Context: an optimization exercise on an open-source flow, tuned for small area, a short achievable clock period and few clock cycles. The choices shown serve that exercise and are no tape-out recipe.
In this exercise RTL edits were held to simulation tests only and were not proved equivalent to the original.
Some runs may be left out. An edit can pass the tests and still lose a function that they never use.

**flow/config.mk**
```make
export PLATFORM = sky130hd
export DESIGN_NAME = Top
export DESIGN_NICKNAME = Top
export VERILOG_FILES = /design/flow/design.v
export SDC_FILE = /design/flow/constraint.sdc
export NUM_CORES = 4
export LEC_CHECK = 0
export CAP_MARGIN = 20
export CORE_MARGIN = 2
export CORE_UTILIZATION = 40
export SLEW_MARGIN = 20
```
**flow/constraint.sdc**
```tcl
create_clock -name core_clock -period 8.0 [get_ports {clock}]
set_input_delay 1.6000 -clock core_clock [delete_from_list [all_inputs] [get_ports {clock}]]
set_output_delay 1.6000 -clock core_clock [all_outputs]
set_load 0.01 [all_outputs]
```
**flow/design.v**
```verilog
module DW01_add #(parameter width = 8) (
  input  wire [width-1:0] A,
  input  wire [width-1:0] B,
  input  wire             CI,
  output wire [width-1:0] SUM,
  output wire             CO
  );
  assign {CO, SUM} = A + B + CI;
endmodule
module divider_pipe_stage(
  input wire clock,
  input wire reset_n,
  input wire start,
  input wire [27:0] divided,
  input wire [19:0] divisor,
  input wire [7:0] q_in,
  output reg start_out,
  output reg [19:0] divisor_out,
  output reg [27:0] result,
  output reg [7:0] q_out
  );
  wire [20:0] stage_result;
  wire [27:0] stage_divided;
  wire q;
  wire [7:0] q_inner;
  assign stage_divided = {divided, 1'd0};
  DW01_add #(20)
    stage_add(.A(stage_divided[27:8]), .B(divisor), .CI(1'd1), .SUM(stage_result[19:0]), .CO(stage_result[20]));
  assign q = stage_result[20] ^ divided[27];
  assign q_inner = {q_in,q};
  always@(posedge clock or negedge reset_n)
    begin
      if(!reset_n)
        begin
          divisor_out <= 20'd0;
          result <= 28'd0;
          q_out <= 8'd0;
          start_out <= 1'd0;
        end
      else
        begin
          if(start)
            begin
              divisor_out <= divisor;
              result <= q ? {stage_result, stage_divided[7:0]} : stage_divided;
              q_out <= q_inner;
              start_out <= 1'd1;
            end
          else
            begin
              divisor_out <= 20'd0;
              result <= 28'd0;
              q_out <= 8'd0;
              start_out <= 1'd0;
            end
        end
    end
endmodule
module end_pipe_stage(
  input wire clock,
  input wire reset_n,
  input wire start,
  input wire [27:0] divided,
  input wire [19:0] divisor,
  input wire [7:0] q_in,
  output reg start_out,
  output reg [7:0] q_out
  );
  reg [27:0] result;
  wire [20:0] stage_result;
  wire [27:0] stage_divided;
  wire q;
  wire [7:0] q_inner;
  wire [19:0] divided_input;
  assign stage_divided = {divided, 1'd0};
  assign divided_input = stage_divided[27:8];
  DW01_add #(20)
    stage_add(.A(divided_input), .B(divisor), .CI(1'd1), .SUM(stage_result[19:0]), .CO(stage_result[20]));
  assign q = stage_result[20] ^ divided[27];
  assign q_inner = {q_in,q};
  always@(posedge clock or negedge reset_n)
    begin
      if(!reset_n)
        begin
          result <= 28'd0;
          q_out <= 8'd0;
          start_out <= 1'd0;
        end
      else
        begin
          if(start)
            begin
              result <= stage_result;
              q_out <= q_inner;
              start_out <= 1'd1;
            end
          else
            begin
              result <= 28'd0;
              q_out <= 8'd0;
              start_out <= 1'd0;
            end
        end
    end
endmodule
module pipeline_divider(
  input wire clock,
  input wire reset_n,
  input wire start,
  input wire [27:0] divided,
  input wire [19:0] divisor,
  output wire [7:0] q,
  output wire StartOut
  );
  wire start1, start2, start3, start4, start5, start6, start7;
  wire [19:0] divisor1, divisor2, divisor3, divisor4, divisor5, divisor6, divisor7, divisor_in;
  wire [27:0] result1, result2, result3, result4, result5, result6, result7;
  wire [7:0] q0, q1, q2, q3, q4, q5, q6;
  wire [9:0] input_init;
  assign divisor_in = ~divisor;
  divider_pipe_stage stage0(
  .clock(clock),
  .reset_n(reset_n),
  .start(start),
  .divided(divided),
  .divisor(divisor_in),
  .q_in(8'd0),
  .start_out(start1),
  .divisor_out(divisor1),
  .result(result1),
  .q_out(q0)
  );
  divider_pipe_stage stage1(
  .clock(clock),
  .reset_n(reset_n),
  .start(start1),
  .divided(result1),
  .divisor(divisor1),
  .q_in(q0),
  .start_out(start2),
  .divisor_out(divisor2),
  .result(result2),
  .q_out(q1)
  );
  divider_pipe_stage stage2(
  .clock(clock),
  .reset_n(reset_n),
  .start(start2),
  .divided(result2),
  .divisor(divisor2),
  .q_in(q1),
  .start_out(start3),
  .divisor_out(divisor3),
  .result(result3),
  .q_out(q2)
  );
  divider_pipe_stage stage3(
  .clock(clock),
  .reset_n(reset_n),
  .start(start3),
  .divided(result3),
  .divisor(divisor3),
  .q_in(q2),
  .start_out(start4),
  .divisor_out(divisor4),
  .result(result4),
  .q_out(q3)
  );
  divider_pipe_stage stage4(
  .clock(clock),
  .reset_n(reset_n),
  .start(start4),
  .divided(result4),
  .divisor(divisor4),
  .q_in(q3),
  .start_out(start5),
  .divisor_out(divisor5),
  .result(result5),
  .q_out(q4)
  );
  divider_pipe_stage stage5(
  .clock(clock),
  .reset_n(reset_n),
  .start(start5),
  .divided(result5),
  .divisor(divisor5),
  .q_in(q4),
  .start_out(start6),
  .divisor_out(divisor6),
  .result(result6),
  .q_out(q5)
  );
  divider_pipe_stage stage6(
  .clock(clock),
  .reset_n(reset_n),
  .start(start6),
  .divided(result6),
  .divisor(divisor6),
  .q_in(q5),
  .start_out(start7),
  .divisor_out(divisor7),
  .result(result7),
  .q_out(q6)
  );
  end_pipe_stage stage7(
  .clock(clock),
  .reset_n(reset_n),
  .start(start7),
  .divided(result7),
  .divisor(divisor7),
  .q_in(q6),
  .start_out(StartOut),
  .q_out(q)
  );
endmodule
module Output_Fetch_MEM(
  input wire          clock,
  input wire          reset_n,
  input wire          start,
  input wire [127:0]  ReadBus,
  output reg [15:0]   ReadAddress,
  output reg [15:0]   DataOut,
  output reg          StartOut,
  input wire output_base_offset,
  output reg done
  );
  reg [3:0]           short_count;
  reg [127:0]           data_in;
  reg done0, done1, done2, done3, done4, done5, done6, done7, done8, done9, done10, done11;
  reg base_offset;
  reg StartOut1,  StartOut0;
  always@(posedge clock or negedge reset_n)
    begin
      if(!reset_n)
        begin
          done1 <= 1'd0;
          done2 <= 1'd0;
          done3 <= 1'd0;
          done4 <= 1'd0;
          done5 <= 1'd0;
          done6 <= 1'd0;
          done7 <= 1'd0;
          done8 <= 1'd0;
          done9 <= 1'd0;
          done10 <= 1'd0;
          done11 <= 1'd0;
          done <= 1'd0;
        end
      else if(start)
        begin
          done1 <= done0;
          done2 <= done1;
          done3 <= done2;
          done4 <= done3;
          done5 <= done4;
          done6 <= done5;
          done7 <= done6;
          done8 <= done7;
          done9 <= done8;
          done10 <= done9;
          done11 <= done10;
          done <= done11;
        end
      else
         begin
          done1 <= 1'd0;
          done2 <= 1'd0;
          done3 <= 1'd0;
          done4 <= 1'd0;
          done5 <= 1'd0;
          done6 <= 1'd0;
          done7 <= 1'd0;
          done8 <= 1'd0;
          done9 <= 1'd0;
          done10 <= 1'd0;
          done11 <= 1'd0;
          done <= 1'd0;
        end
    end
  always@(posedge clock or negedge reset_n)
    begin
      if(!reset_n)
        begin
          ReadAddress <= 16'b0;
          StartOut <= 1'b0;
          data_in <= 8'd0;
          short_count <= 4'd0;
          done0 <= 1'b0;
        end
      else
        begin
          if(start & (ReadAddress[14:0]) == 15'd19200)
            begin
              StartOut <= 1'd0;
              ReadAddress <= ReadAddress;
              data_in <= 8'd0;
              short_count <= 4'd0;
              done0 <= 1'b1;
            end
          else if(start & (short_count != 4'hf))
            begin
              ReadAddress <= ReadAddress;
              StartOut <= 1'b1;
              data_in <= ReadBus;
              short_count <= short_count + 1'b1;
              done0 <= 1'b0;
            end
          else if(start & (short_count == 4'hf))
            begin
              StartOut <= 1'd1;
              ReadAddress <= ReadAddress + 1'd1;
              short_count <= 4'd0;
              done0 <= 1'b0;
              data_in <= ReadBus;
            end
          else
            begin
              ReadAddress <= {output_base_offset, 15'b0};
              StartOut <= 1'b0;
              data_in <= 8'd0;
              short_count <= 1'b0;
              done0 <= 1'd0;
            end
        end
    end
  always@(posedge clock)
    base_offset <= output_base_offset;
  always@(*)
    begin
      case(short_count)
        16'hf: DataOut <= {base_offset,7'd0, data_in[15:8]};
        16'he: DataOut <= {base_offset,7'd0, data_in[23:16]};
        16'hd: DataOut <= {base_offset,7'd0, data_in[31:24]};
        16'hc: DataOut <= {base_offset,7'd0, data_in[39:32]};
        16'hb: DataOut <= {base_offset,7'd0, data_in[47:40]};
        16'ha: DataOut <= {base_offset,7'd0, data_in[55:48]};
        16'h9: DataOut <= {base_offset,7'd0, data_in[63:56]};
        16'h8: DataOut <= {base_offset,7'd0, data_in[71:64]};
        16'h7: DataOut <= {base_offset,7'd0, data_in[79:72]};
        16'h6: DataOut <= {base_offset,7'd0, data_in[87:80]};
        16'h5: DataOut <= {base_offset,7'd0, data_in[95:88]};
        16'h4: DataOut <= {base_offset,7'd0, data_in[103:96]};
        16'h3: DataOut <= {base_offset,7'd0, data_in[111:104]};
        16'h2: DataOut <= {base_offset,7'd0, data_in[119:112]};
        16'h1: DataOut <= {base_offset,7'd0, data_in[127:120]};
        16'h0: DataOut <= {base_offset,7'd0, data_in[7:0]};
      endcase
    end
endmodule
module Output_Fetch_Cdf(
  input wire          clock,
  input wire          reset_n,
  input wire [19:0]  ReadBus,
  output reg [19:0]   DataOut,
  input wire          StartIn,
  output reg          StartOut
  );
  always@(posedge clock or negedge reset_n)
    begin
      if(!reset_n)
        begin
          StartOut <= 1'b0;
          DataOut <= 20'd0;
        end
      else
        begin
          if(StartIn)
            begin
              StartOut <= 1'b1;
              DataOut <= ReadBus[19:0];
            end
          else
            begin
              StartOut <= 1'b0;
              DataOut <= 20'd0;
            end
        end
    end
endmodule
module Output_TopExpression(
  input wire clock,
  input wire reset_n,
  input wire [19:0] DataIn,
  input wire [19:0] CdfMin,
  input wire StartIn,
  output reg StartOut,
  output reg [27:0] DataOut
  );
  reg [19:0] Data;
  wire [19:0] dataResult;
  reg [19:0] dataTop;
  reg dataCout;
  wire [13:0] result, data_Result;
  reg [13:0] dataBottom;
  wire cout, bottom_cout, data_cout;
  reg  Start0, Start1;
  wire [27:0] B;
  DW01_add #(20)
    first_add(.A(DataIn), .B(~CdfMin), .CI(1'd1), .SUM(dataResult), .CO(data_cout));
  always@(posedge clock or negedge reset_n)
    if(!reset_n)
      begin
        Data <= 20'd0;
        Start0 <= 1'd0;
      end
    else
      begin
        if(StartIn)
          begin
            Data <= dataResult;
            Start0 <= 1'd1;
          end
        else
          begin
            Data <= 20'b0;
            Start0 <= 1'd0;
          end
      end
  DW01_add #(14)
    bottom_add(.A({Data[5:0],8'd0}), .B(~Data[13:0]), .CI(1'd1), .SUM(data_Result), .CO(bottom_cout));
  always@(posedge clock or negedge reset_n)
    begin
      if(!reset_n)
        begin
          dataTop <= 20'd0;
          dataBottom <= 14'd0;
          dataCout <= 1'd0;
          Start1 <= 1'd0;
        end
      else
        begin
          if(Start0)
            begin
              dataTop <= Data;
              dataBottom <= data_Result;
              dataCout <= bottom_cout;
              Start1 <= 1'd1;
            end
          else
            begin
              dataTop <= 20'd0;
              dataBottom <= 14'd0;
              dataCout <= 1'd0;
              Start1 <= 1'd0;
            end
        end
    end
  DW01_add #(14)
    top_add(.A(dataTop[19:6]), .B(~{8'd0,dataTop[19:14]}), .CI(dataCout), .SUM(result), .CO(cout));
  always@(posedge clock or negedge reset_n)
    begin
      if(!reset_n)
        begin
          DataOut <= 28'b0;
          StartOut <= 1'd0;
        end
      else
        begin
          if(Start1)
            begin
                DataOut <= {result, dataBottom};
                StartOut <= 1'd1;
            end
          else
            begin
              DataOut <= 28'b0;
              StartOut <= 1'd0;
            end
        end
    end
endmodule
module Output_Result(
  input wire clock,
  input wire reset_n,
  input wire [27:0] DataIn,
  input wire StartIn,
  input wire [19:0] Divisor,
  output wire StartOut,
  output wire [7:0] DataOut
  );
  pipeline_divider divider(
    .clock(clock),
    .reset_n(reset_n),
    .start(StartIn),
    .divided(DataIn),
    .divisor(Divisor),
    .q(DataOut),
    .StartOut(StartOut)
  );
endmodule
module Output_Store(
  input wire clock,
  input wire reset_n,
  input wire StartIn,
  input wire [7:0] ResultIn,
  output reg [127:0] WriteBus,
  output reg [15:0] WriteAddress,
  output reg WriteEnable,
  input wire output_base_offset
  );
  reg [4:0] short_count;
  reg [15:0] next_WriteAddress;
  reg [127:0] data;
  reg [127:0] offset;
  always@(posedge clock)
    begin
      WriteAddress <= next_WriteAddress;
    end
  always@(posedge clock or negedge reset_n)
    begin
      if(!reset_n)
        begin
          WriteBus <= 127'b0;
          next_WriteAddress <= 16'b0;
          WriteEnable <= 1'b0;
          short_count <= 4'd15;
        end
      else
        begin
          if(StartIn)
            begin
              case(short_count)
                4'h0: WriteBus <= {WriteBus[127:8], ResultIn};
                4'h1: WriteBus <= {WriteBus[127:16], ResultIn, WriteBus[7:0]};
                4'h2: WriteBus <= {WriteBus[127:24], ResultIn, WriteBus[15:0]};
                4'h3: WriteBus <= {WriteBus[127:32], ResultIn, WriteBus[23:0]};
                4'h4: WriteBus <= {WriteBus[127:40], ResultIn, WriteBus[31:0]};
                4'h5: WriteBus <= {WriteBus[127:48], ResultIn, WriteBus[39:0]};
                4'h6: WriteBus <= {WriteBus[127:56], ResultIn, WriteBus[47:0]};
                4'h7: WriteBus <= {WriteBus[127:64], ResultIn, WriteBus[55:0]};
                4'h8: WriteBus <= {WriteBus[127:72], ResultIn, WriteBus[63:0]};
                4'h9: WriteBus <= {WriteBus[127:80], ResultIn, WriteBus[71:0]};
                4'ha: WriteBus <= {WriteBus[127:88], ResultIn, WriteBus[79:0]};
                4'hb: WriteBus <= {WriteBus[127:96], ResultIn, WriteBus[87:0]};
                4'hc: WriteBus <= {WriteBus[127:104], ResultIn, WriteBus[95:0]};
                4'hd: WriteBus <= {WriteBus[127:112], ResultIn, WriteBus[103:0]};
                4'he: WriteBus <= {WriteBus[127:120], ResultIn, WriteBus[111:0]};
                4'hf: WriteBus <= {ResultIn, WriteBus[119:0]};
              endcase
              if(short_count == 4'h0)
                begin
                  next_WriteAddress <= next_WriteAddress + 1'd1;
                  WriteEnable <= 1'b1;
                  short_count <= 4'd15;
                end
              else
                begin
                  next_WriteAddress <= next_WriteAddress;
                  WriteEnable <= 1'b0;
                  short_count <= short_count - 1'b1;
                end
            end
          else
            begin
              WriteBus <= 127'b0;
              next_WriteAddress <= 16'b0;
              WriteEnable <= 1'b0;
              short_count <= 4'd15;
            end
        end
    end
  endmodule
module Output_top(
  input wire          clock,
  input wire          reset_n,
  input wire          start,
  input wire [19:0]   CdfMin,
  input wire [19:0]   divisor,
  input wire [19:0]  M2SP_ReadBus,
  output wire [15:0]  M2SP_ReadAddress,
  input wire [127:0]  M3SP_ReadBus,
  output wire [15:0]  M3SP_ReadAddress,
  output wire         WriteEnable,
  output wire [127:0] Output_MEMBus,
  output wire [15:0]  Output_MEMAddress,
  output wire done,
  input wire output_base_offset
  );
  wire                start_to_stage_two;
  wire [19:0]         DataToStageThree;
  wire                start_to_stage_three;
  wire [27:0]         DataToStageFour;
  wire                start_to_stage_four;
  wire [7:0]          result;
  wire                start_to_stage_five;
  Output_Fetch_MEM stage1(
    .clock(clock),
    .reset_n(reset_n),
    .start(start),
    .ReadBus(M3SP_ReadBus),
    .ReadAddress(M3SP_ReadAddress),
    .DataOut(M2SP_ReadAddress),
    .StartOut(start_to_stage_two),
    .output_base_offset(output_base_offset),
    .done(done)
    );
  Output_Fetch_Cdf stage2(
    .clock(clock),
    .reset_n(reset_n),
    .ReadBus(M2SP_ReadBus),
    .DataOut(DataToStageThree),
    .StartIn(start_to_stage_two),
    .StartOut(start_to_stage_three)
    );
  Output_TopExpression stage3(
    .clock(clock),
    .reset_n(reset_n),
    .DataIn(DataToStageThree),
    .CdfMin(CdfMin),
    .StartIn(start_to_stage_three),
    .StartOut(start_to_stage_four),
    .DataOut(DataToStageFour)
  );
  Output_Result stage4(
    .clock(clock),
    .reset_n(reset_n),
    .DataIn(DataToStageFour),
    .StartIn(start_to_stage_four),
    .StartOut(start_to_stage_five),
    .Divisor(divisor),
    .DataOut(result)
  );
  Output_Store stage5(
    .clock(clock),
    .reset_n(reset_n),
    .StartIn(start_to_stage_five),
    .ResultIn(result),
    .WriteBus(Output_MEMBus),
    .WriteAddress(Output_MEMAddress),
    .WriteEnable(WriteEnable),
    .output_base_offset(output_base_offset)
  );
endmodule
module Cdf_Fetch(
  input wire          clock,
  input wire          reset_n,
  input wire         start,
  input wire [35:0]  ReadBus,
  output wire [15:0]   ReadAddr,
  output reg [19:0]   AccumlateOut,
  output reg          StartOut,
  output reg [15:0]   StoreAddress,
  input wire input_base_offset,
  output reg done
  );
  reg [8:0]           count;
  reg [19:0]         DataIn;
  reg [15:0]          ReadAddress;
  reg done0, done1;
  assign ReadAddr =  ReadAddress;
  always@(*)
    begin
      if(ReadBus[35:20] == 16'haaaa)
        DataIn <= ReadBus[19:0];
      else
        DataIn <= 20'd0;
    end
  always@(posedge clock or negedge reset_n)
    begin
      if(!reset_n)
        begin
          StoreAddress <= 16'b0;
          done1 <= 1'd0;
          done <= 1'd0;
        end
      else if(start)
        begin
          StoreAddress <= ReadAddress;
          done1 <= done0;
          done <= done1;
        end
      else
        begin
          StoreAddress <= 16'b0;
          done1 <= 1'd0;
          done <= 1'd0;
        end
    end
  always@(posedge clock or negedge reset_n)
    begin
      if(!reset_n)
        begin
          ReadAddress <= 16'b0;
          AccumlateOut <= 20'b0;
          StartOut <= 1'b0;
          count <= 0;
          done0 <= 1'd0;
        end
      else
        begin
          if(start & (count < 9'd256))
            begin
              ReadAddress <= ReadAddress + 1'b1;
              AccumlateOut <= DataIn;
              StartOut <= 1'b1;
              count <= count + 1'b1;
              done0 <= 1'd0;
            end
          else if(start & (count >9'd255))
            begin
              ReadAddress <= 16'd0;
              AccumlateOut <= DataIn;
              StartOut <= 1'b0;
              count <= count;
              done0 <= 1'd1;
            end
          else
            begin
              ReadAddress <= {input_base_offset,15'b0};
              AccumlateOut <= 20'b0;
              StartOut <= 1'b0;
              count <= 1'b0;
              done0 <= 1'd0;
            end
        end
    end
endmodule
module Cdf_Accumlate(
  input wire clock,
  input wire reset_n,
  input wire [19:0] AccumlateIn,
  input wire StartIn,
  input wire [15:0] StoreAddressIn,
  output reg [19:0] AccumlateResult,
  output reg [15:0] StoreAddressOut,
  output reg StartOut,
  output reg [19:0] CdfMin,
  output reg CdfValid
  );
  wire [19:0] AccumlateOut;
  wire Cout;
  always@(posedge clock or negedge reset_n)
    if(!reset_n)
      begin
        StartOut <= 1'b0;
      end
    else
      begin
        if(StartIn)
          begin
            StartOut <= 1'b1;
          end
        else
          begin
            StartOut <= 1'b0;
          end
      end
  always@(posedge clock)
    begin
      StoreAddressOut <= StoreAddressIn;
    end
  always@(posedge clock or negedge reset_n)
    begin
      if(!reset_n)
        begin
          AccumlateResult <= 1'b0;
          CdfMin <= 20'd0;
          CdfValid <= 1'd0;
        end
      else
        begin
          if(StartIn)
            begin
              AccumlateResult <= AccumlateOut;
              if(CdfMin == 20'd0)
                begin
                  if(AccumlateOut > 20'd0)
                    begin
                      CdfMin <= AccumlateOut;
                      CdfValid <= 1'd1;
                    end
                  else
                    begin
                      CdfMin <= CdfMin;
                      CdfValid <= 1'd0;
                    end
                end
              else
                begin
                  CdfMin <= CdfMin;
                  CdfValid <= 1'd0;
                end
            end
          else
            begin
              AccumlateResult <= 1'b0;
              CdfMin <= 20'd0;
              CdfValid <= 1'd0;
            end
        end
    end
  DW01_add #(20)
    add(.A(AccumlateResult), .B(AccumlateIn), .CI(1'd0), .SUM(AccumlateOut), .CO(Cout));
endmodule
module Cdf_Store(
  input wire clock,
  input wire reset_n,
  input wire StartIn,
  input wire [19:0] ResultIn,
  input wire [15:0] StoreAddressIn,
  output reg [127:0] WriteBus,
  output reg [15:0] WriteAddress,
  output reg WriteEnable
  );
  always@(posedge clock or negedge reset_n)
    begin
      if(!reset_n)
        begin
          WriteBus <= 16'b0;
          WriteAddress <= 16'b0;
          WriteEnable <= 1'b0;
        end
      else
        begin
          if(StartIn)
            begin    
              WriteBus <= ResultIn;
              WriteAddress <= StoreAddressIn;
              WriteEnable <= 1'b1;
            end
          else
            begin
              WriteBus <= 16'b0;
              WriteAddress <= 16'b0;
              WriteEnable <= 1'b0;
            end
        end
    end
  endmodule
module Cdf_top(
  input wire          clock,
  input wire          reset_n,
  input wire          start,
  input wire [35:0]  SP_ReadBus,
  output wire [15:0]  SP_ReadAddress,
  output wire         WriteEnable,
  output wire [127:0] Output_MEMBus,
  output wire [15:0]  Output_MEMAddress,
  output wire [19:0] Cdf_Min,
  output wire done,
  input wire input_base_offset,
  output wire cdf_valid
  );
  wire [19:0]         Accumlate;
  wire [19:0]         AccumlateResult;
  wire [15:0]         store_address;
  wire [15:0]         store_address_to_store;
  wire                start_to_accumlate;
  wire                start_to_store;
  Cdf_Fetch stage1 (
    .clock(clock),
    .reset_n(reset_n),
    .start(start),
    .ReadBus(SP_ReadBus),
    .ReadAddr(SP_ReadAddress),
    .AccumlateOut(Accumlate),
    .StartOut(start_to_accumlate),
    .StoreAddress(store_address),
    .input_base_offset(input_base_offset),
    .done(done)
    );
  Cdf_Accumlate stage2(
    .clock(clock),
    .reset_n(reset_n),
    .AccumlateIn(Accumlate),
    .StartIn(start_to_accumlate),
    .StoreAddressIn(store_address),
    .AccumlateResult(AccumlateResult),
    .StoreAddressOut(store_address_to_store),
    .StartOut(start_to_store),
    .CdfMin(Cdf_Min),
    .CdfValid(cdf_valid)
    );
  Cdf_Store stage3(
    .clock(clock),
    .reset_n(reset_n),
    .StartIn(start_to_store),
    .ResultIn(AccumlateResult),
    .StoreAddressIn(store_address_to_store),
    .WriteBus(Output_MEMBus),
    .WriteAddress(Output_MEMAddress),
    .WriteEnable(WriteEnable)
  );
endmodule
module input_pipeline(
  input start, clock, rst_n,
  input [127:0] m1ReadBus,
  input [35:0] m2ReadBus,
  input inputBaseOffset,
  output reg [15:0] m1ReadAddr, 
  output reg [15:0] m2ReadAddr, 
  output reg [15:0] m2WriteAddr, m3WriteAddr, 
  output reg [127:0] m2WriteBus, m3WriteBus,
  output reg m2WE, m3WE,
  output reg input_done
);
parameter ADDRESS_OF_LAST = 15'd19199;
parameter [2:0]
  RESET = 3'b000,
  GET_VALUES = 3'b001,
  LOAD_NEXT = 3'b010,
  GET_LAST_VAL = 3'b011,
  FINAL_LOAD1 = 3'b100,
  FINAL_LOAD2 = 3'b101, 
  DONE = 3'b110;
reg write_enable, m2WE_FI, m2WE_FS, m2WE_Accum;
reg [14:0] readInitial_FI, readInitial_FS, readInitial_Accum;
reg [35:0] scratchVal_FS, scratchVal_Accum;
reg done_FI, done_FS, done_Accum, done_enable;
reg [6:0] pipelineCounter;
reg [15:0] memoryCounter;
reg [15:0] m1ReadBus_Reg;
reg [35:0] m2ReadBus_Reg;
always@(*) begin
  m1ReadBus_Reg <= m1ReadBus[pipelineCounter+:8'd8];
  m1ReadAddr <= memoryCounter;
  m2ReadAddr <= {inputBaseOffset,readInitial_FI};
  if(!input_done && m2WE && (readInitial_FI == m2WriteAddr[14:0])) begin
    m2ReadBus_Reg <= m2WriteBus[35:0];
  end else begin 
    m2ReadBus_Reg <= m2ReadBus[35:0];
  end
end
always@(posedge clock) begin
  m2WE <= m2WE_Accum;
  m2WriteAddr <= {inputBaseOffset,readInitial_Accum};
  m2WriteBus <= scratchVal_Accum;
  m3WE <= m2WE_FI;
  m3WriteAddr <= {inputBaseOffset,m1ReadAddr[14:0]};
  m3WriteBus <= m1ReadBus;
  input_done <= done_Accum;
end
always@(posedge clock or negedge rst_n) begin
  if(!rst_n) begin
      readInitial_FI <= 0;
      readInitial_FS <= 0;
      readInitial_Accum <= 0;
      scratchVal_FS <= 36'hAAAA00000;
      scratchVal_Accum <= 36'hAAAA00000;
      m2WE_FI <= 1'b0;
      m2WE_FS <= 1'b0;
      m2WE_Accum <= 1'b0;
      done_FI <= 1'b0;
      done_FS <= 1'b0;
      done_Accum <= 1'b0;   
  end else begin 
    if(start) begin
      done_FI <= done_enable;
      m2WE_FI <= write_enable;
      readInitial_FI <= m1ReadBus_Reg;
      done_FS <= done_FI;
      m2WE_FS <= m2WE_FI;
      readInitial_FS <= readInitial_FI;
      if(m2WE_Accum && (readInitial_FI == readInitial_Accum)) begin
        scratchVal_FS <= scratchVal_Accum;
      end else begin
        if(m2ReadBus_Reg[35:20] == 16'hAAAA) begin
          scratchVal_FS <= m2ReadBus_Reg;
        end else begin
          scratchVal_FS <= 36'hAAAA00000;
        end
      end
      done_Accum <= done_FS;
      m2WE_Accum <= m2WE_FS;
      readInitial_Accum <= readInitial_FS;
      if(m2WE_Accum && (readInitial_FS == readInitial_Accum)) begin
        scratchVal_Accum <= scratchVal_Accum + 1'b1;
      end else begin
        scratchVal_Accum <= scratchVal_FS + 1'b1;
      end
    end else begin
      readInitial_FI <= 0;
      readInitial_FS <= 0;
      readInitial_Accum <= 0;
      scratchVal_FS <= 36'hAAAA00000;
      scratchVal_Accum <= 36'hAAAA00000;
      m2WE_FI <= 1'b0;
      m2WE_FS <= 1'b0;
      m2WE_Accum <= 1'b0;
      done_FI <= 1'b0;
      done_FS <= 1'b0;
      done_Accum <= 1'b0;   
    end
  end
end
always@(posedge clock or negedge rst_n) begin
  if(!rst_n) begin
    memoryCounter <= 0;
    pipelineCounter <= 0;
    write_enable <= 1'b0;
    done_enable <= 1'b0;
  end else begin
    if(start & (pipelineCounter != 127'd120)) begin
      memoryCounter <= memoryCounter;
      pipelineCounter <= pipelineCounter + 127'd8;
      write_enable <= 1'b1;
      done_enable <= 1'b0;
    end else begin
      if(start & (pipelineCounter == 127'd120)) begin
        if(memoryCounter[14:0] == ADDRESS_OF_LAST) begin
          memoryCounter <= memoryCounter;
          pipelineCounter <= pipelineCounter;
          write_enable <= 1'b0;
          done_enable <= 1'b1;
        end else begin
          memoryCounter <= memoryCounter + 1'b1;
          pipelineCounter <= 127'b0;
          write_enable <= 1'b1;
          done_enable <= 1'b0;
        end
      end else begin
        pipelineCounter <= 127'b0;
        memoryCounter <= 15'b0;
        write_enable <= 1'b1;
        done_enable <= 1'b0;
      end
    end
  end
end
endmodule
module input_top(
  input wire start, 
  input wire clock, 
  input wire rst_n,
  input wire [127:0] m1ReadBus, 
  input wire [35:0]m2ReadBus,
  input wire inputBaseOffset,
  output wire [15:0] m1ReadAddr, 
  output wire [15:0] m2ReadAddr, 
  output wire [15:0] m2WriteAddr, m3WriteAddr, 
  output wire [127:0] m2WriteBus, m3WriteBus,
  output wire m2WE, m3WE,
  output wire done,
  output wire cdf_valid,
  output wire [19:0] cdf_min
);
wire input_done;
wire [15:0] CDF_m2ReadAddr, CDF_m2WriteAddr, input_m2WriteAddr, input_m2ReadAddr;
wire [127:0] CDF_m2WriteBus, input_m2WriteBus;
wire CDF_m2WE, input_m2WE;
assign m2WriteAddr = input_done ? CDF_m2WriteAddr : input_m2WriteAddr;
assign m2WriteBus = input_done ? CDF_m2WriteBus : input_m2WriteBus;
assign m2ReadAddr = input_done ? CDF_m2ReadAddr : input_m2ReadAddr;
assign m2WE = input_done ? CDF_m2WE : input_m2WE;
input_pipeline input_dut(
  .start(start), .clock(clock), .rst_n(rst_n),
  .m1ReadBus(m1ReadBus),
  .m2ReadBus(m2ReadBus),
  .inputBaseOffset(inputBaseOffset),
  .m1ReadAddr(m1ReadAddr), 
  .m2ReadAddr(input_m2ReadAddr), 
  .m2WriteAddr(input_m2WriteAddr), .m3WriteAddr(m3WriteAddr), 
  .m2WriteBus(input_m2WriteBus), .m3WriteBus(m3WriteBus),
  .m2WE(input_m2WE), .m3WE(m3WE),
  .input_done(input_done)
);
Cdf_top CDF_dut(
    .clock(clock),
    .reset_n(rst_n),
    .start(input_done),
    .SP_ReadBus(m2ReadBus),
    .SP_ReadAddress(CDF_m2ReadAddr),
    .WriteEnable(CDF_m2WE),
    .Output_MEMBus(CDF_m2WriteBus),
    .Output_MEMAddress(CDF_m2WriteAddr),
    .Cdf_Min(cdf_min),
    .done(done),
    .input_base_offset(inputBaseOffset),
    .cdf_valid(cdf_valid)
  );
endmodule
module Controllor(
  input wire clock,
  input wire reset_n,
  input wire start,
  output reg output_start,
  output reg input_start,
  input wire input_done,
  input wire output_done,
  input wire [19:0] Cdf_Min,
  output reg [19:0] Cdf_Min_Out,
  output reg [19:0] Divisor,
  output reg output_base_offset,
  output reg input_base_offset,
  input wire cdf_valid
  );
  parameter INITIAL         = 2'd0;
  parameter BEGIN           = 2'd1;
  parameter BEGIN_CDF       = 2'd2;
  parameter REPEAT          = 2'd3;
  parameter WAIT_FOR_INPUT = 1'd1;
  parameter REPEAT_START    = 1'd0;
  parameter DIVIDEND        = 20'd307200;
  reg [19:0] cdf_min1;
  reg [19:0] cdf_min0;
  reg [1:0] State;
  reg RepeatState;
  always@(*)
    begin
      if(output_base_offset)
        begin
          Cdf_Min_Out <= cdf_min1;
          Divisor <= DIVIDEND - cdf_min1;
        end
      else
        begin
          Cdf_Min_Out <= cdf_min0;
          Divisor <= DIVIDEND - cdf_min0;
        end
    end
  always@(posedge clock)
    if(cdf_valid)
    begin
      if(input_base_offset)
        begin
          cdf_min1 <= Cdf_Min;
        end
      else
        begin
          cdf_min0 <= Cdf_Min;
        end
    end
  always@(posedge clock or negedge reset_n)
    begin
      if(!reset_n)
        begin
          input_start <= 1'd0;
          output_start <= 1'd0;
          State <= INITIAL;
          input_base_offset <= 1'd0;
          output_base_offset <= 1'd0;
        end
      else
        begin
          case(State)
            INITIAL:
              begin
                if(start)
                  begin
                    input_start <= 1'd1;
                    output_start <= 1'd0;
                    State <= BEGIN;
                  end
                else
                  begin
                    input_start <= 1'd0;
                    output_start <= 1'd0;
                    State <= INITIAL; 
                  end
                  RepeatState <= REPEAT_START;
                  input_base_offset <= 1'd0;
                  output_base_offset <= 1'd0;
              end
            BEGIN:
              begin
                if(input_done)
                  begin
                    input_start <= 1'd0;
                    output_start <= 1'd0;
                    State <= REPEAT; 
                    input_base_offset <= 1'd1;
                    output_base_offset <= 1'd0;
                  end
                else
                  begin
                    input_start <= 1'd1;
                    output_start <= 1'd0;
                    State <= BEGIN; 
                    input_base_offset <= 1'd0;
                    output_base_offset <= 1'd0;
                  end
                  RepeatState <= REPEAT_START;
              end
            REPEAT:
              begin
                case(RepeatState)
                  REPEAT_START:
                    begin
                      if(output_done)
                        begin
                          input_start <= 1'd1;  
                          output_start <= 1'd0;
                          RepeatState <= WAIT_FOR_INPUT;
                        end
                      else
                        begin
                          input_start <= 1'd1; 
                          output_start <= 1'd1;
                          RepeatState <= REPEAT_START;
                        end
                        input_base_offset <= input_base_offset;
                        output_base_offset <= output_base_offset;
                    end
                  WAIT_FOR_INPUT:
                    begin
                      if(input_done)
                        begin
                          input_start <= 1'd0; 
                          output_start <= 1'd0;
                          RepeatState <= REPEAT_START;
                          input_base_offset <= ~input_base_offset;
                          output_base_offset <= ~output_base_offset;
                        end
                      else
                        begin
                          input_start <= 1'd1; 
                          output_start <= 1'd0;
                          RepeatState <= WAIT_FOR_INPUT;
                          input_base_offset <= input_base_offset;
                          output_base_offset <= output_base_offset;
                        end
                    end
                endcase  
                State <= REPEAT;
              end
          endcase
        end
    end
endmodule
module Top(
  input wire clock,
  input wire reset_n,
  input wire start,
  input wire [127:0] M1_ReadBus1,
  output wire [15:0] M1_ReadAddress1,
  input wire [35:0] M2_ReadBus1,
  input wire [19:0] M2_ReadBus2,
  output wire [15:0] M2_ReadAddress1,
  output wire [15:0] M2_ReadAddress2,
  output wire [127:0] M2_WriteBus,
  output wire [15:0] M2_WriteAddress,
  output wire M2_WriteEnable,
  input wire [127:0] M3_ReadBus1,
  output wire [15:0] M3_ReadAddress1,
  output wire [127:0] M3_WriteBus,
  output wire [15:0] M3_WriteAddress,
  output wire M3_WriteEnable,
  output wire [127:0] M4_WriteBus,
  output wire [15:0] M4_WriteAddress,
  output wire M4_WriteEnable
  );
  wire input_base_offset, output_base_offset;
  wire output_start, input_start;
  wire output_done,input_done;
  wire [19:0] cdf_min, cdf_min_out, divisor;
  wire cdf_valid;
  Output_top dut_output_top(
    .clock(clock),
    .reset_n(reset_n),
    .start(output_start),
    .CdfMin(cdf_min_out),
    .divisor(divisor),
    .M2SP_ReadBus(M2_ReadBus2[19:0]),
    .M2SP_ReadAddress(M2_ReadAddress2),
    .M3SP_ReadBus(M3_ReadBus1),
    .M3SP_ReadAddress(M3_ReadAddress1),
    .WriteEnable(M4_WriteEnable),
    .Output_MEMBus(M4_WriteBus),
    .Output_MEMAddress(M4_WriteAddress),
    .done(output_done),
    .output_base_offset(output_base_offset)
    );
  Controllor dut_Controller(
    .clock(clock),
    .reset_n(reset_n),
    .start(start),
    .output_start(output_start),
    .input_start(input_start),
    .input_done(input_done),
    .output_done(output_done),
    .Cdf_Min(cdf_min),
    .Cdf_Min_Out(cdf_min_out),
    .Divisor(divisor),
    .input_base_offset(input_base_offset),
    .output_base_offset(output_base_offset),
    .cdf_valid(cdf_valid)
    );
input_top top_dut(.start(input_start), .clock(clock), .rst_n(reset_n), .m1ReadBus(M1_ReadBus1), .m2ReadBus(M2_ReadBus1[35:0]),
        .inputBaseOffset(input_base_offset), .m1ReadAddr(M1_ReadAddress1), .m2ReadAddr(M2_ReadAddress1), 
        .m2WriteAddr(M2_WriteAddress), .m3WriteAddr(M3_WriteAddress), .m2WriteBus(M2_WriteBus), .m3WriteBus(M3_WriteBus),
        .m2WE(M2_WriteEnable), .m3WE(M3_WriteEnable), .done(input_done), .cdf_valid(cdf_valid), .cdf_min(cdf_min));
endmodule
```
**flow/run.sh**
```bash
#!/bin/bash
# synth_recipe.tcl (not shown) runs the flow's synth.tcl, then flattens the netlist and writes it again
# the make line also repeats each setting of config.mk as NAME=value (left out here)
make -C /OpenROAD-flow-scripts/flow DESIGN_CONFIG=/design/flow/config.mk WORK_HOME=/design/flow/orfs CLKGATE_MAP_FILE= SYNTH_SCRIPT=/design/flow/synth_recipe.tcl finish
```
==> reports/metrics.cfg, run 1 <==
[outcome]
outcome=no timing/DRC/antenna violations

[cells_and_area]
nNetsFinal=6377
non_clock_buffering_overhead=0.106
antennaDiodeCount=14
num-nonclk-inverters=146
area_of_the_multi_input_gates_um2=23900
seq_area_frac=0.445
post_route_cells_drive_above_1_share=0.0771
finish.cell_count_without_fillers=7858
sequential_cell_area_um2=31800
most_common_cell_after_layout_fill_and_taps_aside=sky130_fd_sc_hd__dfrtp_1
n_clock_buffer=211
most-common-layout-cells=sky130_fd_sc_hd__dfrtp_1 (1015), sky130_fd_sc_hd__clkdlybuf4s50_1 (713), sky130_fd_sc_hd__and2_1 (450)
synthToLayoutAreaGrowth_pct=24.3
multi_input_area_share=0.336

[floorplan]
boundaryPins=814
std_cell_rows=138
die_w_um=383
start_util=0.404
dieHeight_um=383

[worst_setup_path]
critPathCapture=dut_output_top.stage4.divider.stage0.result[18]
worst_r2r_path_depth=18
crit_path_cell_trace=mux2i_1 > ha_1 > nand3_1 > xor2_1 > ha_1 > o21ai_0 > o21ai_0 > a221o_1 > a31oi_1 > nor4b_2 > o41a_1 > o22ai_2 > a21oi_1 > o311ai_1 > a311o_2 > o211a_4 > or3_1 > a21oi_1
cp_data_arrival_time_ns=6.49
critPathLaunchType=flop
critical_path.top_delay_family=compound AO/OA/AOI/OAI gates
ff_to_ff_end=dut_output_top.stage4.divider.stage0.result[18]
timing_worst_setup_path_type=flop to flop
cp.depth=18
timing.critical_path.slowest_cell_delay_ns=0.95
timing.critical_path.fanout_max=42
path_buf_inv=0
required_ns=8.66
regToRegSetupSlack_ns=2.17
setup.worst_path.start=dut_Controller.output_base_offset

[synthesis]
synth.lib_cells_used.distinct=101
post_synth_xor_area_fraction=0.0422
synthCells=5129
post_synth_fa_ha_maj_area_fraction=0.0521
synth_top_cells_by_count=sky130_fd_sc_hd__dfrtp_1 (1019), sky130_fd_sc_hd__and2_1 (450), sky130_fd_sc_hd__nand2_1 (321)
synth_largest_area_cell=sky130_fd_sc_hd__dfrtp_1
synth_most_common_cell=sky130_fd_sc_hd__dfrtp_1
synth-seq-cells=1304
synth-compound-area-share=0.0998
ys_warn_count=11
synth_top_area_frac=0.444
post_synth_and_or_nand_nor_area_fraction=0.165
synth_area_um2=57400
ys_top_cells_by_area=sky130_fd_sc_hd__dfrtp_1 (44%), sky130_fd_sc_hd__dfxtp_1 (7.8%), sky130_fd_sc_hd__and2_1 (4.9%)
multiplexer_share_of_the_synthesized_area=0.0513

[clocking]
cts_hold_buffers=0
ctsResizeCount=0
cts-root-to-sink-buffers=3
insertion_delay_ns=0.76
post-cts-setup-buffers=0
h-tree-depth=4
cts_tree=built

[place]
dpl-instance-area_um2=66200
place_ws_ns=2.19
gp_congestion=0.975
post-place-cells=7573
dp.final_hpwl_um=136000
numPortBuffers=714

[sta]
report.final.slew_viol_count=0
finClkSkew_ns=0.0199
max_clock_freq_mhz=171
timing.final.ws_setup_ns=2.17
slew_headroom=0.255
finalHoldViolCount=0
final.period_utilization=0.729
rsz_0062_raised_after_global_routing=false
worst_slew_pin_slew_ns=1.10
totalNegativeSetupSlack_ns=0
hold_slack_ns=0.338

[routing]
detail_route.wirelength_um=176000
route.antenna.remaining_nets=0
route.met3.wl_um=11900
met2_length_um=83300
route.detailed.wl_per_inst_um=22.4
detailed_routing_iteration_count_for_the_pre_antenna_repair_pass=6
vias_per_cell=5.15
detailedRoute.firstIterationViolations=2785
vias=40482
post-route-drc-count=0
highest-signal-layer=met5

[hold_path]
timing.hold.worst.start=top_dut.CDF_dut.stage1.StoreAddress[1]
min_path_cells=0
worstHoldPathType=flop to flop
timing.hold.worst_endpoint=top_dut.CDF_dut.stage2.StoreAddressOut[1]

[global_route]
grt_max_degree=175
grt_antenna_before_repair=25
groute.usage.overall=0.239
grt_util_met1=0.318
use_met3=0.0634

Testbench counts for the RTL of run 1, summed over its fixed seeds: cycles 7,377,160.
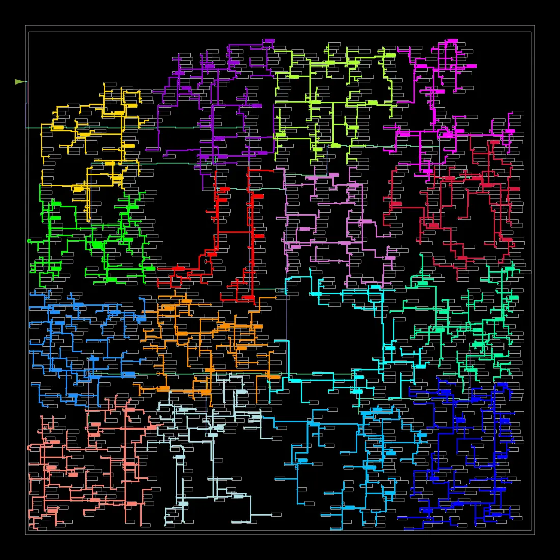
Figure 1: run 1, the clock tree on the layout.
sequential cells: 1304
sinks on the clock net: 1304
root buffer selected by CTS: sky130_fd_sc_hd__clkbuf_16
Inserted Clock Buffers: 147

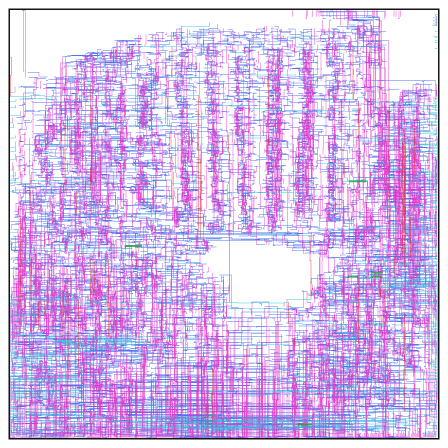
Figure 2: run 1, routed metal, one colour a layer.
colour	layer	wire length
red	M4	3320 um
blue	M1	77.5 mm
green	M5	61.6 um
magenta	M2	83.3 mm
cyan	M3	11900 um

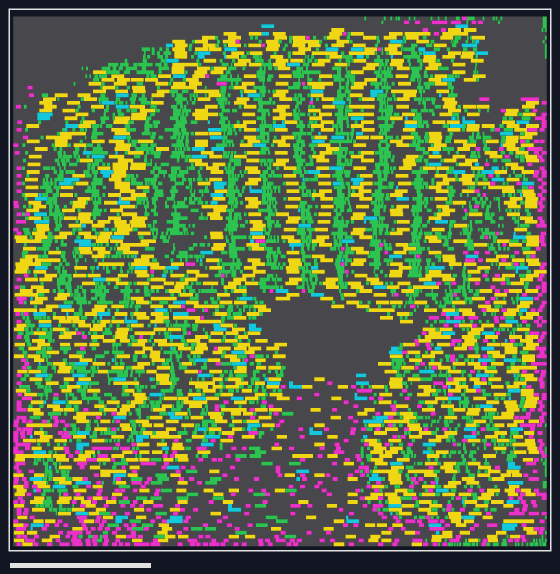
Figure 3: run 1, cells coloured by class.
Scale bar: 100 um. Fill, decap, tap and diode cells in grey.
colour	class	cells
magenta	remaining buffers and delay cells	762
green	remaining logic cells	3617
cyan	clock drivers and dummy loads	271
yellow	registers	1304
Final Core Density: 0.502
Placeable Area: 142000 um^2
area of all placed cells without fillers: 71300 um^2

Figure 4. Cells by drive strength (run 1).
Scale bar: 100 um.
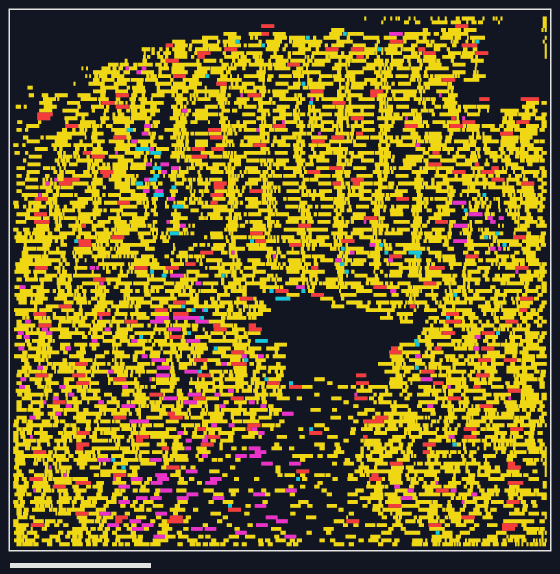

## Run 2: files that changed since run 1, shown whole
==> flow/design.v <==
module Top(
  input wire clock,
  input wire reset_n,
  input wire start,
  input wire [127:0] M1_ReadBus1,
  output wire [15:0] M1_ReadAddress1,
  input wire [35:0] M2_ReadBus1,
  input wire [19:0] M2_ReadBus2,
  output wire [15:0] M2_ReadAddress1,
  output wire [15:0] M2_ReadAddress2,
  output wire [127:0] M2_WriteBus,
  output wire [15:0] M2_WriteAddress,
  output wire M2_WriteEnable,
  input wire [127:0] M3_ReadBus1,
  output wire [15:0] M3_ReadAddress1,
  output wire [127:0] M3_WriteBus,
  output wire [15:0] M3_WriteAddress,
  output wire M3_WriteEnable,
  output wire [127:0] M4_WriteBus,
  output wire [15:0] M4_WriteAddress,
  output wire M4_WriteEnable
  );
  localparam REPLAY = 1'b1;
  localparam [14:0] LASTW = 15'd19199;
  localparam [27:0] NPIX = 28'd307200;
  localparam [2:0] S_IDLE  = 3'd0,
                   S_CLR   = 3'd1,
                   S_HIST  = 3'd2,
                   S_DRAIN = 3'd3,
                   S_LUT   = 3'd4,
                   S_OUT   = 3'd5,
                   S_WAIT  = 3'd6,
                   S_REP   = 3'd7;
  reg [2:0]  st;
  reg [14:0] w;         
  reg [2:0]  ph;        
  reg [7:0]  p;         
  reg [1:0]  ls;        
  reg [1:0]  dc;        
  reg [7:0]  ra1, ra2, rc;
  reg        pv;        
  reg        od;        
  reg [2:0]  phd;
  reg        we2;
  reg [7:0]  wa2;
  reg [18:0] wd2c;
  reg [7:0]  wd2l;
  reg        we3;
  reg [15:0] wa3;
  reg        w3o;       
  reg [18:0] wd3c;
  reg [7:0]  wd3l;
  reg        m4we;
  reg [14:0] m4a;
  reg [127:0] asm;
  reg [18:0] h;
  reg [27:0] E;
  reg [19:0] Dn;        
  reg [7:0]  v;
  reg        found;
  function [7:0] pix;
    input [127:0] bus;
    input [3:0] k;
    pix = bus[k*8 +: 8];
  endfunction
  reg [3:0] k1, k2, k3;
  always @(*) begin
    case (ph)
      3'd0: begin k1 = 4'd0;  k2 = 4'd1;  k3 = 4'd2;  end
      3'd1: begin k1 = 4'd3;  k2 = 4'd4;  k3 = 4'd5;  end
      3'd2: begin k1 = 4'd6;  k2 = 4'd7;  k3 = 4'd8;  end
      3'd3: begin k1 = 4'd9;  k2 = 4'd10; k3 = 4'd11; end
      3'd4: begin k1 = 4'd12; k2 = 4'd13; k3 = 4'd14; end
      3'd5: begin k1 = 4'd15; k2 = 4'd13; k3 = 4'd7;  end
      3'd6: begin k1 = 4'd1;  k2 = 4'd13; k3 = 4'd10; end
      default: begin k1 = 4'd4; k2 = 4'd13; k3 = 4'd13; end
    endcase
  end
  wire in_lut = (st == S_LUT);
  assign M1_ReadAddress1 = {1'b0, w};
  assign M2_ReadAddress1 = {8'd0, in_lut ? p : ra1};
  assign M2_ReadAddress2 = {8'd0, ra2};
  assign M3_ReadAddress1 = (st == S_REP) ? {1'b1, w} : {8'd0, in_lut ? p : rc};
  assign M2_WriteEnable  = we2;
  assign M2_WriteAddress = {8'd0, wa2};
  assign M2_WriteBus     = {92'd0, wd2c, 9'd0, wd2l};
  assign M3_WriteEnable  = we3;
  assign M3_WriteAddress = wa3;
  assign M3_WriteBus     = w3o ? asm : {101'd0, wd3c, wd3l};
  assign M4_WriteEnable  = m4we;
  assign M4_WriteAddress = {1'b0, m4a};
  assign M4_WriteBus     = asm;
  wire [18:0] c2 = (we2 && wa2 == ra1) ? wd2c : M2_ReadBus1[35:17];
  wire [18:0] c3 = (we3 && wa3[7:0] == rc) ? wd3c : M3_ReadBus1[26:8];
  reg  [27:0] ea, eb;
  reg         ec;
  wire [27:0] esum = ea + eb + {27'd0, ec};
  always @(*) begin
    ea = E; eb = {{8{Dn[19]}}, Dn}; ec = 1'b0;
    if (ls == 2'd1) begin
      if (!found) begin ea = 28'd0 - NPIX; eb = {9'd0, h}; end
      else        begin eb = {1'b0, h, 8'd0}; end
    end else if (ls == 2'd2) begin
      eb = ~{9'd0, h}; ec = 1'b1;
    end
  end
  wire loop_go = found && (v != 8'd255) && !E[27];
  wire wlast = (w == LASTW);
  always @(posedge clock or negedge reset_n) begin
    if (!reset_n) begin
      st <= S_IDLE; w <= 15'd0; ph <= 3'd0; p <= 8'd0; ls <= 2'd0; dc <= 2'd0;
      pv <= 1'b0; od <= 1'b0; we2 <= 1'b0; we3 <= 1'b0; m4we <= 1'b0; m4a <= 15'd0;
      found <= 1'b0; v <= 8'd0; w3o <= 1'b0;
    end else begin
      pv <= 1'b0; od <= 1'b0; m4we <= 1'b0;
      we2 <= 1'b0; we3 <= 1'b0;
      if (pv) begin
        we2 <= 1'b1; we3 <= 1'b1; w3o <= 1'b0;
      end
      if (od && phd == 3'd5) begin
        m4we <= 1'b1;
        we3 <= REPLAY; w3o <= 1'b1;
      end
      if (m4we) m4a <= (m4a == LASTW) ? 15'd0 : m4a + 15'd1;
      case (st)
        S_IDLE: if (start) begin st <= S_CLR; p <= 8'd0; end
        S_CLR: begin
          we3 <= 1'b1; w3o <= 1'b0;
          p <= p + 8'd1;
          if (p == 8'd255) begin st <= S_HIST; w <= 15'd0; ph <= 3'd0; end
        end
        S_HIST: begin
          pv <= 1'b1;
          ph <= ph + 3'd1;
          if (ph == 3'd7) begin
            w <= wlast ? 15'd0 : w + 15'd1;
            if (wlast) begin st <= S_DRAIN; dc <= 2'd0; end
          end
        end
        S_DRAIN: begin
          dc <= dc + 2'd1;
          if (dc == 2'd1) begin st <= S_LUT; p <= 8'd0; ls <= 2'd0; found <= 1'b0; v <= 8'd0; end
        end
        S_LUT: begin
          case (ls)
            2'd0: ls <= 2'd1;
            2'd1: begin
              if (h == 19'd0) ls <= 2'd3;
              else if (!found) begin found <= 1'b1; ls <= 2'd3; end
              else ls <= 2'd2;
            end
            2'd2: ls <= 2'd3;
            default: begin
              if (loop_go) v <= v + 8'd1;
              else begin
                we2 <= 1'b1; we3 <= 1'b1; w3o <= 1'b0;
                p <= p + 8'd1; ls <= 2'd0;
                if (p == 8'd255) begin st <= S_OUT; w <= 15'd0; ph <= 3'd0; end
              end
            end
          endcase
        end
        S_OUT: begin
          od <= 1'b1;
          ph <= (ph == 3'd5) ? 3'd0 : ph + 3'd1;
          if (ph == 3'd5) begin
            w <= wlast ? 15'd0 : w + 15'd1;
            if (wlast) begin st <= S_WAIT; dc <= 2'd0; end
          end
        end
        S_WAIT: begin
          dc <= dc + 2'd1;
          if (dc == 2'd1) begin
            if (REPLAY) st <= S_REP;
            else begin st <= S_HIST; ph <= 3'd0; end
          end
        end
        default: begin  
          m4we <= 1'b1;
          w <= wlast ? 15'd0 : w + 15'd1;
        end
      endcase
    end
  end
  always @(posedge clock) begin
    phd <= ph;
    ra1 <= pix(M1_ReadBus1, k1);
    ra2 <= pix(M1_ReadBus1, k2);
    rc  <= pix(M1_ReadBus1, k3);
    if (pv) begin
      wa2 <= ra1; wd2c <= c2 + 19'd1; wd2l <= 8'd0;
      wa3 <= {8'd0, rc}; wd3c <= c3 + 19'd1; wd3l <= 8'd0;
    end
    if (st == S_CLR) begin
      wa3 <= {8'd0, p}; wd3c <= 19'd0; wd3l <= 8'd0;
    end
    if (st == S_LUT && ls == 2'd3) begin
      wa2 <= p; wd2c <= 19'd0; wd2l <= v;
      wa3 <= {8'd0, p}; wd3c <= 19'd0; wd3l <= v;
    end
    if (od && phd == 3'd5) wa3 <= {1'b1, m4a};
    if (st == S_REP) asm <= M3_ReadBus1;
    else if (od) begin
      case (phd)
        3'd0: begin asm[7:0]     <= M2_ReadBus1[7:0]; asm[15:8]    <= M2_ReadBus2[7:0]; asm[23:16]   <= M3_ReadBus1[7:0]; end
        3'd1: begin asm[31:24]   <= M2_ReadBus1[7:0]; asm[39:32]   <= M2_ReadBus2[7:0]; asm[47:40]   <= M3_ReadBus1[7:0]; end
        3'd2: begin asm[55:48]   <= M2_ReadBus1[7:0]; asm[63:56]   <= M2_ReadBus2[7:0]; asm[71:64]   <= M3_ReadBus1[7:0]; end
        3'd3: begin asm[79:72]   <= M2_ReadBus1[7:0]; asm[87:80]   <= M2_ReadBus2[7:0]; asm[95:88]   <= M3_ReadBus1[7:0]; end
        3'd4: begin asm[103:96]  <= M2_ReadBus1[7:0]; asm[111:104] <= M2_ReadBus2[7:0]; asm[119:112] <= M3_ReadBus1[7:0]; end
        default: asm[127:120] <= M2_ReadBus1[7:0];
      endcase
    end
    if (st == S_LUT) begin
      if (ls == 2'd0) h <= M2_ReadBus1[35:17] + M3_ReadBus1[26:8];
      if (ls == 2'd1 && h != 19'd0) begin
        E <= esum;
        if (!found) Dn <= esum[19:0];
      end
      if (ls == 2'd2) E <= esum;
      if (ls == 2'd3 && loop_go) E <= esum;
    end
  end
endmodule
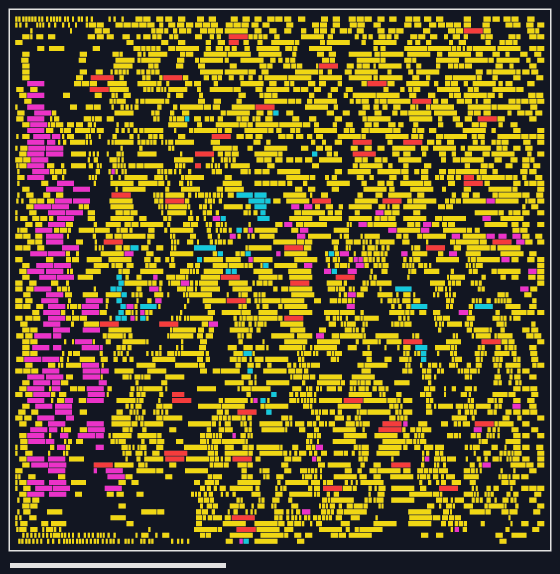
Figure 5: run 2, cells by drive strength.
Scale bar: 100 um.
colour	size	cells	share
magenta	x2	174	5.7%
cyan	x3 and x4	46	1.5%
red	x6 and larger	52	1.7%
yellow	x1 and smaller	2784	91%
layout overhead on the synthesized area: 34.6%
Non-clock buffers: 697
area of all placed cells without fillers: 32700 um^2

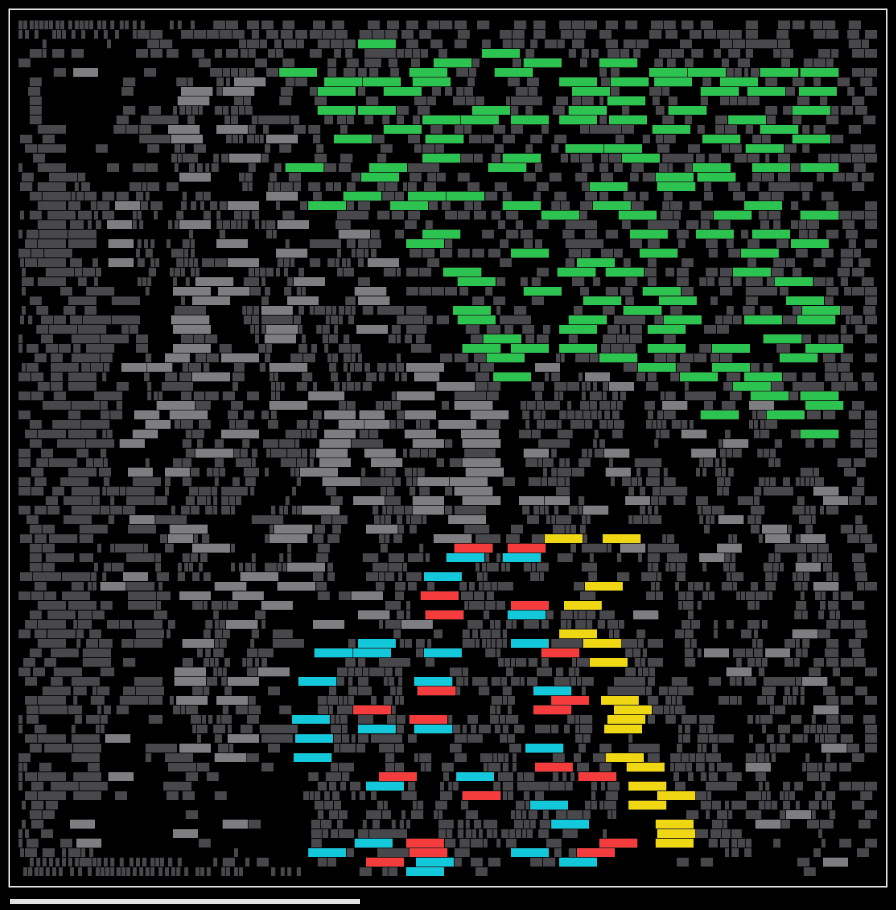
Figure 6: run 2, where the registers sit.
Scale bar: 100 um. Other sequential cells in the stronger grey, the rest of the logic in the fainter grey.
colour	netlist name	sequential cells
yellow	h	19
red	Dn	20
green	asm	128
cyan	E	28
FF+latch area: 9930 um^2
proportion of cell area occupied by registers: 0.304

==> reports/metrics.cfg, run 2 <==
[synthesis]
synth_most_common_cell=sky130_fd_sc_hd__nand2_1
synth.lib_cells_used.distinct=76
synth_seq_area_share=0.409
multiplexer_share_of_the_synthesized_area=0.143
synth_top_area_frac=0.289
synth-compound-area-share=0.141
post_synth_fa_ha_maj_area_fraction=0.0354
ys_warn_count=1
post_synth_xor_area_fraction=0.0321
ys_top_cells_by_area=sky130_fd_sc_hd__edfxtp_1 (29%), sky130_fd_sc_hd__mux4_2 (8.9%), sky130_fd_sc_hd__dfrtp_1 (6.5%)
synth_area_um2=24300
synth_largest_area_cell=sky130_fd_sc_hd__edfxtp_1
postSynth.asyncResetShare=0.174
synthCells=2414
synth_top_cells_by_count=sky130_fd_sc_hd__nand2_1 (272), sky130_fd_sc_hd__edfxtp_1 (234), sky130_fd_sc_hd__and2_1 (170)
synth-seq-cells=363

[sta]
slew_headroom=0.239
totalNegativeSetupSlack_ns=0
finalHoldViolCount=0
hold_slack_ns=0.496
rsz_0062_raised_after_global_routing=false
max_clock_freq_mhz=198
finClkSkew_ns=0.0294
report.final.slew_viol_count=0
worst_slew_pin_slew_ns=1.14
timing.final.ws_setup_ns=2.94
final.period_utilization=0.633

[cells_and_area]
postLayoutCoreUtil=0.544
n_clock_buffer=58
non_clock_buffering_overhead=0.211
antennaDiodeCount=5
most_common_cell_after_layout_fill_and_taps_aside=sky130_fd_sc_hd__clkdlybuf4s50_1
nNetsFinal=3403
finish.cell_count_without_fillers=3843
num-nonclk-inverters=52
area_of_the_multi_input_gates_um2=13300
layout_top_registers=asm (128), E (28), Dn (20)
post_route_cells_drive_above_1_share=0.0890

[clocking]
root_buffer=sky130_fd_sc_hd__clkbuf_16
tritoncts.num_buffers=43
cts.clk_slew.worst_paths_ns=0.06
cts_tree=built
insertion_delay_ns=0.60
ctsResizeCount=0
post-cts-setup-buffers=0
cts-root-to-sink-buffers=3
numClockSinks=363
h-tree-depth=2

[place]
dpl-instance-area_um2=31300
gp_congestion=1.02
place_ws_ns=3.24
dp.final_hpwl_um=92700
numPortBuffers=665
post-place-cells=3758

[routing]
route.antenna.remaining_nets=0
post-route-drc-count=0
route.met3.wl_um=8960
detailedRoute.firstIterationViolations=1736
detail_route.wirelength_um=115000
detailed_routing_iteration_count_for_the_pre_antenna_repair_pass=5
met2_length_um=56200
route.detailed.wl_per_inst_um=29.9
vias=22035
vias_per_cell=5.73
highest-signal-layer=met5

[worst_setup_path]
critPathCapture=M3_ReadAddress1[7]
critical_path.top_delay_family=simple AND/OR/NAND/NOR gates
regToRegSetupSlack_ns=3.22
setup.worst_path.start=st[0]
timing_worst_setup_path_type=flop to primary output
required_ns=6.40
timing.critical_path.slowest_cell_delay_ns=0.78
worst_r2r_path_depth=15
cp_data_arrival_time_ns=3.46
path_buf_inv=1
timing.critical_path.fanout_max=20
cp.depth=5
ff_to_ff_end=E[27]
critPathLaunchType=flop
crit_path_cell_trace=nand2b_1 > nand2b_1 > nand2_1 > a31oi_1 > clkdlybuf4s50_1

[hold_path]
timing.hold.worst_endpoint=phd[0]
timing.hold.worst.start=ph[0]
worstHoldPathType=flop to flop
min_path_cells=0

[floorplan]
start_util=0.404
boundaryPins=814
std_cell_rows=90
dieHeight_um=250
die_w_um=250
floorplan.die_area_um2=62700
core_area_um2=60100

[global_route]
groute.usage.overall=0.356
grt_antenna_before_repair=6
grt_pass1_wl_um=159000
use_met3=0.0821
grt_util_met1=0.373
grt_max_degree=102

[outcome]
outcome=no timing/DRC/antenna violations

Testbench counts for the RTL of run 2, summed over its fixed seeds: cycles 2,315,766.
Figure 7. Cells coloured by class (run 2).
Scale bar: 100 um. Fill, decap, tap and diode cells in grey.
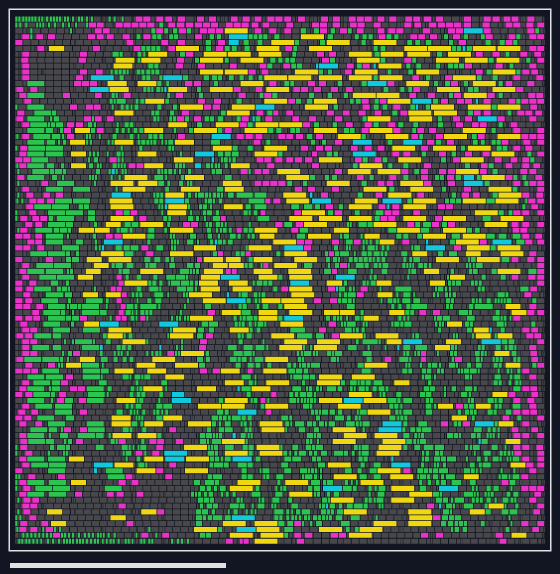

## Run 3: what changed since run 2
--- a/flow/design.v
+++ b/flow/design.v
@@ -20,7 +20,7 @@
   output wire [15:0] M4_WriteAddress,
   output wire M4_WriteEnable
   );
-  localparam REPLAY = 1'b1;
+  localparam REPLAY = 1'b0;
   localparam [14:0] LASTW = 15'd19199;
   localparam [27:0] NPIX = 28'd307200;
   localparam [2:0] S_IDLE  = 3'd0,
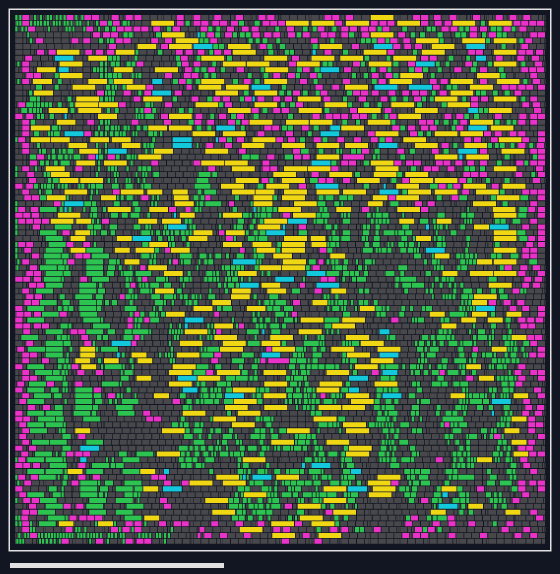
Figure 8: run 3, cells coloured by class.
Scale bar: 100 um. Fill, decap, tap and diode cells in grey.
colour	class	cells
yellow	registers	363
green	remaining logic cells	1930
cyan	clock drivers and dummy loads	82
magenta	remaining buffers and delay cells	698

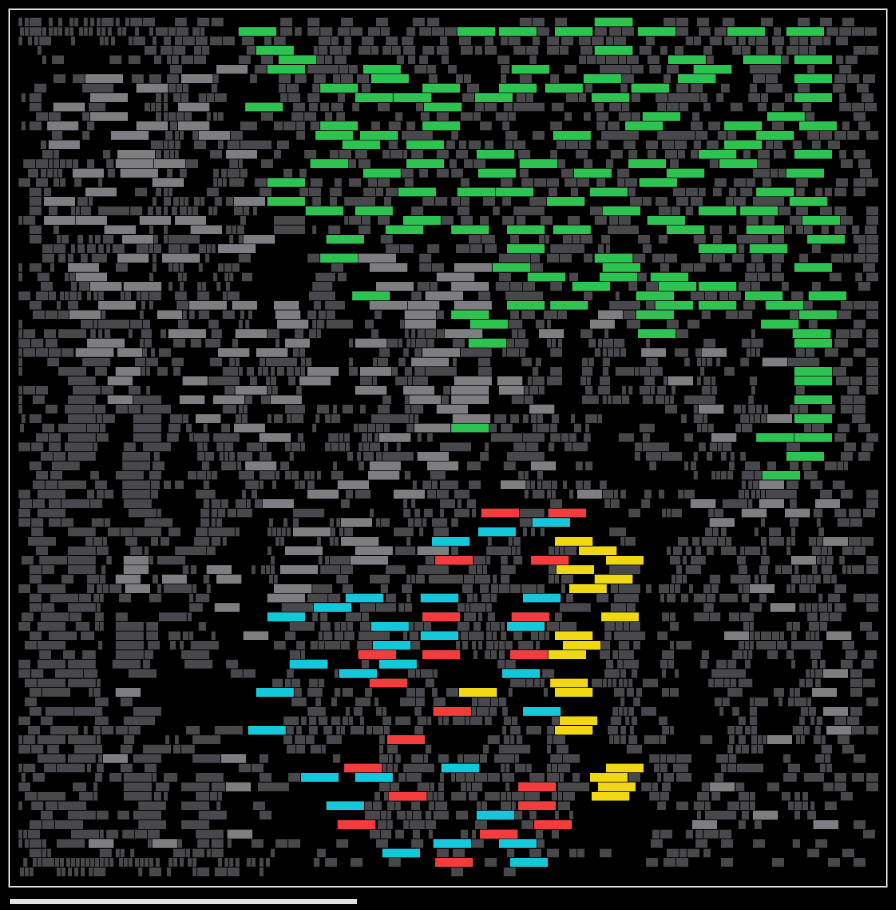
Figure 9: run 3, where the registers sit.
Scale bar: 100 um. Other sequential cells in the stronger grey, the rest of the logic in the fainter grey.
colour	netlist name	sequential cells
red	Dn	20
yellow	h	19
cyan	E	28
green	asm	128
not coloured	168

==> reports/metrics.cfg, run 3 <==
[outcome]
outcome=no timing/DRC/antenna violations

[cells_and_area]
sequential_cell_area_um2=9930
n_clock_buffer=62
postLayoutCoreUtil=0.542
nNetsFinal=3419
area_of_the_multi_input_gates_um2=13600
non_clock_buffering_overhead=0.209
postLayoutCellArea_um2=33300
n_sequential_cell=363
num-nonclk-inverters=61

[routing]
vias_per_cell=5.78
detailedRoute.firstIterationViolations=1886
post-route-drc-count=0
route.detailed.wl_per_inst_um=29.3
met2_length_um=54400
route.met3.wl_um=8820

[hold_path]
timing.hold.worst_endpoint=wa3[15]
worstHoldPathType=flop to flop

[sta]
hold_slack_ns=0.448
max_clock_freq_mhz=197
slew_headroom=0.306
report.final.slew_viol_count=0
worst_slew_pin_slew_ns=1.04
timing.final.ws_setup_ns=2.93
finClkSkew_ns=0.0215

[clocking]
ctsResizeCount=0
post-cts-setup-buffers=0
numClockSinks=363
cts-root-to-sink-buffers=3
cts_hold_buffers=0
root_buffer=sky130_fd_sc_hd__clkbuf_16

[global_route]
groute.usage.overall=0.344
grt_antenna_before_repair=6
grt_util_met1=0.397
grt_max_degree=114

[worst_setup_path]
timing_worst_setup_path_type=flop to primary output
cp.depth=6
critPathCapture=M3_ReadAddress1[1]
regToRegSetupSlack_ns=3.27
worst_r2r_path_depth=12
setup.worst_path.start=st[1]
crit_path_cell_trace=clkinv_1 > nand3_1 > buf_4 > nand2_1 > a31oi_1 > clkdlybuf4s50_1
ff_to_ff_end=E[16]
timing.critical_path.slowest_cell_delay_ns=0.73
required_ns=6.40

[floorplan]
start_util=0.402
std_cell_rows=91
die_w_um=252
dieHeight_um=252
boundaryPins=814

[place]
place_ws_ns=3.01
gp_congestion=0.968
numPortBuffers=665
dpl-instance-area_um2=31600

[synthesis]
synth_top_cells_by_count=sky130_fd_sc_hd__nand2_1 (251), sky130_fd_sc_hd__edfxtp_1 (234), sky130_fd_sc_hd__and2_1 (169)
synth_largest_area_cell=sky130_fd_sc_hd__edfxtp_1
post_synth_and_or_nand_nor_area_fraction=0.171
synth_most_common_cell=sky130_fd_sc_hd__nand2_1
ys_warn_count=1
multiplexer_share_of_the_synthesized_area=0.138
synthCells=2431
postSynth.asyncResetShare=0.174
synth_seq_area_share=0.402
synth_area_um2=24700

Testbench counts for the RTL of run 3, summed over its fixed seeds: cycles 4,322,260.
Figure 10. The clock tree on the layout (run 3).
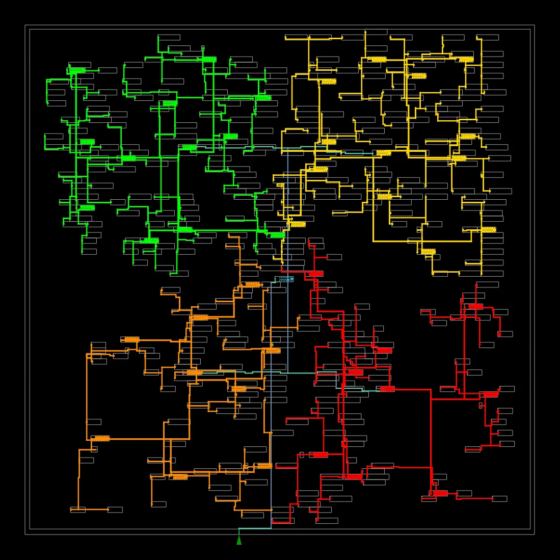

## Run 4: files that changed since run 3, shown whole
==> flow/design.v <==
module Top(
  input wire clock,
  input wire reset_n,
  input wire start,
  input wire [127:0] M1_ReadBus1,
  output wire [15:0] M1_ReadAddress1,
  input wire [35:0] M2_ReadBus1,
  input wire [19:0] M2_ReadBus2,
  output wire [15:0] M2_ReadAddress1,
  output wire [15:0] M2_ReadAddress2,
  output wire [127:0] M2_WriteBus,
  output wire [15:0] M2_WriteAddress,
  output wire M2_WriteEnable,
  input wire [127:0] M3_ReadBus1,
  output wire [15:0] M3_ReadAddress1,
  output wire [127:0] M3_WriteBus,
  output wire [15:0] M3_WriteAddress,
  output wire M3_WriteEnable,
  output wire [127:0] M4_WriteBus,
  output wire [15:0] M4_WriteAddress,
  output wire M4_WriteEnable
  );
  localparam REPLAY = 1'b1;
  localparam [14:0] LASTW = 15'd19199;
  localparam [27:0] NPIX = 28'd307200;
  localparam [2:0] S_IDLE  = 3'd0,
                   S_CLR   = 3'd1,
                   S_HIST  = 3'd2,
                   S_DRAIN = 3'd3,
                   S_LUT   = 3'd4,
                   S_OUT   = 3'd5,
                   S_WAIT  = 3'd6,
                   S_REP   = 3'd7;
  localparam [2:0] L_CAP  = 3'd0,    
                   L_A2   = 3'd1,    
                   L_B2   = 3'd2,    
                   L_A3   = 3'd3,    
                   L_B3   = 3'd4,    
                   L_LOOP = 3'd5;    
  reg [2:0]  st;
  reg [14:0] w;         
  reg [2:0]  ph;        
  reg [2:0]  ls;        
  reg        dc;        
  reg [7:0]  ra1, ra2, rc;
  reg        pv;        
  reg        od;        
  reg [2:0]  phd;
  reg        we2, we3, m4we;
  reg [7:0]  wa2;
  reg [15:0] wa3;
  reg [14:0] m4a;
  reg [127:0] asm;
  reg [7:0]  v;
  reg        found;
  wire [18:0] a_c3 = asm[26:8];
  wire [18:0] a_c2 = asm[67:49];
  wire [27:0] E    = asm[95:68];
  wire [19:0] Dn   = asm[115:96];
  function [7:0] pix;
    input [127:0] bus;
    input [3:0] k;
    pix = bus[k*8 +: 8];
  endfunction
  reg [3:0] k1, k2, k3;
  always @(*) begin
    case (ph)
      3'd0: begin k1 = 4'd0;  k2 = 4'd1;  k3 = 4'd2;  end
      3'd1: begin k1 = 4'd3;  k2 = 4'd4;  k3 = 4'd5;  end
      3'd2: begin k1 = 4'd6;  k2 = 4'd7;  k3 = 4'd8;  end
      3'd3: begin k1 = 4'd9;  k2 = 4'd10; k3 = 4'd11; end
      3'd4: begin k1 = 4'd12; k2 = 4'd13; k3 = 4'd14; end
      3'd5: begin k1 = 4'd15; k2 = 4'd13; k3 = 4'd7;  end
      3'd6: begin k1 = 4'd1;  k2 = 4'd13; k3 = 4'd10; end
      default: begin k1 = 4'd4; k2 = 4'd13; k3 = 4'd13; end
    endcase
  end
  assign M1_ReadAddress1 = {1'b0, w};
  assign M2_ReadAddress1 = {8'd0, ra1};
  assign M2_ReadAddress2 = {8'd0, ra2};
  assign M3_ReadAddress1 = (st == S_REP) ? {1'b1, w} : {8'd0, rc};
  assign M2_WriteEnable  = we2;
  assign M2_WriteAddress = {8'd0, wa2};
  assign M2_WriteBus     = {asm[31:0], asm[127:32]};
  assign M3_WriteEnable  = we3;
  assign M3_WriteAddress = wa3;
  assign M3_WriteBus     = asm;
  assign M4_WriteEnable  = m4we;
  assign M4_WriteAddress = {1'b0, m4a};
  assign M4_WriteBus     = asm;
  wire [18:0] c2 = (we2 && wa2 == ra1) ? a_c2 : M2_ReadBus1[35:17];
  wire [18:0] c3 = (we3 && wa3[7:0] == rc) ? a_c3 : M3_ReadBus1[26:8];
  wire [18:0] cx = (ls == L_A3 || ls == L_B3 || (ls == L_B2 && !found)) ? a_c3 : a_c2;
  reg  [27:0] ea, eb;
  reg         ec;
  always @(*) begin
    ea = E; eb = {{8{Dn[19]}}, Dn}; ec = 1'b0;
    case (ls)
      L_A2, L_A3: begin
        if (!found) begin ea = 28'd0 - NPIX; eb = {9'd0, cx}; end
        else eb = {1'b0, cx, 8'd0};
      end
      L_B2, L_B3: begin
        if (!found) eb = {9'd0, cx};
        else begin eb = ~{9'd0, cx}; ec = 1'b1; end
      end
      default: ;
    endcase
  end
  wire [27:0] esum = ea + eb + {27'd0, ec};
  wire loop_go = found && (v != 8'd255) && !E[27];
  wire emit = (st == S_LUT) && (ls == L_LOOP) && !loop_go;
  wire wlast = (w == LASTW);
  wire nz_next = (M2_ReadBus1[35:17] != 19'd0) || (M3_ReadBus1[26:8] != 19'd0);
  always @(posedge clock or negedge reset_n) begin
    if (!reset_n) begin
      st <= S_IDLE; w <= 15'd0; ph <= 3'd0; ls <= L_CAP; dc <= 1'b0;
      pv <= 1'b0; od <= 1'b0; we2 <= 1'b0; we3 <= 1'b0; m4we <= 1'b0; m4a <= 15'd0;
      found <= 1'b0; v <= 8'd0;
    end else begin
      pv <= 1'b0; od <= 1'b0; m4we <= 1'b0;
      we2 <= 1'b0; we3 <= 1'b0;
      if (pv) begin we2 <= 1'b1; we3 <= 1'b1; end
      if (od && phd == 3'd5) begin m4we <= 1'b1; we3 <= REPLAY; end
      if (m4we) m4a <= (m4a == LASTW) ? 15'd0 : m4a + 15'd1;
      case (st)
        S_IDLE: if (start) st <= S_CLR;
        S_CLR: begin
          we3 <= 1'b1;
          if (ra1 == 8'd255) begin st <= S_HIST; w <= 15'd0; ph <= 3'd0; end
        end
        S_HIST: begin
          pv <= 1'b1;
          ph <= ph + 3'd1;
          if (ph == 3'd7) begin
            w <= wlast ? 15'd0 : w + 15'd1;
            if (wlast) begin st <= S_DRAIN; dc <= 1'b0; end
          end
        end
        S_DRAIN: begin
          dc <= 1'b1;
          if (dc) begin st <= S_LUT; ls <= L_CAP; found <= 1'b0; v <= 8'd0; end
        end
        S_LUT: begin
          case (ls)
            L_CAP: ls <= nz_next ? L_A2 : L_LOOP;
            L_A2:  ls <= L_B2;
            L_B2:  begin ls <= found ? L_A3 : L_LOOP; found <= 1'b1; end
            L_A3:  ls <= L_B3;
            L_B3:  ls <= L_LOOP;
            default: begin
              if (loop_go) v <= v + 8'd1;
              else begin
                we2 <= 1'b1; we3 <= 1'b1;
                ls <= L_CAP;
                if (ra1 == 8'd255) begin st <= S_OUT; w <= 15'd0; ph <= 3'd0; end
              end
            end
          endcase
        end
        S_OUT: begin
          od <= 1'b1;
          ph <= (ph == 3'd5) ? 3'd0 : ph + 3'd1;
          if (ph == 3'd5) begin
            w <= wlast ? 15'd0 : w + 15'd1;
            if (wlast) begin st <= S_WAIT; dc <= 1'b0; end
          end
        end
        S_WAIT: begin
          dc <= 1'b1;
          if (dc) begin
            if (REPLAY) st <= S_REP;
            else begin st <= S_HIST; ph <= 3'd0; end
          end
        end
        default: begin  
          m4we <= 1'b1;
          w <= wlast ? 15'd0 : w + 15'd1;
        end
      endcase
    end
  end
  wire [7:0] ra1_inc = ra1 + 8'd1;
  always @(posedge clock) begin
    phd <= ph;
    if (st == S_CLR) begin
      ra1 <= ra1_inc;
      wa3 <= {8'd0, ra1};
      asm[26:8] <= 19'd0;
    end else if (st == S_LUT) begin
      if (emit) begin
        ra1 <= ra1_inc; rc <= ra1_inc;
        wa2 <= ra1; wa3 <= {8'd0, ra1};
        asm[7:0] <= v; asm[39:32] <= v;
        asm[26:8] <= 19'd0; asm[67:49] <= 19'd0;
      end
      if (ls == L_CAP) begin
        asm[67:49] <= M2_ReadBus1[35:17];
        asm[26:8]  <= M3_ReadBus1[26:8];
      end
      if (((ls == L_A2 || ls == L_B2 || ls == L_A3 || ls == L_B3)) ||
          (ls == L_LOOP && loop_go))
        asm[95:68] <= esum;
      if (ls == L_B2 && !found) asm[115:96] <= esum[19:0];
    end else if (st == S_DRAIN) begin
      ra1 <= 8'd0; rc <= 8'd0;
    end else if (st == S_IDLE) begin
      ra1 <= 8'd0;
    end else begin
      ra1 <= pix(M1_ReadBus1, k1);
      ra2 <= pix(M1_ReadBus1, k2);
      rc  <= pix(M1_ReadBus1, k3);
    end
    if (pv) begin
      wa2 <= ra1; asm[67:49] <= c2 + 19'd1;
      wa3 <= {8'd0, rc}; asm[26:8] <= c3 + 19'd1;
    end
    if (od && phd == 3'd5) wa3 <= {1'b1, m4a};
    if (st == S_REP) asm <= M3_ReadBus1;
    else if (od) begin
      case (phd)
        3'd0: begin asm[7:0]     <= M2_ReadBus1[7:0]; asm[15:8]    <= M2_ReadBus2[7:0]; asm[23:16]   <= M3_ReadBus1[7:0]; end
        3'd1: begin asm[31:24]   <= M2_ReadBus1[7:0]; asm[39:32]   <= M2_ReadBus2[7:0]; asm[47:40]   <= M3_ReadBus1[7:0]; end
        3'd2: begin asm[55:48]   <= M2_ReadBus1[7:0]; asm[63:56]   <= M2_ReadBus2[7:0]; asm[71:64]   <= M3_ReadBus1[7:0]; end
        3'd3: begin asm[79:72]   <= M2_ReadBus1[7:0]; asm[87:80]   <= M2_ReadBus2[7:0]; asm[95:88]   <= M3_ReadBus1[7:0]; end
        3'd4: begin asm[103:96]  <= M2_ReadBus1[7:0]; asm[111:104] <= M2_ReadBus2[7:0]; asm[119:112] <= M3_ReadBus1[7:0]; end
        default: asm[127:120] <= M2_ReadBus1[7:0];
      endcase
    end
  end
endmodule
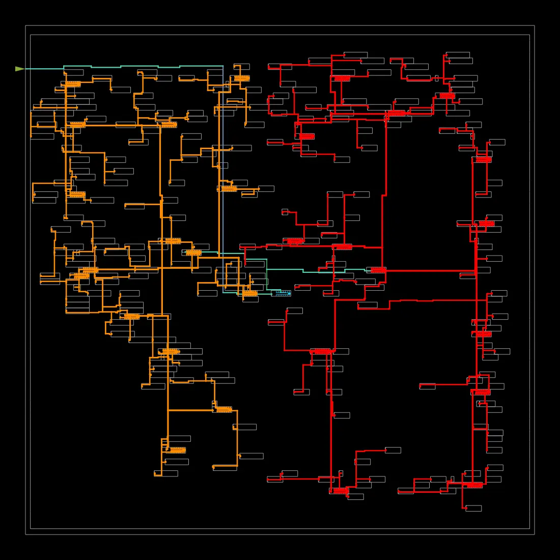
Figure 11: run 4, the clock tree on the layout.
sequential cells: 233
Inserted Clock Buffers: 30
sinks on the clock net: 233

==> reports/metrics.cfg, run 4 <==
[worst_setup_path]
worst_r2r_path_depth=19
critical_path.top_delay_family=compound AO/OA/AOI/OAI gates
timing.critical_path.slowest_cell_delay_ns=0.95
critPathCapture=asm[90]
crit_path_cell_trace=or2_2 > mux2_2 > mux2_2 > ha_1 > nand2_1 > o21ai_0 > o22ai_1 > a21oi_1 > fa_1 > inv_1 > fa_1 > a211oi_1 > o21bai_1 > o211a_1 > o21ai_1 > o211ai_1 > or3_1 > a21oi_1 > o31ai_1
critPathLaunchType=flop
timing.critical_path.fanout_max=31

[global_route]
grt_pass1_wl_um=152000
grt_max_degree=77
grt_util_met1=0.445

[floorplan]
floorplan.die_area_um2=56800
core_area_um2=54000

[cells_and_area]
num-nonclk-inverters=24
layout_top_registers=asm (128), wa3 (16)
most-common-layout-cells=sky130_fd_sc_hd__clkdlybuf4s50_1 (765), sky130_fd_sc_hd__nand2_1 (364), sky130_fd_sc_hd__a21oi_1 (191)
seq_area_frac=0.195
finish.cell_count_without_fillers=3826
sequential_cell_area_um2=5670
area_of_the_multi_input_gates_um2=13500
antennaDiodeCount=14

[hold_path]
min_path_cells=2

[place]
place_ws_ns=2.13
numPortBuffers=766
post-place-cells=3756

[sta]
finClkSkew_ns=0.0339
worst_slew_pin_slew_ns=1.07
slew_headroom=0.285
finalHoldViolCount=0

[synthesis]
post_synth_fa_ha_maj_area_fraction=0.0326
synth_seq_area_share=0.258
postSynth.asyncResetShare=0.232
post_synth_xor_area_fraction=0.0406
multiplexer_share_of_the_synthesized_area=0.145
synth_area_um2=22000

[clocking]
root_buffer=sky130_fd_sc_hd__clkbuf_16

[outcome]
outcome=no timing/DRC/antenna violations

Testbench counts for the RTL of run 4, summed over its fixed seeds: cycles 2,318,192.
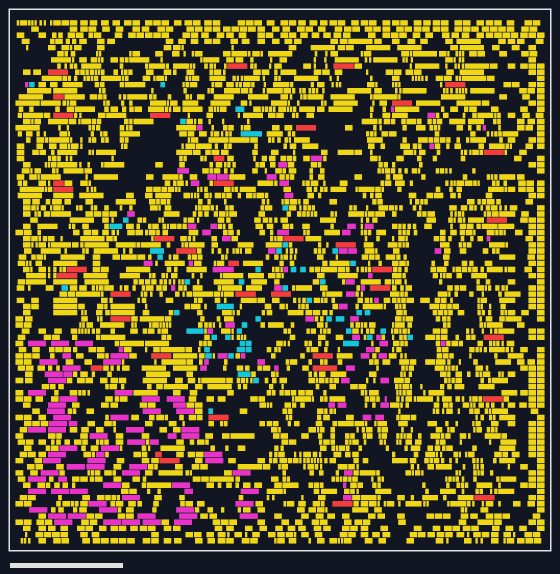
Figure 12: run 4, cells by drive strength.
Scale bar: 50 um.
colour	size	cells	share
magenta	x2	144	4.6%
cyan	x3 and x4	50	1.6%
red	x6 and larger	39	1.3%
yellow	x1 and smaller	2883	93%

Figure 13. Cells coloured by class (run 4).
Scale bar: 50 um. Fill, decap, tap and diode cells in grey.
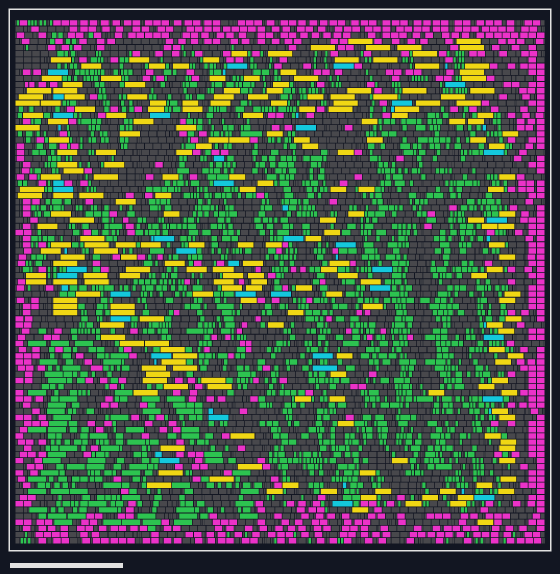

## Run 5: what changed since run 4
==> flow/flow/run.sh (new file) <==
#!/bin/bash
set -euo pipefail
bash standard.sh 'BUFFER_PORTS_ARGS=-buffer_cell sky130_fd_sc_hd__buf_1' finish > make_finish.log 2>&1
==> flow/standard.sh (new file) <==
#!/bin/bash
# synth_recipe.tcl (not shown) runs the flow's synth.tcl, then flattens the netlist and writes it again
# the make line also repeats each setting of config.mk as NAME=value (left out here)
make -C /OpenROAD-flow-scripts/flow DESIGN_CONFIG=/design/flow/config.mk WORK_HOME=/design/flow/orfs CLKGATE_MAP_FILE= SYNTH_SCRIPT=/design/flow/synth_recipe.tcl "${@:-finish}"
removed: flow/run.sh
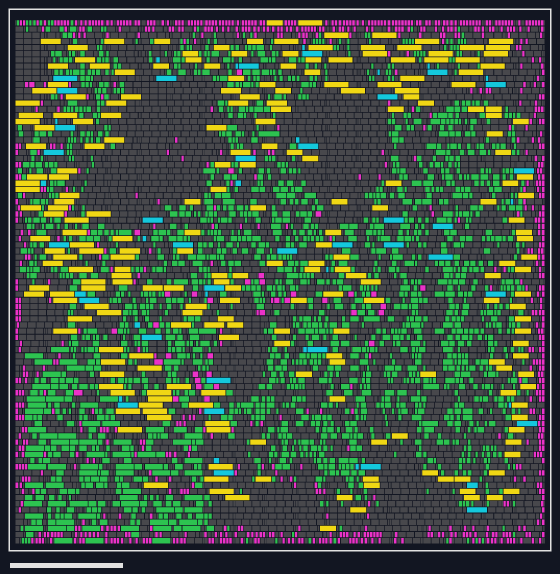
Figure 14: run 5, cells coloured by class.
Scale bar: 50 um. Fill, decap, tap and diode cells in grey.
colour	class	cells
cyan	clock drivers and dummy loads	56
green	remaining logic cells	2025
yellow	registers	233
magenta	remaining buffers and delay cells	802

==> reports/metrics.cfg, run 5 <==
[synthesis]
synth_area_um2=22000
synth_top_cells_by_count=sky130_fd_sc_hd__nand2_1 (364), sky130_fd_sc_hd__buf_4 (291), sky130_fd_sc_hd__a21oi_1 (191)
ys_top_cells_by_area=sky130_fd_sc_hd__edfxtp_1 (10%), sky130_fd_sc_hd__buf_4 (10%), sky130_fd_sc_hd__dfxtp_1 (9.7%)
post_synth_and_or_nand_nor_area_fraction=0.184
post_synth_xor_area_fraction=0.0406
synth_seq_area_share=0.258
synth-compound-area-share=0.205

[cells_and_area]
most-common-layout-cells=sky130_fd_sc_hd__buf_1 (765), sky130_fd_sc_hd__nand2_1 (364), sky130_fd_sc_hd__a21oi_1 (191)
most_common_cell_after_layout_fill_and_taps_aside=sky130_fd_sc_hd__buf_1
synthToLayoutAreaGrowth_pct=10.7
non_clock_buffering_overhead=0.130
n_clock_buffer=40
finish.cell_count_without_fillers=3823
postLayoutCoreUtil=0.450
sequential_cell_area_um2=5670
area_of_the_multi_input_gates_um2=13500
final.signal_buffer_count=802

[worst_setup_path]
timing.critical_path.slowest_cell_delay_ns=0.97
cp.depth=19
cp_data_arrival_time_ns=6.45
critPathLaunchType=flop
ff_to_ff_end=asm[92]
setup.worst_path.start=ls[0]
timing_worst_setup_path_type=flop to flop
required_ns=8.47
critPathCapture=asm[92]
timing.critical_path.fanout_max=31

[sta]
max_clock_freq_mhz=167
finClkSkew_ns=0.0298
finalHoldViolCount=0
timing.final.ws_setup_ns=2.02
report.final.slew_viol_count=0
rsz_0062_raised_after_global_routing=false

[routing]
vias_per_cell=6.08
highest-signal-layer=met5
route.met3.wl_um=10100
route.antenna.remaining_nets=0
post-route-drc-count=0
detailed_routing_iteration_count_for_the_pre_antenna_repair_pass=6
detail_route.wirelength_um=103000
vias=23225

[hold_path]
worstHoldPathType=flop to flop
min_path_cells=2
timing.hold.worst_endpoint=wa3[15]

[global_route]
grt_max_degree=76
use_met3=0.0912
grt_pass1_wl_um=146000
grt_antenna_before_repair=24

[clocking]
cts_tree=built
ctsResizeCount=0
cts-root-to-sink-buffers=3
root_buffer=sky130_fd_sc_hd__clkbuf_16
numClockSinks=233
h-tree-depth=1

[outcome]
outcome=no timing/DRC/antenna violations

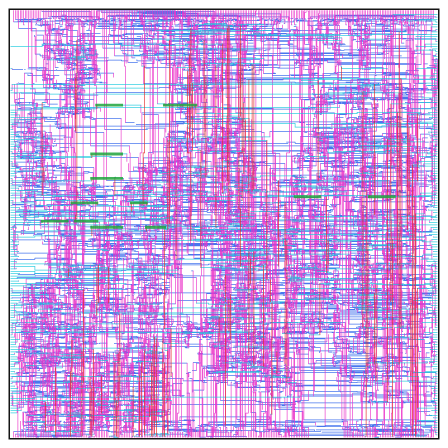
Figure 15: run 5, routed metal, one colour a layer.
colour	layer	wire length
cyan	M3	10100 um
green	M5	167 um
magenta	M2	47.5 mm
blue	M1	40.1 mm
red	M4	5630 um

Figure 16. The clock tree on the layout (run 5).
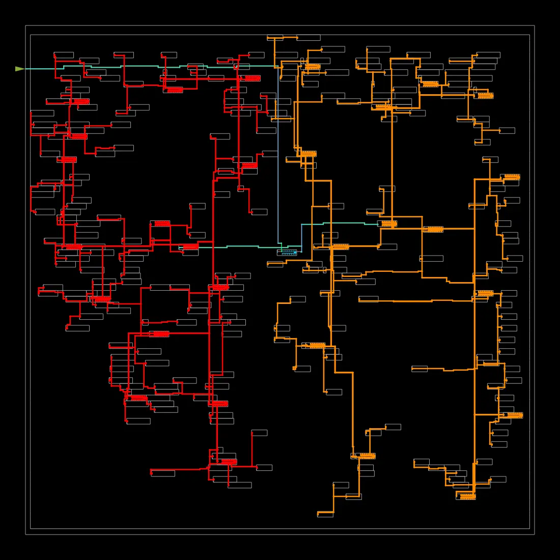

## Run 6: files that changed since run 5, shown whole
==> flow/design.v <==
module Top(
  input wire clock,
  input wire reset_n,
  input wire start,
  input wire [127:0] M1_ReadBus1,
  output wire [15:0] M1_ReadAddress1,
  input wire [35:0] M2_ReadBus1,
  input wire [19:0] M2_ReadBus2,
  output wire [15:0] M2_ReadAddress1,
  output wire [15:0] M2_ReadAddress2,
  output wire [127:0] M2_WriteBus,
  output wire [15:0] M2_WriteAddress,
  output wire M2_WriteEnable,
  input wire [127:0] M3_ReadBus1,
  output wire [15:0] M3_ReadAddress1,
  output wire [127:0] M3_WriteBus,
  output wire [15:0] M3_WriteAddress,
  output wire M3_WriteEnable,
  output wire [127:0] M4_WriteBus,
  output wire [15:0] M4_WriteAddress,
  output wire M4_WriteEnable
  );
  localparam REPLAY = 1'b1;
  localparam [14:0] LASTW = 15'd19199;
  localparam [27:0] NPIX = 28'd307200;
  localparam [2:0] L_CAP  = 3'd0,    
                   L_A2   = 3'd1,    
                   L_B2   = 3'd2,    
                   L_A3   = 3'd3,    
                   L_B3   = 3'd4,    
                   L_LOOP = 3'd5;    
  reg s_clr, s_hist, s_drain, s_lut, s_out, s_wait, s_rep;
  reg [14:0] w;         
  reg [2:0]  ph;        
  reg [2:0]  ls;        
  reg        dc;        
  reg [7:0]  ra1, ra2;
  reg [15:0] ra3;       
  wire [7:0] rc = ra3[7:0];
  reg        pv;        
  reg        od;        
  reg [5:0]  phd;       
  reg        we2, we3, m4we;
  reg [7:0]  wa2;
  reg [15:0] wa3;
  reg [14:0] m4a;
  reg [127:0] asm;
  reg [7:0]  v;
  reg        found;
  wire [18:0] a_c3 = asm[26:8];
  wire [18:0] a_c2 = asm[67:49];
  wire [27:0] E    = asm[95:68];
  wire [19:0] Dn   = asm[115:96];
  function [7:0] pix;
    input [127:0] bus;
    input [3:0] k;
    pix = bus[k*8 +: 8];
  endfunction
  reg [3:0] k1, k2, k3;
  always @(*) begin
    case (ph)
      3'd0: begin k1 = 4'd0;  k2 = 4'd1;  k3 = 4'd2;  end
      3'd1: begin k1 = 4'd3;  k2 = 4'd4;  k3 = 4'd5;  end
      3'd2: begin k1 = 4'd6;  k2 = 4'd7;  k3 = 4'd8;  end
      3'd3: begin k1 = 4'd9;  k2 = 4'd10; k3 = 4'd11; end
      3'd4: begin k1 = 4'd12; k2 = 4'd13; k3 = 4'd14; end
      3'd5: begin k1 = 4'd15; k2 = 4'd13; k3 = 4'd7;  end
      3'd6: begin k1 = 4'd1;  k2 = 4'd13; k3 = 4'd10; end
      default: begin k1 = 4'd4; k2 = 4'd13; k3 = 4'd13; end
    endcase
  end
  assign M1_ReadAddress1 = {1'b0, w};
  assign M2_ReadAddress1 = {8'd0, ra1};
  assign M2_ReadAddress2 = {8'd0, ra2};
  assign M3_ReadAddress1 = ra3;
  assign M2_WriteEnable  = we2;
  assign M2_WriteAddress = {8'd0, wa2};
  assign M2_WriteBus     = {asm[31:0], asm[127:32]};
  assign M3_WriteEnable  = we3;
  assign M3_WriteAddress = wa3;
  assign M3_WriteBus     = asm;
  assign M4_WriteEnable  = m4we;
  assign M4_WriteAddress = {1'b0, m4a};
  assign M4_WriteBus     = asm;
  wire [18:0] c2 = (we2 && wa2 == ra1) ? a_c2 : M2_ReadBus1[35:17];
  wire [18:0] c3 = (we3 && wa3[7:0] == rc) ? a_c3 : M3_ReadBus1[26:8];
  wire [18:0] cx = (ls == L_A3 || ls == L_B3 || (ls == L_B2 && !found)) ? a_c3 : a_c2;
  reg  [27:0] ea, eb;
  reg         ec;
  always @(*) begin
    ea = E; eb = {{8{Dn[19]}}, Dn}; ec = 1'b0;
    case (ls)
      L_A2, L_A3: begin
        if (!found) begin ea = 28'd0 - NPIX; eb = {9'd0, cx}; end
        else eb = {1'b0, cx, 8'd0};
      end
      L_B2, L_B3: begin
        if (!found) eb = {9'd0, cx};
        else begin eb = ~{9'd0, cx}; ec = 1'b1; end
      end
      default: ;
    endcase
  end
  wire [27:0] esum = ea + eb + {27'd0, ec};
  wire loop_go = found && (v != 8'd255) && !E[27];
  wire emit = s_lut && (ls == L_LOOP) && !loop_go;
  wire lut_end = emit && (ra1 == 8'd255);
  wire wlast = (w == LASTW);
  wire [14:0] w_inc = wlast ? 15'd0 : w + 15'd1;
  wire nz_next = (M2_ReadBus1[35:17] != 19'd0) || (M3_ReadBus1[26:8] != 19'd0);
  wire hist_end = s_hist && ph == 3'd7 && wlast;
  wire out_end  = s_out && ph == 3'd5 && wlast;
  always @(posedge clock or negedge reset_n) begin
    if (!reset_n) begin
      s_clr <= 1'b0; s_hist <= 1'b0; s_drain <= 1'b0; s_lut <= 1'b0;
      s_out <= 1'b0; s_wait <= 1'b0; s_rep <= 1'b0;
      w <= 15'd0; ph <= 3'd0; ls <= L_CAP; dc <= 1'b0;
      pv <= 1'b0; od <= 1'b0; we2 <= 1'b0; we3 <= 1'b0; m4we <= 1'b0;
      found <= 1'b0; v <= 8'd0;
    end else begin
      pv <= s_hist;
      od <= s_out;
      m4we <= (od && phd[5]) || s_rep;
      we2 <= pv || emit;
      we3 <= pv || emit || s_clr || (REPLAY && od && phd[5]);
      if (start && !s_clr && !s_hist && !s_drain && !s_lut && !s_out && !s_wait && !s_rep)
        s_clr <= 1'b1;
      else if (s_clr && ra1 == 8'd255) begin s_clr <= 1'b0; s_hist <= 1'b1; end
      if (hist_end) begin s_hist <= 1'b0; s_drain <= 1'b1; end
      if (s_drain || s_wait) dc <= ~dc;
      if (s_drain && dc) begin s_drain <= 1'b0; s_lut <= 1'b1; found <= 1'b0; v <= 8'd0; end
      if (lut_end) begin s_lut <= 1'b0; s_out <= 1'b1; end
      if (out_end) begin s_out <= 1'b0; s_wait <= 1'b1; end
      if (s_wait && dc) begin
        s_wait <= 1'b0;
        if (REPLAY) s_rep <= 1'b1; else s_hist <= 1'b1;
      end
      if (s_hist) ph <= ph + 3'd1;
      else if (s_out) ph <= (ph == 3'd5) ? 3'd0 : ph + 3'd1;
      else ph <= 3'd0;
      if ((s_hist && ph == 3'd7) || (s_out && ph == 3'd5) || s_rep) w <= w_inc;
      if (s_lut) begin
        case (ls)
          L_CAP: ls <= nz_next ? L_A2 : L_LOOP;
          L_A2:  ls <= L_B2;
          L_B2:  begin ls <= found ? L_A3 : L_LOOP; found <= 1'b1; end
          L_A3:  ls <= L_B3;
          L_B3:  ls <= L_LOOP;
          default: begin
            if (loop_go) v <= v + 8'd1;
            else ls <= L_CAP;
          end
        endcase
      end
    end
  end
  wire [7:0] ra1_inc = ra1 + 8'd1;
  wire idle = !(s_clr || s_hist || s_drain || s_lut || s_out || s_wait || s_rep);
  always @(posedge clock) begin
    phd <= {s_out && ph == 3'd5, s_out && ph == 3'd4, s_out && ph == 3'd3,
            s_out && ph == 3'd2, s_out && ph == 3'd1, s_out && ph == 3'd0};
    if ((s_out && ph == 3'd5) || s_rep) m4a <= w;
    if (s_clr) begin
      ra1 <= ra1_inc;
    end else if (s_lut) begin
      if (emit) begin ra1 <= ra1_inc; ra3 <= {8'd0, ra1_inc}; end
    end else if (s_drain || idle) begin
      ra1 <= 8'd0; ra3 <= 16'd0;
    end else if (s_rep || (s_wait && dc && REPLAY)) begin
      ra3 <= {1'b1, s_rep ? w_inc : 15'd0};
    end else begin
      ra1 <= pix(M1_ReadBus1, k1);
      ra2 <= pix(M1_ReadBus1, k2);
      ra3 <= {8'd0, pix(M1_ReadBus1, k3)};
    end
    if (s_clr) wa3 <= {8'd0, ra1};
    if (emit) begin wa2 <= ra1; wa3 <= {8'd0, ra1}; end
    if (pv) begin wa2 <= ra1; wa3 <= {8'd0, rc}; end
    if (od && phd[5]) wa3 <= {1'b1, m4a};
    if (s_clr) asm[26:8] <= 19'd0;
    if (s_lut) begin
      if (ls == L_CAP) begin
        asm[67:49] <= M2_ReadBus1[35:17];
        asm[26:8]  <= M3_ReadBus1[26:8];
      end
      if (emit) begin
        asm[7:0] <= v; asm[39:32] <= v;
        asm[26:8] <= 19'd0; asm[67:49] <= 19'd0;
      end
      if (((ls == L_A2 || ls == L_B2 || ls == L_A3 || ls == L_B3)) ||
          (ls == L_LOOP && loop_go))
        asm[95:68] <= esum;
      if (ls == L_B2 && !found) asm[115:96] <= esum[19:0];
    end
    if (pv) begin
      asm[67:49] <= c2 + 19'd1;
      asm[26:8]  <= c3 + 19'd1;
    end
    if (s_rep) asm <= M3_ReadBus1;
    if (od) begin
      if (phd[0]) begin asm[7:0]     <= M2_ReadBus1[7:0]; asm[15:8]    <= M2_ReadBus2[7:0]; asm[23:16]   <= M3_ReadBus1[7:0]; end
      if (phd[1]) begin asm[31:24]   <= M2_ReadBus1[7:0]; asm[39:32]   <= M2_ReadBus2[7:0]; asm[47:40]   <= M3_ReadBus1[7:0]; end
      if (phd[2]) begin asm[55:48]   <= M2_ReadBus1[7:0]; asm[63:56]   <= M2_ReadBus2[7:0]; asm[71:64]   <= M3_ReadBus1[7:0]; end
      if (phd[3]) begin asm[79:72]   <= M2_ReadBus1[7:0]; asm[87:80]   <= M2_ReadBus2[7:0]; asm[95:88]   <= M3_ReadBus1[7:0]; end
      if (phd[4]) begin asm[103:96]  <= M2_ReadBus1[7:0]; asm[111:104] <= M2_ReadBus2[7:0]; asm[119:112] <= M3_ReadBus1[7:0]; end
      if (phd[5]) asm[127:120] <= M2_ReadBus1[7:0];
    end
  end
endmodule
==> flow/config.mk <==
export PLATFORM = sky130hd
export DESIGN_NAME = Top
export DESIGN_NICKNAME = Top
export VERILOG_FILES = /design/flow/design.v
export SDC_FILE = /design/flow/constraint.sdc
export NUM_CORES = 4
export LEC_CHECK = 0
export ABC_CLOCK_PERIOD_IN_PS = 3000
export CAP_MARGIN = 20
export CORE_MARGIN = 2
export CORE_UTILIZATION = 40
export SETUP_SLACK_MARGIN = 5
export SLEW_MARGIN = 20
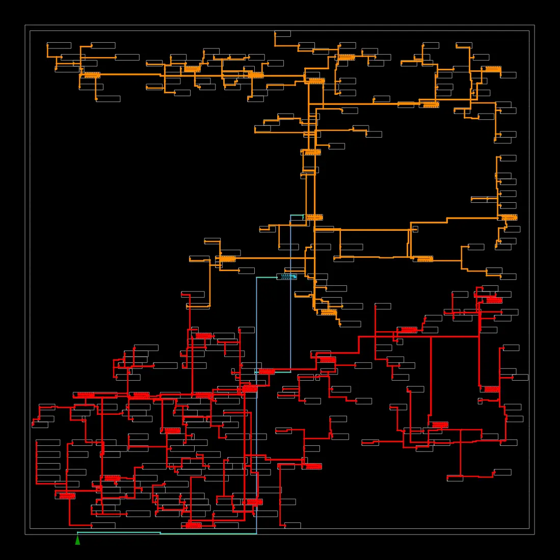
Figure 17: run 6, the clock tree on the layout.
sinks on the clock net: 248
sequential cells: 248
H-tree depth reported by CTS: 1
Inserted Clock Buffers: 31

==> reports/metrics.cfg, run 6 <==
[routing]
route.met3.wl_um=13300
vias_per_cell=6.01
route.antenna.remaining_nets=0
met2_length_um=50300
post-route-drc-count=0
detailedRoute.firstIterationViolations=2694
route.detailed.wl_per_inst_um=28.2
highest-signal-layer=met5
detail_route.wirelength_um=111000
vias=23687

[floorplan]
floorplan.die_area_um2=54700
core_area_um2=52300
std_cell_rows=84
die_w_um=234
start_util=0.404

[sta]
report.final.slew_viol_count=0
rsz_0062_raised_after_global_routing=true
finalHoldViolCount=0
max_clock_freq_mhz=243
slew_headroom=0.244
final.period_utilization=0.514
timing.final.ws_setup_ns=3.89
finClkSkew_ns=0.0150
worst_slew_pin_slew_ns=1.13

[worst_setup_path]
required_ns=8.54
crit_path_cell_trace=nand2b_4 > a22oi_2 > buf_4 > buf_8 > mux2_4 > ha_1 > nor2_1 > a221o_1 > ha_4 > o21ai_2 > a211oi_2 > o211ai_1 > buf_4 > a211oi_4 > buf_4 > nor3_2 > nor4_1 > a211oi_1 > o21ai_1
path_buf_inv=4
cp_data_arrival_time_ns=4.65
timing_worst_setup_path_type=flop to flop
regToRegSetupSlack_ns=3.89
ff_to_ff_end=asm[87]
cp.depth=19
critPathLaunchType=flop
timing.critical_path.slowest_cell_delay_ns=0.44
worst_r2r_path_depth=19

[global_route]
use_met3=0.134
grt_max_degree=91
grt_pass1_wl_um=152000
grt_util_met1=0.456
groute.usage.overall=0.382

[synthesis]
synth.lib_cells_used.distinct=68
ys_top_cells_by_area=sky130_fd_sc_hd__dfxtp_1 (13%), sky130_fd_sc_hd__buf_4 (10%), sky130_fd_sc_hd__edfxtp_1 (10%)
synth_area_um2=21100
synth-compound-area-share=0.194
ys_warn_count=1
synth_most_common_cell=sky130_fd_sc_hd__nand2_1
post_synth_xor_area_fraction=0.0448
synth_top_area_frac=0.128
synthCells=2662
synth-seq-cells=248
multiplexer_share_of_the_synthesized_area=0.112

[clocking]
ctsResizeCount=322
cts-root-to-sink-buffers=3
insertion_delay_ns=0.61
post-cts-setup-buffers=121

[cells_and_area]
nNetsFinal=3599
finish.cell_count_without_fillers=3944
postLayoutCellArea_um2=26700
final.signal_buffer_count=960
multi_input_area_share=0.520
non_clock_buffering_overhead=0.184
post_route_cells_drive_above_1_share=0.201
seq_area_frac=0.223
most_common_cell_after_layout_fill_and_taps_aside=sky130_fd_sc_hd__buf_1
layout_top_registers=asm (128), ra3 (16), wa3 (16)
most-common-layout-cells=sky130_fd_sc_hd__buf_1 (715), sky130_fd_sc_hd__nand2_1 (394), sky130_fd_sc_hd__o21ai_0 (171)
n_clock_buffer=38

[place]
numPortBuffers=766
gp_congestion=0.944
dpl-instance-area_um2=22600
dp.final_hpwl_um=79800

[hold_path]
timing.hold.worst_endpoint=wa3[15]
min_path_cells=1

[outcome]
outcome=no timing/DRC/antenna violations

Testbench counts for the RTL of run 6, summed over its fixed seeds: cycles 2,318,192.
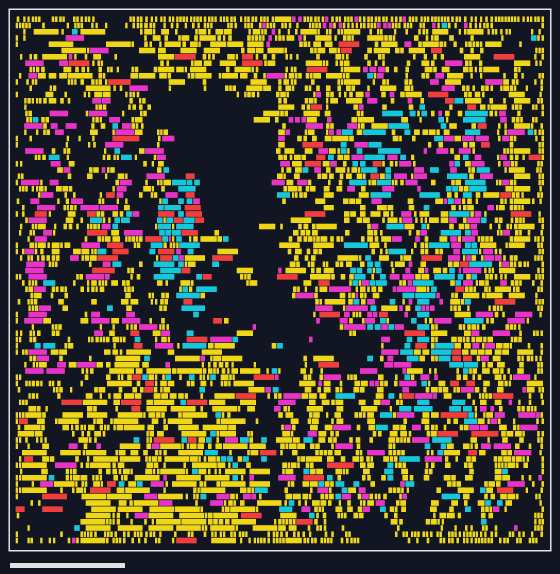
Figure 18: run 6, cells by drive strength.
Scale bar: 50 um.
colour	size	cells	share
cyan	x3 and x4	242	7.4%
yellow	x1 and smaller	2597	80%
red	x6 and larger	100	3.1%
magenta	x2	313	9.6%

Figure 19. Routed metal, one colour a layer (run 6).
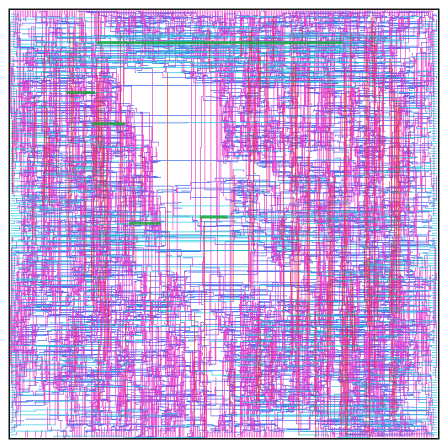

## Run 7: what changed since run 6
==> flow/config.mk (replaced) <==
export PLATFORM = sky130hd
export DESIGN_NAME = Top
export DESIGN_NICKNAME = Top
export VERILOG_FILES = /design/flow/design.v
export SDC_FILE = /design/flow/constraint.sdc
export NUM_CORES = 4
export LEC_CHECK = 0
export ABC_CLOCK_PERIOD_IN_PS = 4000
export CAP_MARGIN = 20
export CORE_MARGIN = 2
export CORE_UTILIZATION = 40
export SETUP_SLACK_MARGIN = 4
export SLEW_MARGIN = 20
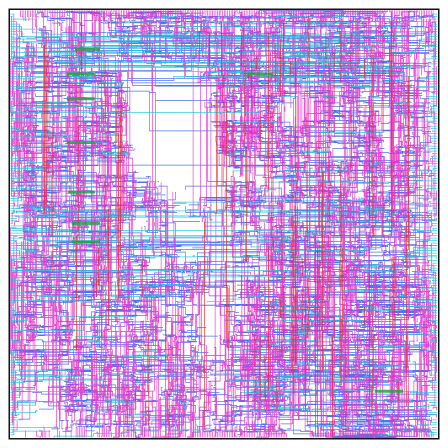
Figure 20: run 7, routed metal, one colour a layer.
colour	layer	wire length
red	M4	5460 um
green	M5	121 um
magenta	M2	49.2 mm
blue	M1	40.1 mm
cyan	M3	12600 um
GRT Util Overall: 0.371
vias post-DR: 23076
total wire length after detailed routing: 107000 um
wire length per cell after detailed routing: 28.0 um

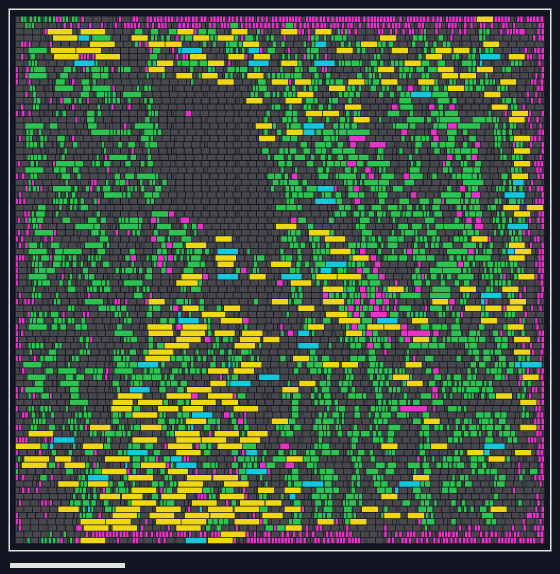
Figure 21: run 7, cells coloured by class.
Scale bar: 50 um. Fill, decap, tap and diode cells in grey.
colour	class	cells
magenta	remaining buffers and delay cells	857
yellow	registers	248
cyan	clock drivers and dummy loads	58
green	remaining logic cells	1986

==> reports/metrics.cfg, run 7 <==
[routing]
vias_per_cell=6.01
met2_length_um=49200
detailedRoute.firstIterationViolations=2265
highest-signal-layer=met5
detailed_routing_iteration_count_for_the_pre_antenna_repair_pass=9

[synthesis]
ys_top_cells_by_area=sky130_fd_sc_hd__dfxtp_1 (13%), sky130_fd_sc_hd__buf_4 (10%), sky130_fd_sc_hd__edfxtp_1 (10%)
post_synth_and_or_nand_nor_area_fraction=0.199
synth_area_um2=21100
synth_largest_area_cell=sky130_fd_sc_hd__dfxtp_1
synth_top_cells_by_count=sky130_fd_sc_hd__nand2_1 (401), sky130_fd_sc_hd__buf_4 (289), sky130_fd_sc_hd__o21ai_0 (231)
postSynth.asyncResetShare=0.173
synthCells=2662
multiplexer_share_of_the_synthesized_area=0.112
synth_most_common_cell=sky130_fd_sc_hd__nand2_1
synth_seq_area_share=0.278
synth-compound-area-share=0.194

[floorplan]
die_w_um=234
std_cell_rows=84
floorplan.die_area_um2=54700
boundaryPins=814
core_area_um2=52300

[clocking]
cts_tree=built
numClockSinks=248
ctsResizeCount=71
h-tree-depth=1
cts-root-to-sink-buffers=3
post-cts-setup-buffers=37

[cells_and_area]
sequential_cell_area_um2=5890
layout_top_registers=asm (128), ra3 (16), wa3 (16)
n_sequential_cell=248
nNetsFinal=3494
final.signal_buffer_count=857
area_of_the_multi_input_gates_um2=13000
finish.cell_count_without_fillers=3837
most-common-layout-cells=sky130_fd_sc_hd__buf_1 (765), sky130_fd_sc_hd__nand2_1 (400), sky130_fd_sc_hd__o21ai_0 (196)
num-nonclk-inverters=24
postLayoutCoreUtil=0.470
multi_input_area_share=0.530
most_common_cell_after_layout_fill_and_taps_aside=sky130_fd_sc_hd__buf_1
seq_area_frac=0.240
n_clock_buffer=50
postLayoutCellArea_um2=24600

[place]
dp.final_hpwl_um=80400
dpl-instance-area_um2=22500
place_ws_ns=3.24
post-place-cells=3726

[outcome]
outcome=no timing/DRC/antenna violations

[worst_setup_path]
cp.depth=20
crit_path_cell_trace=nand2b_4 > a22oi_2 > buf_4 > buf_12 > mux2_4 > ha_4 > nor2_2 > a221oi_2 > fa_2 > inv_2 > fa_2 > a211oi_4 > o21ai_2 > a31oi_2 > buf_4 > nand4b_1 > o211ai_1 > xnor2_1 > mux2i_1 > o21ai_1
timing_worst_setup_path_type=flop to flop
timing.critical_path.slowest_cell_delay_ns=0.44
critical_path.top_delay_family=compound AO/OA/AOI/OAI gates
ff_to_ff_end=asm[110]
critPathLaunchType=flop
critPathCapture=asm[110]
worst_r2r_path_depth=20
setup.worst_path.start=ls[0]
required_ns=8.54

[sta]
report.final.slew_viol_count=0
max_clock_freq_mhz=236
slew_headroom=0.187
finClkSkew_ns=0.0201
final.period_utilization=0.529
worst_slew_pin_slew_ns=1.22
finalHoldViolCount=0
timing.final.ws_setup_ns=3.77
hold_slack_ns=0.501
rsz_0062_raised_after_global_routing=true

[hold_path]
timing.hold.worst.start=wa3[15]
timing.hold.worst_endpoint=wa3[15]

[global_route]
grt_pass1_wl_um=148000
grt_util_met1=0.446
grt_antenna_before_repair=14

## Run 8: what changed since run 7
--- a/flow/design.v
+++ b/flow/design.v
@@ -20,7 +20,7 @@
   output wire [15:0] M4_WriteAddress,
   output wire M4_WriteEnable
   );
-  localparam REPLAY = 1'b1;
+  localparam REPLAY = 1'b0;
   localparam [14:0] LASTW = 15'd19199;
   localparam [27:0] NPIX = 28'd307200;
   localparam [2:0] L_CAP  = 3'd0,    
==> reports/metrics.cfg, run 8 <==
[synthesis]
synth-compound-area-share=0.162
synth_top_area_frac=0.140
post_synth_xor_area_fraction=0.0453
synth_area_um2=18900
synth_top_cells_by_count=sky130_fd_sc_hd__buf_4 (294), sky130_fd_sc_hd__nand2_1 (195), sky130_fd_sc_hd__nor2_1 (192)
postSynth.asyncResetShare=0.176
multiplexer_share_of_the_synthesized_area=0.149
ys_top_cells_by_area=sky130_fd_sc_hd__edfxtp_1 (14%), sky130_fd_sc_hd__buf_4 (12%), sky130_fd_sc_hd__dfxtp_1 (12%)
synth_enable_flop_cells=88
post_synth_fa_ha_maj_area_fraction=0.0372
synthCells=2099
post_synth_and_or_nand_nor_area_fraction=0.153
synth-main-ff-cell=sky130_fd_sc_hd__dfxtp_1
ys_warn_count=1
synth_largest_area_cell=sky130_fd_sc_hd__edfxtp_1
largest_family_of_logic_cells_by_synthesized_area=compound AO/OA/AOI/OAI gates
synth-seq-cells=239
synth_most_common_cell=sky130_fd_sc_hd__buf_4
synth.lib_cells_used.distinct=82
synth_seq_area_share=0.310
avgSynthCellArea_um2=9.02

[outcome]
firstError=[ERROR PPL-0024] Number of IO pins (814) exceeds maximum number of available positions (796). Increase the die perimeter from 886.10um to 1107.04um.
outcome=aborted with a tool error
stop_stage=3_2_place_iop

[floorplan]
std_cell_rows=79
die_w_um=222
dieHeight_um=222
start_util=0.406

Testbench counts for the RTL of run 8, summed over its fixed seeds: cycles 4,327,112.
==> run 9: a larger rewrite; changed files in full <==
==> flow/design.v <==
module Top(
  input wire clock,
  input wire reset_n,
  input wire start,
  input wire [127:0] M1_ReadBus1,
  output wire [15:0] M1_ReadAddress1,
  input wire [35:0] M2_ReadBus1,
  input wire [19:0] M2_ReadBus2,
  output wire [15:0] M2_ReadAddress1,
  output wire [15:0] M2_ReadAddress2,
  output wire [127:0] M2_WriteBus,
  output wire [15:0] M2_WriteAddress,
  output wire M2_WriteEnable,
  input wire [127:0] M3_ReadBus1,
  output wire [15:0] M3_ReadAddress1,
  output wire [127:0] M3_WriteBus,
  output wire [15:0] M3_WriteAddress,
  output wire M3_WriteEnable,
  output wire [127:0] M4_WriteBus,
  output wire [15:0] M4_WriteAddress,
  output wire M4_WriteEnable
  );
  localparam REPLAY = 1'b1;
  localparam [14:0] LASTW = 15'd19199;
  localparam [27:0] NPIX = 28'd307200;
  reg s_clr, s_hist, s_drain, s_lut, s_out, s_wait, s_rep;
  wire idle = !(s_clr || s_hist || s_drain || s_lut || s_out || s_wait || s_rep);
  reg [14:0] w;         
  reg [2:0]  ph;        
  reg        dc;        
  reg o_cap, o_a2, o_b2, o_a3, o_b3, o_loop;
  reg hf;               
  reg cf;               
  reg [7:0] v;
  reg found;
  reg [7:0]  ra1, ra2;
  reg [15:0] ra3;       
  reg        pv;        
  reg        od;        
  reg [5:0]  phd;       
  reg        fwd2, fwd3;
  reg        we2, we3, m4we;
  reg [7:0]  wa2;
  reg [15:0] wa3;
  reg [14:0] m4a;
  reg [127:0] asm;
  wire [18:0] a_c3 = asm[26:8];
  wire [18:0] a_c2 = asm[67:49];
  wire [13:0] El   = asm[81:68];
  wire [13:0] Eh   = asm[95:82];
  wire [19:0] Dn   = asm[115:96];
  reg [7:0] p1, p2, p3;
  always @(*) begin
    case (ph)
      3'd0: begin p1 = M1_ReadBus1[7:0];     p2 = M1_ReadBus1[15:8];    p3 = M1_ReadBus1[23:16];   end
      3'd1: begin p1 = M1_ReadBus1[31:24];   p2 = M1_ReadBus1[39:32];   p3 = M1_ReadBus1[47:40];   end
      3'd2: begin p1 = M1_ReadBus1[55:48];   p2 = M1_ReadBus1[63:56];   p3 = M1_ReadBus1[71:64];   end
      3'd3: begin p1 = M1_ReadBus1[79:72];   p2 = M1_ReadBus1[87:80];   p3 = M1_ReadBus1[95:88];   end
      3'd4: begin p1 = M1_ReadBus1[103:96];  p2 = M1_ReadBus1[111:104]; p3 = M1_ReadBus1[119:112]; end
      3'd5: begin p1 = M1_ReadBus1[127:120]; p2 = M1_ReadBus1[111:104]; p3 = M1_ReadBus1[63:56];   end
      3'd6: begin p1 = M1_ReadBus1[15:8];    p2 = M1_ReadBus1[111:104]; p3 = M1_ReadBus1[87:80];   end
      default: begin p1 = M1_ReadBus1[39:32]; p2 = M1_ReadBus1[111:104]; p3 = M1_ReadBus1[111:104]; end
    endcase
  end
  assign M1_ReadAddress1 = {1'b0, w};
  assign M2_ReadAddress1 = {8'd0, ra1};
  assign M2_ReadAddress2 = {8'd0, ra2};
  assign M3_ReadAddress1 = ra3;
  assign M2_WriteEnable  = we2;
  assign M2_WriteAddress = {8'd0, wa2};
  assign M2_WriteBus     = {asm[31:0], asm[127:32]};
  assign M3_WriteEnable  = we3;
  assign M3_WriteAddress = wa3;
  assign M3_WriteBus     = asm;
  assign M4_WriteEnable  = m4we;
  assign M4_WriteAddress = {1'b0, m4a};
  assign M4_WriteBus     = asm;
  wire [18:0] c2 = fwd2 ? a_c2 : M2_ReadBus1[35:17];
  wire [18:0] c3 = fwd3 ? a_c3 : M3_ReadBus1[26:8];
  wire [18:0] c2n = c2 + {18'd0, pv};
  wire [18:0] c3n = c3 + {18'd0, pv};
  wire        ld   = !found && o_a2;             
  wire [18:0] cx   = (o_a3 || o_b3 || (o_b2 && !found)) ? a_c3 : a_c2;
  reg  [27:0] xop;
  reg         cin0;
  always @(*) begin
    xop = {{8{Dn[19]}}, Dn}; cin0 = 1'b0;
    if (o_a2 || o_a3) xop = found ? {1'b0, cx, 8'd0} : {9'd0, cx};
    else if (o_b2 || o_b3) begin
      if (found) begin xop = ~{9'd0, cx}; cin0 = 1'b1; end
      else xop = {9'd0, cx};
    end
  end
  wire [27:0] abase = ld ? (28'd0 - NPIX) : {Eh, El};
  wire [14:0] s14 = (hf ? abase[27:14] : abase[13:0]) + (hf ? xop[27:14] : xop[13:0]) +
                    {14'd0, hf ? cf : cin0};
  wire loop_go = found && (v != 8'd255) && !Eh[13];
  wire e_op = o_a2 || o_b2 || o_a3 || o_b3 || (o_loop && (hf || loop_go));
  wire emit = o_loop && !hf && !loop_go;
  wire lut_end = emit && (ra1 == 8'd255);
  wire wlast = (w == LASTW);
  wire [14:0] w_inc = wlast ? 15'd0 : w + 15'd1;
  wire nz_next = (M2_ReadBus1[35:17] != 19'd0) || (M3_ReadBus1[26:8] != 19'd0);
  wire hist_end = s_hist && ph == 3'd7 && wlast;
  wire out_end  = s_out && ph == 3'd5 && wlast;
  always @(posedge clock or negedge reset_n) begin
    if (!reset_n) begin
      s_clr <= 1'b0; s_hist <= 1'b0; s_drain <= 1'b0; s_lut <= 1'b0;
      s_out <= 1'b0; s_wait <= 1'b0; s_rep <= 1'b0;
      w <= 15'd0; ph <= 3'd0; dc <= 1'b0;
      o_cap <= 1'b0; o_a2 <= 1'b0; o_b2 <= 1'b0; o_a3 <= 1'b0; o_b3 <= 1'b0; o_loop <= 1'b0;
      hf <= 1'b0; found <= 1'b0; v <= 8'd0;
      pv <= 1'b0; od <= 1'b0; we2 <= 1'b0; we3 <= 1'b0; m4we <= 1'b0;
    end else begin
      pv <= s_hist;
      od <= s_out;
      m4we <= (od && phd[5]) || s_rep;
      we2 <= pv || emit;
      we3 <= pv || emit || s_clr || (REPLAY && od && phd[5]);
      if (start && idle) s_clr <= 1'b1;
      else if (s_clr && ra1 == 8'd255) begin s_clr <= 1'b0; s_hist <= 1'b1; end
      if (hist_end) begin s_hist <= 1'b0; s_drain <= 1'b1; end
      if (s_drain || s_wait) dc <= ~dc;
      if (s_drain && dc) begin
        s_drain <= 1'b0; s_lut <= 1'b1; o_cap <= 1'b1; hf <= 1'b0; found <= 1'b0; v <= 8'd0;
      end
      if (lut_end) begin s_lut <= 1'b0; s_out <= 1'b1; end
      if (out_end) begin s_out <= 1'b0; s_wait <= 1'b1; end
      if (s_wait && dc) begin
        s_wait <= 1'b0;
        if (REPLAY) s_rep <= 1'b1; else s_hist <= 1'b1;
      end
      if (s_hist) ph <= ph + 3'd1;
      else if (s_out) ph <= (ph == 3'd5) ? 3'd0 : ph + 3'd1;
      else ph <= 3'd0;
      if ((s_hist && ph == 3'd7) || (s_out && ph == 3'd5) || s_rep) w <= w_inc;
      if (o_cap) begin
        o_cap <= 1'b0;
        if (nz_next) o_a2 <= 1'b1; else o_loop <= 1'b1;
      end
      if (o_a2 || o_b2 || o_a3 || o_b3) hf <= ~hf;
      if (o_a2 && hf) begin o_a2 <= 1'b0; o_b2 <= 1'b1; end
      if (o_b2 && hf) begin
        o_b2 <= 1'b0; found <= 1'b1;
        if (found) o_a3 <= 1'b1; else o_loop <= 1'b1;
      end
      if (o_a3 && hf) begin o_a3 <= 1'b0; o_b3 <= 1'b1; end
      if (o_b3 && hf) begin o_b3 <= 1'b0; o_loop <= 1'b1; end
      if (o_loop) begin
        if (hf) begin hf <= 1'b0; v <= v + 8'd1; end
        else if (loop_go) hf <= 1'b1;
        else begin o_loop <= 1'b0; if (!lut_end) o_cap <= 1'b1; end
      end
    end
  end
  wire [7:0] ra1_inc = ra1 + 8'd1;
  always @(posedge clock) begin
    phd <= {s_out && ph == 3'd5, s_out && ph == 3'd4, s_out && ph == 3'd3,
            s_out && ph == 3'd2, s_out && ph == 3'd1, s_out && ph == 3'd0};
    if ((s_out && ph == 3'd5) || s_rep) m4a <= w;
    fwd2 <= pv && (ra1 == p1);
    fwd3 <= pv && (ra3[7:0] == p3);
    if (s_clr || emit) begin
      ra1 <= ra1_inc; ra3 <= {8'd0, ra1_inc};
    end else if (s_lut) begin
    end else if (s_drain || idle) begin
      ra1 <= 8'd0; ra3 <= 16'd0;
    end else if (s_rep || (s_wait && dc && REPLAY)) begin
      ra3 <= {1'b1, s_rep ? w_inc : 15'd0};
    end else begin
      ra1 <= p1;
      ra2 <= p2;
      ra3 <= {8'd0, p3};
    end
    wa2 <= ra1;
    wa3 <= (od && phd[5]) ? {1'b1, m4a} : {8'd0, ra3[7:0]};
    if (pv || o_cap) begin
      asm[67:49] <= c2n;
      asm[26:8]  <= c3n;
    end
    if (s_clr || emit) begin
      asm[26:8] <= 19'd0; asm[67:49] <= 19'd0;
      asm[7:0] <= v; asm[39:32] <= v;
    end
    if (e_op) begin
      if (hf) asm[95:82] <= s14[13:0];
      else begin asm[81:68] <= s14[13:0]; cf <= s14[14]; end
    end
    if (o_b2 && hf && !found) asm[115:96] <= {s14[5:0], El};
    if (s_rep) asm <= M3_ReadBus1;
    if (od) begin
      if (phd[0]) begin asm[7:0]     <= M2_ReadBus1[7:0]; asm[15:8]    <= M2_ReadBus2[7:0]; asm[23:16]   <= M3_ReadBus1[7:0]; end
      if (phd[1]) begin asm[31:24]   <= M2_ReadBus1[7:0]; asm[39:32]   <= M2_ReadBus2[7:0]; asm[47:40]   <= M3_ReadBus1[7:0]; end
      if (phd[2]) begin asm[55:48]   <= M2_ReadBus1[7:0]; asm[63:56]   <= M2_ReadBus2[7:0]; asm[71:64]   <= M3_ReadBus1[7:0]; end
      if (phd[3]) begin asm[79:72]   <= M2_ReadBus1[7:0]; asm[87:80]   <= M2_ReadBus2[7:0]; asm[95:88]   <= M3_ReadBus1[7:0]; end
      if (phd[4]) begin asm[103:96]  <= M2_ReadBus1[7:0]; asm[111:104] <= M2_ReadBus2[7:0]; asm[119:112] <= M3_ReadBus1[7:0]; end
      if (phd[5]) asm[127:120] <= M2_ReadBus1[7:0];
    end
  end
endmodule
==> flow/config.mk <==
export PLATFORM = sky130hd
export DESIGN_NAME = Top
export DESIGN_NICKNAME = Top
export VERILOG_FILES = /design/flow/design.v
export SDC_FILE = /design/flow/constraint.sdc
export NUM_CORES = 4
export LEC_CHECK = 0
export ABC_CLOCK_PERIOD_IN_PS = 3000
export CAP_MARGIN = 20
export CORE_MARGIN = 2
export CORE_UTILIZATION = 40
export SETUP_SLACK_MARGIN = 5
export SLEW_MARGIN = 20
==> reports/metrics.cfg, run 9 <==
[outcome]
outcome=aborted with a tool error
stop_stage=3_2_place_iop
firstError=[ERROR PPL-0024] Number of IO pins (814) exceeds maximum number of available positions (790). Increase the die perimeter from 879.86um to 1107.04um.

[floorplan]
std_cell_rows=79
die_w_um=220
start_util=0.403
dieHeight_um=220

[synthesis]
largest_family_of_logic_cells_by_synthesized_area=compound AO/OA/AOI/OAI gates
synth_top_cells_by_count=sky130_fd_sc_hd__buf_4 (288), sky130_fd_sc_hd__nand2_1 (233), sky130_fd_sc_hd__dfxtp_1 (168)
avgSynthCellArea_um2=8.24
synth-main-ff-cell=sky130_fd_sc_hd__dfxtp_1
synth_enable_flop_cells=40
synth_most_common_cell=sky130_fd_sc_hd__buf_4
multiplexer_share_of_the_synthesized_area=0.0862
synth_top_area_frac=0.180
synth-compound-area-share=0.225
ys_warn_count=1
synth-seq-cells=255
postSynth.asyncResetShare=0.184
post_synth_fa_ha_maj_area_fraction=0.0303
synth_largest_area_cell=sky130_fd_sc_hd__dfxtp_1
synthCells=2263
synth_seq_area_share=0.308
synth_area_um2=18700
post_synth_xor_area_fraction=0.0230
ys_top_cells_by_area=sky130_fd_sc_hd__dfxtp_1 (18%), sky130_fd_sc_hd__buf_4 (12%), sky130_fd_sc_hd__edfxtp_1 (6.4%)
post_synth_and_or_nand_nor_area_fraction=0.176
synth.lib_cells_used.distinct=96

Testbench counts for the RTL of run 9, summed over its fixed seeds: cycles 2,326,192.
## Run 10: what changed since run 9
--- a/flow/config.mk
+++ b/flow/config.mk
@@ -7,7 +7,7 @@
 export LEC_CHECK = 0
 export ABC_CLOCK_PERIOD_IN_PS = 3000
 export CAP_MARGIN = 20
-export CORE_MARGIN = 2
-export CORE_UTILIZATION = 40
+export CORE_AREA = 3 3 237 237
+export DIE_AREA = 0 0 240 240
 export SETUP_SLACK_MARGIN = 5
 export SLEW_MARGIN = 20
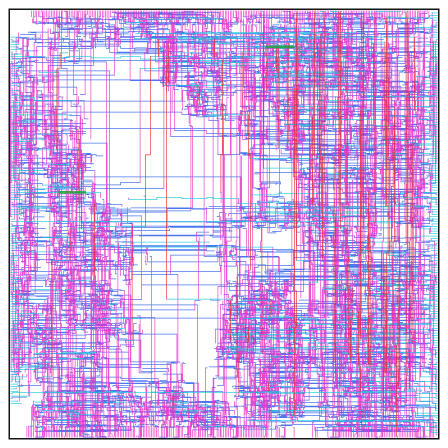
Figure 22: run 10, routed metal, one colour a layer.
colour	layer	wire length
magenta	M2	43.1 mm
cyan	M3	8190 um
red	M4	5580 um
green	M5	28.5 um
blue	M1	36.5 mm

==> reports/metrics.cfg, run 10 <==
[outcome]
outcome=no timing/DRC/antenna violations

[floorplan]
std_cell_rows=85
start_util=0.345
core_area_um2=54000

[worst_setup_path]
timing.critical_path.fanout_max=4
ff_to_ff_end=asm[80]
cp_data_arrival_time_ns=4.85
critPathLaunchType=flop

[cells_and_area]
most-common-layout-cells=sky130_fd_sc_hd__buf_1 (744), sky130_fd_sc_hd__nand2_1 (228), sky130_fd_sc_hd__a21oi_1 (141)
non_clock_buffering_overhead=0.168
n_sequential_cell=255
antennaDiodeCount=3
seq_area_frac=0.260
layout_top_registers=asm (128), ra3 (16), wa3 (16)
n_clock_buffer=43

[synthesis]
post_synth_xor_area_fraction=0.0230
synth_seq_area_share=0.308
synth_largest_area_cell=sky130_fd_sc_hd__dfxtp_1
post_synth_fa_ha_maj_area_fraction=0.0303
synth_top_cells_by_count=sky130_fd_sc_hd__buf_4 (288), sky130_fd_sc_hd__nand2_1 (233), sky130_fd_sc_hd__dfxtp_1 (168)
synth_most_common_cell=sky130_fd_sc_hd__buf_4
ys_top_cells_by_area=sky130_fd_sc_hd__dfxtp_1 (18%), sky130_fd_sc_hd__buf_4 (12%), sky130_fd_sc_hd__edfxtp_1 (6.4%)
synth-main-ff-cell=sky130_fd_sc_hd__dfxtp_1
synth_enable_flop_cells=40
largest_family_of_logic_cells_by_synthesized_area=compound AO/OA/AOI/OAI gates
synth_top_area_frac=0.180
post_synth_and_or_nand_nor_area_fraction=0.176
ys_warn_count=1

[global_route]
grt_pass1_wl_um=128000
grt_max_degree=68

[place]
gp_congestion=0.940
numPortBuffers=766
post-place-cells=3358
place_ws_ns=3.13

[routing]
vias=20079
route.detailed.wl_per_inst_um=26.8
detailed_routing_iteration_count_for_the_pre_antenna_repair_pass=8
route.met3.wl_um=8190
vias_per_cell=5.76
met2_length_um=43100

[sta]
hold_slack_ns=0.480
finClkSkew_ns=0.0247
slew_headroom=0.248

[clocking]
post-cts-setup-buffers=42
ctsResizeCount=113
numClockSinks=255
cts_hold_buffers=0

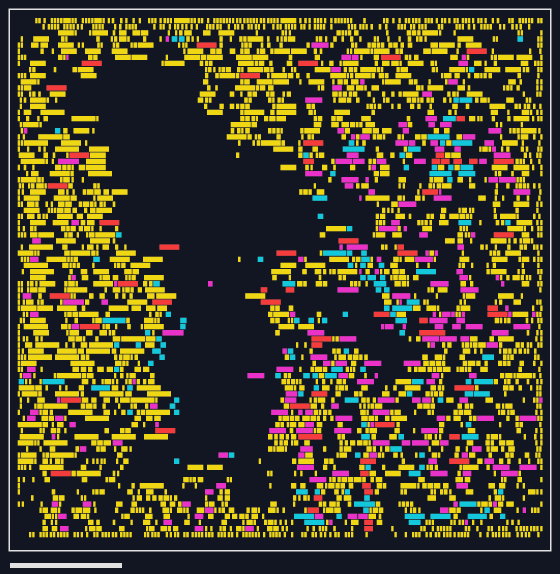
Figure 23: run 10, cells by drive strength.
Scale bar: 50 um.
colour	size	cells	share
yellow	x1 and smaller	2395	86%
magenta	x2	204	7.3%
red	x6 and larger	58	2.1%
cyan	x3 and x4	129	4.6%
area of all placed cells without fillers: 22300 um^2
Non-clock buffers: 861
layout overhead on the synthesized area: 19.7%
final setup margin: 3.63 ns

Figure 24. Where the registers sit (run 10).
Scale bar: 50 um. Other sequential cells in the stronger grey, the rest of the logic in the fainter grey.
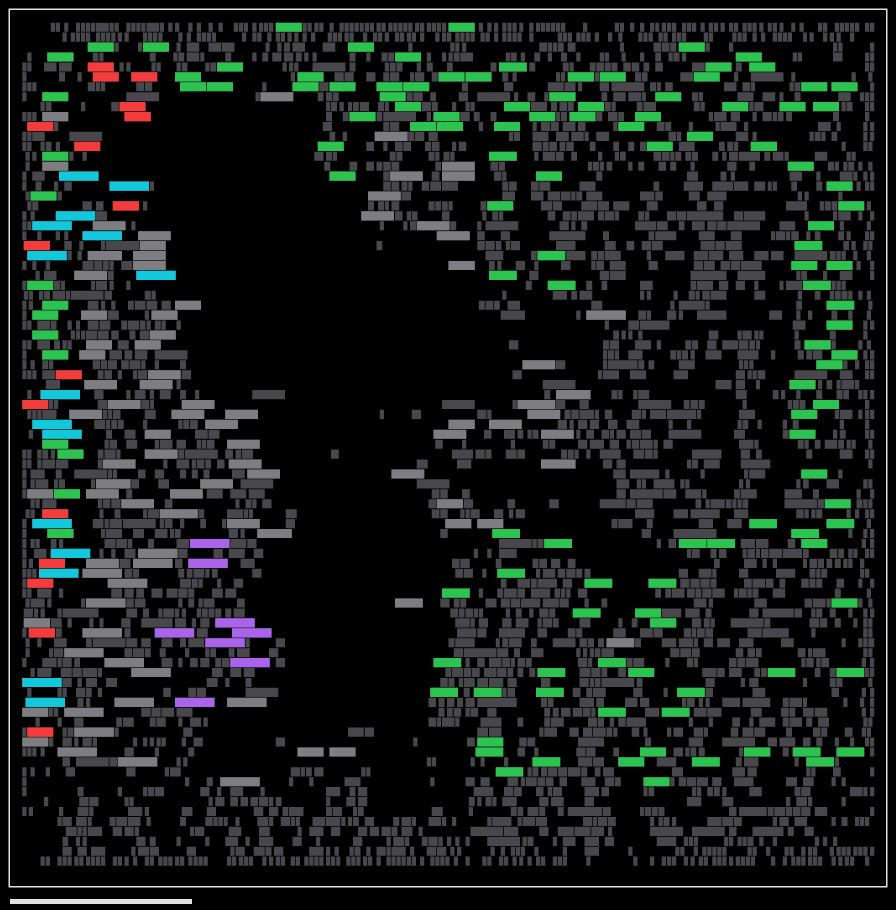

## Run 11: what changed since run 10
==> flow/config.mk (replaced) <==
export PLATFORM = sky130hd
export DESIGN_NAME = Top
export DESIGN_NICKNAME = Top
export VERILOG_FILES = /design/flow/design.v
export SDC_FILE = /design/flow/constraint.sdc
export NUM_CORES = 4
export LEC_CHECK = 0
export ABC_CLOCK_PERIOD_IN_PS = 3500
export CAP_MARGIN = 20
export CORE_AREA = 3 3 237 237
export DIE_AREA = 0 0 240 240
export SETUP_SLACK_MARGIN = 4.5
export SLEW_MARGIN = 20
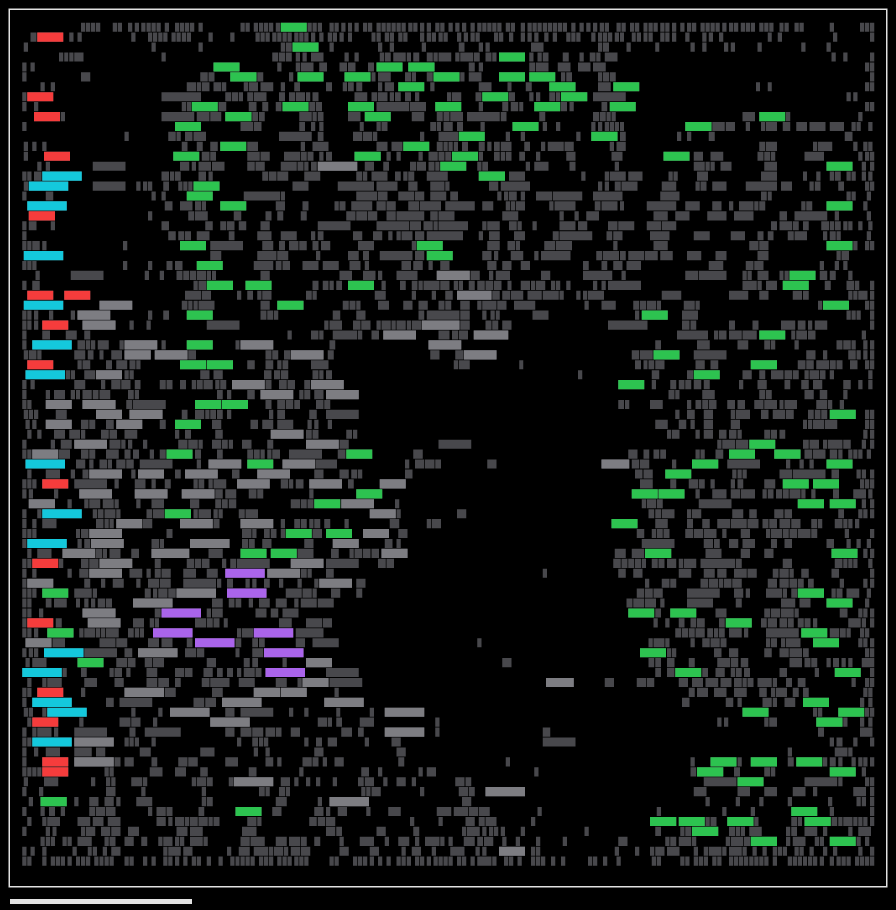
Figure 25: run 11, where the registers sit.
Scale bar: 50 um. Other sequential cells in the stronger grey, the rest of the logic in the fainter grey.
colour	netlist name	sequential cells
purple	ra1	8
green	asm	128
cyan	m4a	15
red	wa3	16

==> reports/metrics.cfg, run 11 <==
[sta]
report.final.slew_viol_count=0
finalHoldViolCount=0
totalNegativeSetupSlack_ns=0
worst_slew_pin_slew_ns=1.13
hold_slack_ns=0.464

[cells_and_area]
nNetsFinal=3095
layout_top_registers=asm (128), ra3 (16), wa3 (16)
finish.cell_count_without_fillers=3459
most_common_cell_after_layout_fill_and_taps_aside=sky130_fd_sc_hd__buf_1
seq_area_frac=0.263
postLayoutCellArea_um2=21900
final.signal_buffer_count=835
area_of_the_multi_input_gates_um2=10600

[routing]
detailedRoute.firstIterationViolations=1847
route.met3.wl_um=8730
route.antenna.remaining_nets=0

[worst_setup_path]
worst_r2r_path_depth=16
crit_path_cell_trace=o21ai_4 > buf_6 > mux2_4 > ha_4 > inv_2 > mux4_2 > o21ai_4 > fa_2 > inv_2 > fa_2 > a211o_1 > a2111oi_4 > o211ai_1 > a31oi_2 > mux2i_1 > nand3_1
regToRegSetupSlack_ns=3.66
timing.critical_path.fanout_max=3
critPathCapture=asm[80]

[hold_path]
timing.hold.worst_endpoint=ra3[8]
worstHoldPathType=flop to flop
min_path_cells=1

[synthesis]
synth_largest_area_cell=sky130_fd_sc_hd__dfxtp_1
avgSynthCellArea_um2=8.24
synth_seq_area_share=0.308
post_synth_and_or_nand_nor_area_fraction=0.176
largest_family_of_logic_cells_by_synthesized_area=compound AO/OA/AOI/OAI gates

[global_route]
use_met3=0.0684
grt_util_met1=0.428
grt_max_degree=81
groute.usage.overall=0.320

[floorplan]
dieHeight_um=240
boundaryPins=814
std_cell_rows=85

[clocking]
post-cts-setup-buffers=22
ctsResizeCount=46
cts.clk_slew.worst_paths_ns=0.07

[outcome]
outcome=no timing/DRC/antenna violations

[place]
dpl-instance-area_um2=20200

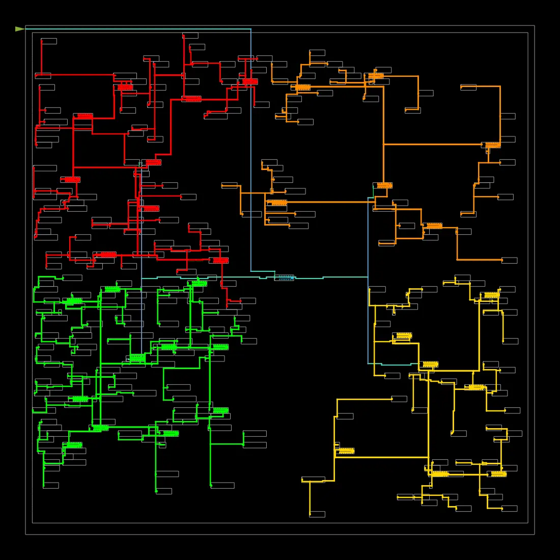
Figure 26: run 11, the clock tree on the layout.
Inserted Clock Buffers: 34
sinks on the clock net: 255
H-tree depth reported by CTS: 2
sequential cells: 255

Figure 27. Cells by drive strength (run 11).
Scale bar: 50 um.
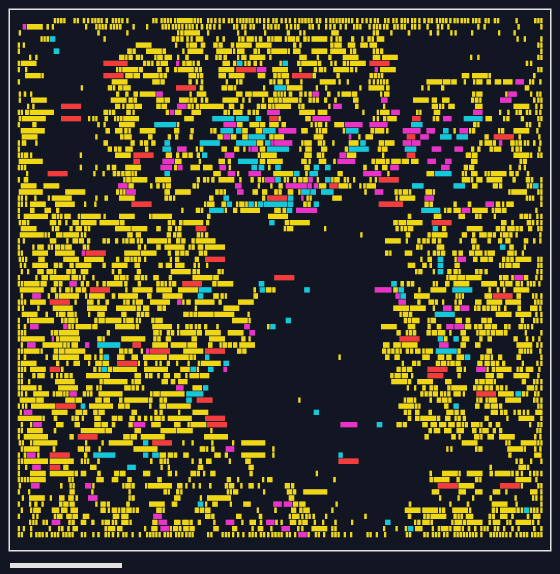

## Run 12: what changed since run 11
--- a/flow/design.v
+++ b/flow/design.v
@@ -31,6 +31,8 @@
   reg o_cap, o_a2, o_b2, o_a3, o_b3, o_loop;
   reg hf;               
   reg cf;               
+  reg [13:0] xr;        
+  reg cinr;             
   reg [7:0] v;
   reg found;
   reg [7:0]  ra1, ra2;
@@ -79,28 +81,30 @@
   wire [18:0] c3 = fwd3 ? a_c3 : M3_ReadBus1[26:8];
   wire [18:0] c2n = c2 + {18'd0, pv};
   wire [18:0] c3n = c3 + {18'd0, pv};
-  wire        ld   = !found && o_a2;             
-  wire [18:0] cx   = (o_a3 || o_b3 || (o_b2 && !found)) ? a_c3 : a_c2;
-  reg  [27:0] xop;
-  reg         cin0;
-  always @(*) begin
-    xop = {{8{Dn[19]}}, Dn}; cin0 = 1'b0;
-    if (o_a2 || o_a3) xop = found ? {1'b0, cx, 8'd0} : {9'd0, cx};
-    else if (o_b2 || o_b3) begin
-      if (found) begin xop = ~{9'd0, cx}; cin0 = 1'b1; end
-      else xop = {9'd0, cx};
-    end
-  end
-  wire [27:0] abase = ld ? (28'd0 - NPIX) : {Eh, El};
-  wire [14:0] s14 = (hf ? abase[27:14] : abase[13:0]) + (hf ? xop[27:14] : xop[13:0]) +
-                    {14'd0, hf ? cf : cin0};
+  wire [14:0] s14 = (hf ? Eh : El) + xr + {14'd0, hf ? cf : cinr};
   wire loop_go = found && (v != 8'd255) && !Eh[13];
   wire e_op = o_a2 || o_b2 || o_a3 || o_b3 || (o_loop && (hf || loop_go));
   wire emit = o_loop && !hf && !loop_go;
   wire lut_end = emit && (ra1 == 8'd255);
+  wire [18:0] bus_c2 = M2_ReadBus1[35:17];
+  wire [18:0] bus_c3 = M3_ReadBus1[26:8];
+  reg  [13:0] xn;
+  reg         cn;
+  always @(*) begin
+    xn = Dn[13:0]; cn = 1'b0;
+    if (o_cap) xn = found ? {bus_c2[5:0], 8'd0} : bus_c2[13:0];
+    else if (o_a2 && !hf) xn = found ? {1'b0, a_c2[18:6]} : {9'd0, a_c2[18:14]};
+    else if (o_a2 && hf) begin xn = found ? ~a_c2[13:0] : a_c3[13:0]; cn = found; end
+    else if (o_b2 && !hf) begin xn = found ? {9'h1ff, ~a_c2[18:14]} : {9'd0, a_c3[18:14]}; cn = found; end
+    else if (o_b2 && hf) xn = found ? {a_c3[5:0], 8'd0} : El;
+    else if (o_a3 && !hf) xn = {1'b0, a_c3[18:6]};
+    else if (o_a3 && hf) begin xn = ~a_c3[13:0]; cn = 1'b1; end
+    else if (o_b3 && !hf) begin xn = {9'h1ff, ~a_c3[18:14]}; cn = 1'b1; end
+    else if (o_loop && !hf) xn = {{8{Dn[19]}}, Dn[19:14]};
+  end
   wire wlast = (w == LASTW);
   wire [14:0] w_inc = wlast ? 15'd0 : w + 15'd1;
-  wire nz_next = (M2_ReadBus1[35:17] != 19'd0) || (M3_ReadBus1[26:8] != 19'd0);
+  wire nz_next = (bus_c2 != 19'd0) || (bus_c3 != 19'd0);
   wire hist_end = s_hist && ph == 3'd7 && wlast;
   wire out_end  = s_out && ph == 3'd5 && wlast;
   always @(posedge clock or negedge reset_n) begin
@@ -187,6 +191,8 @@
       else begin asm[81:68] <= s14[13:0]; cf <= s14[14]; end
     end
     if (o_b2 && hf && !found) asm[115:96] <= {s14[5:0], El};
+    xr <= xn; cinr <= cn;
+    if (s_drain) asm[95:68] <= 28'd0 - NPIX;
     if (s_rep) asm <= M3_ReadBus1;
     if (od) begin
       if (phd[0]) begin asm[7:0]     <= M2_ReadBus1[7:0]; asm[15:8]    <= M2_ReadBus2[7:0]; asm[23:16]   <= M3_ReadBus1[7:0]; end
==> flow/config.mk (replaced) <==
export PLATFORM = sky130hd
export DESIGN_NAME = Top
export DESIGN_NICKNAME = Top
export VERILOG_FILES = /design/flow/design.v
export SDC_FILE = /design/flow/constraint.sdc
export NUM_CORES = 4
export LEC_CHECK = 0
export ABC_CLOCK_PERIOD_IN_PS = 3000
export CAP_MARGIN = 20
export CORE_AREA = 3 3 237 237
export DIE_AREA = 0 0 240 240
export SETUP_SLACK_MARGIN = 5
export SLEW_MARGIN = 20
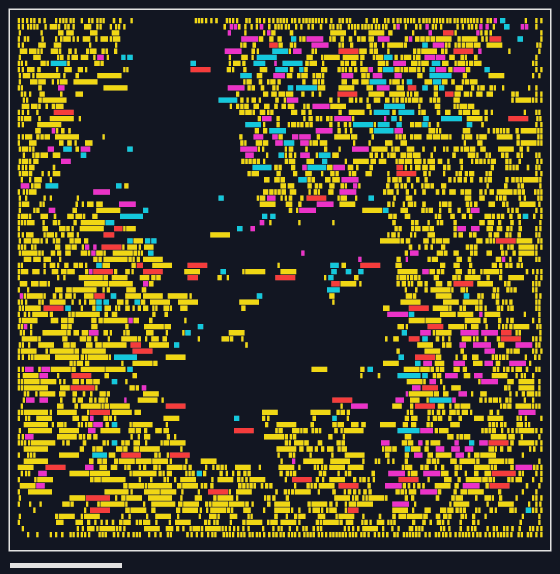
Figure 28: run 12, cells by drive strength.
Scale bar: 50 um.
colour	size	cells	share
magenta	x2	147	5.1%
cyan	x3 and x4	111	3.9%
yellow	x1 and smaller	2545	89%
red	x6 and larger	58	2.0%

==> reports/metrics.cfg, run 12 <==
[outcome]
outcome=no timing/DRC/antenna violations

[clocking]
cts.clk_slew.worst_paths_ns=0.06
h-tree-depth=2
post-cts-setup-buffers=13
numClockSinks=270
cts_tree=built

[synthesis]
synth-main-ff-cell=sky130_fd_sc_hd__dfxtp_1
synth_area_um2=18900
synth-compound-area-share=0.242
synth_top_cells_by_count=sky130_fd_sc_hd__nand2_1 (297), sky130_fd_sc_hd__buf_4 (283), sky130_fd_sc_hd__o21ai_0 (205)
avgSynthCellArea_um2=7.96
synthCells=2377
synth-seq-cells=270
synth_top_area_frac=0.194
largest_family_of_logic_cells_by_synthesized_area=compound AO/OA/AOI/OAI gates
post_synth_fa_ha_maj_area_fraction=0.0193
post_synth_xor_area_fraction=0.0231

[cells_and_area]
seq_area_frac=0.272
postLayoutCoreUtil=0.415
final.signal_buffer_count=836
postLayoutCellArea_um2=22400
most_common_cell_after_layout_fill_and_taps_aside=sky130_fd_sc_hd__buf_1
sequential_cell_area_um2=6100
most-common-layout-cells=sky130_fd_sc_hd__buf_1 (739), sky130_fd_sc_hd__nand2_1 (296), sky130_fd_sc_hd__o21ai_0 (198)
num-nonclk-inverters=30
non_clock_buffering_overhead=0.156
n_clock_buffer=50
area_of_the_multi_input_gates_um2=10600
layout_top_registers=asm (128), ra3 (16), wa3 (16)

[hold_path]
worstHoldPathType=flop to flop
timing.hold.worst.start=ra3[13]
timing.hold.worst_endpoint=ra3[13]
min_path_cells=2

[worst_setup_path]
timing.critical_path.slowest_cell_delay_ns=0.45
setup.worst_path.start=M2_ReadBus1[17]
worst_r2r_path_depth=12
ff_to_ff_end=asm[63]
regToRegSetupSlack_ns=4.91
required_ns=8.44
crit_path_cell_trace=buf_8 > mux2_4 > ha_4 > ha_4 > nand4_1 > a221oi_4 > buf_6 > nand3_2 > xnor2_2 > o21ai_1 > a221oi_2 > nor2_1

[routing]
highest-signal-layer=met5
met2_length_um=45000
vias_per_cell=5.73
detailed_routing_iteration_count_for_the_pre_antenna_repair_pass=8
post-route-drc-count=0
vias=20416

[sta]
timing.final.ws_setup_ns=4.79
totalNegativeSetupSlack_ns=0
final.period_utilization=0.401
finalHoldViolCount=0
finClkSkew_ns=0.0172
worst_slew_pin_slew_ns=1.14
slew_headroom=0.238
report.final.slew_viol_count=0

[floorplan]
std_cell_rows=85
dieHeight_um=240
floorplan.die_area_um2=57600
start_util=0.350
boundaryPins=814

[place]
dpl-instance-area_um2=20500
place_ws_ns=3.72
numPortBuffers=766

[global_route]
grt_max_degree=73
grt_util_met1=0.364

Testbench counts for the RTL of run 12, summed over its fixed seeds: cycles 2,326,192.
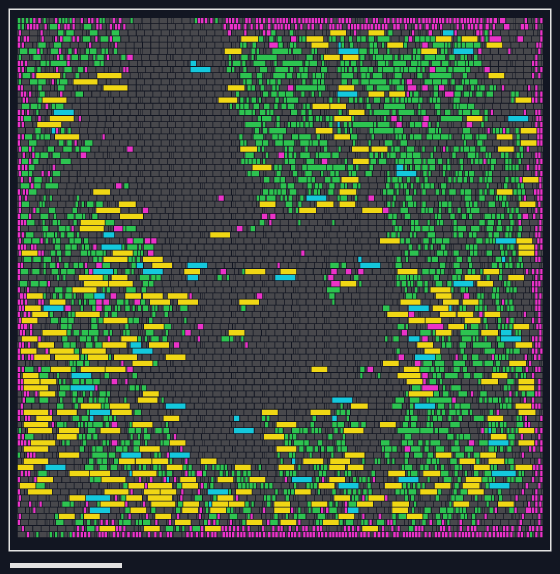
Figure 29: run 12, cells coloured by class.
Scale bar: 50 um. Fill, decap, tap and diode cells in grey.
colour	class	cells
cyan	clock drivers and dummy loads	65
green	remaining logic cells	1690
magenta	remaining buffers and delay cells	836
yellow	registers	270

Figure 30. Routed metal, one colour a layer (run 12).
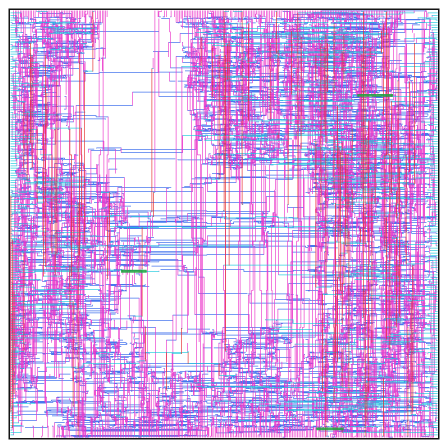

## Run 13: what changed since run 12
--- a/flow/design.v
+++ b/flow/design.v
@@ -20,7 +20,7 @@
   output wire [15:0] M4_WriteAddress,
   output wire M4_WriteEnable
   );
-  localparam REPLAY = 1'b1;
+  localparam REPLAY = 1'b0;
   localparam [14:0] LASTW = 15'd19199;
   localparam [27:0] NPIX = 28'd307200;
   reg s_clr, s_hist, s_drain, s_lut, s_out, s_wait, s_rep;
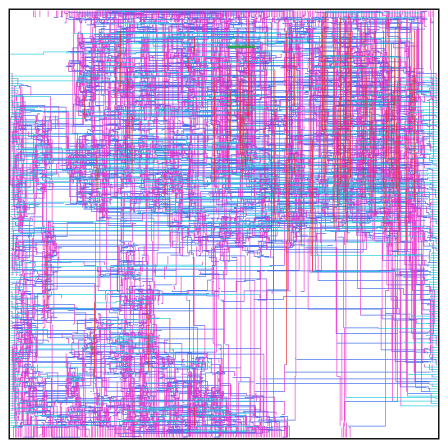
Figure 31: run 13, routed metal, one colour a layer.
colour	layer	wire length
magenta	M2	40.5 mm
green	M5	13.8 um
cyan	M3	12100 um
blue	M1	36.8 mm
red	M4	4920 um
GRT Util Overall: 0.311
total wire length after detailed routing: 94400 um
wire length per cell after detailed routing: 30.1 um
vias post-DR: 17907

==> reports/metrics.cfg, run 13 <==
[global_route]
grt_pass1_wl_um=127000
grt_antenna_before_repair=3
grt_util_met1=0.393
grt_max_degree=61
use_met3=0.129

[sta]
max_clock_freq_mhz=304
worst_slew_pin_slew_ns=1.08
rsz_0062_raised_after_global_routing=true
finalHoldViolCount=0
slew_headroom=0.280
totalNegativeSetupSlack_ns=0

[synthesis]
synth-main-ff-cell=sky130_fd_sc_hd__dfxtp_1
synth-compound-area-share=0.201
synth_seq_area_share=0.354
ys_warn_count=1
post_synth_xor_area_fraction=0.0248
post_synth_and_or_nand_nor_area_fraction=0.153
synth-seq-cells=261
synth_top_area_frac=0.173
synthCells=2017
largest_family_of_logic_cells_by_synthesized_area=compound AO/OA/AOI/OAI gates
postSynth.asyncResetShare=0.176
synth_area_um2=17300
synth_top_cells_by_count=sky130_fd_sc_hd__buf_4 (294), sky130_fd_sc_hd__nand2_1 (228), sky130_fd_sc_hd__o21ai_0 (173)
synth_largest_area_cell=sky130_fd_sc_hd__dfxtp_1
multiplexer_share_of_the_synthesized_area=0.0827
synth_most_common_cell=sky130_fd_sc_hd__buf_4
synth_enable_flop_cells=66
ys_top_cells_by_area=sky130_fd_sc_hd__dfxtp_1 (17%), sky130_fd_sc_hd__buf_4 (13%), sky130_fd_sc_hd__edfxtp_1 (11%)

[worst_setup_path]
ff_to_ff_end=asm[53]
worst_r2r_path_depth=17
crit_path_cell_trace=buf_8 > mux2_4 > ha_4 > ha_4 > nand4_1 > buf_4 > buf_4 > buf_4 > buf_4 > buf_4 > buf_4 > buf_4 > buf_6 > nand2_2 > o211ai_1 > o221a_2 > o21ai_2
timing.critical_path.slowest_cell_delay_ns=0.21
regToRegSetupSlack_ns=4.88
required_ns=8.49
timing.critical_path.fanout_max=4
critPathCapture=asm[53]

[outcome]
outcome=no timing/DRC/antenna violations

[clocking]
cts.clk_slew.worst_paths_ns=0.06
root_buffer=sky130_fd_sc_hd__clkbuf_16
cts_tree=built
ctsResizeCount=116
post-cts-setup-buffers=27
cts_hold_buffers=0

[floorplan]
core_area_um2=54000
boundaryPins=814
dieHeight_um=240
die_w_um=240

[routing]
post-route-drc-count=0
route.antenna.remaining_nets=0
route.met3.wl_um=12100

[cells_and_area]
antennaDiodeCount=2
n_sequential_cell=261
multi_input_area_share=0.429
layout_top_registers=asm (128), wa3 (16)
num-nonclk-inverters=33
area_of_the_multi_input_gates_um2=8780
nNetsFinal=2755
non_clock_buffering_overhead=0.162

[hold_path]
timing.hold.worst.start=ph[0]
worstHoldPathType=flop to flop
timing.hold.worst_endpoint=ph[0]

[place]
dp.final_hpwl_um=71000
gp_congestion=0.987
place_ws_ns=3.55
post-place-cells=3011

Testbench counts for the RTL of run 13, summed over its fixed seeds: cycles 4,343,112.
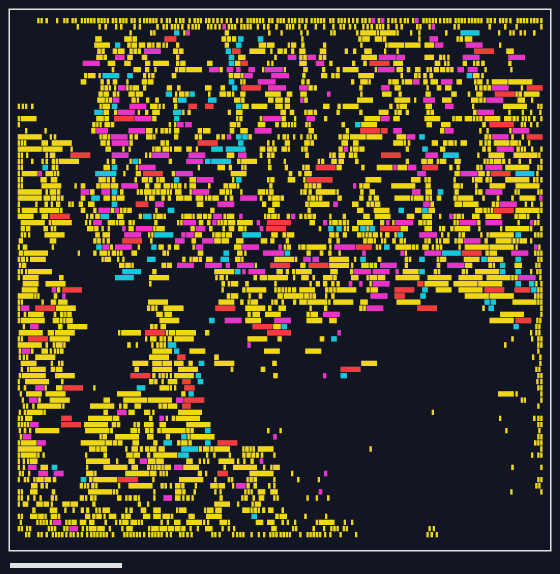
Figure 32: run 13, cells by drive strength.
Scale bar: 50 um.
colour	size	cells	share
magenta	x2	184	7.5%
red	x6 and larger	61	2.5%
cyan	x3 and x4	106	4.3%
yellow	x1 and smaller	2087	86%
layout overhead on the synthesized area: 18.3%
final setup margin: 4.71 ns
area of all placed cells without fillers: 20400 um^2
Non-clock buffers: 741

Figure 33. Where the registers sit (run 13).
Scale bar: 50 um. Other sequential cells in the stronger grey, the rest of the logic in the fainter grey.
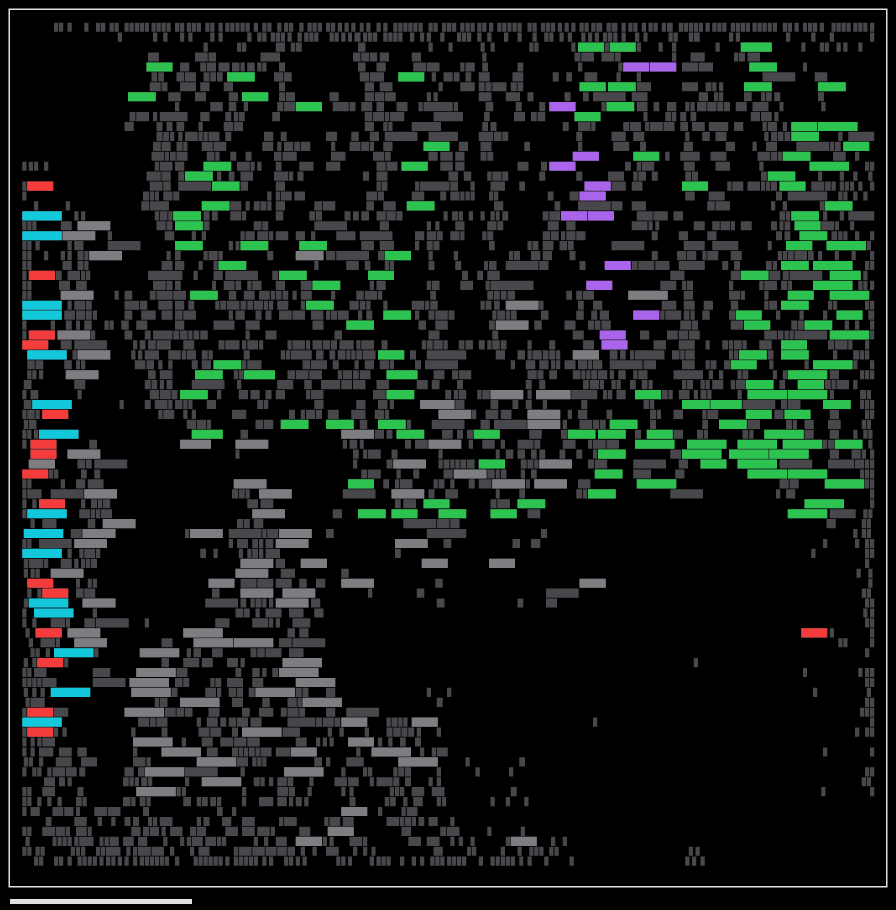

## Run 14: what changed since run 13
--- a/flow/design.v
+++ b/flow/design.v
@@ -20,7 +20,7 @@
   output wire [15:0] M4_WriteAddress,
   output wire M4_WriteEnable
   );
-  localparam REPLAY = 1'b0;
+  localparam REPLAY = 1'b1;
   localparam [14:0] LASTW = 15'd19199;
   localparam [27:0] NPIX = 28'd307200;
   reg s_clr, s_hist, s_drain, s_lut, s_out, s_wait, s_rep;
--- a/flow/config.mk
+++ b/flow/config.mk
@@ -8,6 +8,7 @@
 export ABC_CLOCK_PERIOD_IN_PS = 3000
 export CAP_MARGIN = 20
 export CORE_AREA = 3 3 237 237
+export CTS_BUF_LIST = sky130_fd_sc_hd__clkbuf_4 sky130_fd_sc_hd__clkbuf_8
 export DIE_AREA = 0 0 240 240
 export SETUP_SLACK_MARGIN = 5
 export SLEW_MARGIN = 20
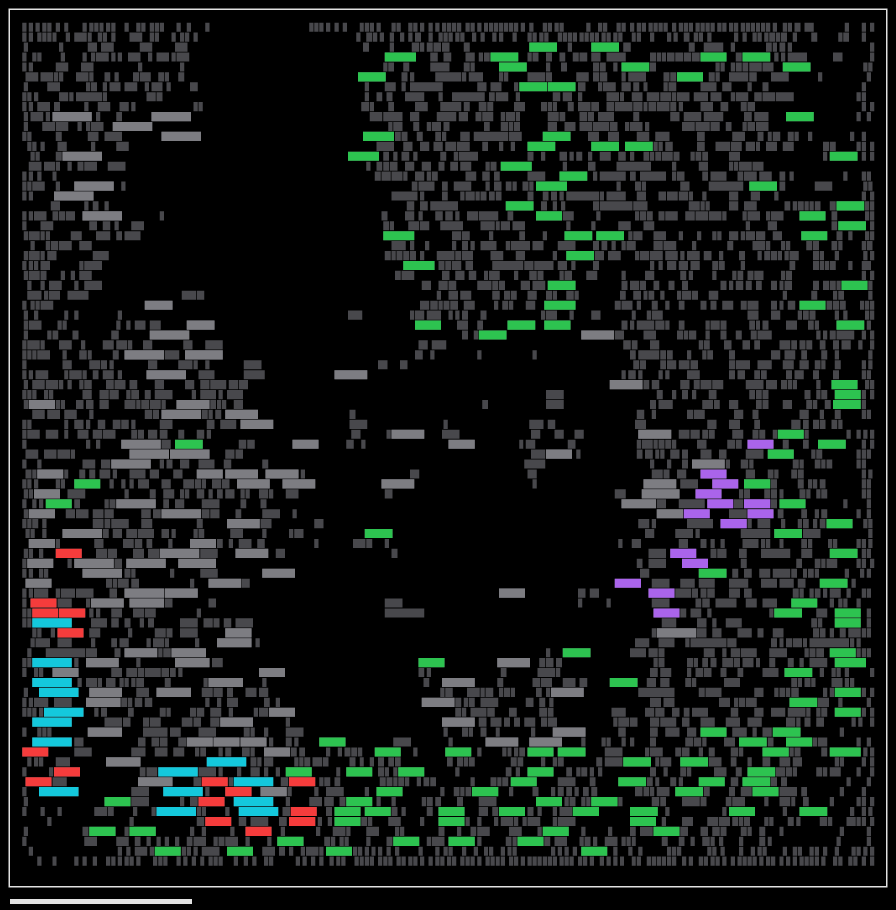
Figure 34: run 14, where the registers sit.
Scale bar: 50 um. Other sequential cells in the stronger grey, the rest of the logic in the fainter grey.
colour	netlist name	sequential cells
cyan	m4a	15
purple	xr	14
green	asm	128
red	wa3	16
not coloured	97
proportion of cell area occupied by registers: 0.276
Final Core Density: 0.414
FF+latch area: 6170 um^2

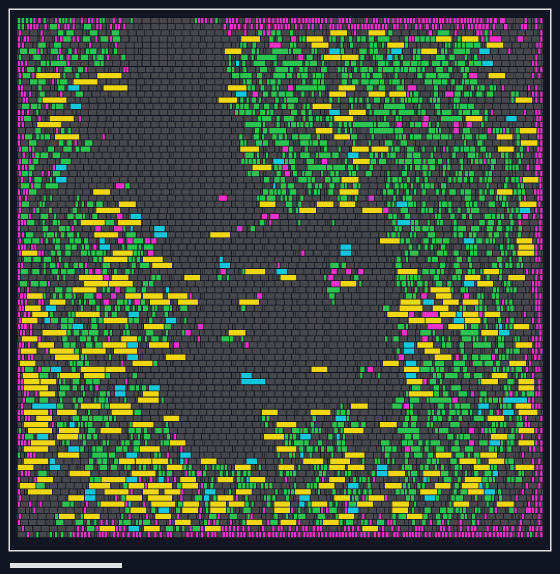
Figure 35: run 14, cells coloured by class.
Scale bar: 50 um. Fill, decap, tap and diode cells in grey.
colour	class	cells
magenta	remaining buffers and delay cells	832
cyan	clock drivers and dummy loads	96
yellow	registers	270
green	remaining logic cells	1690

==> reports/metrics.cfg, run 14 <==
[outcome]
outcome=no timing/DRC/antenna violations

[clocking]
cts_tree=built
numClockSinks=270
cts.clk_slew.worst_paths_ns=0.06
insertion_delay_ns=0.65
tritoncts.num_buffers=53

[cells_and_area]
multi_input_area_share=0.471
most_common_cell_after_layout_fill_and_taps_aside=sky130_fd_sc_hd__buf_1
num-nonclk-inverters=30
layout_top_registers=asm (128), ra3 (16), wa3 (16)
final.signal_buffer_count=832
antennaDiodeCount=3
most-common-layout-cells=sky130_fd_sc_hd__buf_1 (734), sky130_fd_sc_hd__nand2_1 (295), sky130_fd_sc_hd__o21ai_0 (198)
post_route_cells_drive_above_1_share=0.132
area_of_the_multi_input_gates_um2=10500
non_clock_buffering_overhead=0.156
n_clock_buffer=76
n_sequential_cell=270

[global_route]
use_met3=0.0635
groute.usage.overall=0.308
grt_util_met1=0.363
grt_max_degree=73

[routing]
route.met3.wl_um=8560
vias=20544
detailed_routing_iteration_count_for_the_pre_antenna_repair_pass=9
detail_route.wirelength_um=94900
route.detailed.wl_per_inst_um=26.4
vias_per_cell=5.73
post-route-drc-count=0
route.antenna.remaining_nets=0

[synthesis]
synth-compound-area-share=0.242
post_synth_and_or_nand_nor_area_fraction=0.177
synth.lib_cells_used.distinct=84
synth-main-ff-cell=sky130_fd_sc_hd__dfxtp_1
synth_area_um2=18900

[worst_setup_path]
critPathCapture=asm[59]
worst_r2r_path_depth=12
timing_worst_setup_path_type=primary input to flop
cp_data_arrival_time_ns=3.65
required_ns=8.52
ff_to_ff_end=asm[59]

[place]
post-place-cells=3457
place_ws_ns=3.72
dp.final_hpwl_um=69600

[hold_path]
timing.hold.worst_endpoint=ra3[13]
min_path_cells=2

[sta]
timing.final.ws_setup_ns=4.87
totalNegativeSetupSlack_ns=0
rsz_0062_raised_after_global_routing=true
finClkSkew_ns=0.0284
hold_slack_ns=0.460
slew_headroom=0.218
worst_slew_pin_slew_ns=1.17

Testbench counts for the RTL of run 14, summed over its fixed seeds: cycles 2,326,192.
Figure 36. Routed metal, one colour a layer (run 14).
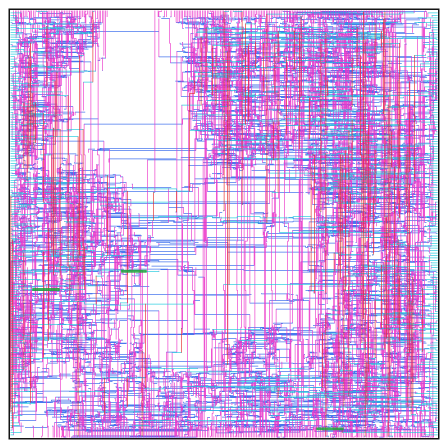

## Run 15: what changed since run 14
--- a/flow/design.v
+++ b/flow/design.v
@@ -51,6 +51,36 @@
   wire [13:0] El   = asm[81:68];
   wire [13:0] Eh   = asm[95:82];
   wire [19:0] Dn   = asm[115:96];
+  function [18:0] inc19;
+    input [18:0] c;
+    input ci;
+    integer i;
+    begin
+      for (i = 0; i < 19; i = i + 1)
+        inc19[i] = c[i] ^ (ci & ((c & ((19'd1 << i) - 19'd1)) == ((19'd1 << i) - 19'd1)));
+    end
+  endfunction
+  function [14:0] add14;
+    input [13:0] a, b;
+    input ci;
+    integer i, l;
+    reg [14:0] g, p, g2, p2;
+    begin
+      g = {(a & b), ci};
+      p = {(a ^ b), 1'b0};
+      for (l = 1; l < 16; l = l * 2) begin
+        g2 = g; p2 = p;
+        for (i = 0; i < 15; i = i + 1)
+          if ((i & l) != 0) begin
+            g2[i] = g[i] | (p[i] & g[(i & ~(l - 1)) - 1]);
+            p2[i] = p[i] & p[(i & ~(l - 1)) - 1];
+          end
+        g = g2; p = p2;
+      end
+      add14[13:0] = a ^ b ^ g[13:0];
+      add14[14] = g[14];
+    end
+  endfunction
   reg [7:0] p1, p2, p3;
   always @(*) begin
     case (ph)
@@ -79,9 +109,9 @@
   assign M4_WriteBus     = asm;
   wire [18:0] c2 = fwd2 ? a_c2 : M2_ReadBus1[35:17];
   wire [18:0] c3 = fwd3 ? a_c3 : M3_ReadBus1[26:8];
-  wire [18:0] c2n = c2 + {18'd0, pv};
-  wire [18:0] c3n = c3 + {18'd0, pv};
-  wire [14:0] s14 = (hf ? Eh : El) + xr + {14'd0, hf ? cf : cinr};
+  wire [18:0] c2n = inc19(c2, pv);
+  wire [18:0] c3n = inc19(c3, pv);
+  wire [14:0] s14 = add14(hf ? Eh : El, xr, hf ? cf : cinr);
   wire loop_go = found && (v != 8'd255) && !Eh[13];
   wire e_op = o_a2 || o_b2 || o_a3 || o_b3 || (o_loop && (hf || loop_go));
   wire emit = o_loop && !hf && !loop_go;
--- a/flow/config.mk
+++ b/flow/config.mk
@@ -8,7 +8,6 @@
 export ABC_CLOCK_PERIOD_IN_PS = 3000
 export CAP_MARGIN = 20
 export CORE_AREA = 3 3 237 237
-export CTS_BUF_LIST = sky130_fd_sc_hd__clkbuf_4 sky130_fd_sc_hd__clkbuf_8
 export DIE_AREA = 0 0 240 240
 export SETUP_SLACK_MARGIN = 5
 export SLEW_MARGIN = 20
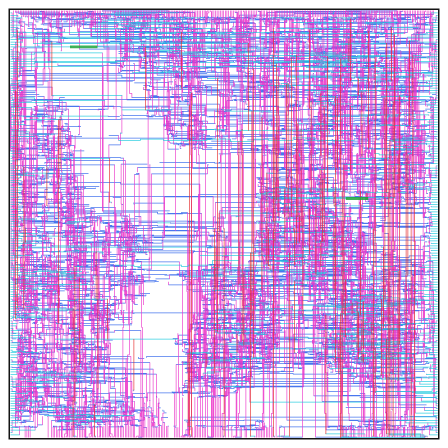
Figure 37: run 15, routed metal, one colour a layer.
colour	layer	wire length
red	M4	7340 um
magenta	M2	45.0 mm
green	M5	24.8 um
blue	M1	38.3 mm
cyan	M3	9570 um
wire length per cell after detailed routing: 28.2 um
total wire length after detailed routing: 100000 um

==> reports/metrics.cfg, run 15 <==
[outcome]
outcome=no timing/DRC/antenna violations

[floorplan]
std_cell_rows=85
floorplan.die_area_um2=57600
core_area_um2=54000
boundaryPins=814
start_util=0.351

[hold_path]
timing.hold.worst_endpoint=ra3[13]
timing.hold.worst.start=ra3[13]

[sta]
report.final.slew_viol_count=0
finClkSkew_ns=0.0290
timing.final.ws_setup_ns=4.89
finalHoldViolCount=0
slew_headroom=0.213
worst_slew_pin_slew_ns=1.18
rsz_0062_raised_after_global_routing=true

[cells_and_area]
n_sequential_cell=270
most_common_cell_after_layout_fill_and_taps_aside=sky130_fd_sc_hd__buf_1
n_clock_buffer=46
most-common-layout-cells=sky130_fd_sc_hd__buf_1 (726), sky130_fd_sc_hd__nand2_1 (263), sky130_fd_sc_hd__o21ai_0 (189)
area_of_the_multi_input_gates_um2=10500
post_route_cells_drive_above_1_share=0.117
seq_area_frac=0.273
nNetsFinal=3168
multi_input_area_share=0.467
layout_top_registers=asm (128), ra3 (16), wa3 (16)

[clocking]
root_buffer=sky130_fd_sc_hd__clkbuf_16
cts-root-to-sink-buffers=3
ctsResizeCount=87
cts_hold_buffers=0
post-cts-setup-buffers=17

[synthesis]
avgSynthCellArea_um2=8.04
synth.lib_cells_used.distinct=82
synth-compound-area-share=0.218
synth-seq-cells=270
post_synth_fa_ha_maj_area_fraction=0.0200
postSynth.asyncResetShare=0.174
largest_family_of_logic_cells_by_synthesized_area=compound AO/OA/AOI/OAI gates
post_synth_xor_area_fraction=0.0328
ys_warn_count=1
ys_top_cells_by_area=sky130_fd_sc_hd__dfxtp_1 (19%), sky130_fd_sc_hd__buf_4 (11%), sky130_fd_sc_hd__edfxtp_1 (6.3%)
synth_top_area_frac=0.193
synth-main-ff-cell=sky130_fd_sc_hd__dfxtp_1

[routing]
route.met3.wl_um=9570
met2_length_um=45000
vias=20398
detailed_routing_iteration_count_for_the_pre_antenna_repair_pass=7

[global_route]
grt_pass1_wl_um=136000
grt_max_degree=73
use_met3=0.0772

[worst_setup_path]
cp_data_arrival_time_ns=1.51
regToRegSetupSlack_ns=4.94
timing_worst_setup_path_type=flop to primary output
timing.critical_path.slowest_cell_delay_ns=0.73
path_buf_inv=1
crit_path_cell_trace=buf_1
worst_r2r_path_depth=13
setup.worst_path.start=asm[76]

[place]
dp.final_hpwl_um=74100
dpl-instance-area_um2=20500
post-place-cells=3445

Testbench counts for the RTL of run 15, summed over its fixed seeds: cycles 2,326,192.
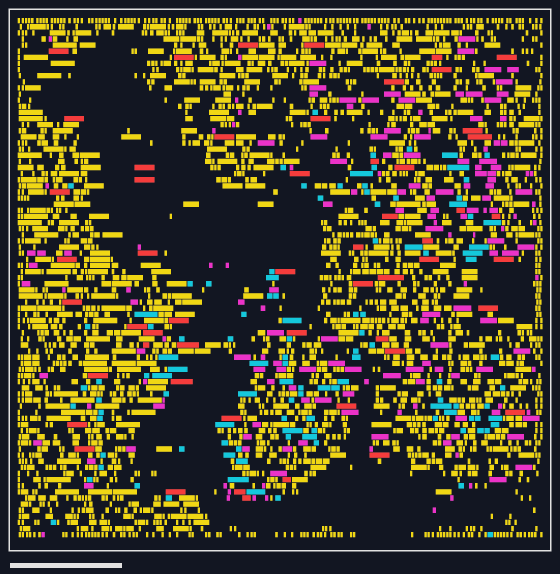
Figure 38: run 15, cells by drive strength.
Scale bar: 50 um.
colour	size	cells	share
yellow	x1 and smaller	2517	88%
red	x6 and larger	53	1.9%
cyan	x3 and x4	110	3.9%
magenta	x2	171	6.0%
layout overhead on the synthesized area: 18.1%
area of all placed cells without fillers: 22400 um^2
Non-clock buffers: 839

Figure 39. The clock tree on the layout (run 15).
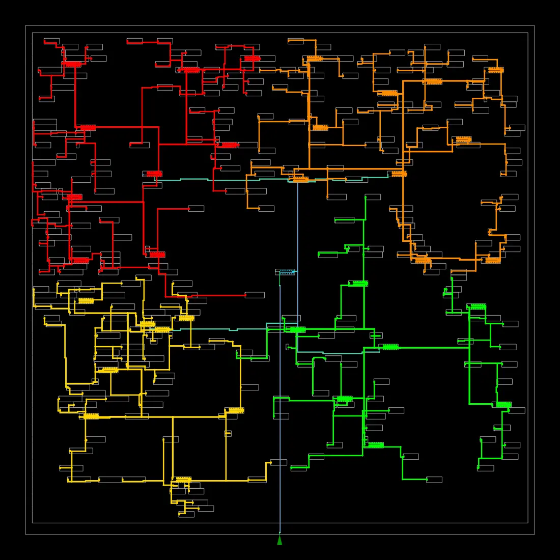

## Run 16: what changed since run 15
--- a/flow/config.mk
+++ b/flow/config.mk
@@ -5,9 +5,10 @@
 export SDC_FILE = /design/flow/constraint.sdc
 export NUM_CORES = 4
 export LEC_CHECK = 0
-export ABC_CLOCK_PERIOD_IN_PS = 3000
+export ABC_AREA = 1
 export CAP_MARGIN = 20
 export CORE_AREA = 3 3 237 237
+export CTS_BUF_LIST = sky130_fd_sc_hd__clkbuf_4 sky130_fd_sc_hd__clkbuf_8
 export DIE_AREA = 0 0 240 240
 export SETUP_SLACK_MARGIN = 5
 export SLEW_MARGIN = 20
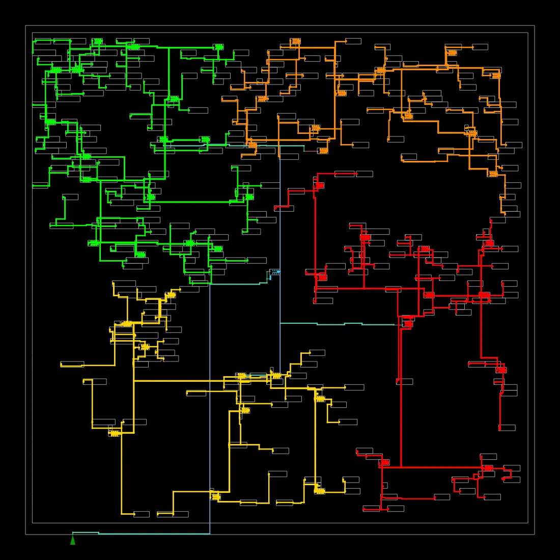
Figure 40: run 16, the clock tree on the layout.
root buffer selected by CTS: sky130_fd_sc_hd__clkbuf_8
sinks on the clock net: 270
sequential cells: 270

==> reports/metrics.cfg, run 16 <==
[synthesis]
post_synth_and_or_nand_nor_area_fraction=0.283
ys_warn_count=1
postSynth.asyncResetShare=0.174
ys_top_cells_by_area=sky130_fd_sc_hd__dfxtp_1 (20%), sky130_fd_sc_hd__nand2_1 (16%), sky130_fd_sc_hd__buf_4 (11%)
post_synth_xor_area_fraction=0.00657
avgSynthCellArea_um2=6.57
synth_seq_area_share=0.324
synth-main-ff-cell=sky130_fd_sc_hd__dfxtp_1
synth.lib_cells_used.distinct=54
multiplexer_share_of_the_synthesized_area=0.000536
synth_enable_flop_cells=40
largest_family_of_logic_cells_by_synthesized_area=simple AND/OR/NAND/NOR gates
synth_most_common_cell=sky130_fd_sc_hd__nand2_1
synth_top_area_frac=0.196
synth-compound-area-share=0.168
post_synth_fa_ha_maj_area_fraction=0.0204
synthCells=2839
synth-seq-cells=270

[hold_path]
timing.hold.worst.start=ra3[8]
timing.hold.worst_endpoint=ra3[8]
min_path_cells=2

[floorplan]
boundaryPins=814
start_util=0.345
floorplan.die_area_um2=57600
dieHeight_um=240
die_w_um=240
core_area_um2=54000
std_cell_rows=85

[worst_setup_path]
required_ns=6.40
critPathLaunchType=flop
worst_r2r_path_depth=9
timing.critical_path.fanout_max=5
cp.depth=1
path_buf_inv=1
setup.worst_path.start=asm[97]
regToRegSetupSlack_ns=5.16
ff_to_ff_end=asm[75]
crit_path_cell_trace=buf_2
critical_path.top_delay_family=flip-flops

[cells_and_area]
finish.cell_count_without_fillers=4059
post_route_cells_drive_above_1_share=0.0929
most-common-layout-cells=sky130_fd_sc_hd__nand2_1 (773), sky130_fd_sc_hd__buf_1 (724), sky130_fd_sc_hd__nor2_1 (281)
multi_input_area_share=0.420
synthToLayoutAreaGrowth_pct=15.9
postLayoutCellArea_um2=21600
final.signal_buffer_count=800
area_of_the_multi_input_gates_um2=9090
most_common_cell_after_layout_fill_and_taps_aside=sky130_fd_sc_hd__nand2_1
n_clock_buffer=78
non_clock_buffering_overhead=0.150

[routing]
route.antenna.remaining_nets=0
vias_per_cell=5.26
vias=21349
detailedRoute.firstIterationViolations=1932
route.met3.wl_um=9030
detailed_routing_iteration_count_for_the_pre_antenna_repair_pass=6
highest-signal-layer=met5
met2_length_um=46300
post-route-drc-count=0
route.detailed.wl_per_inst_um=24.7

[global_route]
grt_util_met1=0.383
grt_pass1_wl_um=137000
groute.usage.overall=0.331

[sta]
worst_slew_pin_slew_ns=1.11
slew_headroom=0.263
rsz_0062_raised_after_global_routing=true
hold_slack_ns=0.468
totalNegativeSetupSlack_ns=0

[place]
place_ws_ns=4.34
post-place-cells=3947
gp_congestion=1.01
numPortBuffers=766

[clocking]
cts-root-to-sink-buffers=3
ctsResizeCount=146
insertion_delay_ns=0.67

[outcome]
outcome=no timing/DRC/antenna violations

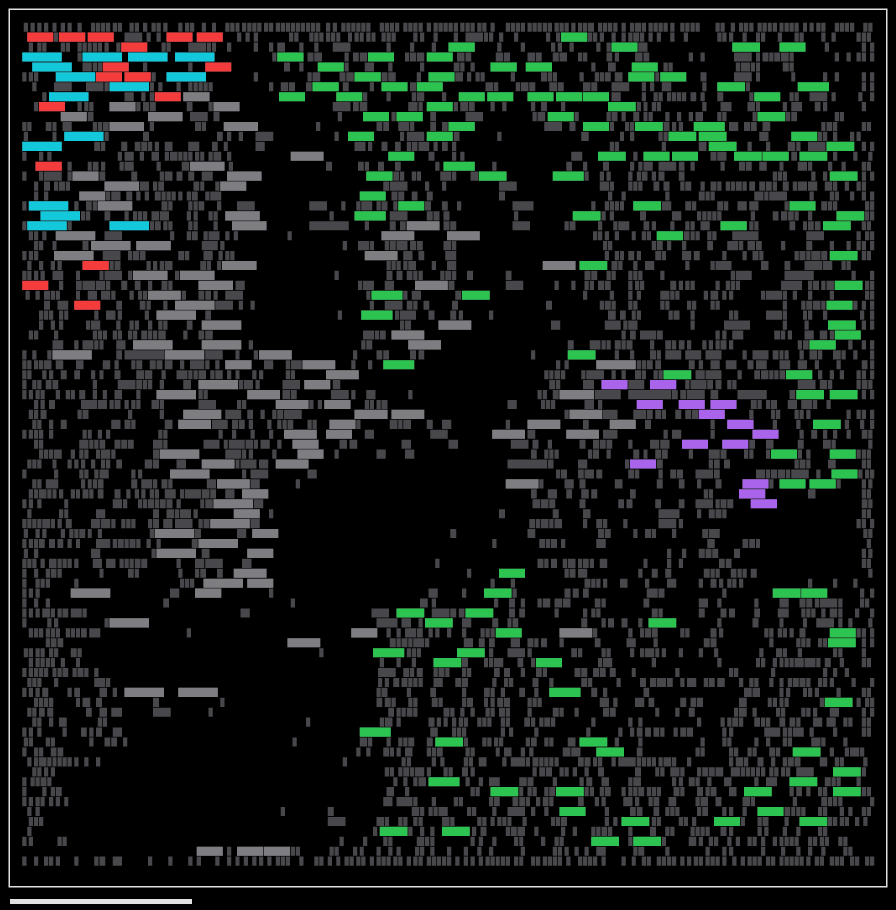
Figure 41: run 16, where the registers sit.
Scale bar: 50 um. Other sequential cells in the stronger grey, the rest of the logic in the fainter grey.
colour	netlist name	sequential cells
red	wa3	16
green	asm	128
purple	xr	14
cyan	m4a	15
not coloured	97
Final Core Density: 0.401
FF+latch area: 6180 um^2
proportion of cell area occupied by registers: 0.285

Figure 42. Routed metal, one colour a layer (run 16).
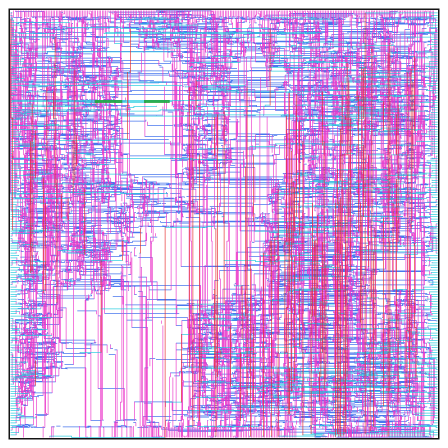

## Run 17: what changed since run 16
--- a/flow/config.mk
+++ b/flow/config.mk
@@ -10,5 +10,6 @@
 export CORE_AREA = 3 3 237 237
 export CTS_BUF_LIST = sky130_fd_sc_hd__clkbuf_4 sky130_fd_sc_hd__clkbuf_8
 export DIE_AREA = 0 0 240 240
+export PLACE_DENSITY = 0.75
 export SETUP_SLACK_MARGIN = 5
 export SLEW_MARGIN = 20
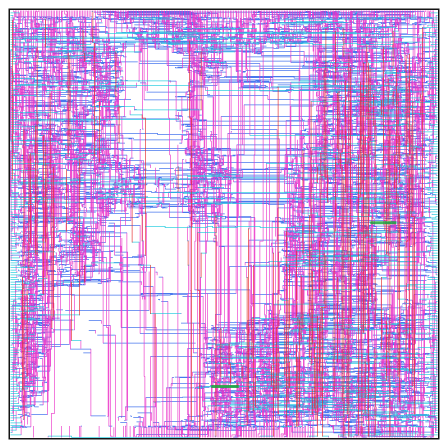
Figure 43: run 17, routed metal, one colour a layer.
colour	layer	wire length
cyan	M3	10000 um
blue	M1	35.5 mm
red	M4	8360 um
magenta	M2	45.6 mm
green	M5	26.7 um

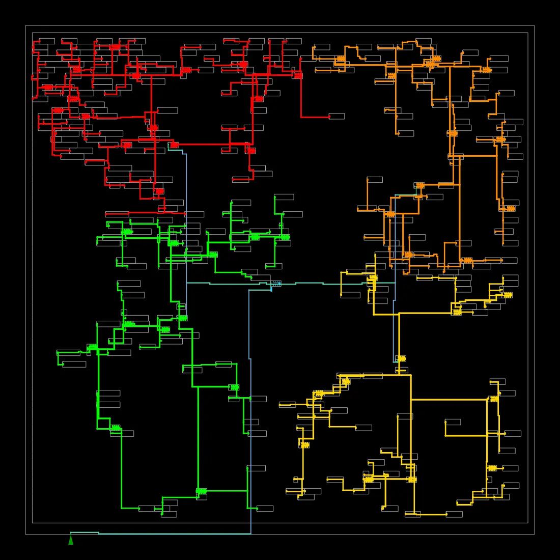
Figure 44: run 17, the clock tree on the layout.
Inserted Clock Buffers: 52

==> reports/metrics.cfg, run 17 <==
[synthesis]
post_synth_and_or_nand_nor_area_fraction=0.283
synth_enable_flop_cells=40
synth_seq_area_share=0.324
postSynth.asyncResetShare=0.174
synth_top_area_frac=0.196
post_synth_fa_ha_maj_area_fraction=0.0204
ys_top_cells_by_area=sky130_fd_sc_hd__dfxtp_1 (20%), sky130_fd_sc_hd__nand2_1 (16%), sky130_fd_sc_hd__buf_4 (11%)
synthCells=2839
multiplexer_share_of_the_synthesized_area=0.000536
synth-seq-cells=270
synth-main-ff-cell=sky130_fd_sc_hd__dfxtp_1
avgSynthCellArea_um2=6.57
synth_top_cells_by_count=sky130_fd_sc_hd__nand2_1 (779), sky130_fd_sc_hd__nor2_1 (287), sky130_fd_sc_hd__buf_4 (284)
ys_warn_count=1
synth_area_um2=18700
synth.lib_cells_used.distinct=54
synth_largest_area_cell=sky130_fd_sc_hd__dfxtp_1
post_synth_xor_area_fraction=0.00657

[routing]
detail_route.wirelength_um=99400
post-route-drc-count=0
vias=21739
route.detailed.wl_per_inst_um=24.4
route.antenna.remaining_nets=0
met2_length_um=45600
vias_per_cell=5.35
detailed_routing_iteration_count_for_the_pre_antenna_repair_pass=6
route.met3.wl_um=10000
detailedRoute.firstIterationViolations=2227

[sta]
timing.final.ws_setup_ns=5.02
totalNegativeSetupSlack_ns=0
finClkSkew_ns=0.0320
finalHoldViolCount=0
final.period_utilization=0.373
hold_slack_ns=0.476
rsz_0062_raised_after_global_routing=true
max_clock_freq_mhz=335
worst_slew_pin_slew_ns=1.13

[hold_path]
min_path_cells=0
worstHoldPathType=flop to flop
timing.hold.worst_endpoint=od
timing.hold.worst.start=s_out

[place]
dpl-instance-area_um2=20000
post-place-cells=3947
gp_congestion=1.01
place_ws_ns=4.31
numPortBuffers=766

[floorplan]
dieHeight_um=240
die_w_um=240
start_util=0.345
std_cell_rows=85
boundaryPins=814
core_area_um2=54000
floorplan.die_area_um2=57600

[cells_and_area]
area_of_the_multi_input_gates_um2=9110
layout_top_registers=asm (128), ra3 (16), wa3 (16)
post_route_cells_drive_above_1_share=0.0832
num-nonclk-inverters=281
synthToLayoutAreaGrowth_pct=15.9
nNetsFinal=3666
n_sequential_cell=270
most_common_cell_after_layout_fill_and_taps_aside=sky130_fd_sc_hd__nand2_1
finish.cell_count_without_fillers=4067
postLayoutCoreUtil=0.401
antennaDiodeCount=6
sequential_cell_area_um2=6140
non_clock_buffering_overhead=0.151
postLayoutCellArea_um2=21600
n_clock_buffer=81
most-common-layout-cells=sky130_fd_sc_hd__nand2_1 (774), sky130_fd_sc_hd__buf_1 (732), sky130_fd_sc_hd__nor2_1 (283)

[global_route]
grt_antenna_before_repair=9
grt_busiest_layer=met2
grt_pass1_wl_um=136000
use_met3=0.0782
grt_util_met1=0.376
groute.usage.overall=0.325

[worst_setup_path]
ff_to_ff_end=ra3[10]
critPathLaunchType=flop
path_buf_inv=1
cp_data_arrival_time_ns=1.38
timing.critical_path.fanout_max=5
required_ns=6.40
timing_worst_setup_path_type=flop to primary output
critPathCapture=M4_WriteBus[86]
critical_path.top_delay_family=flip-flops
worst_r2r_path_depth=11
timing.critical_path.slowest_cell_delay_ns=0.47
regToRegSetupSlack_ns=5.14
setup.worst_path.start=asm[86]
cp.depth=1

[clocking]
root_buffer=sky130_fd_sc_hd__clkbuf_8
post-cts-setup-buffers=10
insertion_delay_ns=0.66
cts-root-to-sink-buffers=3
h-tree-depth=2
ctsResizeCount=109
numClockSinks=270
cts.clk_slew.worst_paths_ns=0.07
cts_hold_buffers=0

[outcome]
outcome=no timing/DRC/antenna violations

Figure 45. Where the registers sit (run 17).
Scale bar: 50 um. Other sequential cells in the stronger grey, the rest of the logic in the fainter grey.
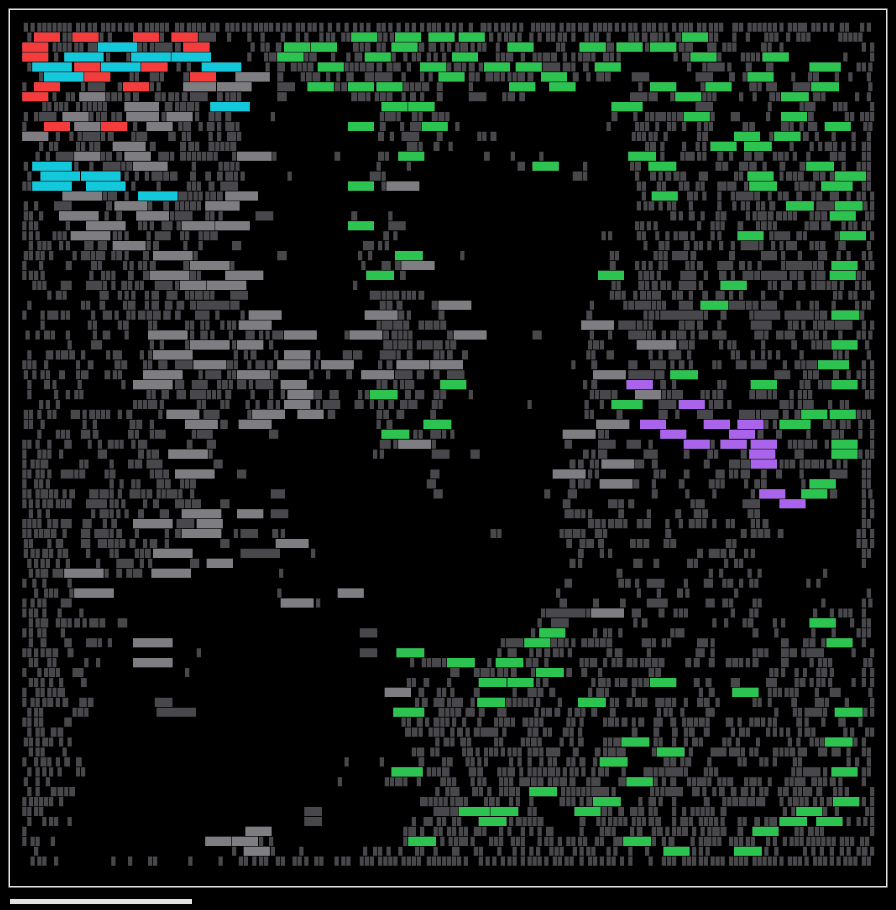

## Run 18: what changed since run 17
--- a/flow/config.mk
+++ b/flow/config.mk
@@ -10,6 +10,5 @@
 export CORE_AREA = 3 3 237 237
 export CTS_BUF_LIST = sky130_fd_sc_hd__clkbuf_4 sky130_fd_sc_hd__clkbuf_8
 export DIE_AREA = 0 0 240 240
-export PLACE_DENSITY = 0.75
-export SETUP_SLACK_MARGIN = 5
+export SETUP_SLACK_MARGIN = 4.8
 export SLEW_MARGIN = 20
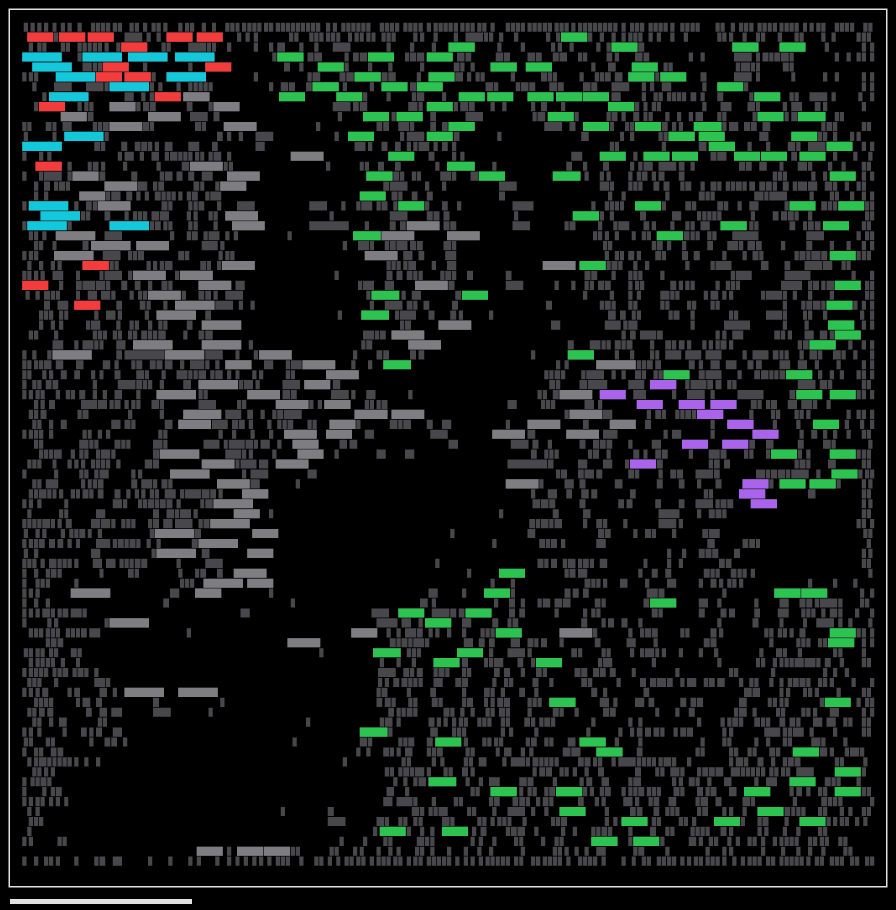
Figure 46: run 18, where the registers sit.
Scale bar: 50 um. Other sequential cells in the stronger grey, the rest of the logic in the fainter grey.
colour	netlist name	sequential cells
red	wa3	16
cyan	m4a	15
purple	xr	14
green	asm	128

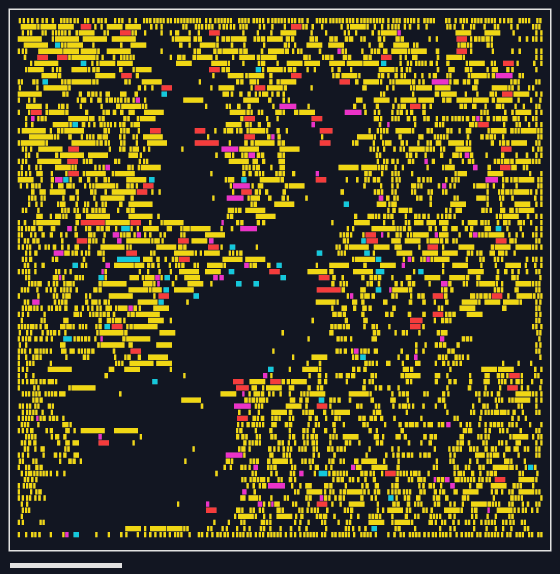
Figure 47: run 18, cells by drive strength.
Scale bar: 50 um.
colour	size	cells	share
yellow	x1 and smaller	3155	94%
cyan	x3 and x4	44	1.3%
magenta	x2	77	2.3%
red	x6 and larger	71	2.1%

==> reports/metrics.cfg, run 18 <==
[synthesis]
synth-compound-area-share=0.168
multiplexer_share_of_the_synthesized_area=0.000536
largest_family_of_logic_cells_by_synthesized_area=simple AND/OR/NAND/NOR gates
synth_enable_flop_cells=40
synth_most_common_cell=sky130_fd_sc_hd__nand2_1
post_synth_and_or_nand_nor_area_fraction=0.283
postSynth.asyncResetShare=0.174
avgSynthCellArea_um2=6.57
post_synth_fa_ha_maj_area_fraction=0.0204
synth-main-ff-cell=sky130_fd_sc_hd__dfxtp_1
ys_warn_count=1
synthCells=2839

[floorplan]
die_w_um=240
floorplan.die_area_um2=57600
std_cell_rows=85
dieHeight_um=240
core_area_um2=54000

[place]
post-place-cells=3947
place_ws_ns=4.34

[cells_and_area]
nNetsFinal=3649
n_sequential_cell=270
area_of_the_multi_input_gates_um2=9080
non_clock_buffering_overhead=0.144
antennaDiodeCount=5
n_clock_buffer=78
postLayoutCoreUtil=0.395
multi_input_area_share=0.426
synthToLayoutAreaGrowth_pct=14.3

[worst_setup_path]
required_ns=6.40
critPathCapture=M4_WriteBus[97]
critPathLaunchType=flop
cp.depth=1
ff_to_ff_end=asm[90]
cp_data_arrival_time_ns=1.57
crit_path_cell_trace=buf_1
timing_worst_setup_path_type=flop to primary output

[hold_path]
min_path_cells=2

[clocking]
cts.clk_slew.worst_paths_ns=0.07
h-tree-depth=2

[global_route]
use_met3=0.0723
grt_max_degree=77

[routing]
highest-signal-layer=met5
route.antenna.remaining_nets=0
vias_per_cell=5.26
detail_route.wirelength_um=99500
vias=21289
route.detailed.wl_per_inst_um=24.6
detailedRoute.firstIterationViolations=1832

[sta]
finClkSkew_ns=0.0737
finalHoldViolCount=0
rsz_0062_raised_after_global_routing=false

[outcome]
outcome=no timing/DRC/antenna violations

Figure 48. Routed metal, one colour a layer (run 18).
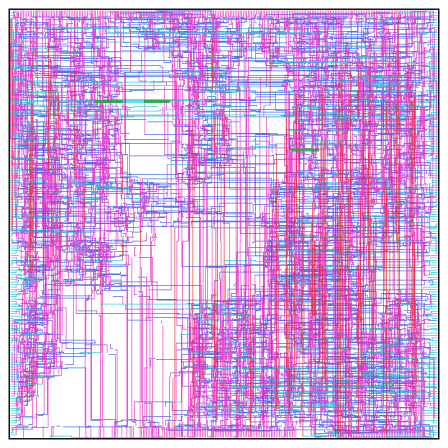

## Run 19: what changed since run 18
--- a/flow/design.v
+++ b/flow/design.v
@@ -20,7 +20,7 @@
   output wire [15:0] M4_WriteAddress,
   output wire M4_WriteEnable
   );
-  localparam REPLAY = 1'b1;
+  localparam REPLAY = 1'b0;
   localparam [14:0] LASTW = 15'd19199;
   localparam [27:0] NPIX = 28'd307200;
   reg s_clr, s_hist, s_drain, s_lut, s_out, s_wait, s_rep;
--- a/flow/config.mk
+++ b/flow/config.mk
@@ -10,5 +10,5 @@
 export CORE_AREA = 3 3 237 237
 export CTS_BUF_LIST = sky130_fd_sc_hd__clkbuf_4 sky130_fd_sc_hd__clkbuf_8
 export DIE_AREA = 0 0 240 240
-export SETUP_SLACK_MARGIN = 4.8
+export SETUP_SLACK_MARGIN = 5
 export SLEW_MARGIN = 20
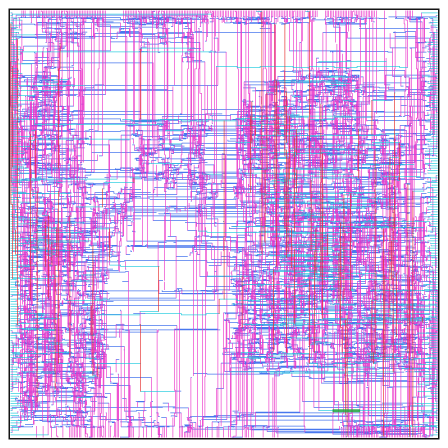
Figure 49: run 19, routed metal, one colour a layer.
colour	layer	wire length
cyan	M3	6980 um
red	M4	4200 um
magenta	M2	40.2 mm
blue	M1	30.8 mm
green	M5	13.8 um
GRT Util Overall: 0.271
vias post-DR: 18430
total wire length after detailed routing: 82100 um
wire length per cell after detailed routing: 22.1 um

==> reports/metrics.cfg, run 19 <==
[clocking]
insertion_delay_ns=0.64
cts.clk_slew.worst_paths_ns=0.07
root_buffer=sky130_fd_sc_hd__clkbuf_8
cts_hold_buffers=0
numClockSinks=261
ctsResizeCount=100

[synthesis]
multiplexer_share_of_the_synthesized_area=0.00172
post_synth_fa_ha_maj_area_fraction=0.0218
postSynth.asyncResetShare=0.176
synth-compound-area-share=0.120
synth-main-ff-cell=sky130_fd_sc_hd__dfxtp_1
synthCells=2580
synth_largest_area_cell=sky130_fd_sc_hd__nand2_1
synth_area_um2=17500
synth_top_cells_by_count=sky130_fd_sc_hd__nand2_1 (796), sky130_fd_sc_hd__buf_4 (302), sky130_fd_sc_hd__inv_1 (267)
synth_seq_area_share=0.350
largest_family_of_logic_cells_by_synthesized_area=simple AND/OR/NAND/NOR gates

[floorplan]
std_cell_rows=85
start_util=0.324
die_w_um=240
boundaryPins=814

[outcome]
outcome=no timing/DRC/antenna violations

[worst_setup_path]
regToRegSetupSlack_ns=5.15
worst_r2r_path_depth=13
setup.worst_path.start=asm[48]
required_ns=6.40
critPathCapture=M4_WriteBus[48]
cp.depth=2
path_buf_inv=2
ff_to_ff_end=asm[114]
cp_data_arrival_time_ns=1.37
critical_path.top_delay_family=flip-flops

[place]
gp_congestion=0.999
numPortBuffers=657

[cells_and_area]
finish.cell_count_without_fillers=3715
n_clock_buffer=75
n_sequential_cell=261
non_clock_buffering_overhead=0.139
post_route_cells_drive_above_1_share=0.0863
layout_top_registers=asm (128), wa3 (16)
most-common-layout-cells=sky130_fd_sc_hd__nand2_1 (790), sky130_fd_sc_hd__buf_1 (630), sky130_fd_sc_hd__inv_1 (263)
num-nonclk-inverters=282
synthToLayoutAreaGrowth_pct=13.7
most_common_cell_after_layout_fill_and_taps_aside=sky130_fd_sc_hd__nand2_1
sequential_cell_area_um2=6190

[sta]
max_clock_freq_mhz=337
slew_headroom=0.307
worst_slew_pin_slew_ns=1.04
final.period_utilization=0.371
rsz_0062_raised_after_global_routing=true

[global_route]
grt_util_met1=0.313

[routing]
highest-signal-layer=met5

Testbench counts for the RTL of run 19, summed over its fixed seeds: cycles 4,343,112.
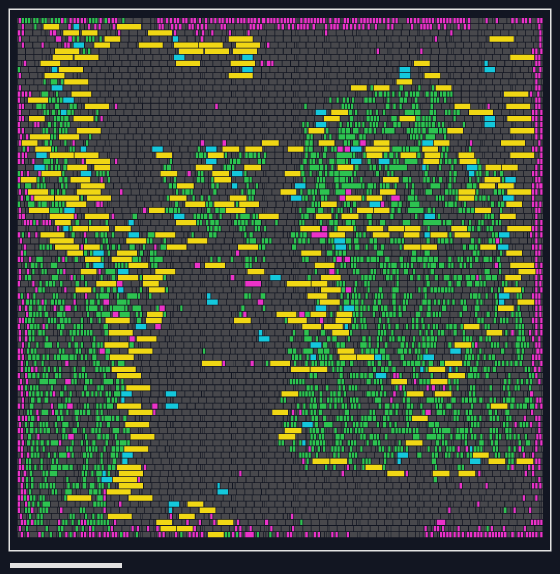
Figure 50: run 19, cells coloured by class.
Scale bar: 50 um. Fill, decap, tap and diode cells in grey.
colour	class	cells
green	remaining logic cells	1975
yellow	registers	261
magenta	remaining buffers and delay cells	686
cyan	clock drivers and dummy loads	91

Figure 51. Where the registers sit (run 19).
Scale bar: 50 um. Other sequential cells in the stronger grey, the rest of the logic in the fainter grey.
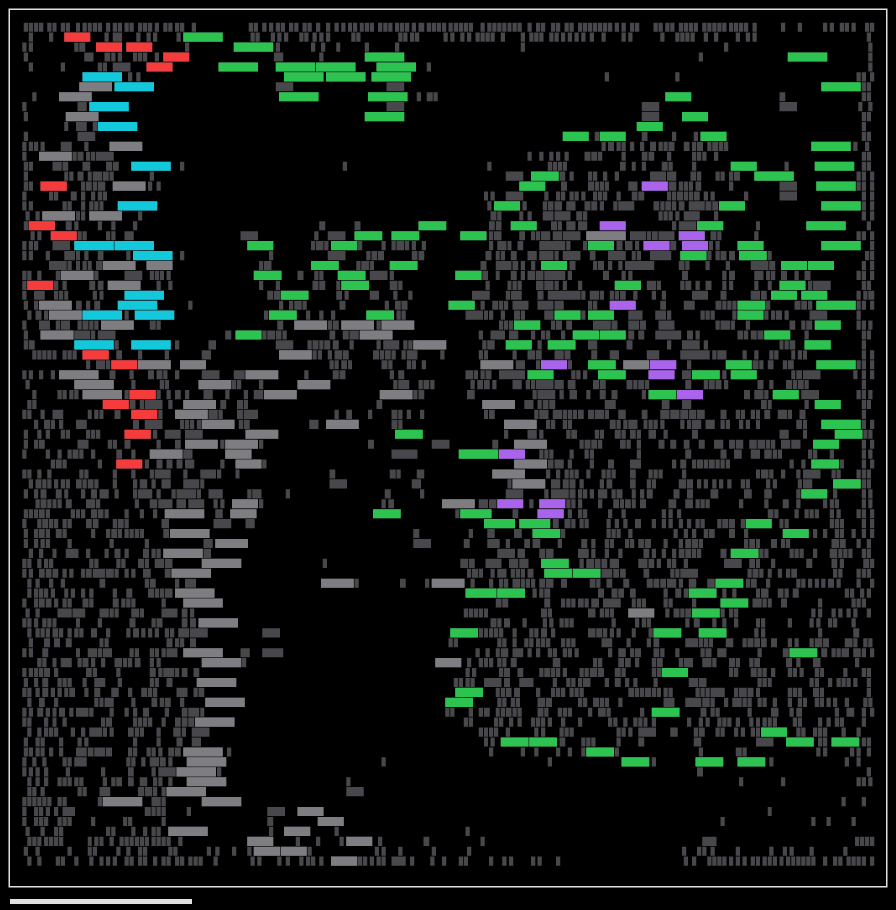

## Run 20: what changed since run 19
--- a/flow/design.v
+++ b/flow/design.v
@@ -20,7 +20,7 @@
   output wire [15:0] M4_WriteAddress,
   output wire M4_WriteEnable
   );
-  localparam REPLAY = 1'b0;
+  localparam REPLAY = 1'b1;
   localparam [14:0] LASTW = 15'd19199;
   localparam [27:0] NPIX = 28'd307200;
   reg s_clr, s_hist, s_drain, s_lut, s_out, s_wait, s_rep;
@@ -100,7 +100,7 @@
   assign M3_ReadAddress1 = ra3;
   assign M2_WriteEnable  = we2;
   assign M2_WriteAddress = {8'd0, wa2};
-  assign M2_WriteBus     = {asm[31:0], asm[127:32]};
+  assign M2_WriteBus     = {92'd0, asm[67:32]};
   assign M3_WriteEnable  = we3;
   assign M3_WriteAddress = wa3;
   assign M3_WriteBus     = asm;
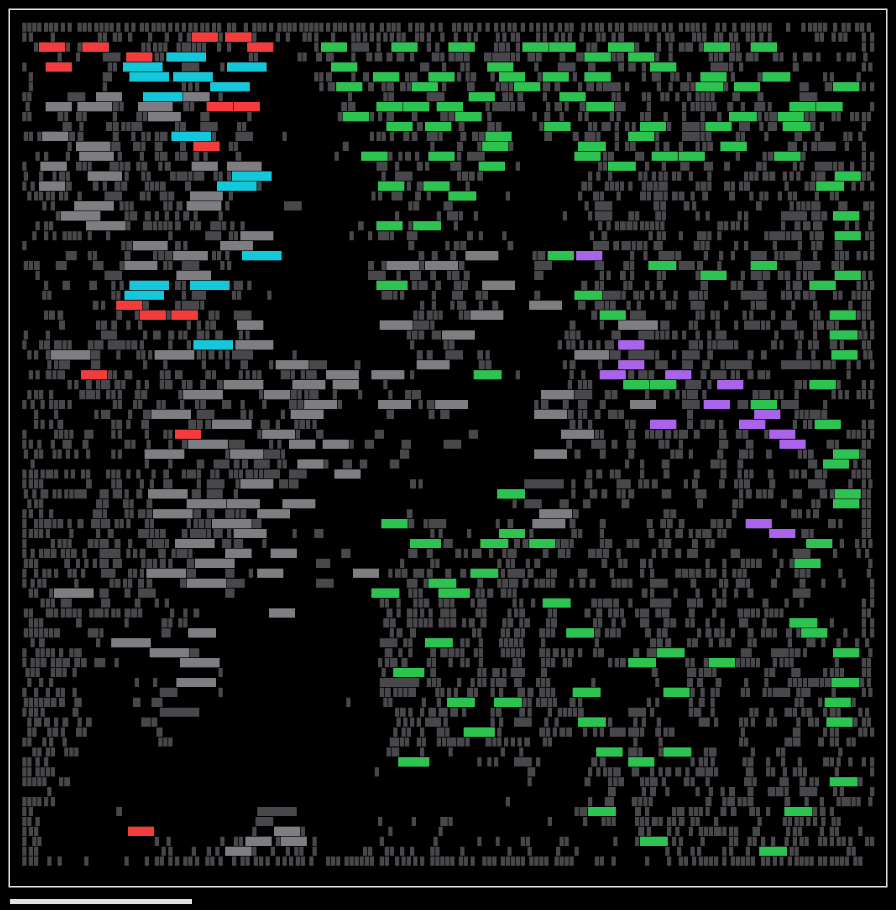
Figure 52: run 20, where the registers sit.
Scale bar: 50 um. Other sequential cells in the stronger grey, the rest of the logic in the fainter grey.
colour	netlist name	sequential cells
purple	xr	14
green	asm	128
cyan	m4a	15
red	wa3	16
not coloured	97
FF+latch area: 6130 um^2
proportion of cell area occupied by registers: 0.285

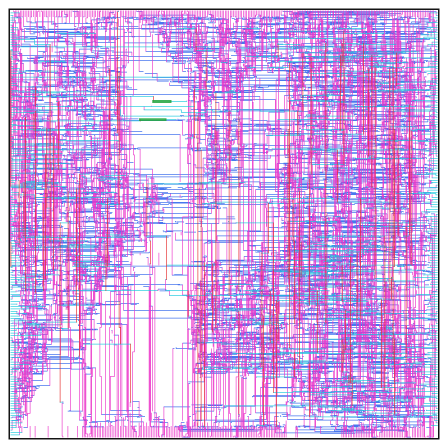
Figure 53: run 20, routed metal, one colour a layer.
colour	layer	wire length
green	M5	23.0 um
red	M4	5220 um
blue	M1	36.7 mm
cyan	M3	7770 um
magenta	M2	46.1 mm
GRT Util Overall: 0.313
total wire length after detailed routing: 95800 um
vias post-DR: 21046
wire length per cell after detailed routing: 23.6 um

==> reports/metrics.cfg, run 20 <==
[synthesis]
post_synth_fa_ha_maj_area_fraction=0.0204
synth-compound-area-share=0.168
synth_top_area_frac=0.196
synth_most_common_cell=sky130_fd_sc_hd__nand2_1
multiplexer_share_of_the_synthesized_area=0.000536
postSynth.asyncResetShare=0.174
synth.lib_cells_used.distinct=54
synth-main-ff-cell=sky130_fd_sc_hd__dfxtp_1
ys_top_cells_by_area=sky130_fd_sc_hd__dfxtp_1 (20%), sky130_fd_sc_hd__nand2_1 (16%), sky130_fd_sc_hd__buf_4 (11%)
post_synth_xor_area_fraction=0.00657
synth_top_cells_by_count=sky130_fd_sc_hd__nand2_1 (779), sky130_fd_sc_hd__nor2_1 (287), sky130_fd_sc_hd__buf_4 (284)
avgSynthCellArea_um2=6.57
post_synth_and_or_nand_nor_area_fraction=0.283
ys_warn_count=1
synthCells=2839

[floorplan]
die_w_um=240
start_util=0.345

[clocking]
cts_tree=built
cts_hold_buffers=0
cts.clk_slew.worst_paths_ns=0.07
h-tree-depth=2
ctsResizeCount=81
tritoncts.num_buffers=51

[outcome]
outcome=no timing/DRC/antenna violations

[global_route]
grt_pass1_wl_um=131000
use_met3=0.0641
grt_busiest_layer=met2

[cells_and_area]
final.signal_buffer_count=711
post_route_cells_drive_above_1_share=0.0771
non_clock_buffering_overhead=0.132
postLayoutCoreUtil=0.398
num-nonclk-inverters=281
n_sequential_cell=270
postLayoutCellArea_um2=21500
antennaDiodeCount=3
most_common_cell_after_layout_fill_and_taps_aside=sky130_fd_sc_hd__nand2_1
finish.cell_count_without_fillers=4059

[sta]
finClkSkew_ns=0.0278
max_clock_freq_mhz=335
timing.final.ws_setup_ns=5.02
worst_slew_pin_slew_ns=1.10
hold_slack_ns=0.465
finalHoldViolCount=0
rsz_0062_raised_after_global_routing=true

[worst_setup_path]
worst_r2r_path_depth=11
cp_data_arrival_time_ns=1.38
critPathCapture=M3_ReadAddress1[6]
critical_path.top_delay_family=flip-flops
timing_worst_setup_path_type=flop to primary output

[hold_path]
worstHoldPathType=flop to flop
timing.hold.worst_endpoint=ra3[12]
timing.hold.worst.start=ra3[12]
min_path_cells=2

[routing]
route.met3.wl_um=7770
highest-signal-layer=met5
detailed_routing_iteration_count_for_the_pre_antenna_repair_pass=6
detailedRoute.firstIterationViolations=1924
met2_length_um=46100

[place]
gp_congestion=0.967
dpl-instance-area_um2=20000
place_ws_ns=4.35
post-place-cells=3947

Testbench counts for the RTL of run 20, summed over its fixed seeds: cycles 2,326,192.
Figure 54. Cells coloured by class (run 20).
Scale bar: 50 um. Fill, decap, tap and diode cells in grey.
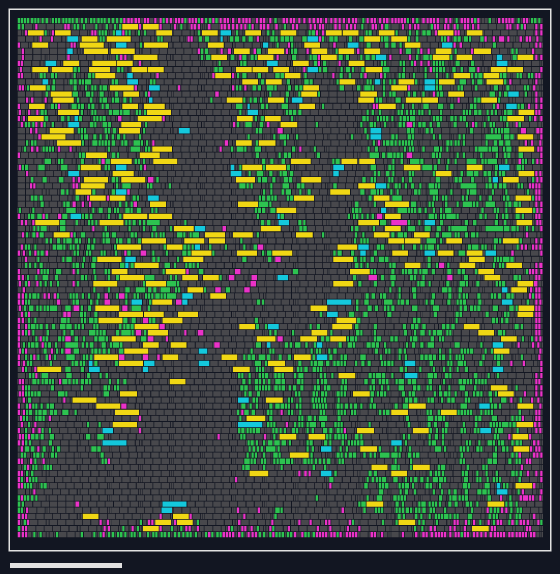

## Run 21: what changed since run 20
--- a/flow/design.v
+++ b/flow/design.v
@@ -100,7 +100,7 @@
   assign M3_ReadAddress1 = ra3;
   assign M2_WriteEnable  = we2;
   assign M2_WriteAddress = {8'd0, wa2};
-  assign M2_WriteBus     = {92'd0, asm[67:32]};
+  assign M2_WriteBus     = {asm[31:0], asm[127:32]};
   assign M3_WriteEnable  = we3;
   assign M3_WriteAddress = wa3;
   assign M3_WriteBus     = asm;
==> flow/flow/run.sh (replaced) <==
#!/bin/bash
set -euo pipefail
bash standard.sh 'BUFFER_PORTS_ARGS=-buffer_cell sky130_fd_sc_hd__buf_1' SETUP_SLACK_MARGIN=5.5 finish > make_finish.log 2>&1
--- a/flow/config.mk
+++ b/flow/config.mk
@@ -5,7 +5,7 @@
 export SDC_FILE = /design/flow/constraint.sdc
 export NUM_CORES = 4
 export LEC_CHECK = 0
-export ABC_AREA = 1
+export ABC_CLOCK_PERIOD_IN_PS = 3000
 export CAP_MARGIN = 20
 export CORE_AREA = 3 3 237 237
 export CTS_BUF_LIST = sky130_fd_sc_hd__clkbuf_4 sky130_fd_sc_hd__clkbuf_8
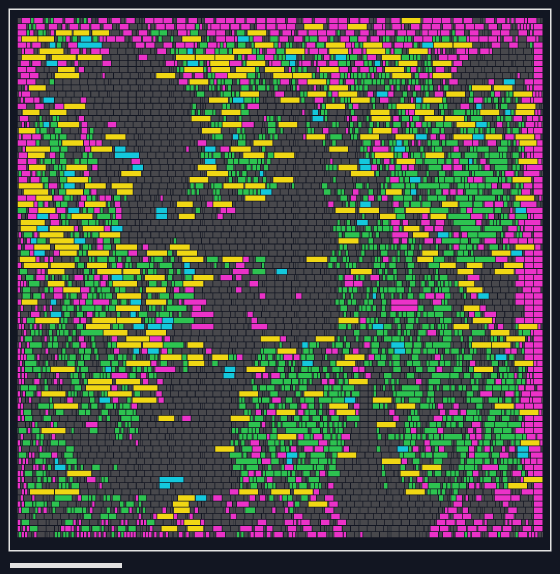
Figure 55: run 21, cells coloured by class.
Scale bar: 50 um. Fill, decap, tap and diode cells in grey.
colour	class	cells
magenta	remaining buffers and delay cells	1036
green	remaining logic cells	1680
yellow	registers	270
cyan	clock drivers and dummy loads	93

==> reports/metrics.cfg, run 21 <==
[floorplan]
start_util=0.351
boundaryPins=814
std_cell_rows=85
floorplan.die_area_um2=57600

[hold_path]
timing.hold.worst_endpoint=ra3[12]
min_path_cells=2

[clocking]
cts_tree=built
insertion_delay_ns=0.69
cts-root-to-sink-buffers=3

[routing]
detailedRoute.firstIterationViolations=2435
vias_per_cell=5.85
vias=22137
route.antenna.remaining_nets=0

[synthesis]
post_synth_and_or_nand_nor_area_fraction=0.163
multiplexer_share_of_the_synthesized_area=0.0908
synth_top_cells_by_count=sky130_fd_sc_hd__buf_4 (285), sky130_fd_sc_hd__nand2_1 (266), sky130_fd_sc_hd__o21ai_0 (201)
synth.lib_cells_used.distinct=82
synth_area_um2=19000
ys_warn_count=1
synth_largest_area_cell=sky130_fd_sc_hd__dfxtp_1
ys_top_cells_by_area=sky130_fd_sc_hd__dfxtp_1 (19%), sky130_fd_sc_hd__buf_4 (11%), sky130_fd_sc_hd__edfxtp_1 (6.3%)
synth_seq_area_share=0.318
synth_enable_flop_cells=40
synth-main-ff-cell=sky130_fd_sc_hd__dfxtp_1

[cells_and_area]
area_of_the_multi_input_gates_um2=11100
num-nonclk-inverters=61
postLayoutCellArea_um2=28700
multi_input_area_share=0.387
finish.cell_count_without_fillers=3784
non_clock_buffering_overhead=0.303
antennaDiodeCount=9
most_common_cell_after_layout_fill_and_taps_aside=sky130_fd_sc_hd__buf_6
sequential_cell_area_um2=6570
post_route_cells_drive_above_1_share=0.399
nNetsFinal=3383
final.signal_buffer_count=1036

[global_route]
grt_util_met1=0.422
grt_max_degree=81
grt_busiest_layer=met2
use_met3=0.111

[worst_setup_path]
critPathLaunchType=flop
timing_worst_setup_path_type=flop to flop
cp_data_arrival_time_ns=3.69
critPathCapture=asm[90]
ff_to_ff_end=asm[90]
required_ns=8.53

[outcome]
outcome=no timing/DRC/antenna violations

[sta]
max_clock_freq_mhz=316
finalHoldViolCount=0

[place]
numPortBuffers=766
dpl-instance-area_um2=20500

Testbench counts for the RTL of run 21, summed over its fixed seeds: cycles 2,326,192.
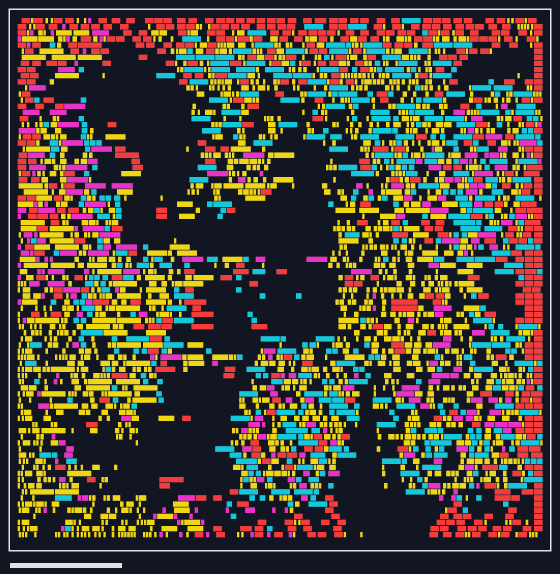
Figure 56: run 21, cells by drive strength.
Scale bar: 50 um.
colour	size	cells	share
cyan	x3 and x4	462	15%
magenta	x2	225	7.3%
yellow	x1 and smaller	1850	60%
red	x6 and larger	542	18%
layout overhead on the synthesized area: 51.1%
final setup margin: 4.83 ns

Figure 57. The clock tree on the layout (run 21).
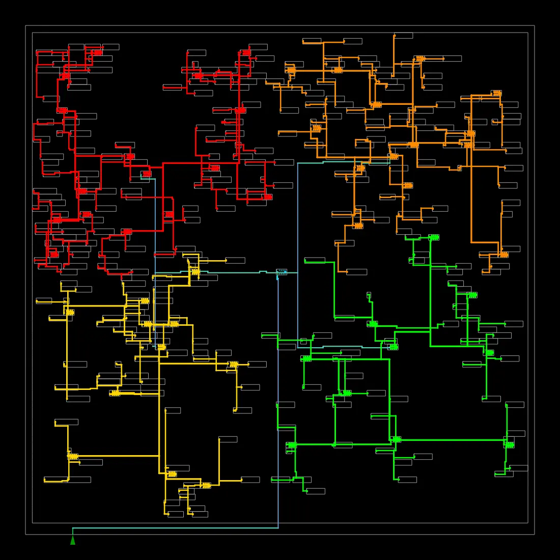

## Run 22: what changed since run 21
--- a/flow/config.mk
+++ b/flow/config.mk
@@ -5,7 +5,7 @@
 export SDC_FILE = /design/flow/constraint.sdc
 export NUM_CORES = 4
 export LEC_CHECK = 0
-export ABC_CLOCK_PERIOD_IN_PS = 3000
+export ABC_AREA = 1
 export CAP_MARGIN = 20
 export CORE_AREA = 3 3 237 237
 export CTS_BUF_LIST = sky130_fd_sc_hd__clkbuf_4 sky130_fd_sc_hd__clkbuf_8
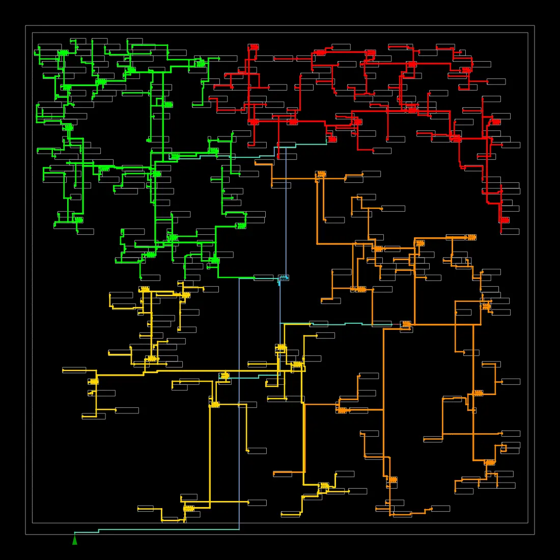
Figure 58: run 22, the clock tree on the layout.
Inserted Clock Buffers: 51

==> reports/metrics.cfg, run 22 <==
[synthesis]
post_synth_xor_area_fraction=0.00657
multiplexer_share_of_the_synthesized_area=0.000536
synth_enable_flop_cells=40
post_synth_fa_ha_maj_area_fraction=0.0204
ys_warn_count=1
synth_most_common_cell=sky130_fd_sc_hd__nand2_1
post_synth_and_or_nand_nor_area_fraction=0.283
synth-main-ff-cell=sky130_fd_sc_hd__dfxtp_1
synth-seq-cells=270

[cells_and_area]
sequential_cell_area_um2=6570
finish.cell_count_without_fillers=4237
multi_input_area_share=0.360
non_clock_buffering_overhead=0.287
seq_area_frac=0.241
layout_top_registers=asm (128), ra3 (16), wa3 (16)
postLayoutCellArea_um2=27300
most_common_cell_after_layout_fill_and_taps_aside=sky130_fd_sc_hd__nand2_1
antennaDiodeCount=8
n_sequential_cell=270
num-nonclk-inverters=281
final.signal_buffer_count=974
most-common-layout-cells=sky130_fd_sc_hd__nand2_1 (731), sky130_fd_sc_hd__buf_6 (436), sky130_fd_sc_hd__buf_1 (290)

[floorplan]
start_util=0.345
die_w_um=240
std_cell_rows=85
core_area_um2=54000
dieHeight_um=240

[place]
place_ws_ns=4.32
numPortBuffers=766
gp_congestion=1.04
post-place-cells=3949

[routing]
route.met3.wl_um=10300
detailedRoute.firstIterationViolations=2189
post-route-drc-count=0
highest-signal-layer=met5
vias_per_cell=5.36
detailed_routing_iteration_count_for_the_pre_antenna_repair_pass=6
detail_route.wirelength_um=107000
route.antenna.remaining_nets=0

[worst_setup_path]
timing.critical_path.fanout_max=2
timing_worst_setup_path_type=flop to primary output
path_buf_inv=1
timing.critical_path.slowest_cell_delay_ns=0.53
cp_data_arrival_time_ns=1.35
critPathCapture=M2_ReadAddress1[7]
critPathLaunchType=flop
cp.depth=1
crit_path_cell_trace=buf_1
regToRegSetupSlack_ns=5.25
required_ns=6.40

[global_route]
grt_pass1_wl_um=147000
grt_busiest_layer=met2
grt_util_met1=0.393
grt_max_degree=79
grt_antenna_before_repair=9

[clocking]
h-tree-depth=2
cts_tree=built
cts-root-to-sink-buffers=3
numClockSinks=270
ctsResizeCount=1305
root_buffer=sky130_fd_sc_hd__clkbuf_8
post-cts-setup-buffers=144

[sta]
worst_slew_pin_slew_ns=1.17
final.period_utilization=0.368
report.final.slew_viol_count=0
finClkSkew_ns=0.0477
totalNegativeSetupSlack_ns=0
timing.final.ws_setup_ns=5.05
hold_slack_ns=0.467

[hold_path]
timing.hold.worst_endpoint=od
timing.hold.worst.start=s_out

[outcome]
outcome=no timing/DRC/antenna violations

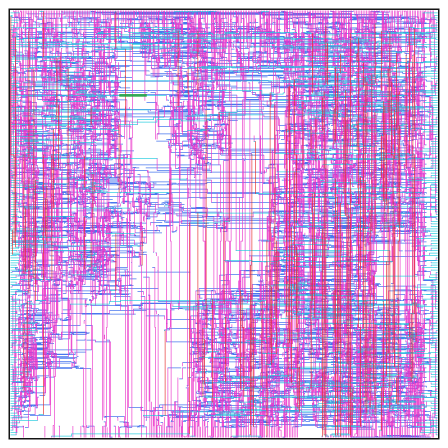
Figure 59: run 22, routed metal, one colour a layer.
colour	layer	wire length
green	M5	13.8 um
magenta	M2	50.2 mm
red	M4	8710 um
blue	M1	38.0 mm
cyan	M3	10300 um
wire length per cell after detailed routing: 25.3 um
vias post-DR: 22711

Figure 60. Cells coloured by class (run 22).
Scale bar: 50 um. Fill, decap, tap and diode cells in grey.
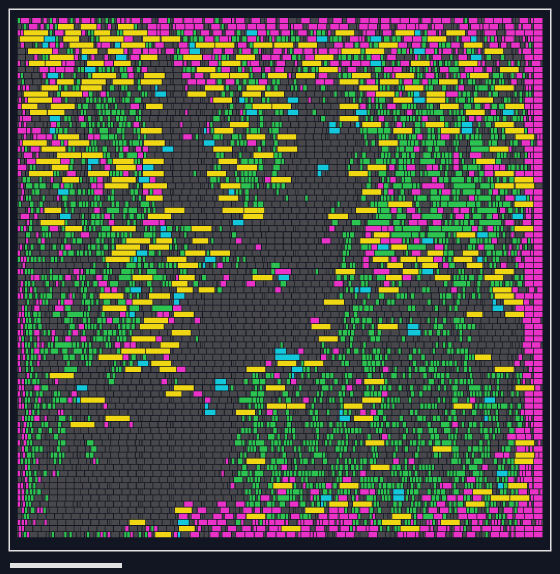

## Run 23: what changed since run 22
==> flow/flow/run.sh (replaced) <==
#!/bin/bash
set -euo pipefail
bash standard.sh 'BUFFER_PORTS_ARGS=-buffer_cell sky130_fd_sc_hd__buf_1' finish > make_finish.log 2>&1
==> flow/config.mk (replaced) <==
export PLATFORM = sky130hd
export DESIGN_NAME = Top
export DESIGN_NICKNAME = Top
export VERILOG_FILES = /design/flow/design.v
export SDC_FILE = /design/flow/constraint.sdc
export NUM_CORES = 4
export LEC_CHECK = 0
export ABC_AREA = 1
export CAP_MARGIN = 20
export CORE_AREA = 3 3 233 233
export DIE_AREA = 0 0 236 236
export SETUP_SLACK_MARGIN = 5
export SLEW_MARGIN = 20
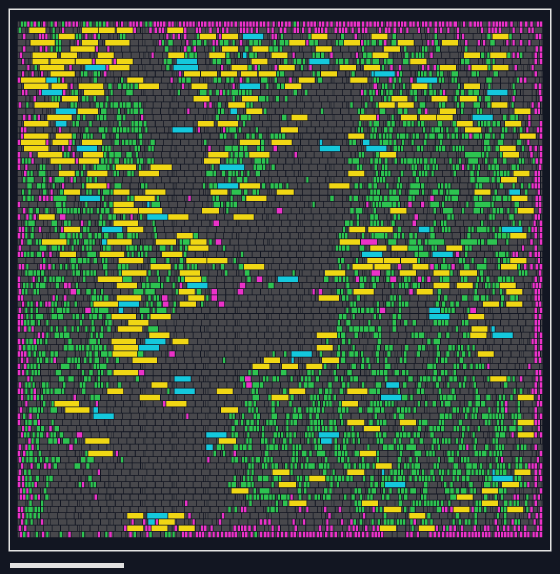
Figure 61: run 23, cells coloured by class.
Scale bar: 50 um. Fill, decap, tap and diode cells in grey.
colour	class	cells
cyan	clock drivers and dummy loads	63
green	remaining logic cells	2194
yellow	registers	270
magenta	remaining buffers and delay cells	790

==> reports/metrics.cfg, run 23 <==
[worst_setup_path]
required_ns=6.40
critical_path.top_delay_family=flip-flops
cp_data_arrival_time_ns=1.42
ff_to_ff_end=asm[90]
critPathLaunchType=flop

[floorplan]
std_cell_rows=83
die_w_um=236
dieHeight_um=236
floorplan.die_area_um2=55700

[routing]
route.antenna.remaining_nets=0
highest-signal-layer=met5
detail_route.wirelength_um=97300
vias_per_cell=5.28
met2_length_um=46700
detailed_routing_iteration_count_for_the_pre_antenna_repair_pass=6
detailedRoute.firstIterationViolations=1929

[clocking]
ctsResizeCount=53
insertion_delay_ns=0.57
cts_hold_buffers=0
root_buffer=sky130_fd_sc_hd__clkbuf_16

[cells_and_area]
layout_top_registers=asm (128), ra3 (16), wa3 (16)
sequential_cell_area_um2=6070
nNetsFinal=3635
area_of_the_multi_input_gates_um2=9110
synthToLayoutAreaGrowth_pct=14.8
postLayoutCoreUtil=0.414
finish.cell_count_without_fillers=4001
n_sequential_cell=270
n_clock_buffer=50
postLayoutCellArea_um2=21400

[hold_path]
min_path_cells=0
timing.hold.worst.start=s_out

[synthesis]
synth-compound-area-share=0.168
synthCells=2839
avgSynthCellArea_um2=6.57
post_synth_xor_area_fraction=0.00657
post_synth_and_or_nand_nor_area_fraction=0.283
post_synth_fa_ha_maj_area_fraction=0.0204

[sta]
timing.final.ws_setup_ns=4.98
totalNegativeSetupSlack_ns=0
report.final.slew_viol_count=0

[outcome]
outcome=no timing/DRC/antenna violations

[global_route]
grt_util_met1=0.390
grt_pass1_wl_um=136000
use_met3=0.0666

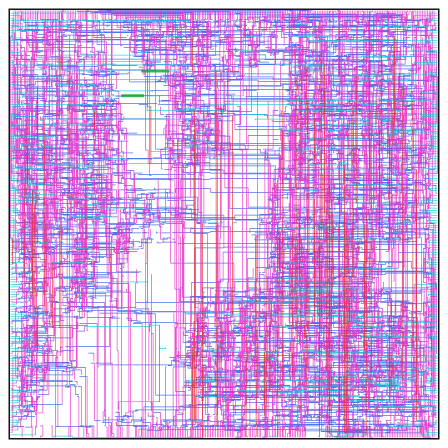
Figure 62: run 23, routed metal, one colour a layer.
colour	layer	wire length
magenta	M2	46.7 mm
red	M4	6220 um
blue	M1	36.7 mm
cyan	M3	7670 um
green	M5	24.8 um

Figure 63. Where the registers sit (run 23).
Scale bar: 50 um. Other sequential cells in the stronger grey, the rest of the logic in the fainter grey.
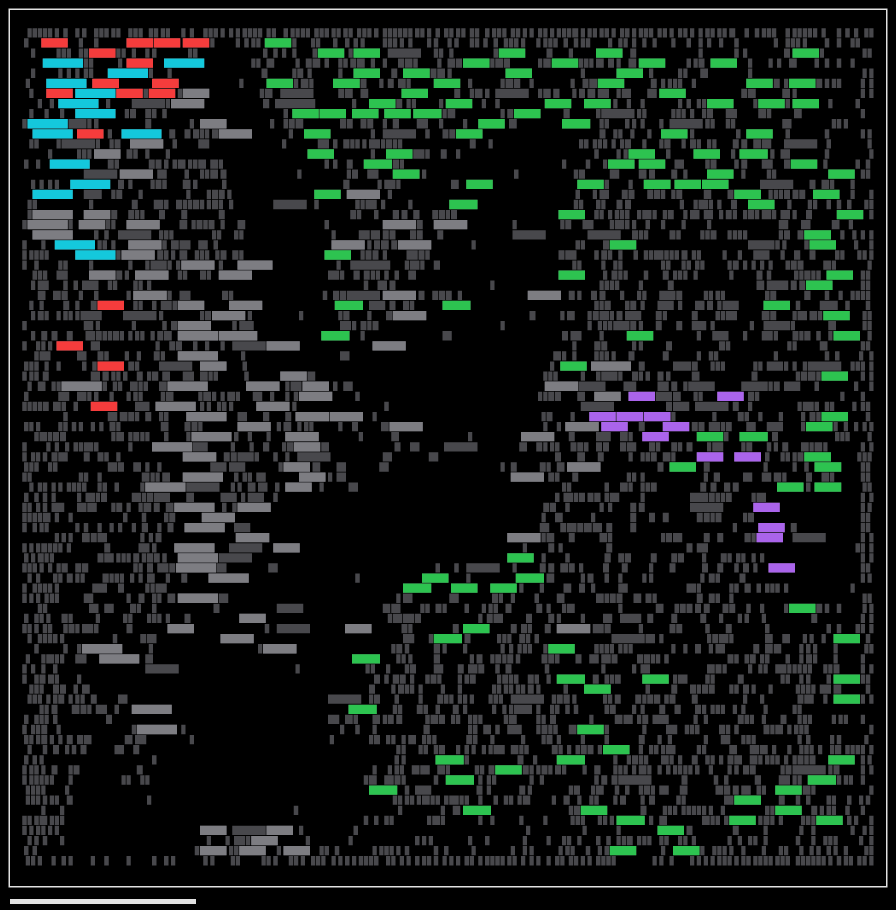

## Run 24: what changed since run 23
--- a/flow/design.v
+++ b/flow/design.v
@@ -30,10 +30,6 @@
   reg        dc;        
   reg o_cap, o_a2, o_b2, o_a3, o_b3, o_loop;
   reg hf;               
-  reg cf;               
-  reg [13:0] xr;        
-  reg cinr;             
-  reg [7:0] v;
   reg found;
   reg [7:0]  ra1, ra2;
   reg [15:0] ra3;       
@@ -51,6 +47,10 @@
   wire [13:0] El   = asm[81:68];
   wire [13:0] Eh   = asm[95:82];
   wire [19:0] Dn   = asm[115:96];
+  wire [13:0] xr   = {asm[41:40], asm[127:116]};   
+  wire [7:0]  v    = {asm[48:42], asm[31]};         
+  wire        cf   = asm[30];                       
+  wire        cinr = asm[29];                       
   function [18:0] inc19;
     input [18:0] c;
     input ci;
@@ -100,7 +100,7 @@
   assign M3_ReadAddress1 = ra3;
   assign M2_WriteEnable  = we2;
   assign M2_WriteAddress = {8'd0, wa2};
-  assign M2_WriteBus     = {asm[31:0], asm[127:32]};
+  assign M2_WriteBus     = {92'd0, asm[67:32]};
   assign M3_WriteEnable  = we3;
   assign M3_WriteAddress = wa3;
   assign M3_WriteBus     = asm;
@@ -143,7 +143,7 @@
       s_out <= 1'b0; s_wait <= 1'b0; s_rep <= 1'b0;
       w <= 15'd0; ph <= 3'd0; dc <= 1'b0;
       o_cap <= 1'b0; o_a2 <= 1'b0; o_b2 <= 1'b0; o_a3 <= 1'b0; o_b3 <= 1'b0; o_loop <= 1'b0;
-      hf <= 1'b0; found <= 1'b0; v <= 8'd0;
+      hf <= 1'b0; found <= 1'b0;
       pv <= 1'b0; od <= 1'b0; we2 <= 1'b0; we3 <= 1'b0; m4we <= 1'b0;
     end else begin
       pv <= s_hist;
@@ -156,7 +156,7 @@
       if (hist_end) begin s_hist <= 1'b0; s_drain <= 1'b1; end
       if (s_drain || s_wait) dc <= ~dc;
       if (s_drain && dc) begin
-        s_drain <= 1'b0; s_lut <= 1'b1; o_cap <= 1'b1; hf <= 1'b0; found <= 1'b0; v <= 8'd0;
+        s_drain <= 1'b0; s_lut <= 1'b1; o_cap <= 1'b1; hf <= 1'b0; found <= 1'b0;
       end
       if (lut_end) begin s_lut <= 1'b0; s_out <= 1'b1; end
       if (out_end) begin s_out <= 1'b0; s_wait <= 1'b1; end
@@ -181,7 +181,7 @@
       if (o_a3 && hf) begin o_a3 <= 1'b0; o_b3 <= 1'b1; end
       if (o_b3 && hf) begin o_b3 <= 1'b0; o_loop <= 1'b1; end
       if (o_loop) begin
-        if (hf) begin hf <= 1'b0; v <= v + 8'd1; end
+        if (hf) hf <= 1'b0;
         else if (loop_go) hf <= 1'b1;
         else begin o_loop <= 1'b0; if (!lut_end) o_cap <= 1'b1; end
       end
@@ -218,10 +218,12 @@
     end
     if (e_op) begin
       if (hf) asm[95:82] <= s14[13:0];
-      else begin asm[81:68] <= s14[13:0]; cf <= s14[14]; end
+      else begin asm[81:68] <= s14[13:0]; asm[30] <= s14[14]; end
     end
     if (o_b2 && hf && !found) asm[115:96] <= {s14[5:0], El};
-    xr <= xn; cinr <= cn;
+    if (s_lut) begin {asm[41:40], asm[127:116]} <= xn; asm[29] <= cn; end
+    if (s_drain) {asm[48:42], asm[31]} <= 8'd0;
+    if (o_loop && hf) {asm[48:42], asm[31]} <= v + 8'd1;
     if (s_drain) asm[95:68] <= 28'd0 - NPIX;
     if (s_rep) asm <= M3_ReadBus1;
     if (od) begin
--- a/flow/config.mk
+++ b/flow/config.mk
@@ -7,7 +7,8 @@
 export LEC_CHECK = 0
 export ABC_AREA = 1
 export CAP_MARGIN = 20
-export CORE_AREA = 3 3 233 233
-export DIE_AREA = 0 0 236 236
+export CORE_AREA = 3 3 237 237
+export CTS_BUF_LIST = sky130_fd_sc_hd__clkbuf_4 sky130_fd_sc_hd__clkbuf_8
+export DIE_AREA = 0 0 240 240
 export SETUP_SLACK_MARGIN = 5
 export SLEW_MARGIN = 20
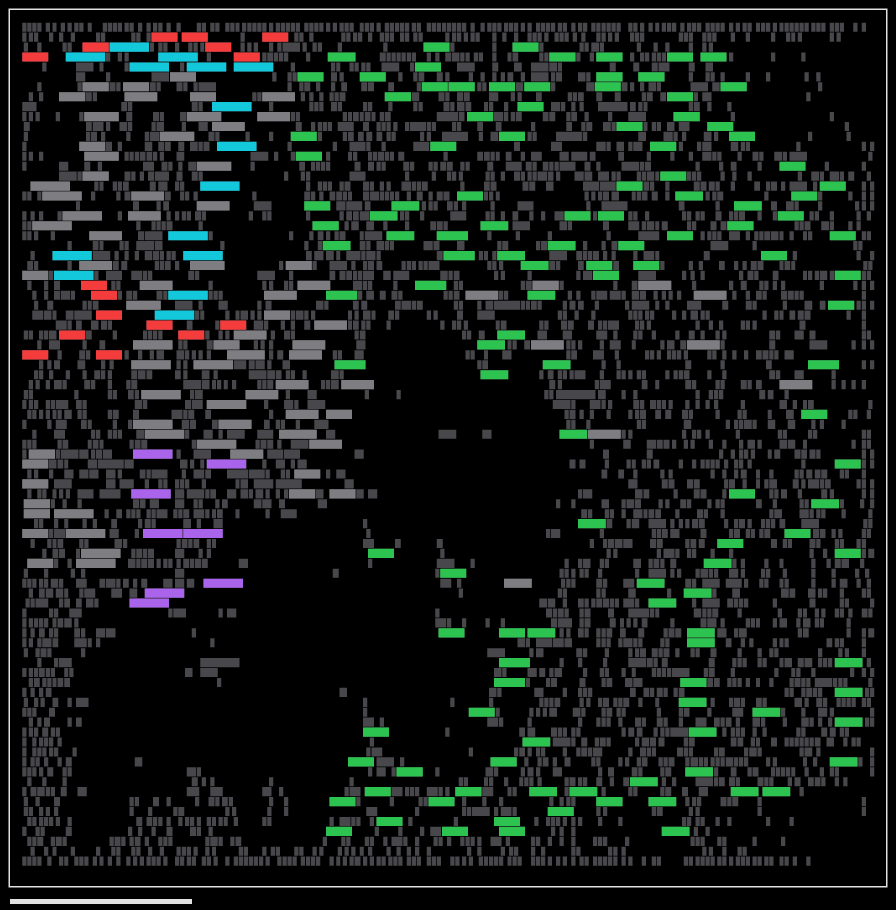
Figure 64: run 24, where the registers sit.
Scale bar: 50 um. Other sequential cells in the stronger grey, the rest of the logic in the fainter grey.
colour	netlist name	sequential cells
green	asm	128
cyan	m4a	15
purple	ra1	8
red	wa3	16
Final Core Density: 0.400
proportion of cell area occupied by registers: 0.260
FF+latch area: 5610 um^2

==> reports/metrics.cfg, run 24 <==
[outcome]
outcome=no timing/DRC/antenna violations

[synthesis]
synth_enable_flop_cells=39
synth_top_area_frac=0.179
synth_most_common_cell=sky130_fd_sc_hd__nand2_1
ys_warn_count=1
post_synth_and_or_nand_nor_area_fraction=0.317
postSynth.asyncResetShare=0.159
synth_largest_area_cell=sky130_fd_sc_hd__nand2_1
post_synth_xor_area_fraction=0.00606
synth-seq-cells=246
synth-compound-area-share=0.157

[sta]
totalNegativeSetupSlack_ns=0
finClkSkew_ns=0.0357
finalHoldViolCount=0
slew_headroom=0.203
final.period_utilization=0.370

[clocking]
cts-root-to-sink-buffers=3
cts_hold_buffers=0
numClockSinks=246
insertion_delay_ns=0.66

[global_route]
grt_busiest_layer=met2
grt_pass1_wl_um=134000

[worst_setup_path]
timing.critical_path.fanout_max=4
required_ns=6.40
ff_to_ff_end=ra2[5]
cp.depth=1
regToRegSetupSlack_ns=5.12
critPathCapture=M3_WriteBus[26]
timing.critical_path.slowest_cell_delay_ns=0.46
path_buf_inv=1

[cells_and_area]
final.signal_buffer_count=713
layout_top_registers=asm (128), ra3 (16), wa3 (16)
non_clock_buffering_overhead=0.133
synthToLayoutAreaGrowth_pct=15.0
most-common-layout-cells=sky130_fd_sc_hd__nand2_1 (890), sky130_fd_sc_hd__buf_1 (655), sky130_fd_sc_hd__nor2_1 (321)

[floorplan]
boundaryPins=814
start_util=0.348

[hold_path]
min_path_cells=0
worstHoldPathType=flop to flop

[routing]
vias=21530
detailedRoute.firstIterationViolations=2040
vias_per_cell=5.12
route.antenna.remaining_nets=0
post-route-drc-count=0
route.met3.wl_um=9670

[place]
place_ws_ns=4.45
post-place-cells=4087
numPortBuffers=674

Testbench counts for the RTL of run 24, summed over its fixed seeds: cycles 2,326,192.
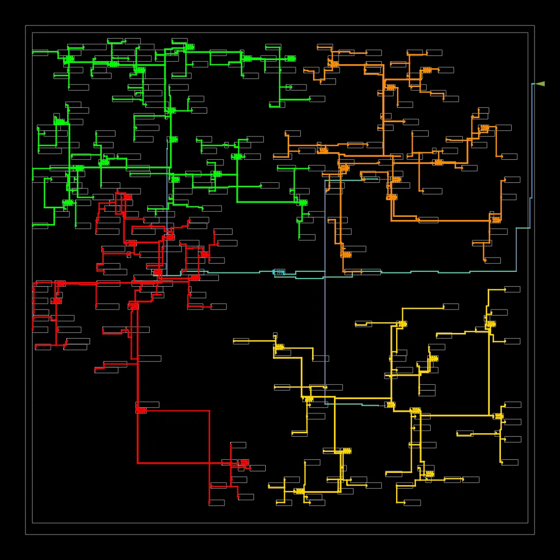
Figure 65: run 24, the clock tree on the layout.
sequential cells: 246
Inserted Clock Buffers: 50

Figure 66. Routed metal, one colour a layer (run 24).
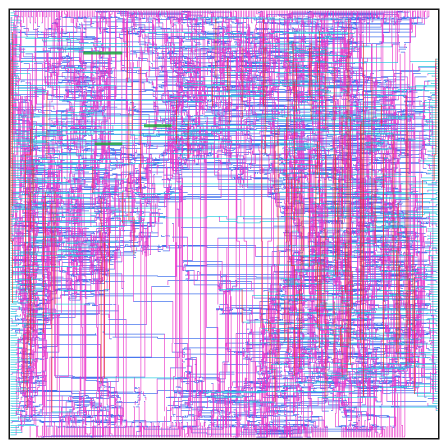

## Run 25: what changed since run 24
--- a/flow/config.mk
+++ b/flow/config.mk
@@ -8,7 +8,7 @@
 export ABC_AREA = 1
 export CAP_MARGIN = 20
 export CORE_AREA = 3 3 237 237
-export CTS_BUF_LIST = sky130_fd_sc_hd__clkbuf_4 sky130_fd_sc_hd__clkbuf_8
+export CTS_BUF_LIST = sky130_fd_sc_hd__clkbuf_8 sky130_fd_sc_hd__clkbuf_16
 export DIE_AREA = 0 0 240 240
 export SETUP_SLACK_MARGIN = 5
 export SLEW_MARGIN = 20
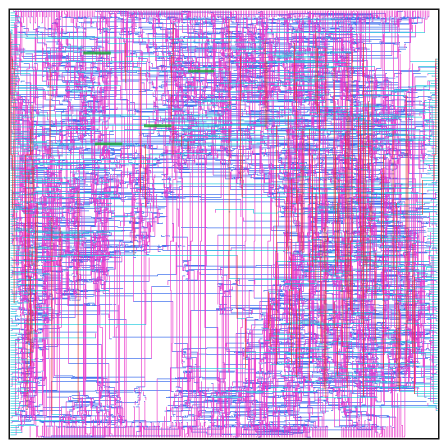
Figure 67: run 25, routed metal, one colour a layer.
colour	layer	wire length
cyan	M3	8800 um
magenta	M2	45.4 mm
blue	M1	37.8 mm
red	M4	5480 um
green	M5	54.3 um
GRT Util Overall: 0.319
total wire length after detailed routing: 97500 um
vias post-DR: 21379
wire length per cell after detailed routing: 23.4 um

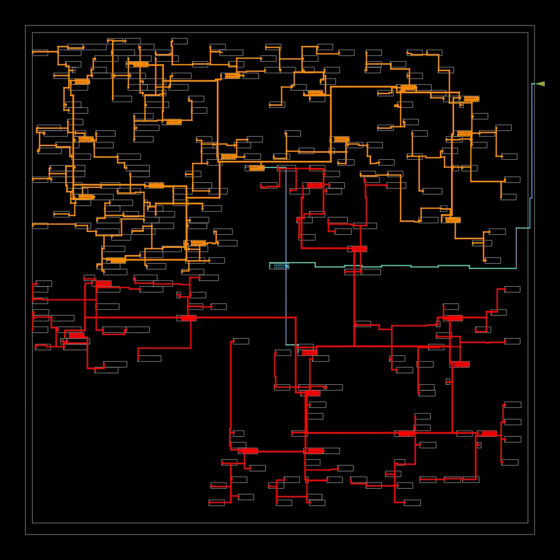
Figure 68: run 25, the clock tree on the layout.
H-tree depth reported by CTS: 1
Inserted Clock Buffers: 31
sinks on the clock net: 246

==> reports/metrics.cfg, run 25 <==
[synthesis]
avgSynthCellArea_um2=6.30
synth-compound-area-share=0.157
synth-main-ff-cell=sky130_fd_sc_hd__dfxtp_1
synth_enable_flop_cells=39
post_synth_xor_area_fraction=0.00606
ys_top_cells_by_area=sky130_fd_sc_hd__nand2_1 (18%), sky130_fd_sc_hd__dfxtp_1 (18%), sky130_fd_sc_hd__buf_4 (12%)
ys_warn_count=1
postSynth.asyncResetShare=0.159
synth_top_cells_by_count=sky130_fd_sc_hd__nand2_1 (898), sky130_fd_sc_hd__nor2_1 (326), sky130_fd_sc_hd__inv_1 (297)
multiplexer_share_of_the_synthesized_area=0
synth-seq-cells=246

[sta]
slew_headroom=0.234
final.period_utilization=0.372
worst_slew_pin_slew_ns=1.15
rsz_0062_raised_after_global_routing=true
finClkSkew_ns=0.0293
totalNegativeSetupSlack_ns=0
hold_slack_ns=0.408
max_clock_freq_mhz=336
timing.final.ws_setup_ns=5.02

[cells_and_area]
finish.cell_count_without_fillers=4163
area_of_the_multi_input_gates_um2=9950
most_common_cell_after_layout_fill_and_taps_aside=sky130_fd_sc_hd__nand2_1
layout_top_registers=asm (128), ra3 (16), wa3 (16)
final.signal_buffer_count=704
n_sequential_cell=246
nNetsFinal=3776
n_clock_buffer=39
non_clock_buffering_overhead=0.130
multi_input_area_share=0.464
antennaDiodeCount=9
sequential_cell_area_um2=5570
postLayoutCellArea_um2=21400
seq_area_frac=0.260
most-common-layout-cells=sky130_fd_sc_hd__nand2_1 (890), sky130_fd_sc_hd__buf_1 (668), sky130_fd_sc_hd__nor2_1 (322)

[worst_setup_path]
path_buf_inv=1
worst_r2r_path_depth=12
ff_to_ff_end=fwd2
setup.worst_path.start=ra1[7]
crit_path_cell_trace=buf_1
cp_data_arrival_time_ns=1.38
critPathLaunchType=flop
timing.critical_path.fanout_max=6
required_ns=6.40
critical_path.top_delay_family=flip-flops
timing.critical_path.slowest_cell_delay_ns=0.58
cp.depth=1

[clocking]
ctsResizeCount=50
root_buffer=sky130_fd_sc_hd__clkbuf_16
post-cts-setup-buffers=1
cts-root-to-sink-buffers=3
cts.clk_slew.worst_paths_ns=0.06
insertion_delay_ns=0.61

[routing]
post-route-drc-count=0
vias_per_cell=5.14
highest-signal-layer=met5
detailed_routing_iteration_count_for_the_pre_antenna_repair_pass=6
detailedRoute.firstIterationViolations=1993
route.antenna.remaining_nets=0

[hold_path]
worstHoldPathType=flop to flop
timing.hold.worst.start=s_out
min_path_cells=0
timing.hold.worst_endpoint=od

[global_route]
grt_pass1_wl_um=133000
use_met3=0.0663
grt_max_degree=65
grt_util_met1=0.391
grt_antenna_before_repair=13

[place]
post-place-cells=4087
dpl-instance-area_um2=20100
place_ws_ns=4.45
gp_congestion=0.956
numPortBuffers=674
dp.final_hpwl_um=75700

[floorplan]
die_w_um=240
start_util=0.348
boundaryPins=814
std_cell_rows=85
floorplan.die_area_um2=57600

[outcome]
outcome=no timing/DRC/antenna violations

Figure 69. Cells coloured by class (run 25).
Scale bar: 50 um. Fill, decap, tap and diode cells in grey.
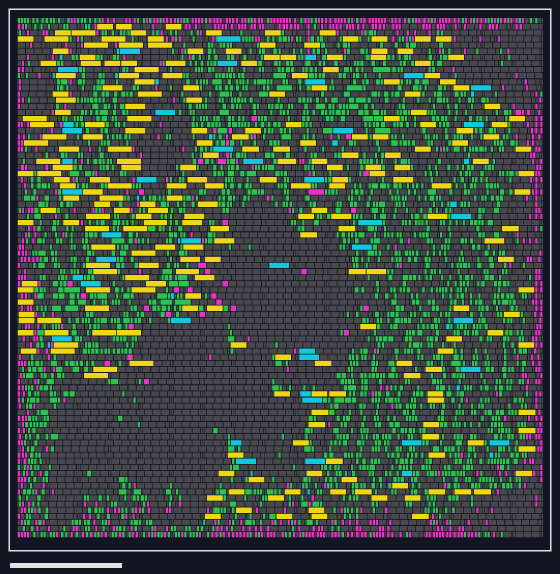

## Run 26: what changed since run 25
--- a/flow/config.mk
+++ b/flow/config.mk
@@ -12,3 +12,4 @@
 export DIE_AREA = 0 0 240 240
 export SETUP_SLACK_MARGIN = 5
 export SLEW_MARGIN = 20
+export TNS_END_PERCENT = 10
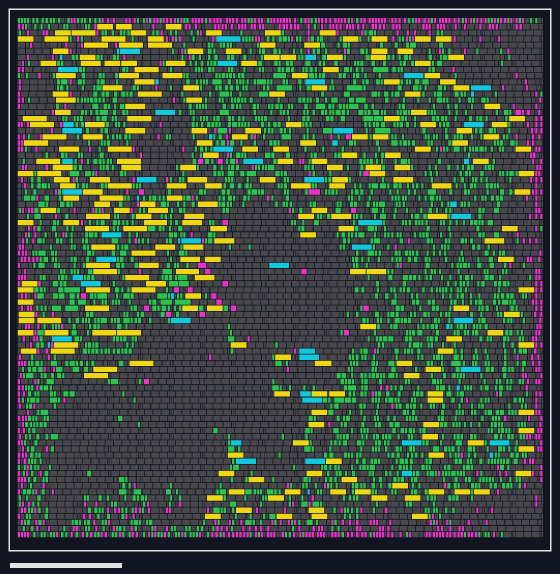
Figure 70: run 26, cells coloured by class.
Scale bar: 50 um. Fill, decap, tap and diode cells in grey.
colour	class	cells
yellow	registers	246
cyan	clock drivers and dummy loads	58
magenta	remaining buffers and delay cells	699
green	remaining logic cells	2450
Final Core Density: 0.395
placement row count: 85
proportion of cell area occupied by registers: 0.259
Placeable Area: 54000 um^2

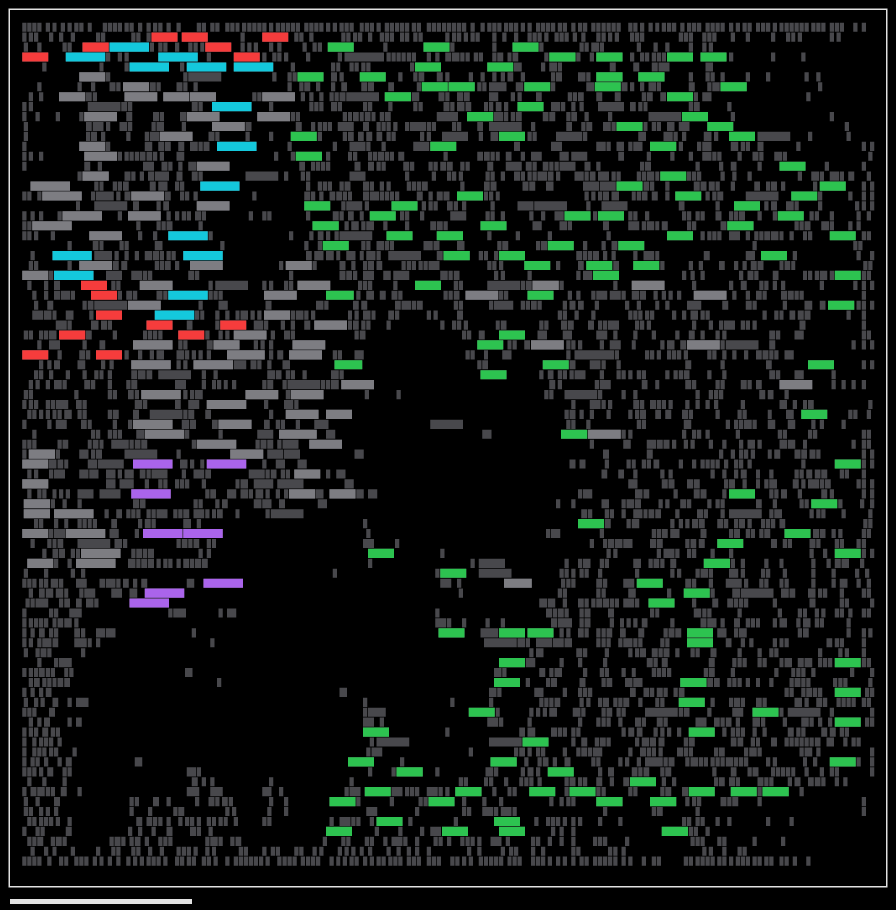
Figure 71: run 26, where the registers sit.
Scale bar: 50 um. Other sequential cells in the stronger grey, the rest of the logic in the fainter grey.
colour	netlist name	sequential cells
purple	ra1	8
red	wa3	16
green	asm	128
cyan	m4a	15
not coloured	79

==> reports/metrics.cfg, run 26 <==
[routing]
route.antenna.remaining_nets=0
met2_length_um=45300
vias=21339
route.met3.wl_um=8720
route.detailed.wl_per_inst_um=23.5
vias_per_cell=5.13
detail_route.wirelength_um=97600

[worst_setup_path]
worst_r2r_path_depth=7
cp.depth=1
critPathCapture=M3_WriteBus[31]
regToRegSetupSlack_ns=4.96
cp_data_arrival_time_ns=1.62
critPathLaunchType=flop
setup.worst_path.start=asm[31]
timing.critical_path.fanout_max=7
timing.critical_path.slowest_cell_delay_ns=0.61

[synthesis]
largest_family_of_logic_cells_by_synthesized_area=simple AND/OR/NAND/NOR gates
synth_top_area_frac=0.179
ys_top_cells_by_area=sky130_fd_sc_hd__nand2_1 (18%), sky130_fd_sc_hd__dfxtp_1 (18%), sky130_fd_sc_hd__buf_4 (12%)
synth_top_cells_by_count=sky130_fd_sc_hd__nand2_1 (898), sky130_fd_sc_hd__nor2_1 (326), sky130_fd_sc_hd__inv_1 (297)
synthCells=2984
synth_most_common_cell=sky130_fd_sc_hd__nand2_1
post_synth_and_or_nand_nor_area_fraction=0.317
synth_enable_flop_cells=39
multiplexer_share_of_the_synthesized_area=0
post_synth_fa_ha_maj_area_fraction=0.0202
post_synth_xor_area_fraction=0.00606
ys_warn_count=1
synth_seq_area_share=0.293
synth_area_um2=18800
synth.lib_cells_used.distinct=58
avgSynthCellArea_um2=6.30

[sta]
finalHoldViolCount=0
final.period_utilization=0.402
timing.final.ws_setup_ns=4.78
totalNegativeSetupSlack_ns=0
report.final.slew_viol_count=0
hold_slack_ns=0.402

[place]
dp.final_hpwl_um=75700
numPortBuffers=674
dpl-instance-area_um2=20100

[cells_and_area]
num-nonclk-inverters=314
n_sequential_cell=246
non_clock_buffering_overhead=0.128
finish.cell_count_without_fillers=4157
post_route_cells_drive_above_1_share=0.0426
nNetsFinal=3771
most_common_cell_after_layout_fill_and_taps_aside=sky130_fd_sc_hd__nand2_1
sequential_cell_area_um2=5520
final.signal_buffer_count=699
n_clock_buffer=39

[clocking]
cts-root-to-sink-buffers=3
h-tree-depth=1
cts_hold_buffers=0
cts_tree=built
root_buffer=sky130_fd_sc_hd__clkbuf_16
insertion_delay_ns=0.61

[global_route]
use_met3=0.0646
grt_busiest_layer=met2
grt_pass1_wl_um=133000

[hold_path]
timing.hold.worst_endpoint=od
worstHoldPathType=flop to flop

[outcome]
outcome=no timing/DRC/antenna violations

[floorplan]
die_w_um=240
start_util=0.348
floorplan.die_area_um2=57600


==> layout pictures side by side <==
Cells by drive strength.
picture 1
Scale bar: 50 um.
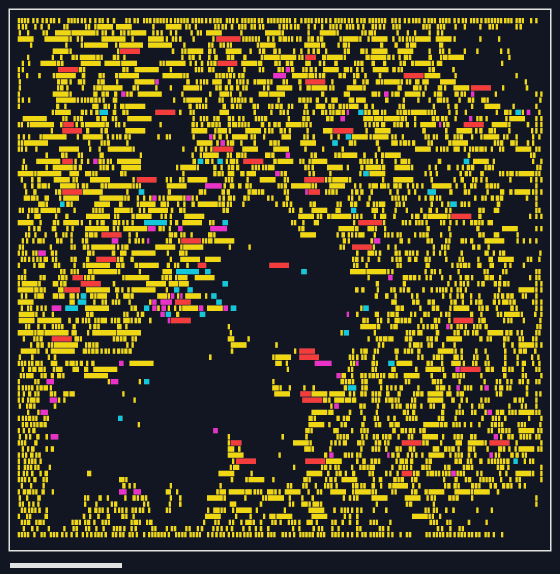
picture 2
Scale bar: 100 um.
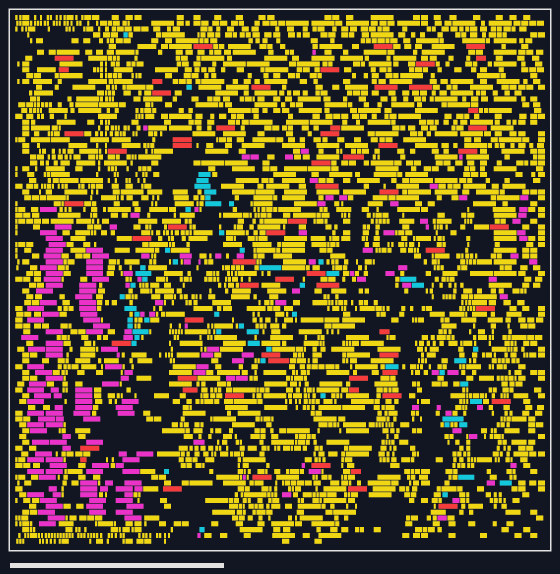
picture 3
Scale bar: 50 um.
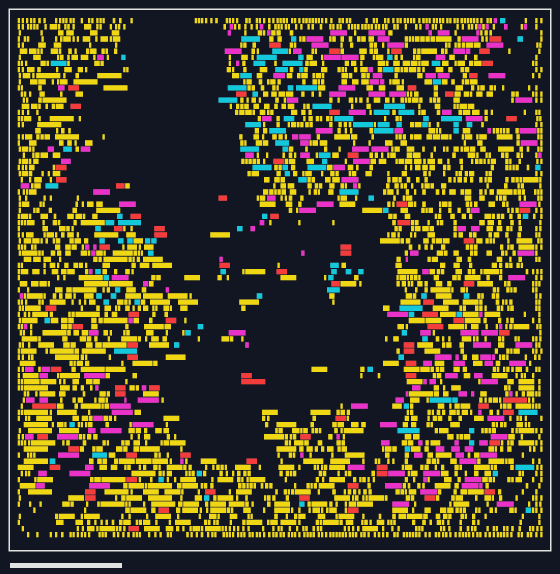
picture 4
Scale bar: 50 um.
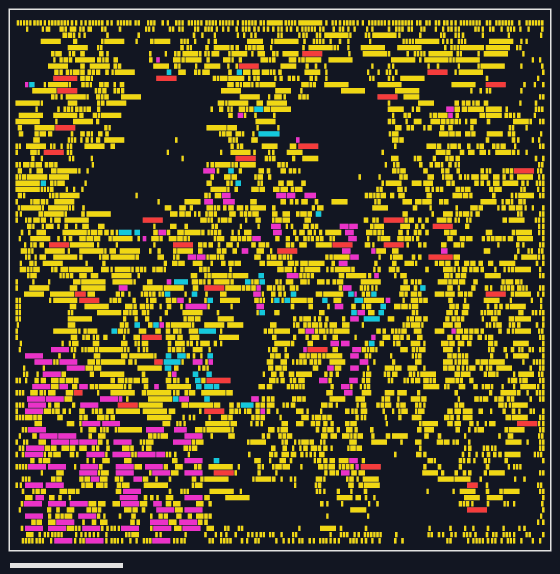
picture 5
Scale bar: 50 um.
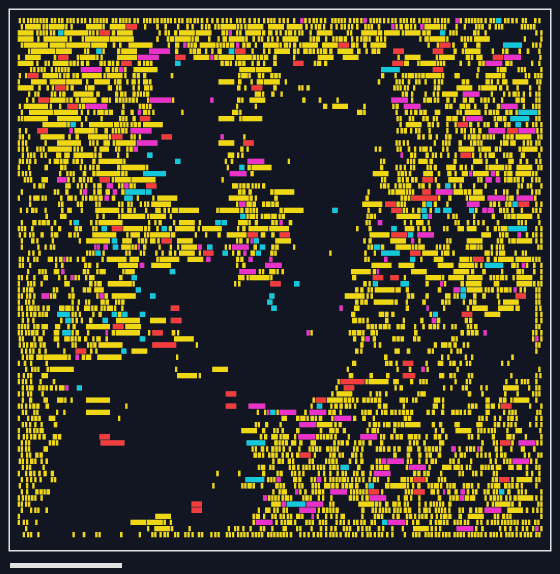
picture 6
Scale bar: 50 um.
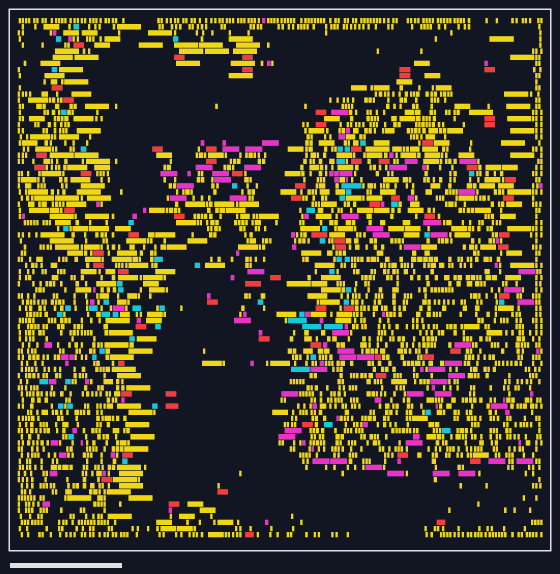
picture 5 -> run 17
picture 3 -> run 14
picture 4 -> run 5
picture 1 -> run 26
picture 6 -> run 19
picture 2 -> run 3

Key to picture 6:
colour	size	cells	share
magenta	x2	130	4.3%
yellow	x1 and smaller	2753	91%
cyan	x3 and x4	61	2.0%
red	x6 and larger	69	2.3%

[separate check: timing with driven ports]
The flow's constraints put no driver on any port. The routed layouts listed below were extracted and timed again, unchanged, in two steps. Step 1, drivers: a clkbuf_16 drives clock and a buf_2 each remaining input, both assumed. Step 2 moves the port delays by t, midway between the first and last clock arrival at a register: inputs arrive t later, outputs are due t later. That takes back most of the time a late clock gives input paths. Three values: ideal, step 1, step 2; two values: the first two.
run	t, ns	setup WS [ns]	hold WS [ns]	worst setup path after step 2	worst slew at a driven data input, ns
run 1	0.826	2.167 / 2.167 / 2.167	0.338 / 0.338 / 0.338	register to register	0.16
run 2	0.643	2.940 / 2.885 / 3.138	0.496 / 0.496 / 0.496	input to register	0.12
run 3	0.639	2.931 / 2.884 / 3.064	0.448 / 0.448 / 0.448	input to register	0.13
run 4	0.648	1.973 / 1.973 / 1.973	0.476 / 0.476 / 0.476	register to register	0.17
run 5	0.656	2.024 / 2.024 / 2.024	0.475 / 0.475 / 0.475	register to register	0.13
run 6	0.654	3.891 / 3.891 / 3.891	0.505 / 0.505 / 0.505	register to register	0.11
run 7	0.652	3.768 / 3.768 / 3.768	0.501 / 0.501 / 0.501	register to register	0.10
run 10	0.639	3.629 / 3.629 / 3.629	0.480 / 0.480 / 0.480	register to register	0.11
run 11	0.611	3.655 / 3.655 / 3.655	0.464 / 0.464 / 0.464	register to register	0.14
run 12	0.605	4.790 / 4.792 / 4.187	0.460 / 0.460 / 0.460	input to register	0.13
run 13	0.607	4.712 / 4.713 / 4.106	0.504 / 0.504 / 0.504	input to register	0.09
run 14	0.697	4.872 / 4.871 / 4.174	0.460 / 0.460 / 0.460	input to register	0.13
run 15	0.597	4.887 / 4.842 / 4.409	0.459 / 0.459 / 0.459	input to register	0.16
run 16	0.695	5.038 / 4.988 / 4.496	0.468 / 0.468 / 0.468	input to register	0.15
run 17	0.686	5.018 / 4.969 / 4.500	0.476 / 0.476 / 0.476	input to register	0.19
run 18	0.696	4.827 / 4.778 / 4.530	0.466 / 0.466 / 0.466	input to register	0.14
run 19	0.663	5.031 / 4.979 / 4.602	0.485 / 0.485 / 0.485	input to register	0.15
run 20	0.697	5.018 / 4.962 / 4.402	0.465 / 0.465 / 0.465	input to register	0.15
run 21	0.716	4.832 / 4.832 / 4.502	0.464 / 0.464 / 0.464	input to register	0.15
run 22	0.707	5.053 / 4.999 / 4.882	0.467 / 0.467 / 0.467	input to register	0.12
run 23	0.605	4.984 / 4.931 / 4.595	0.457 / 0.457 / 0.457	input to register	0.14
run 24	0.698	5.038 / 4.981 / 4.517	0.395 / 0.395 / 0.395	input to register	0.16
run 25	0.660	5.023 / 4.962 / 4.528	0.408 / 0.408 / 0.408	input to register	0.17
run 26	0.657	4.783 / 4.723 / 4.512	0.402 / 0.402 / 0.402	input to register	0.18
After both steps setup and hold are still met in every run listed. For run 14, which loses most, drivers alone change the setup slack by -0.001 ns; drivers and shift together by -0.698 ns.
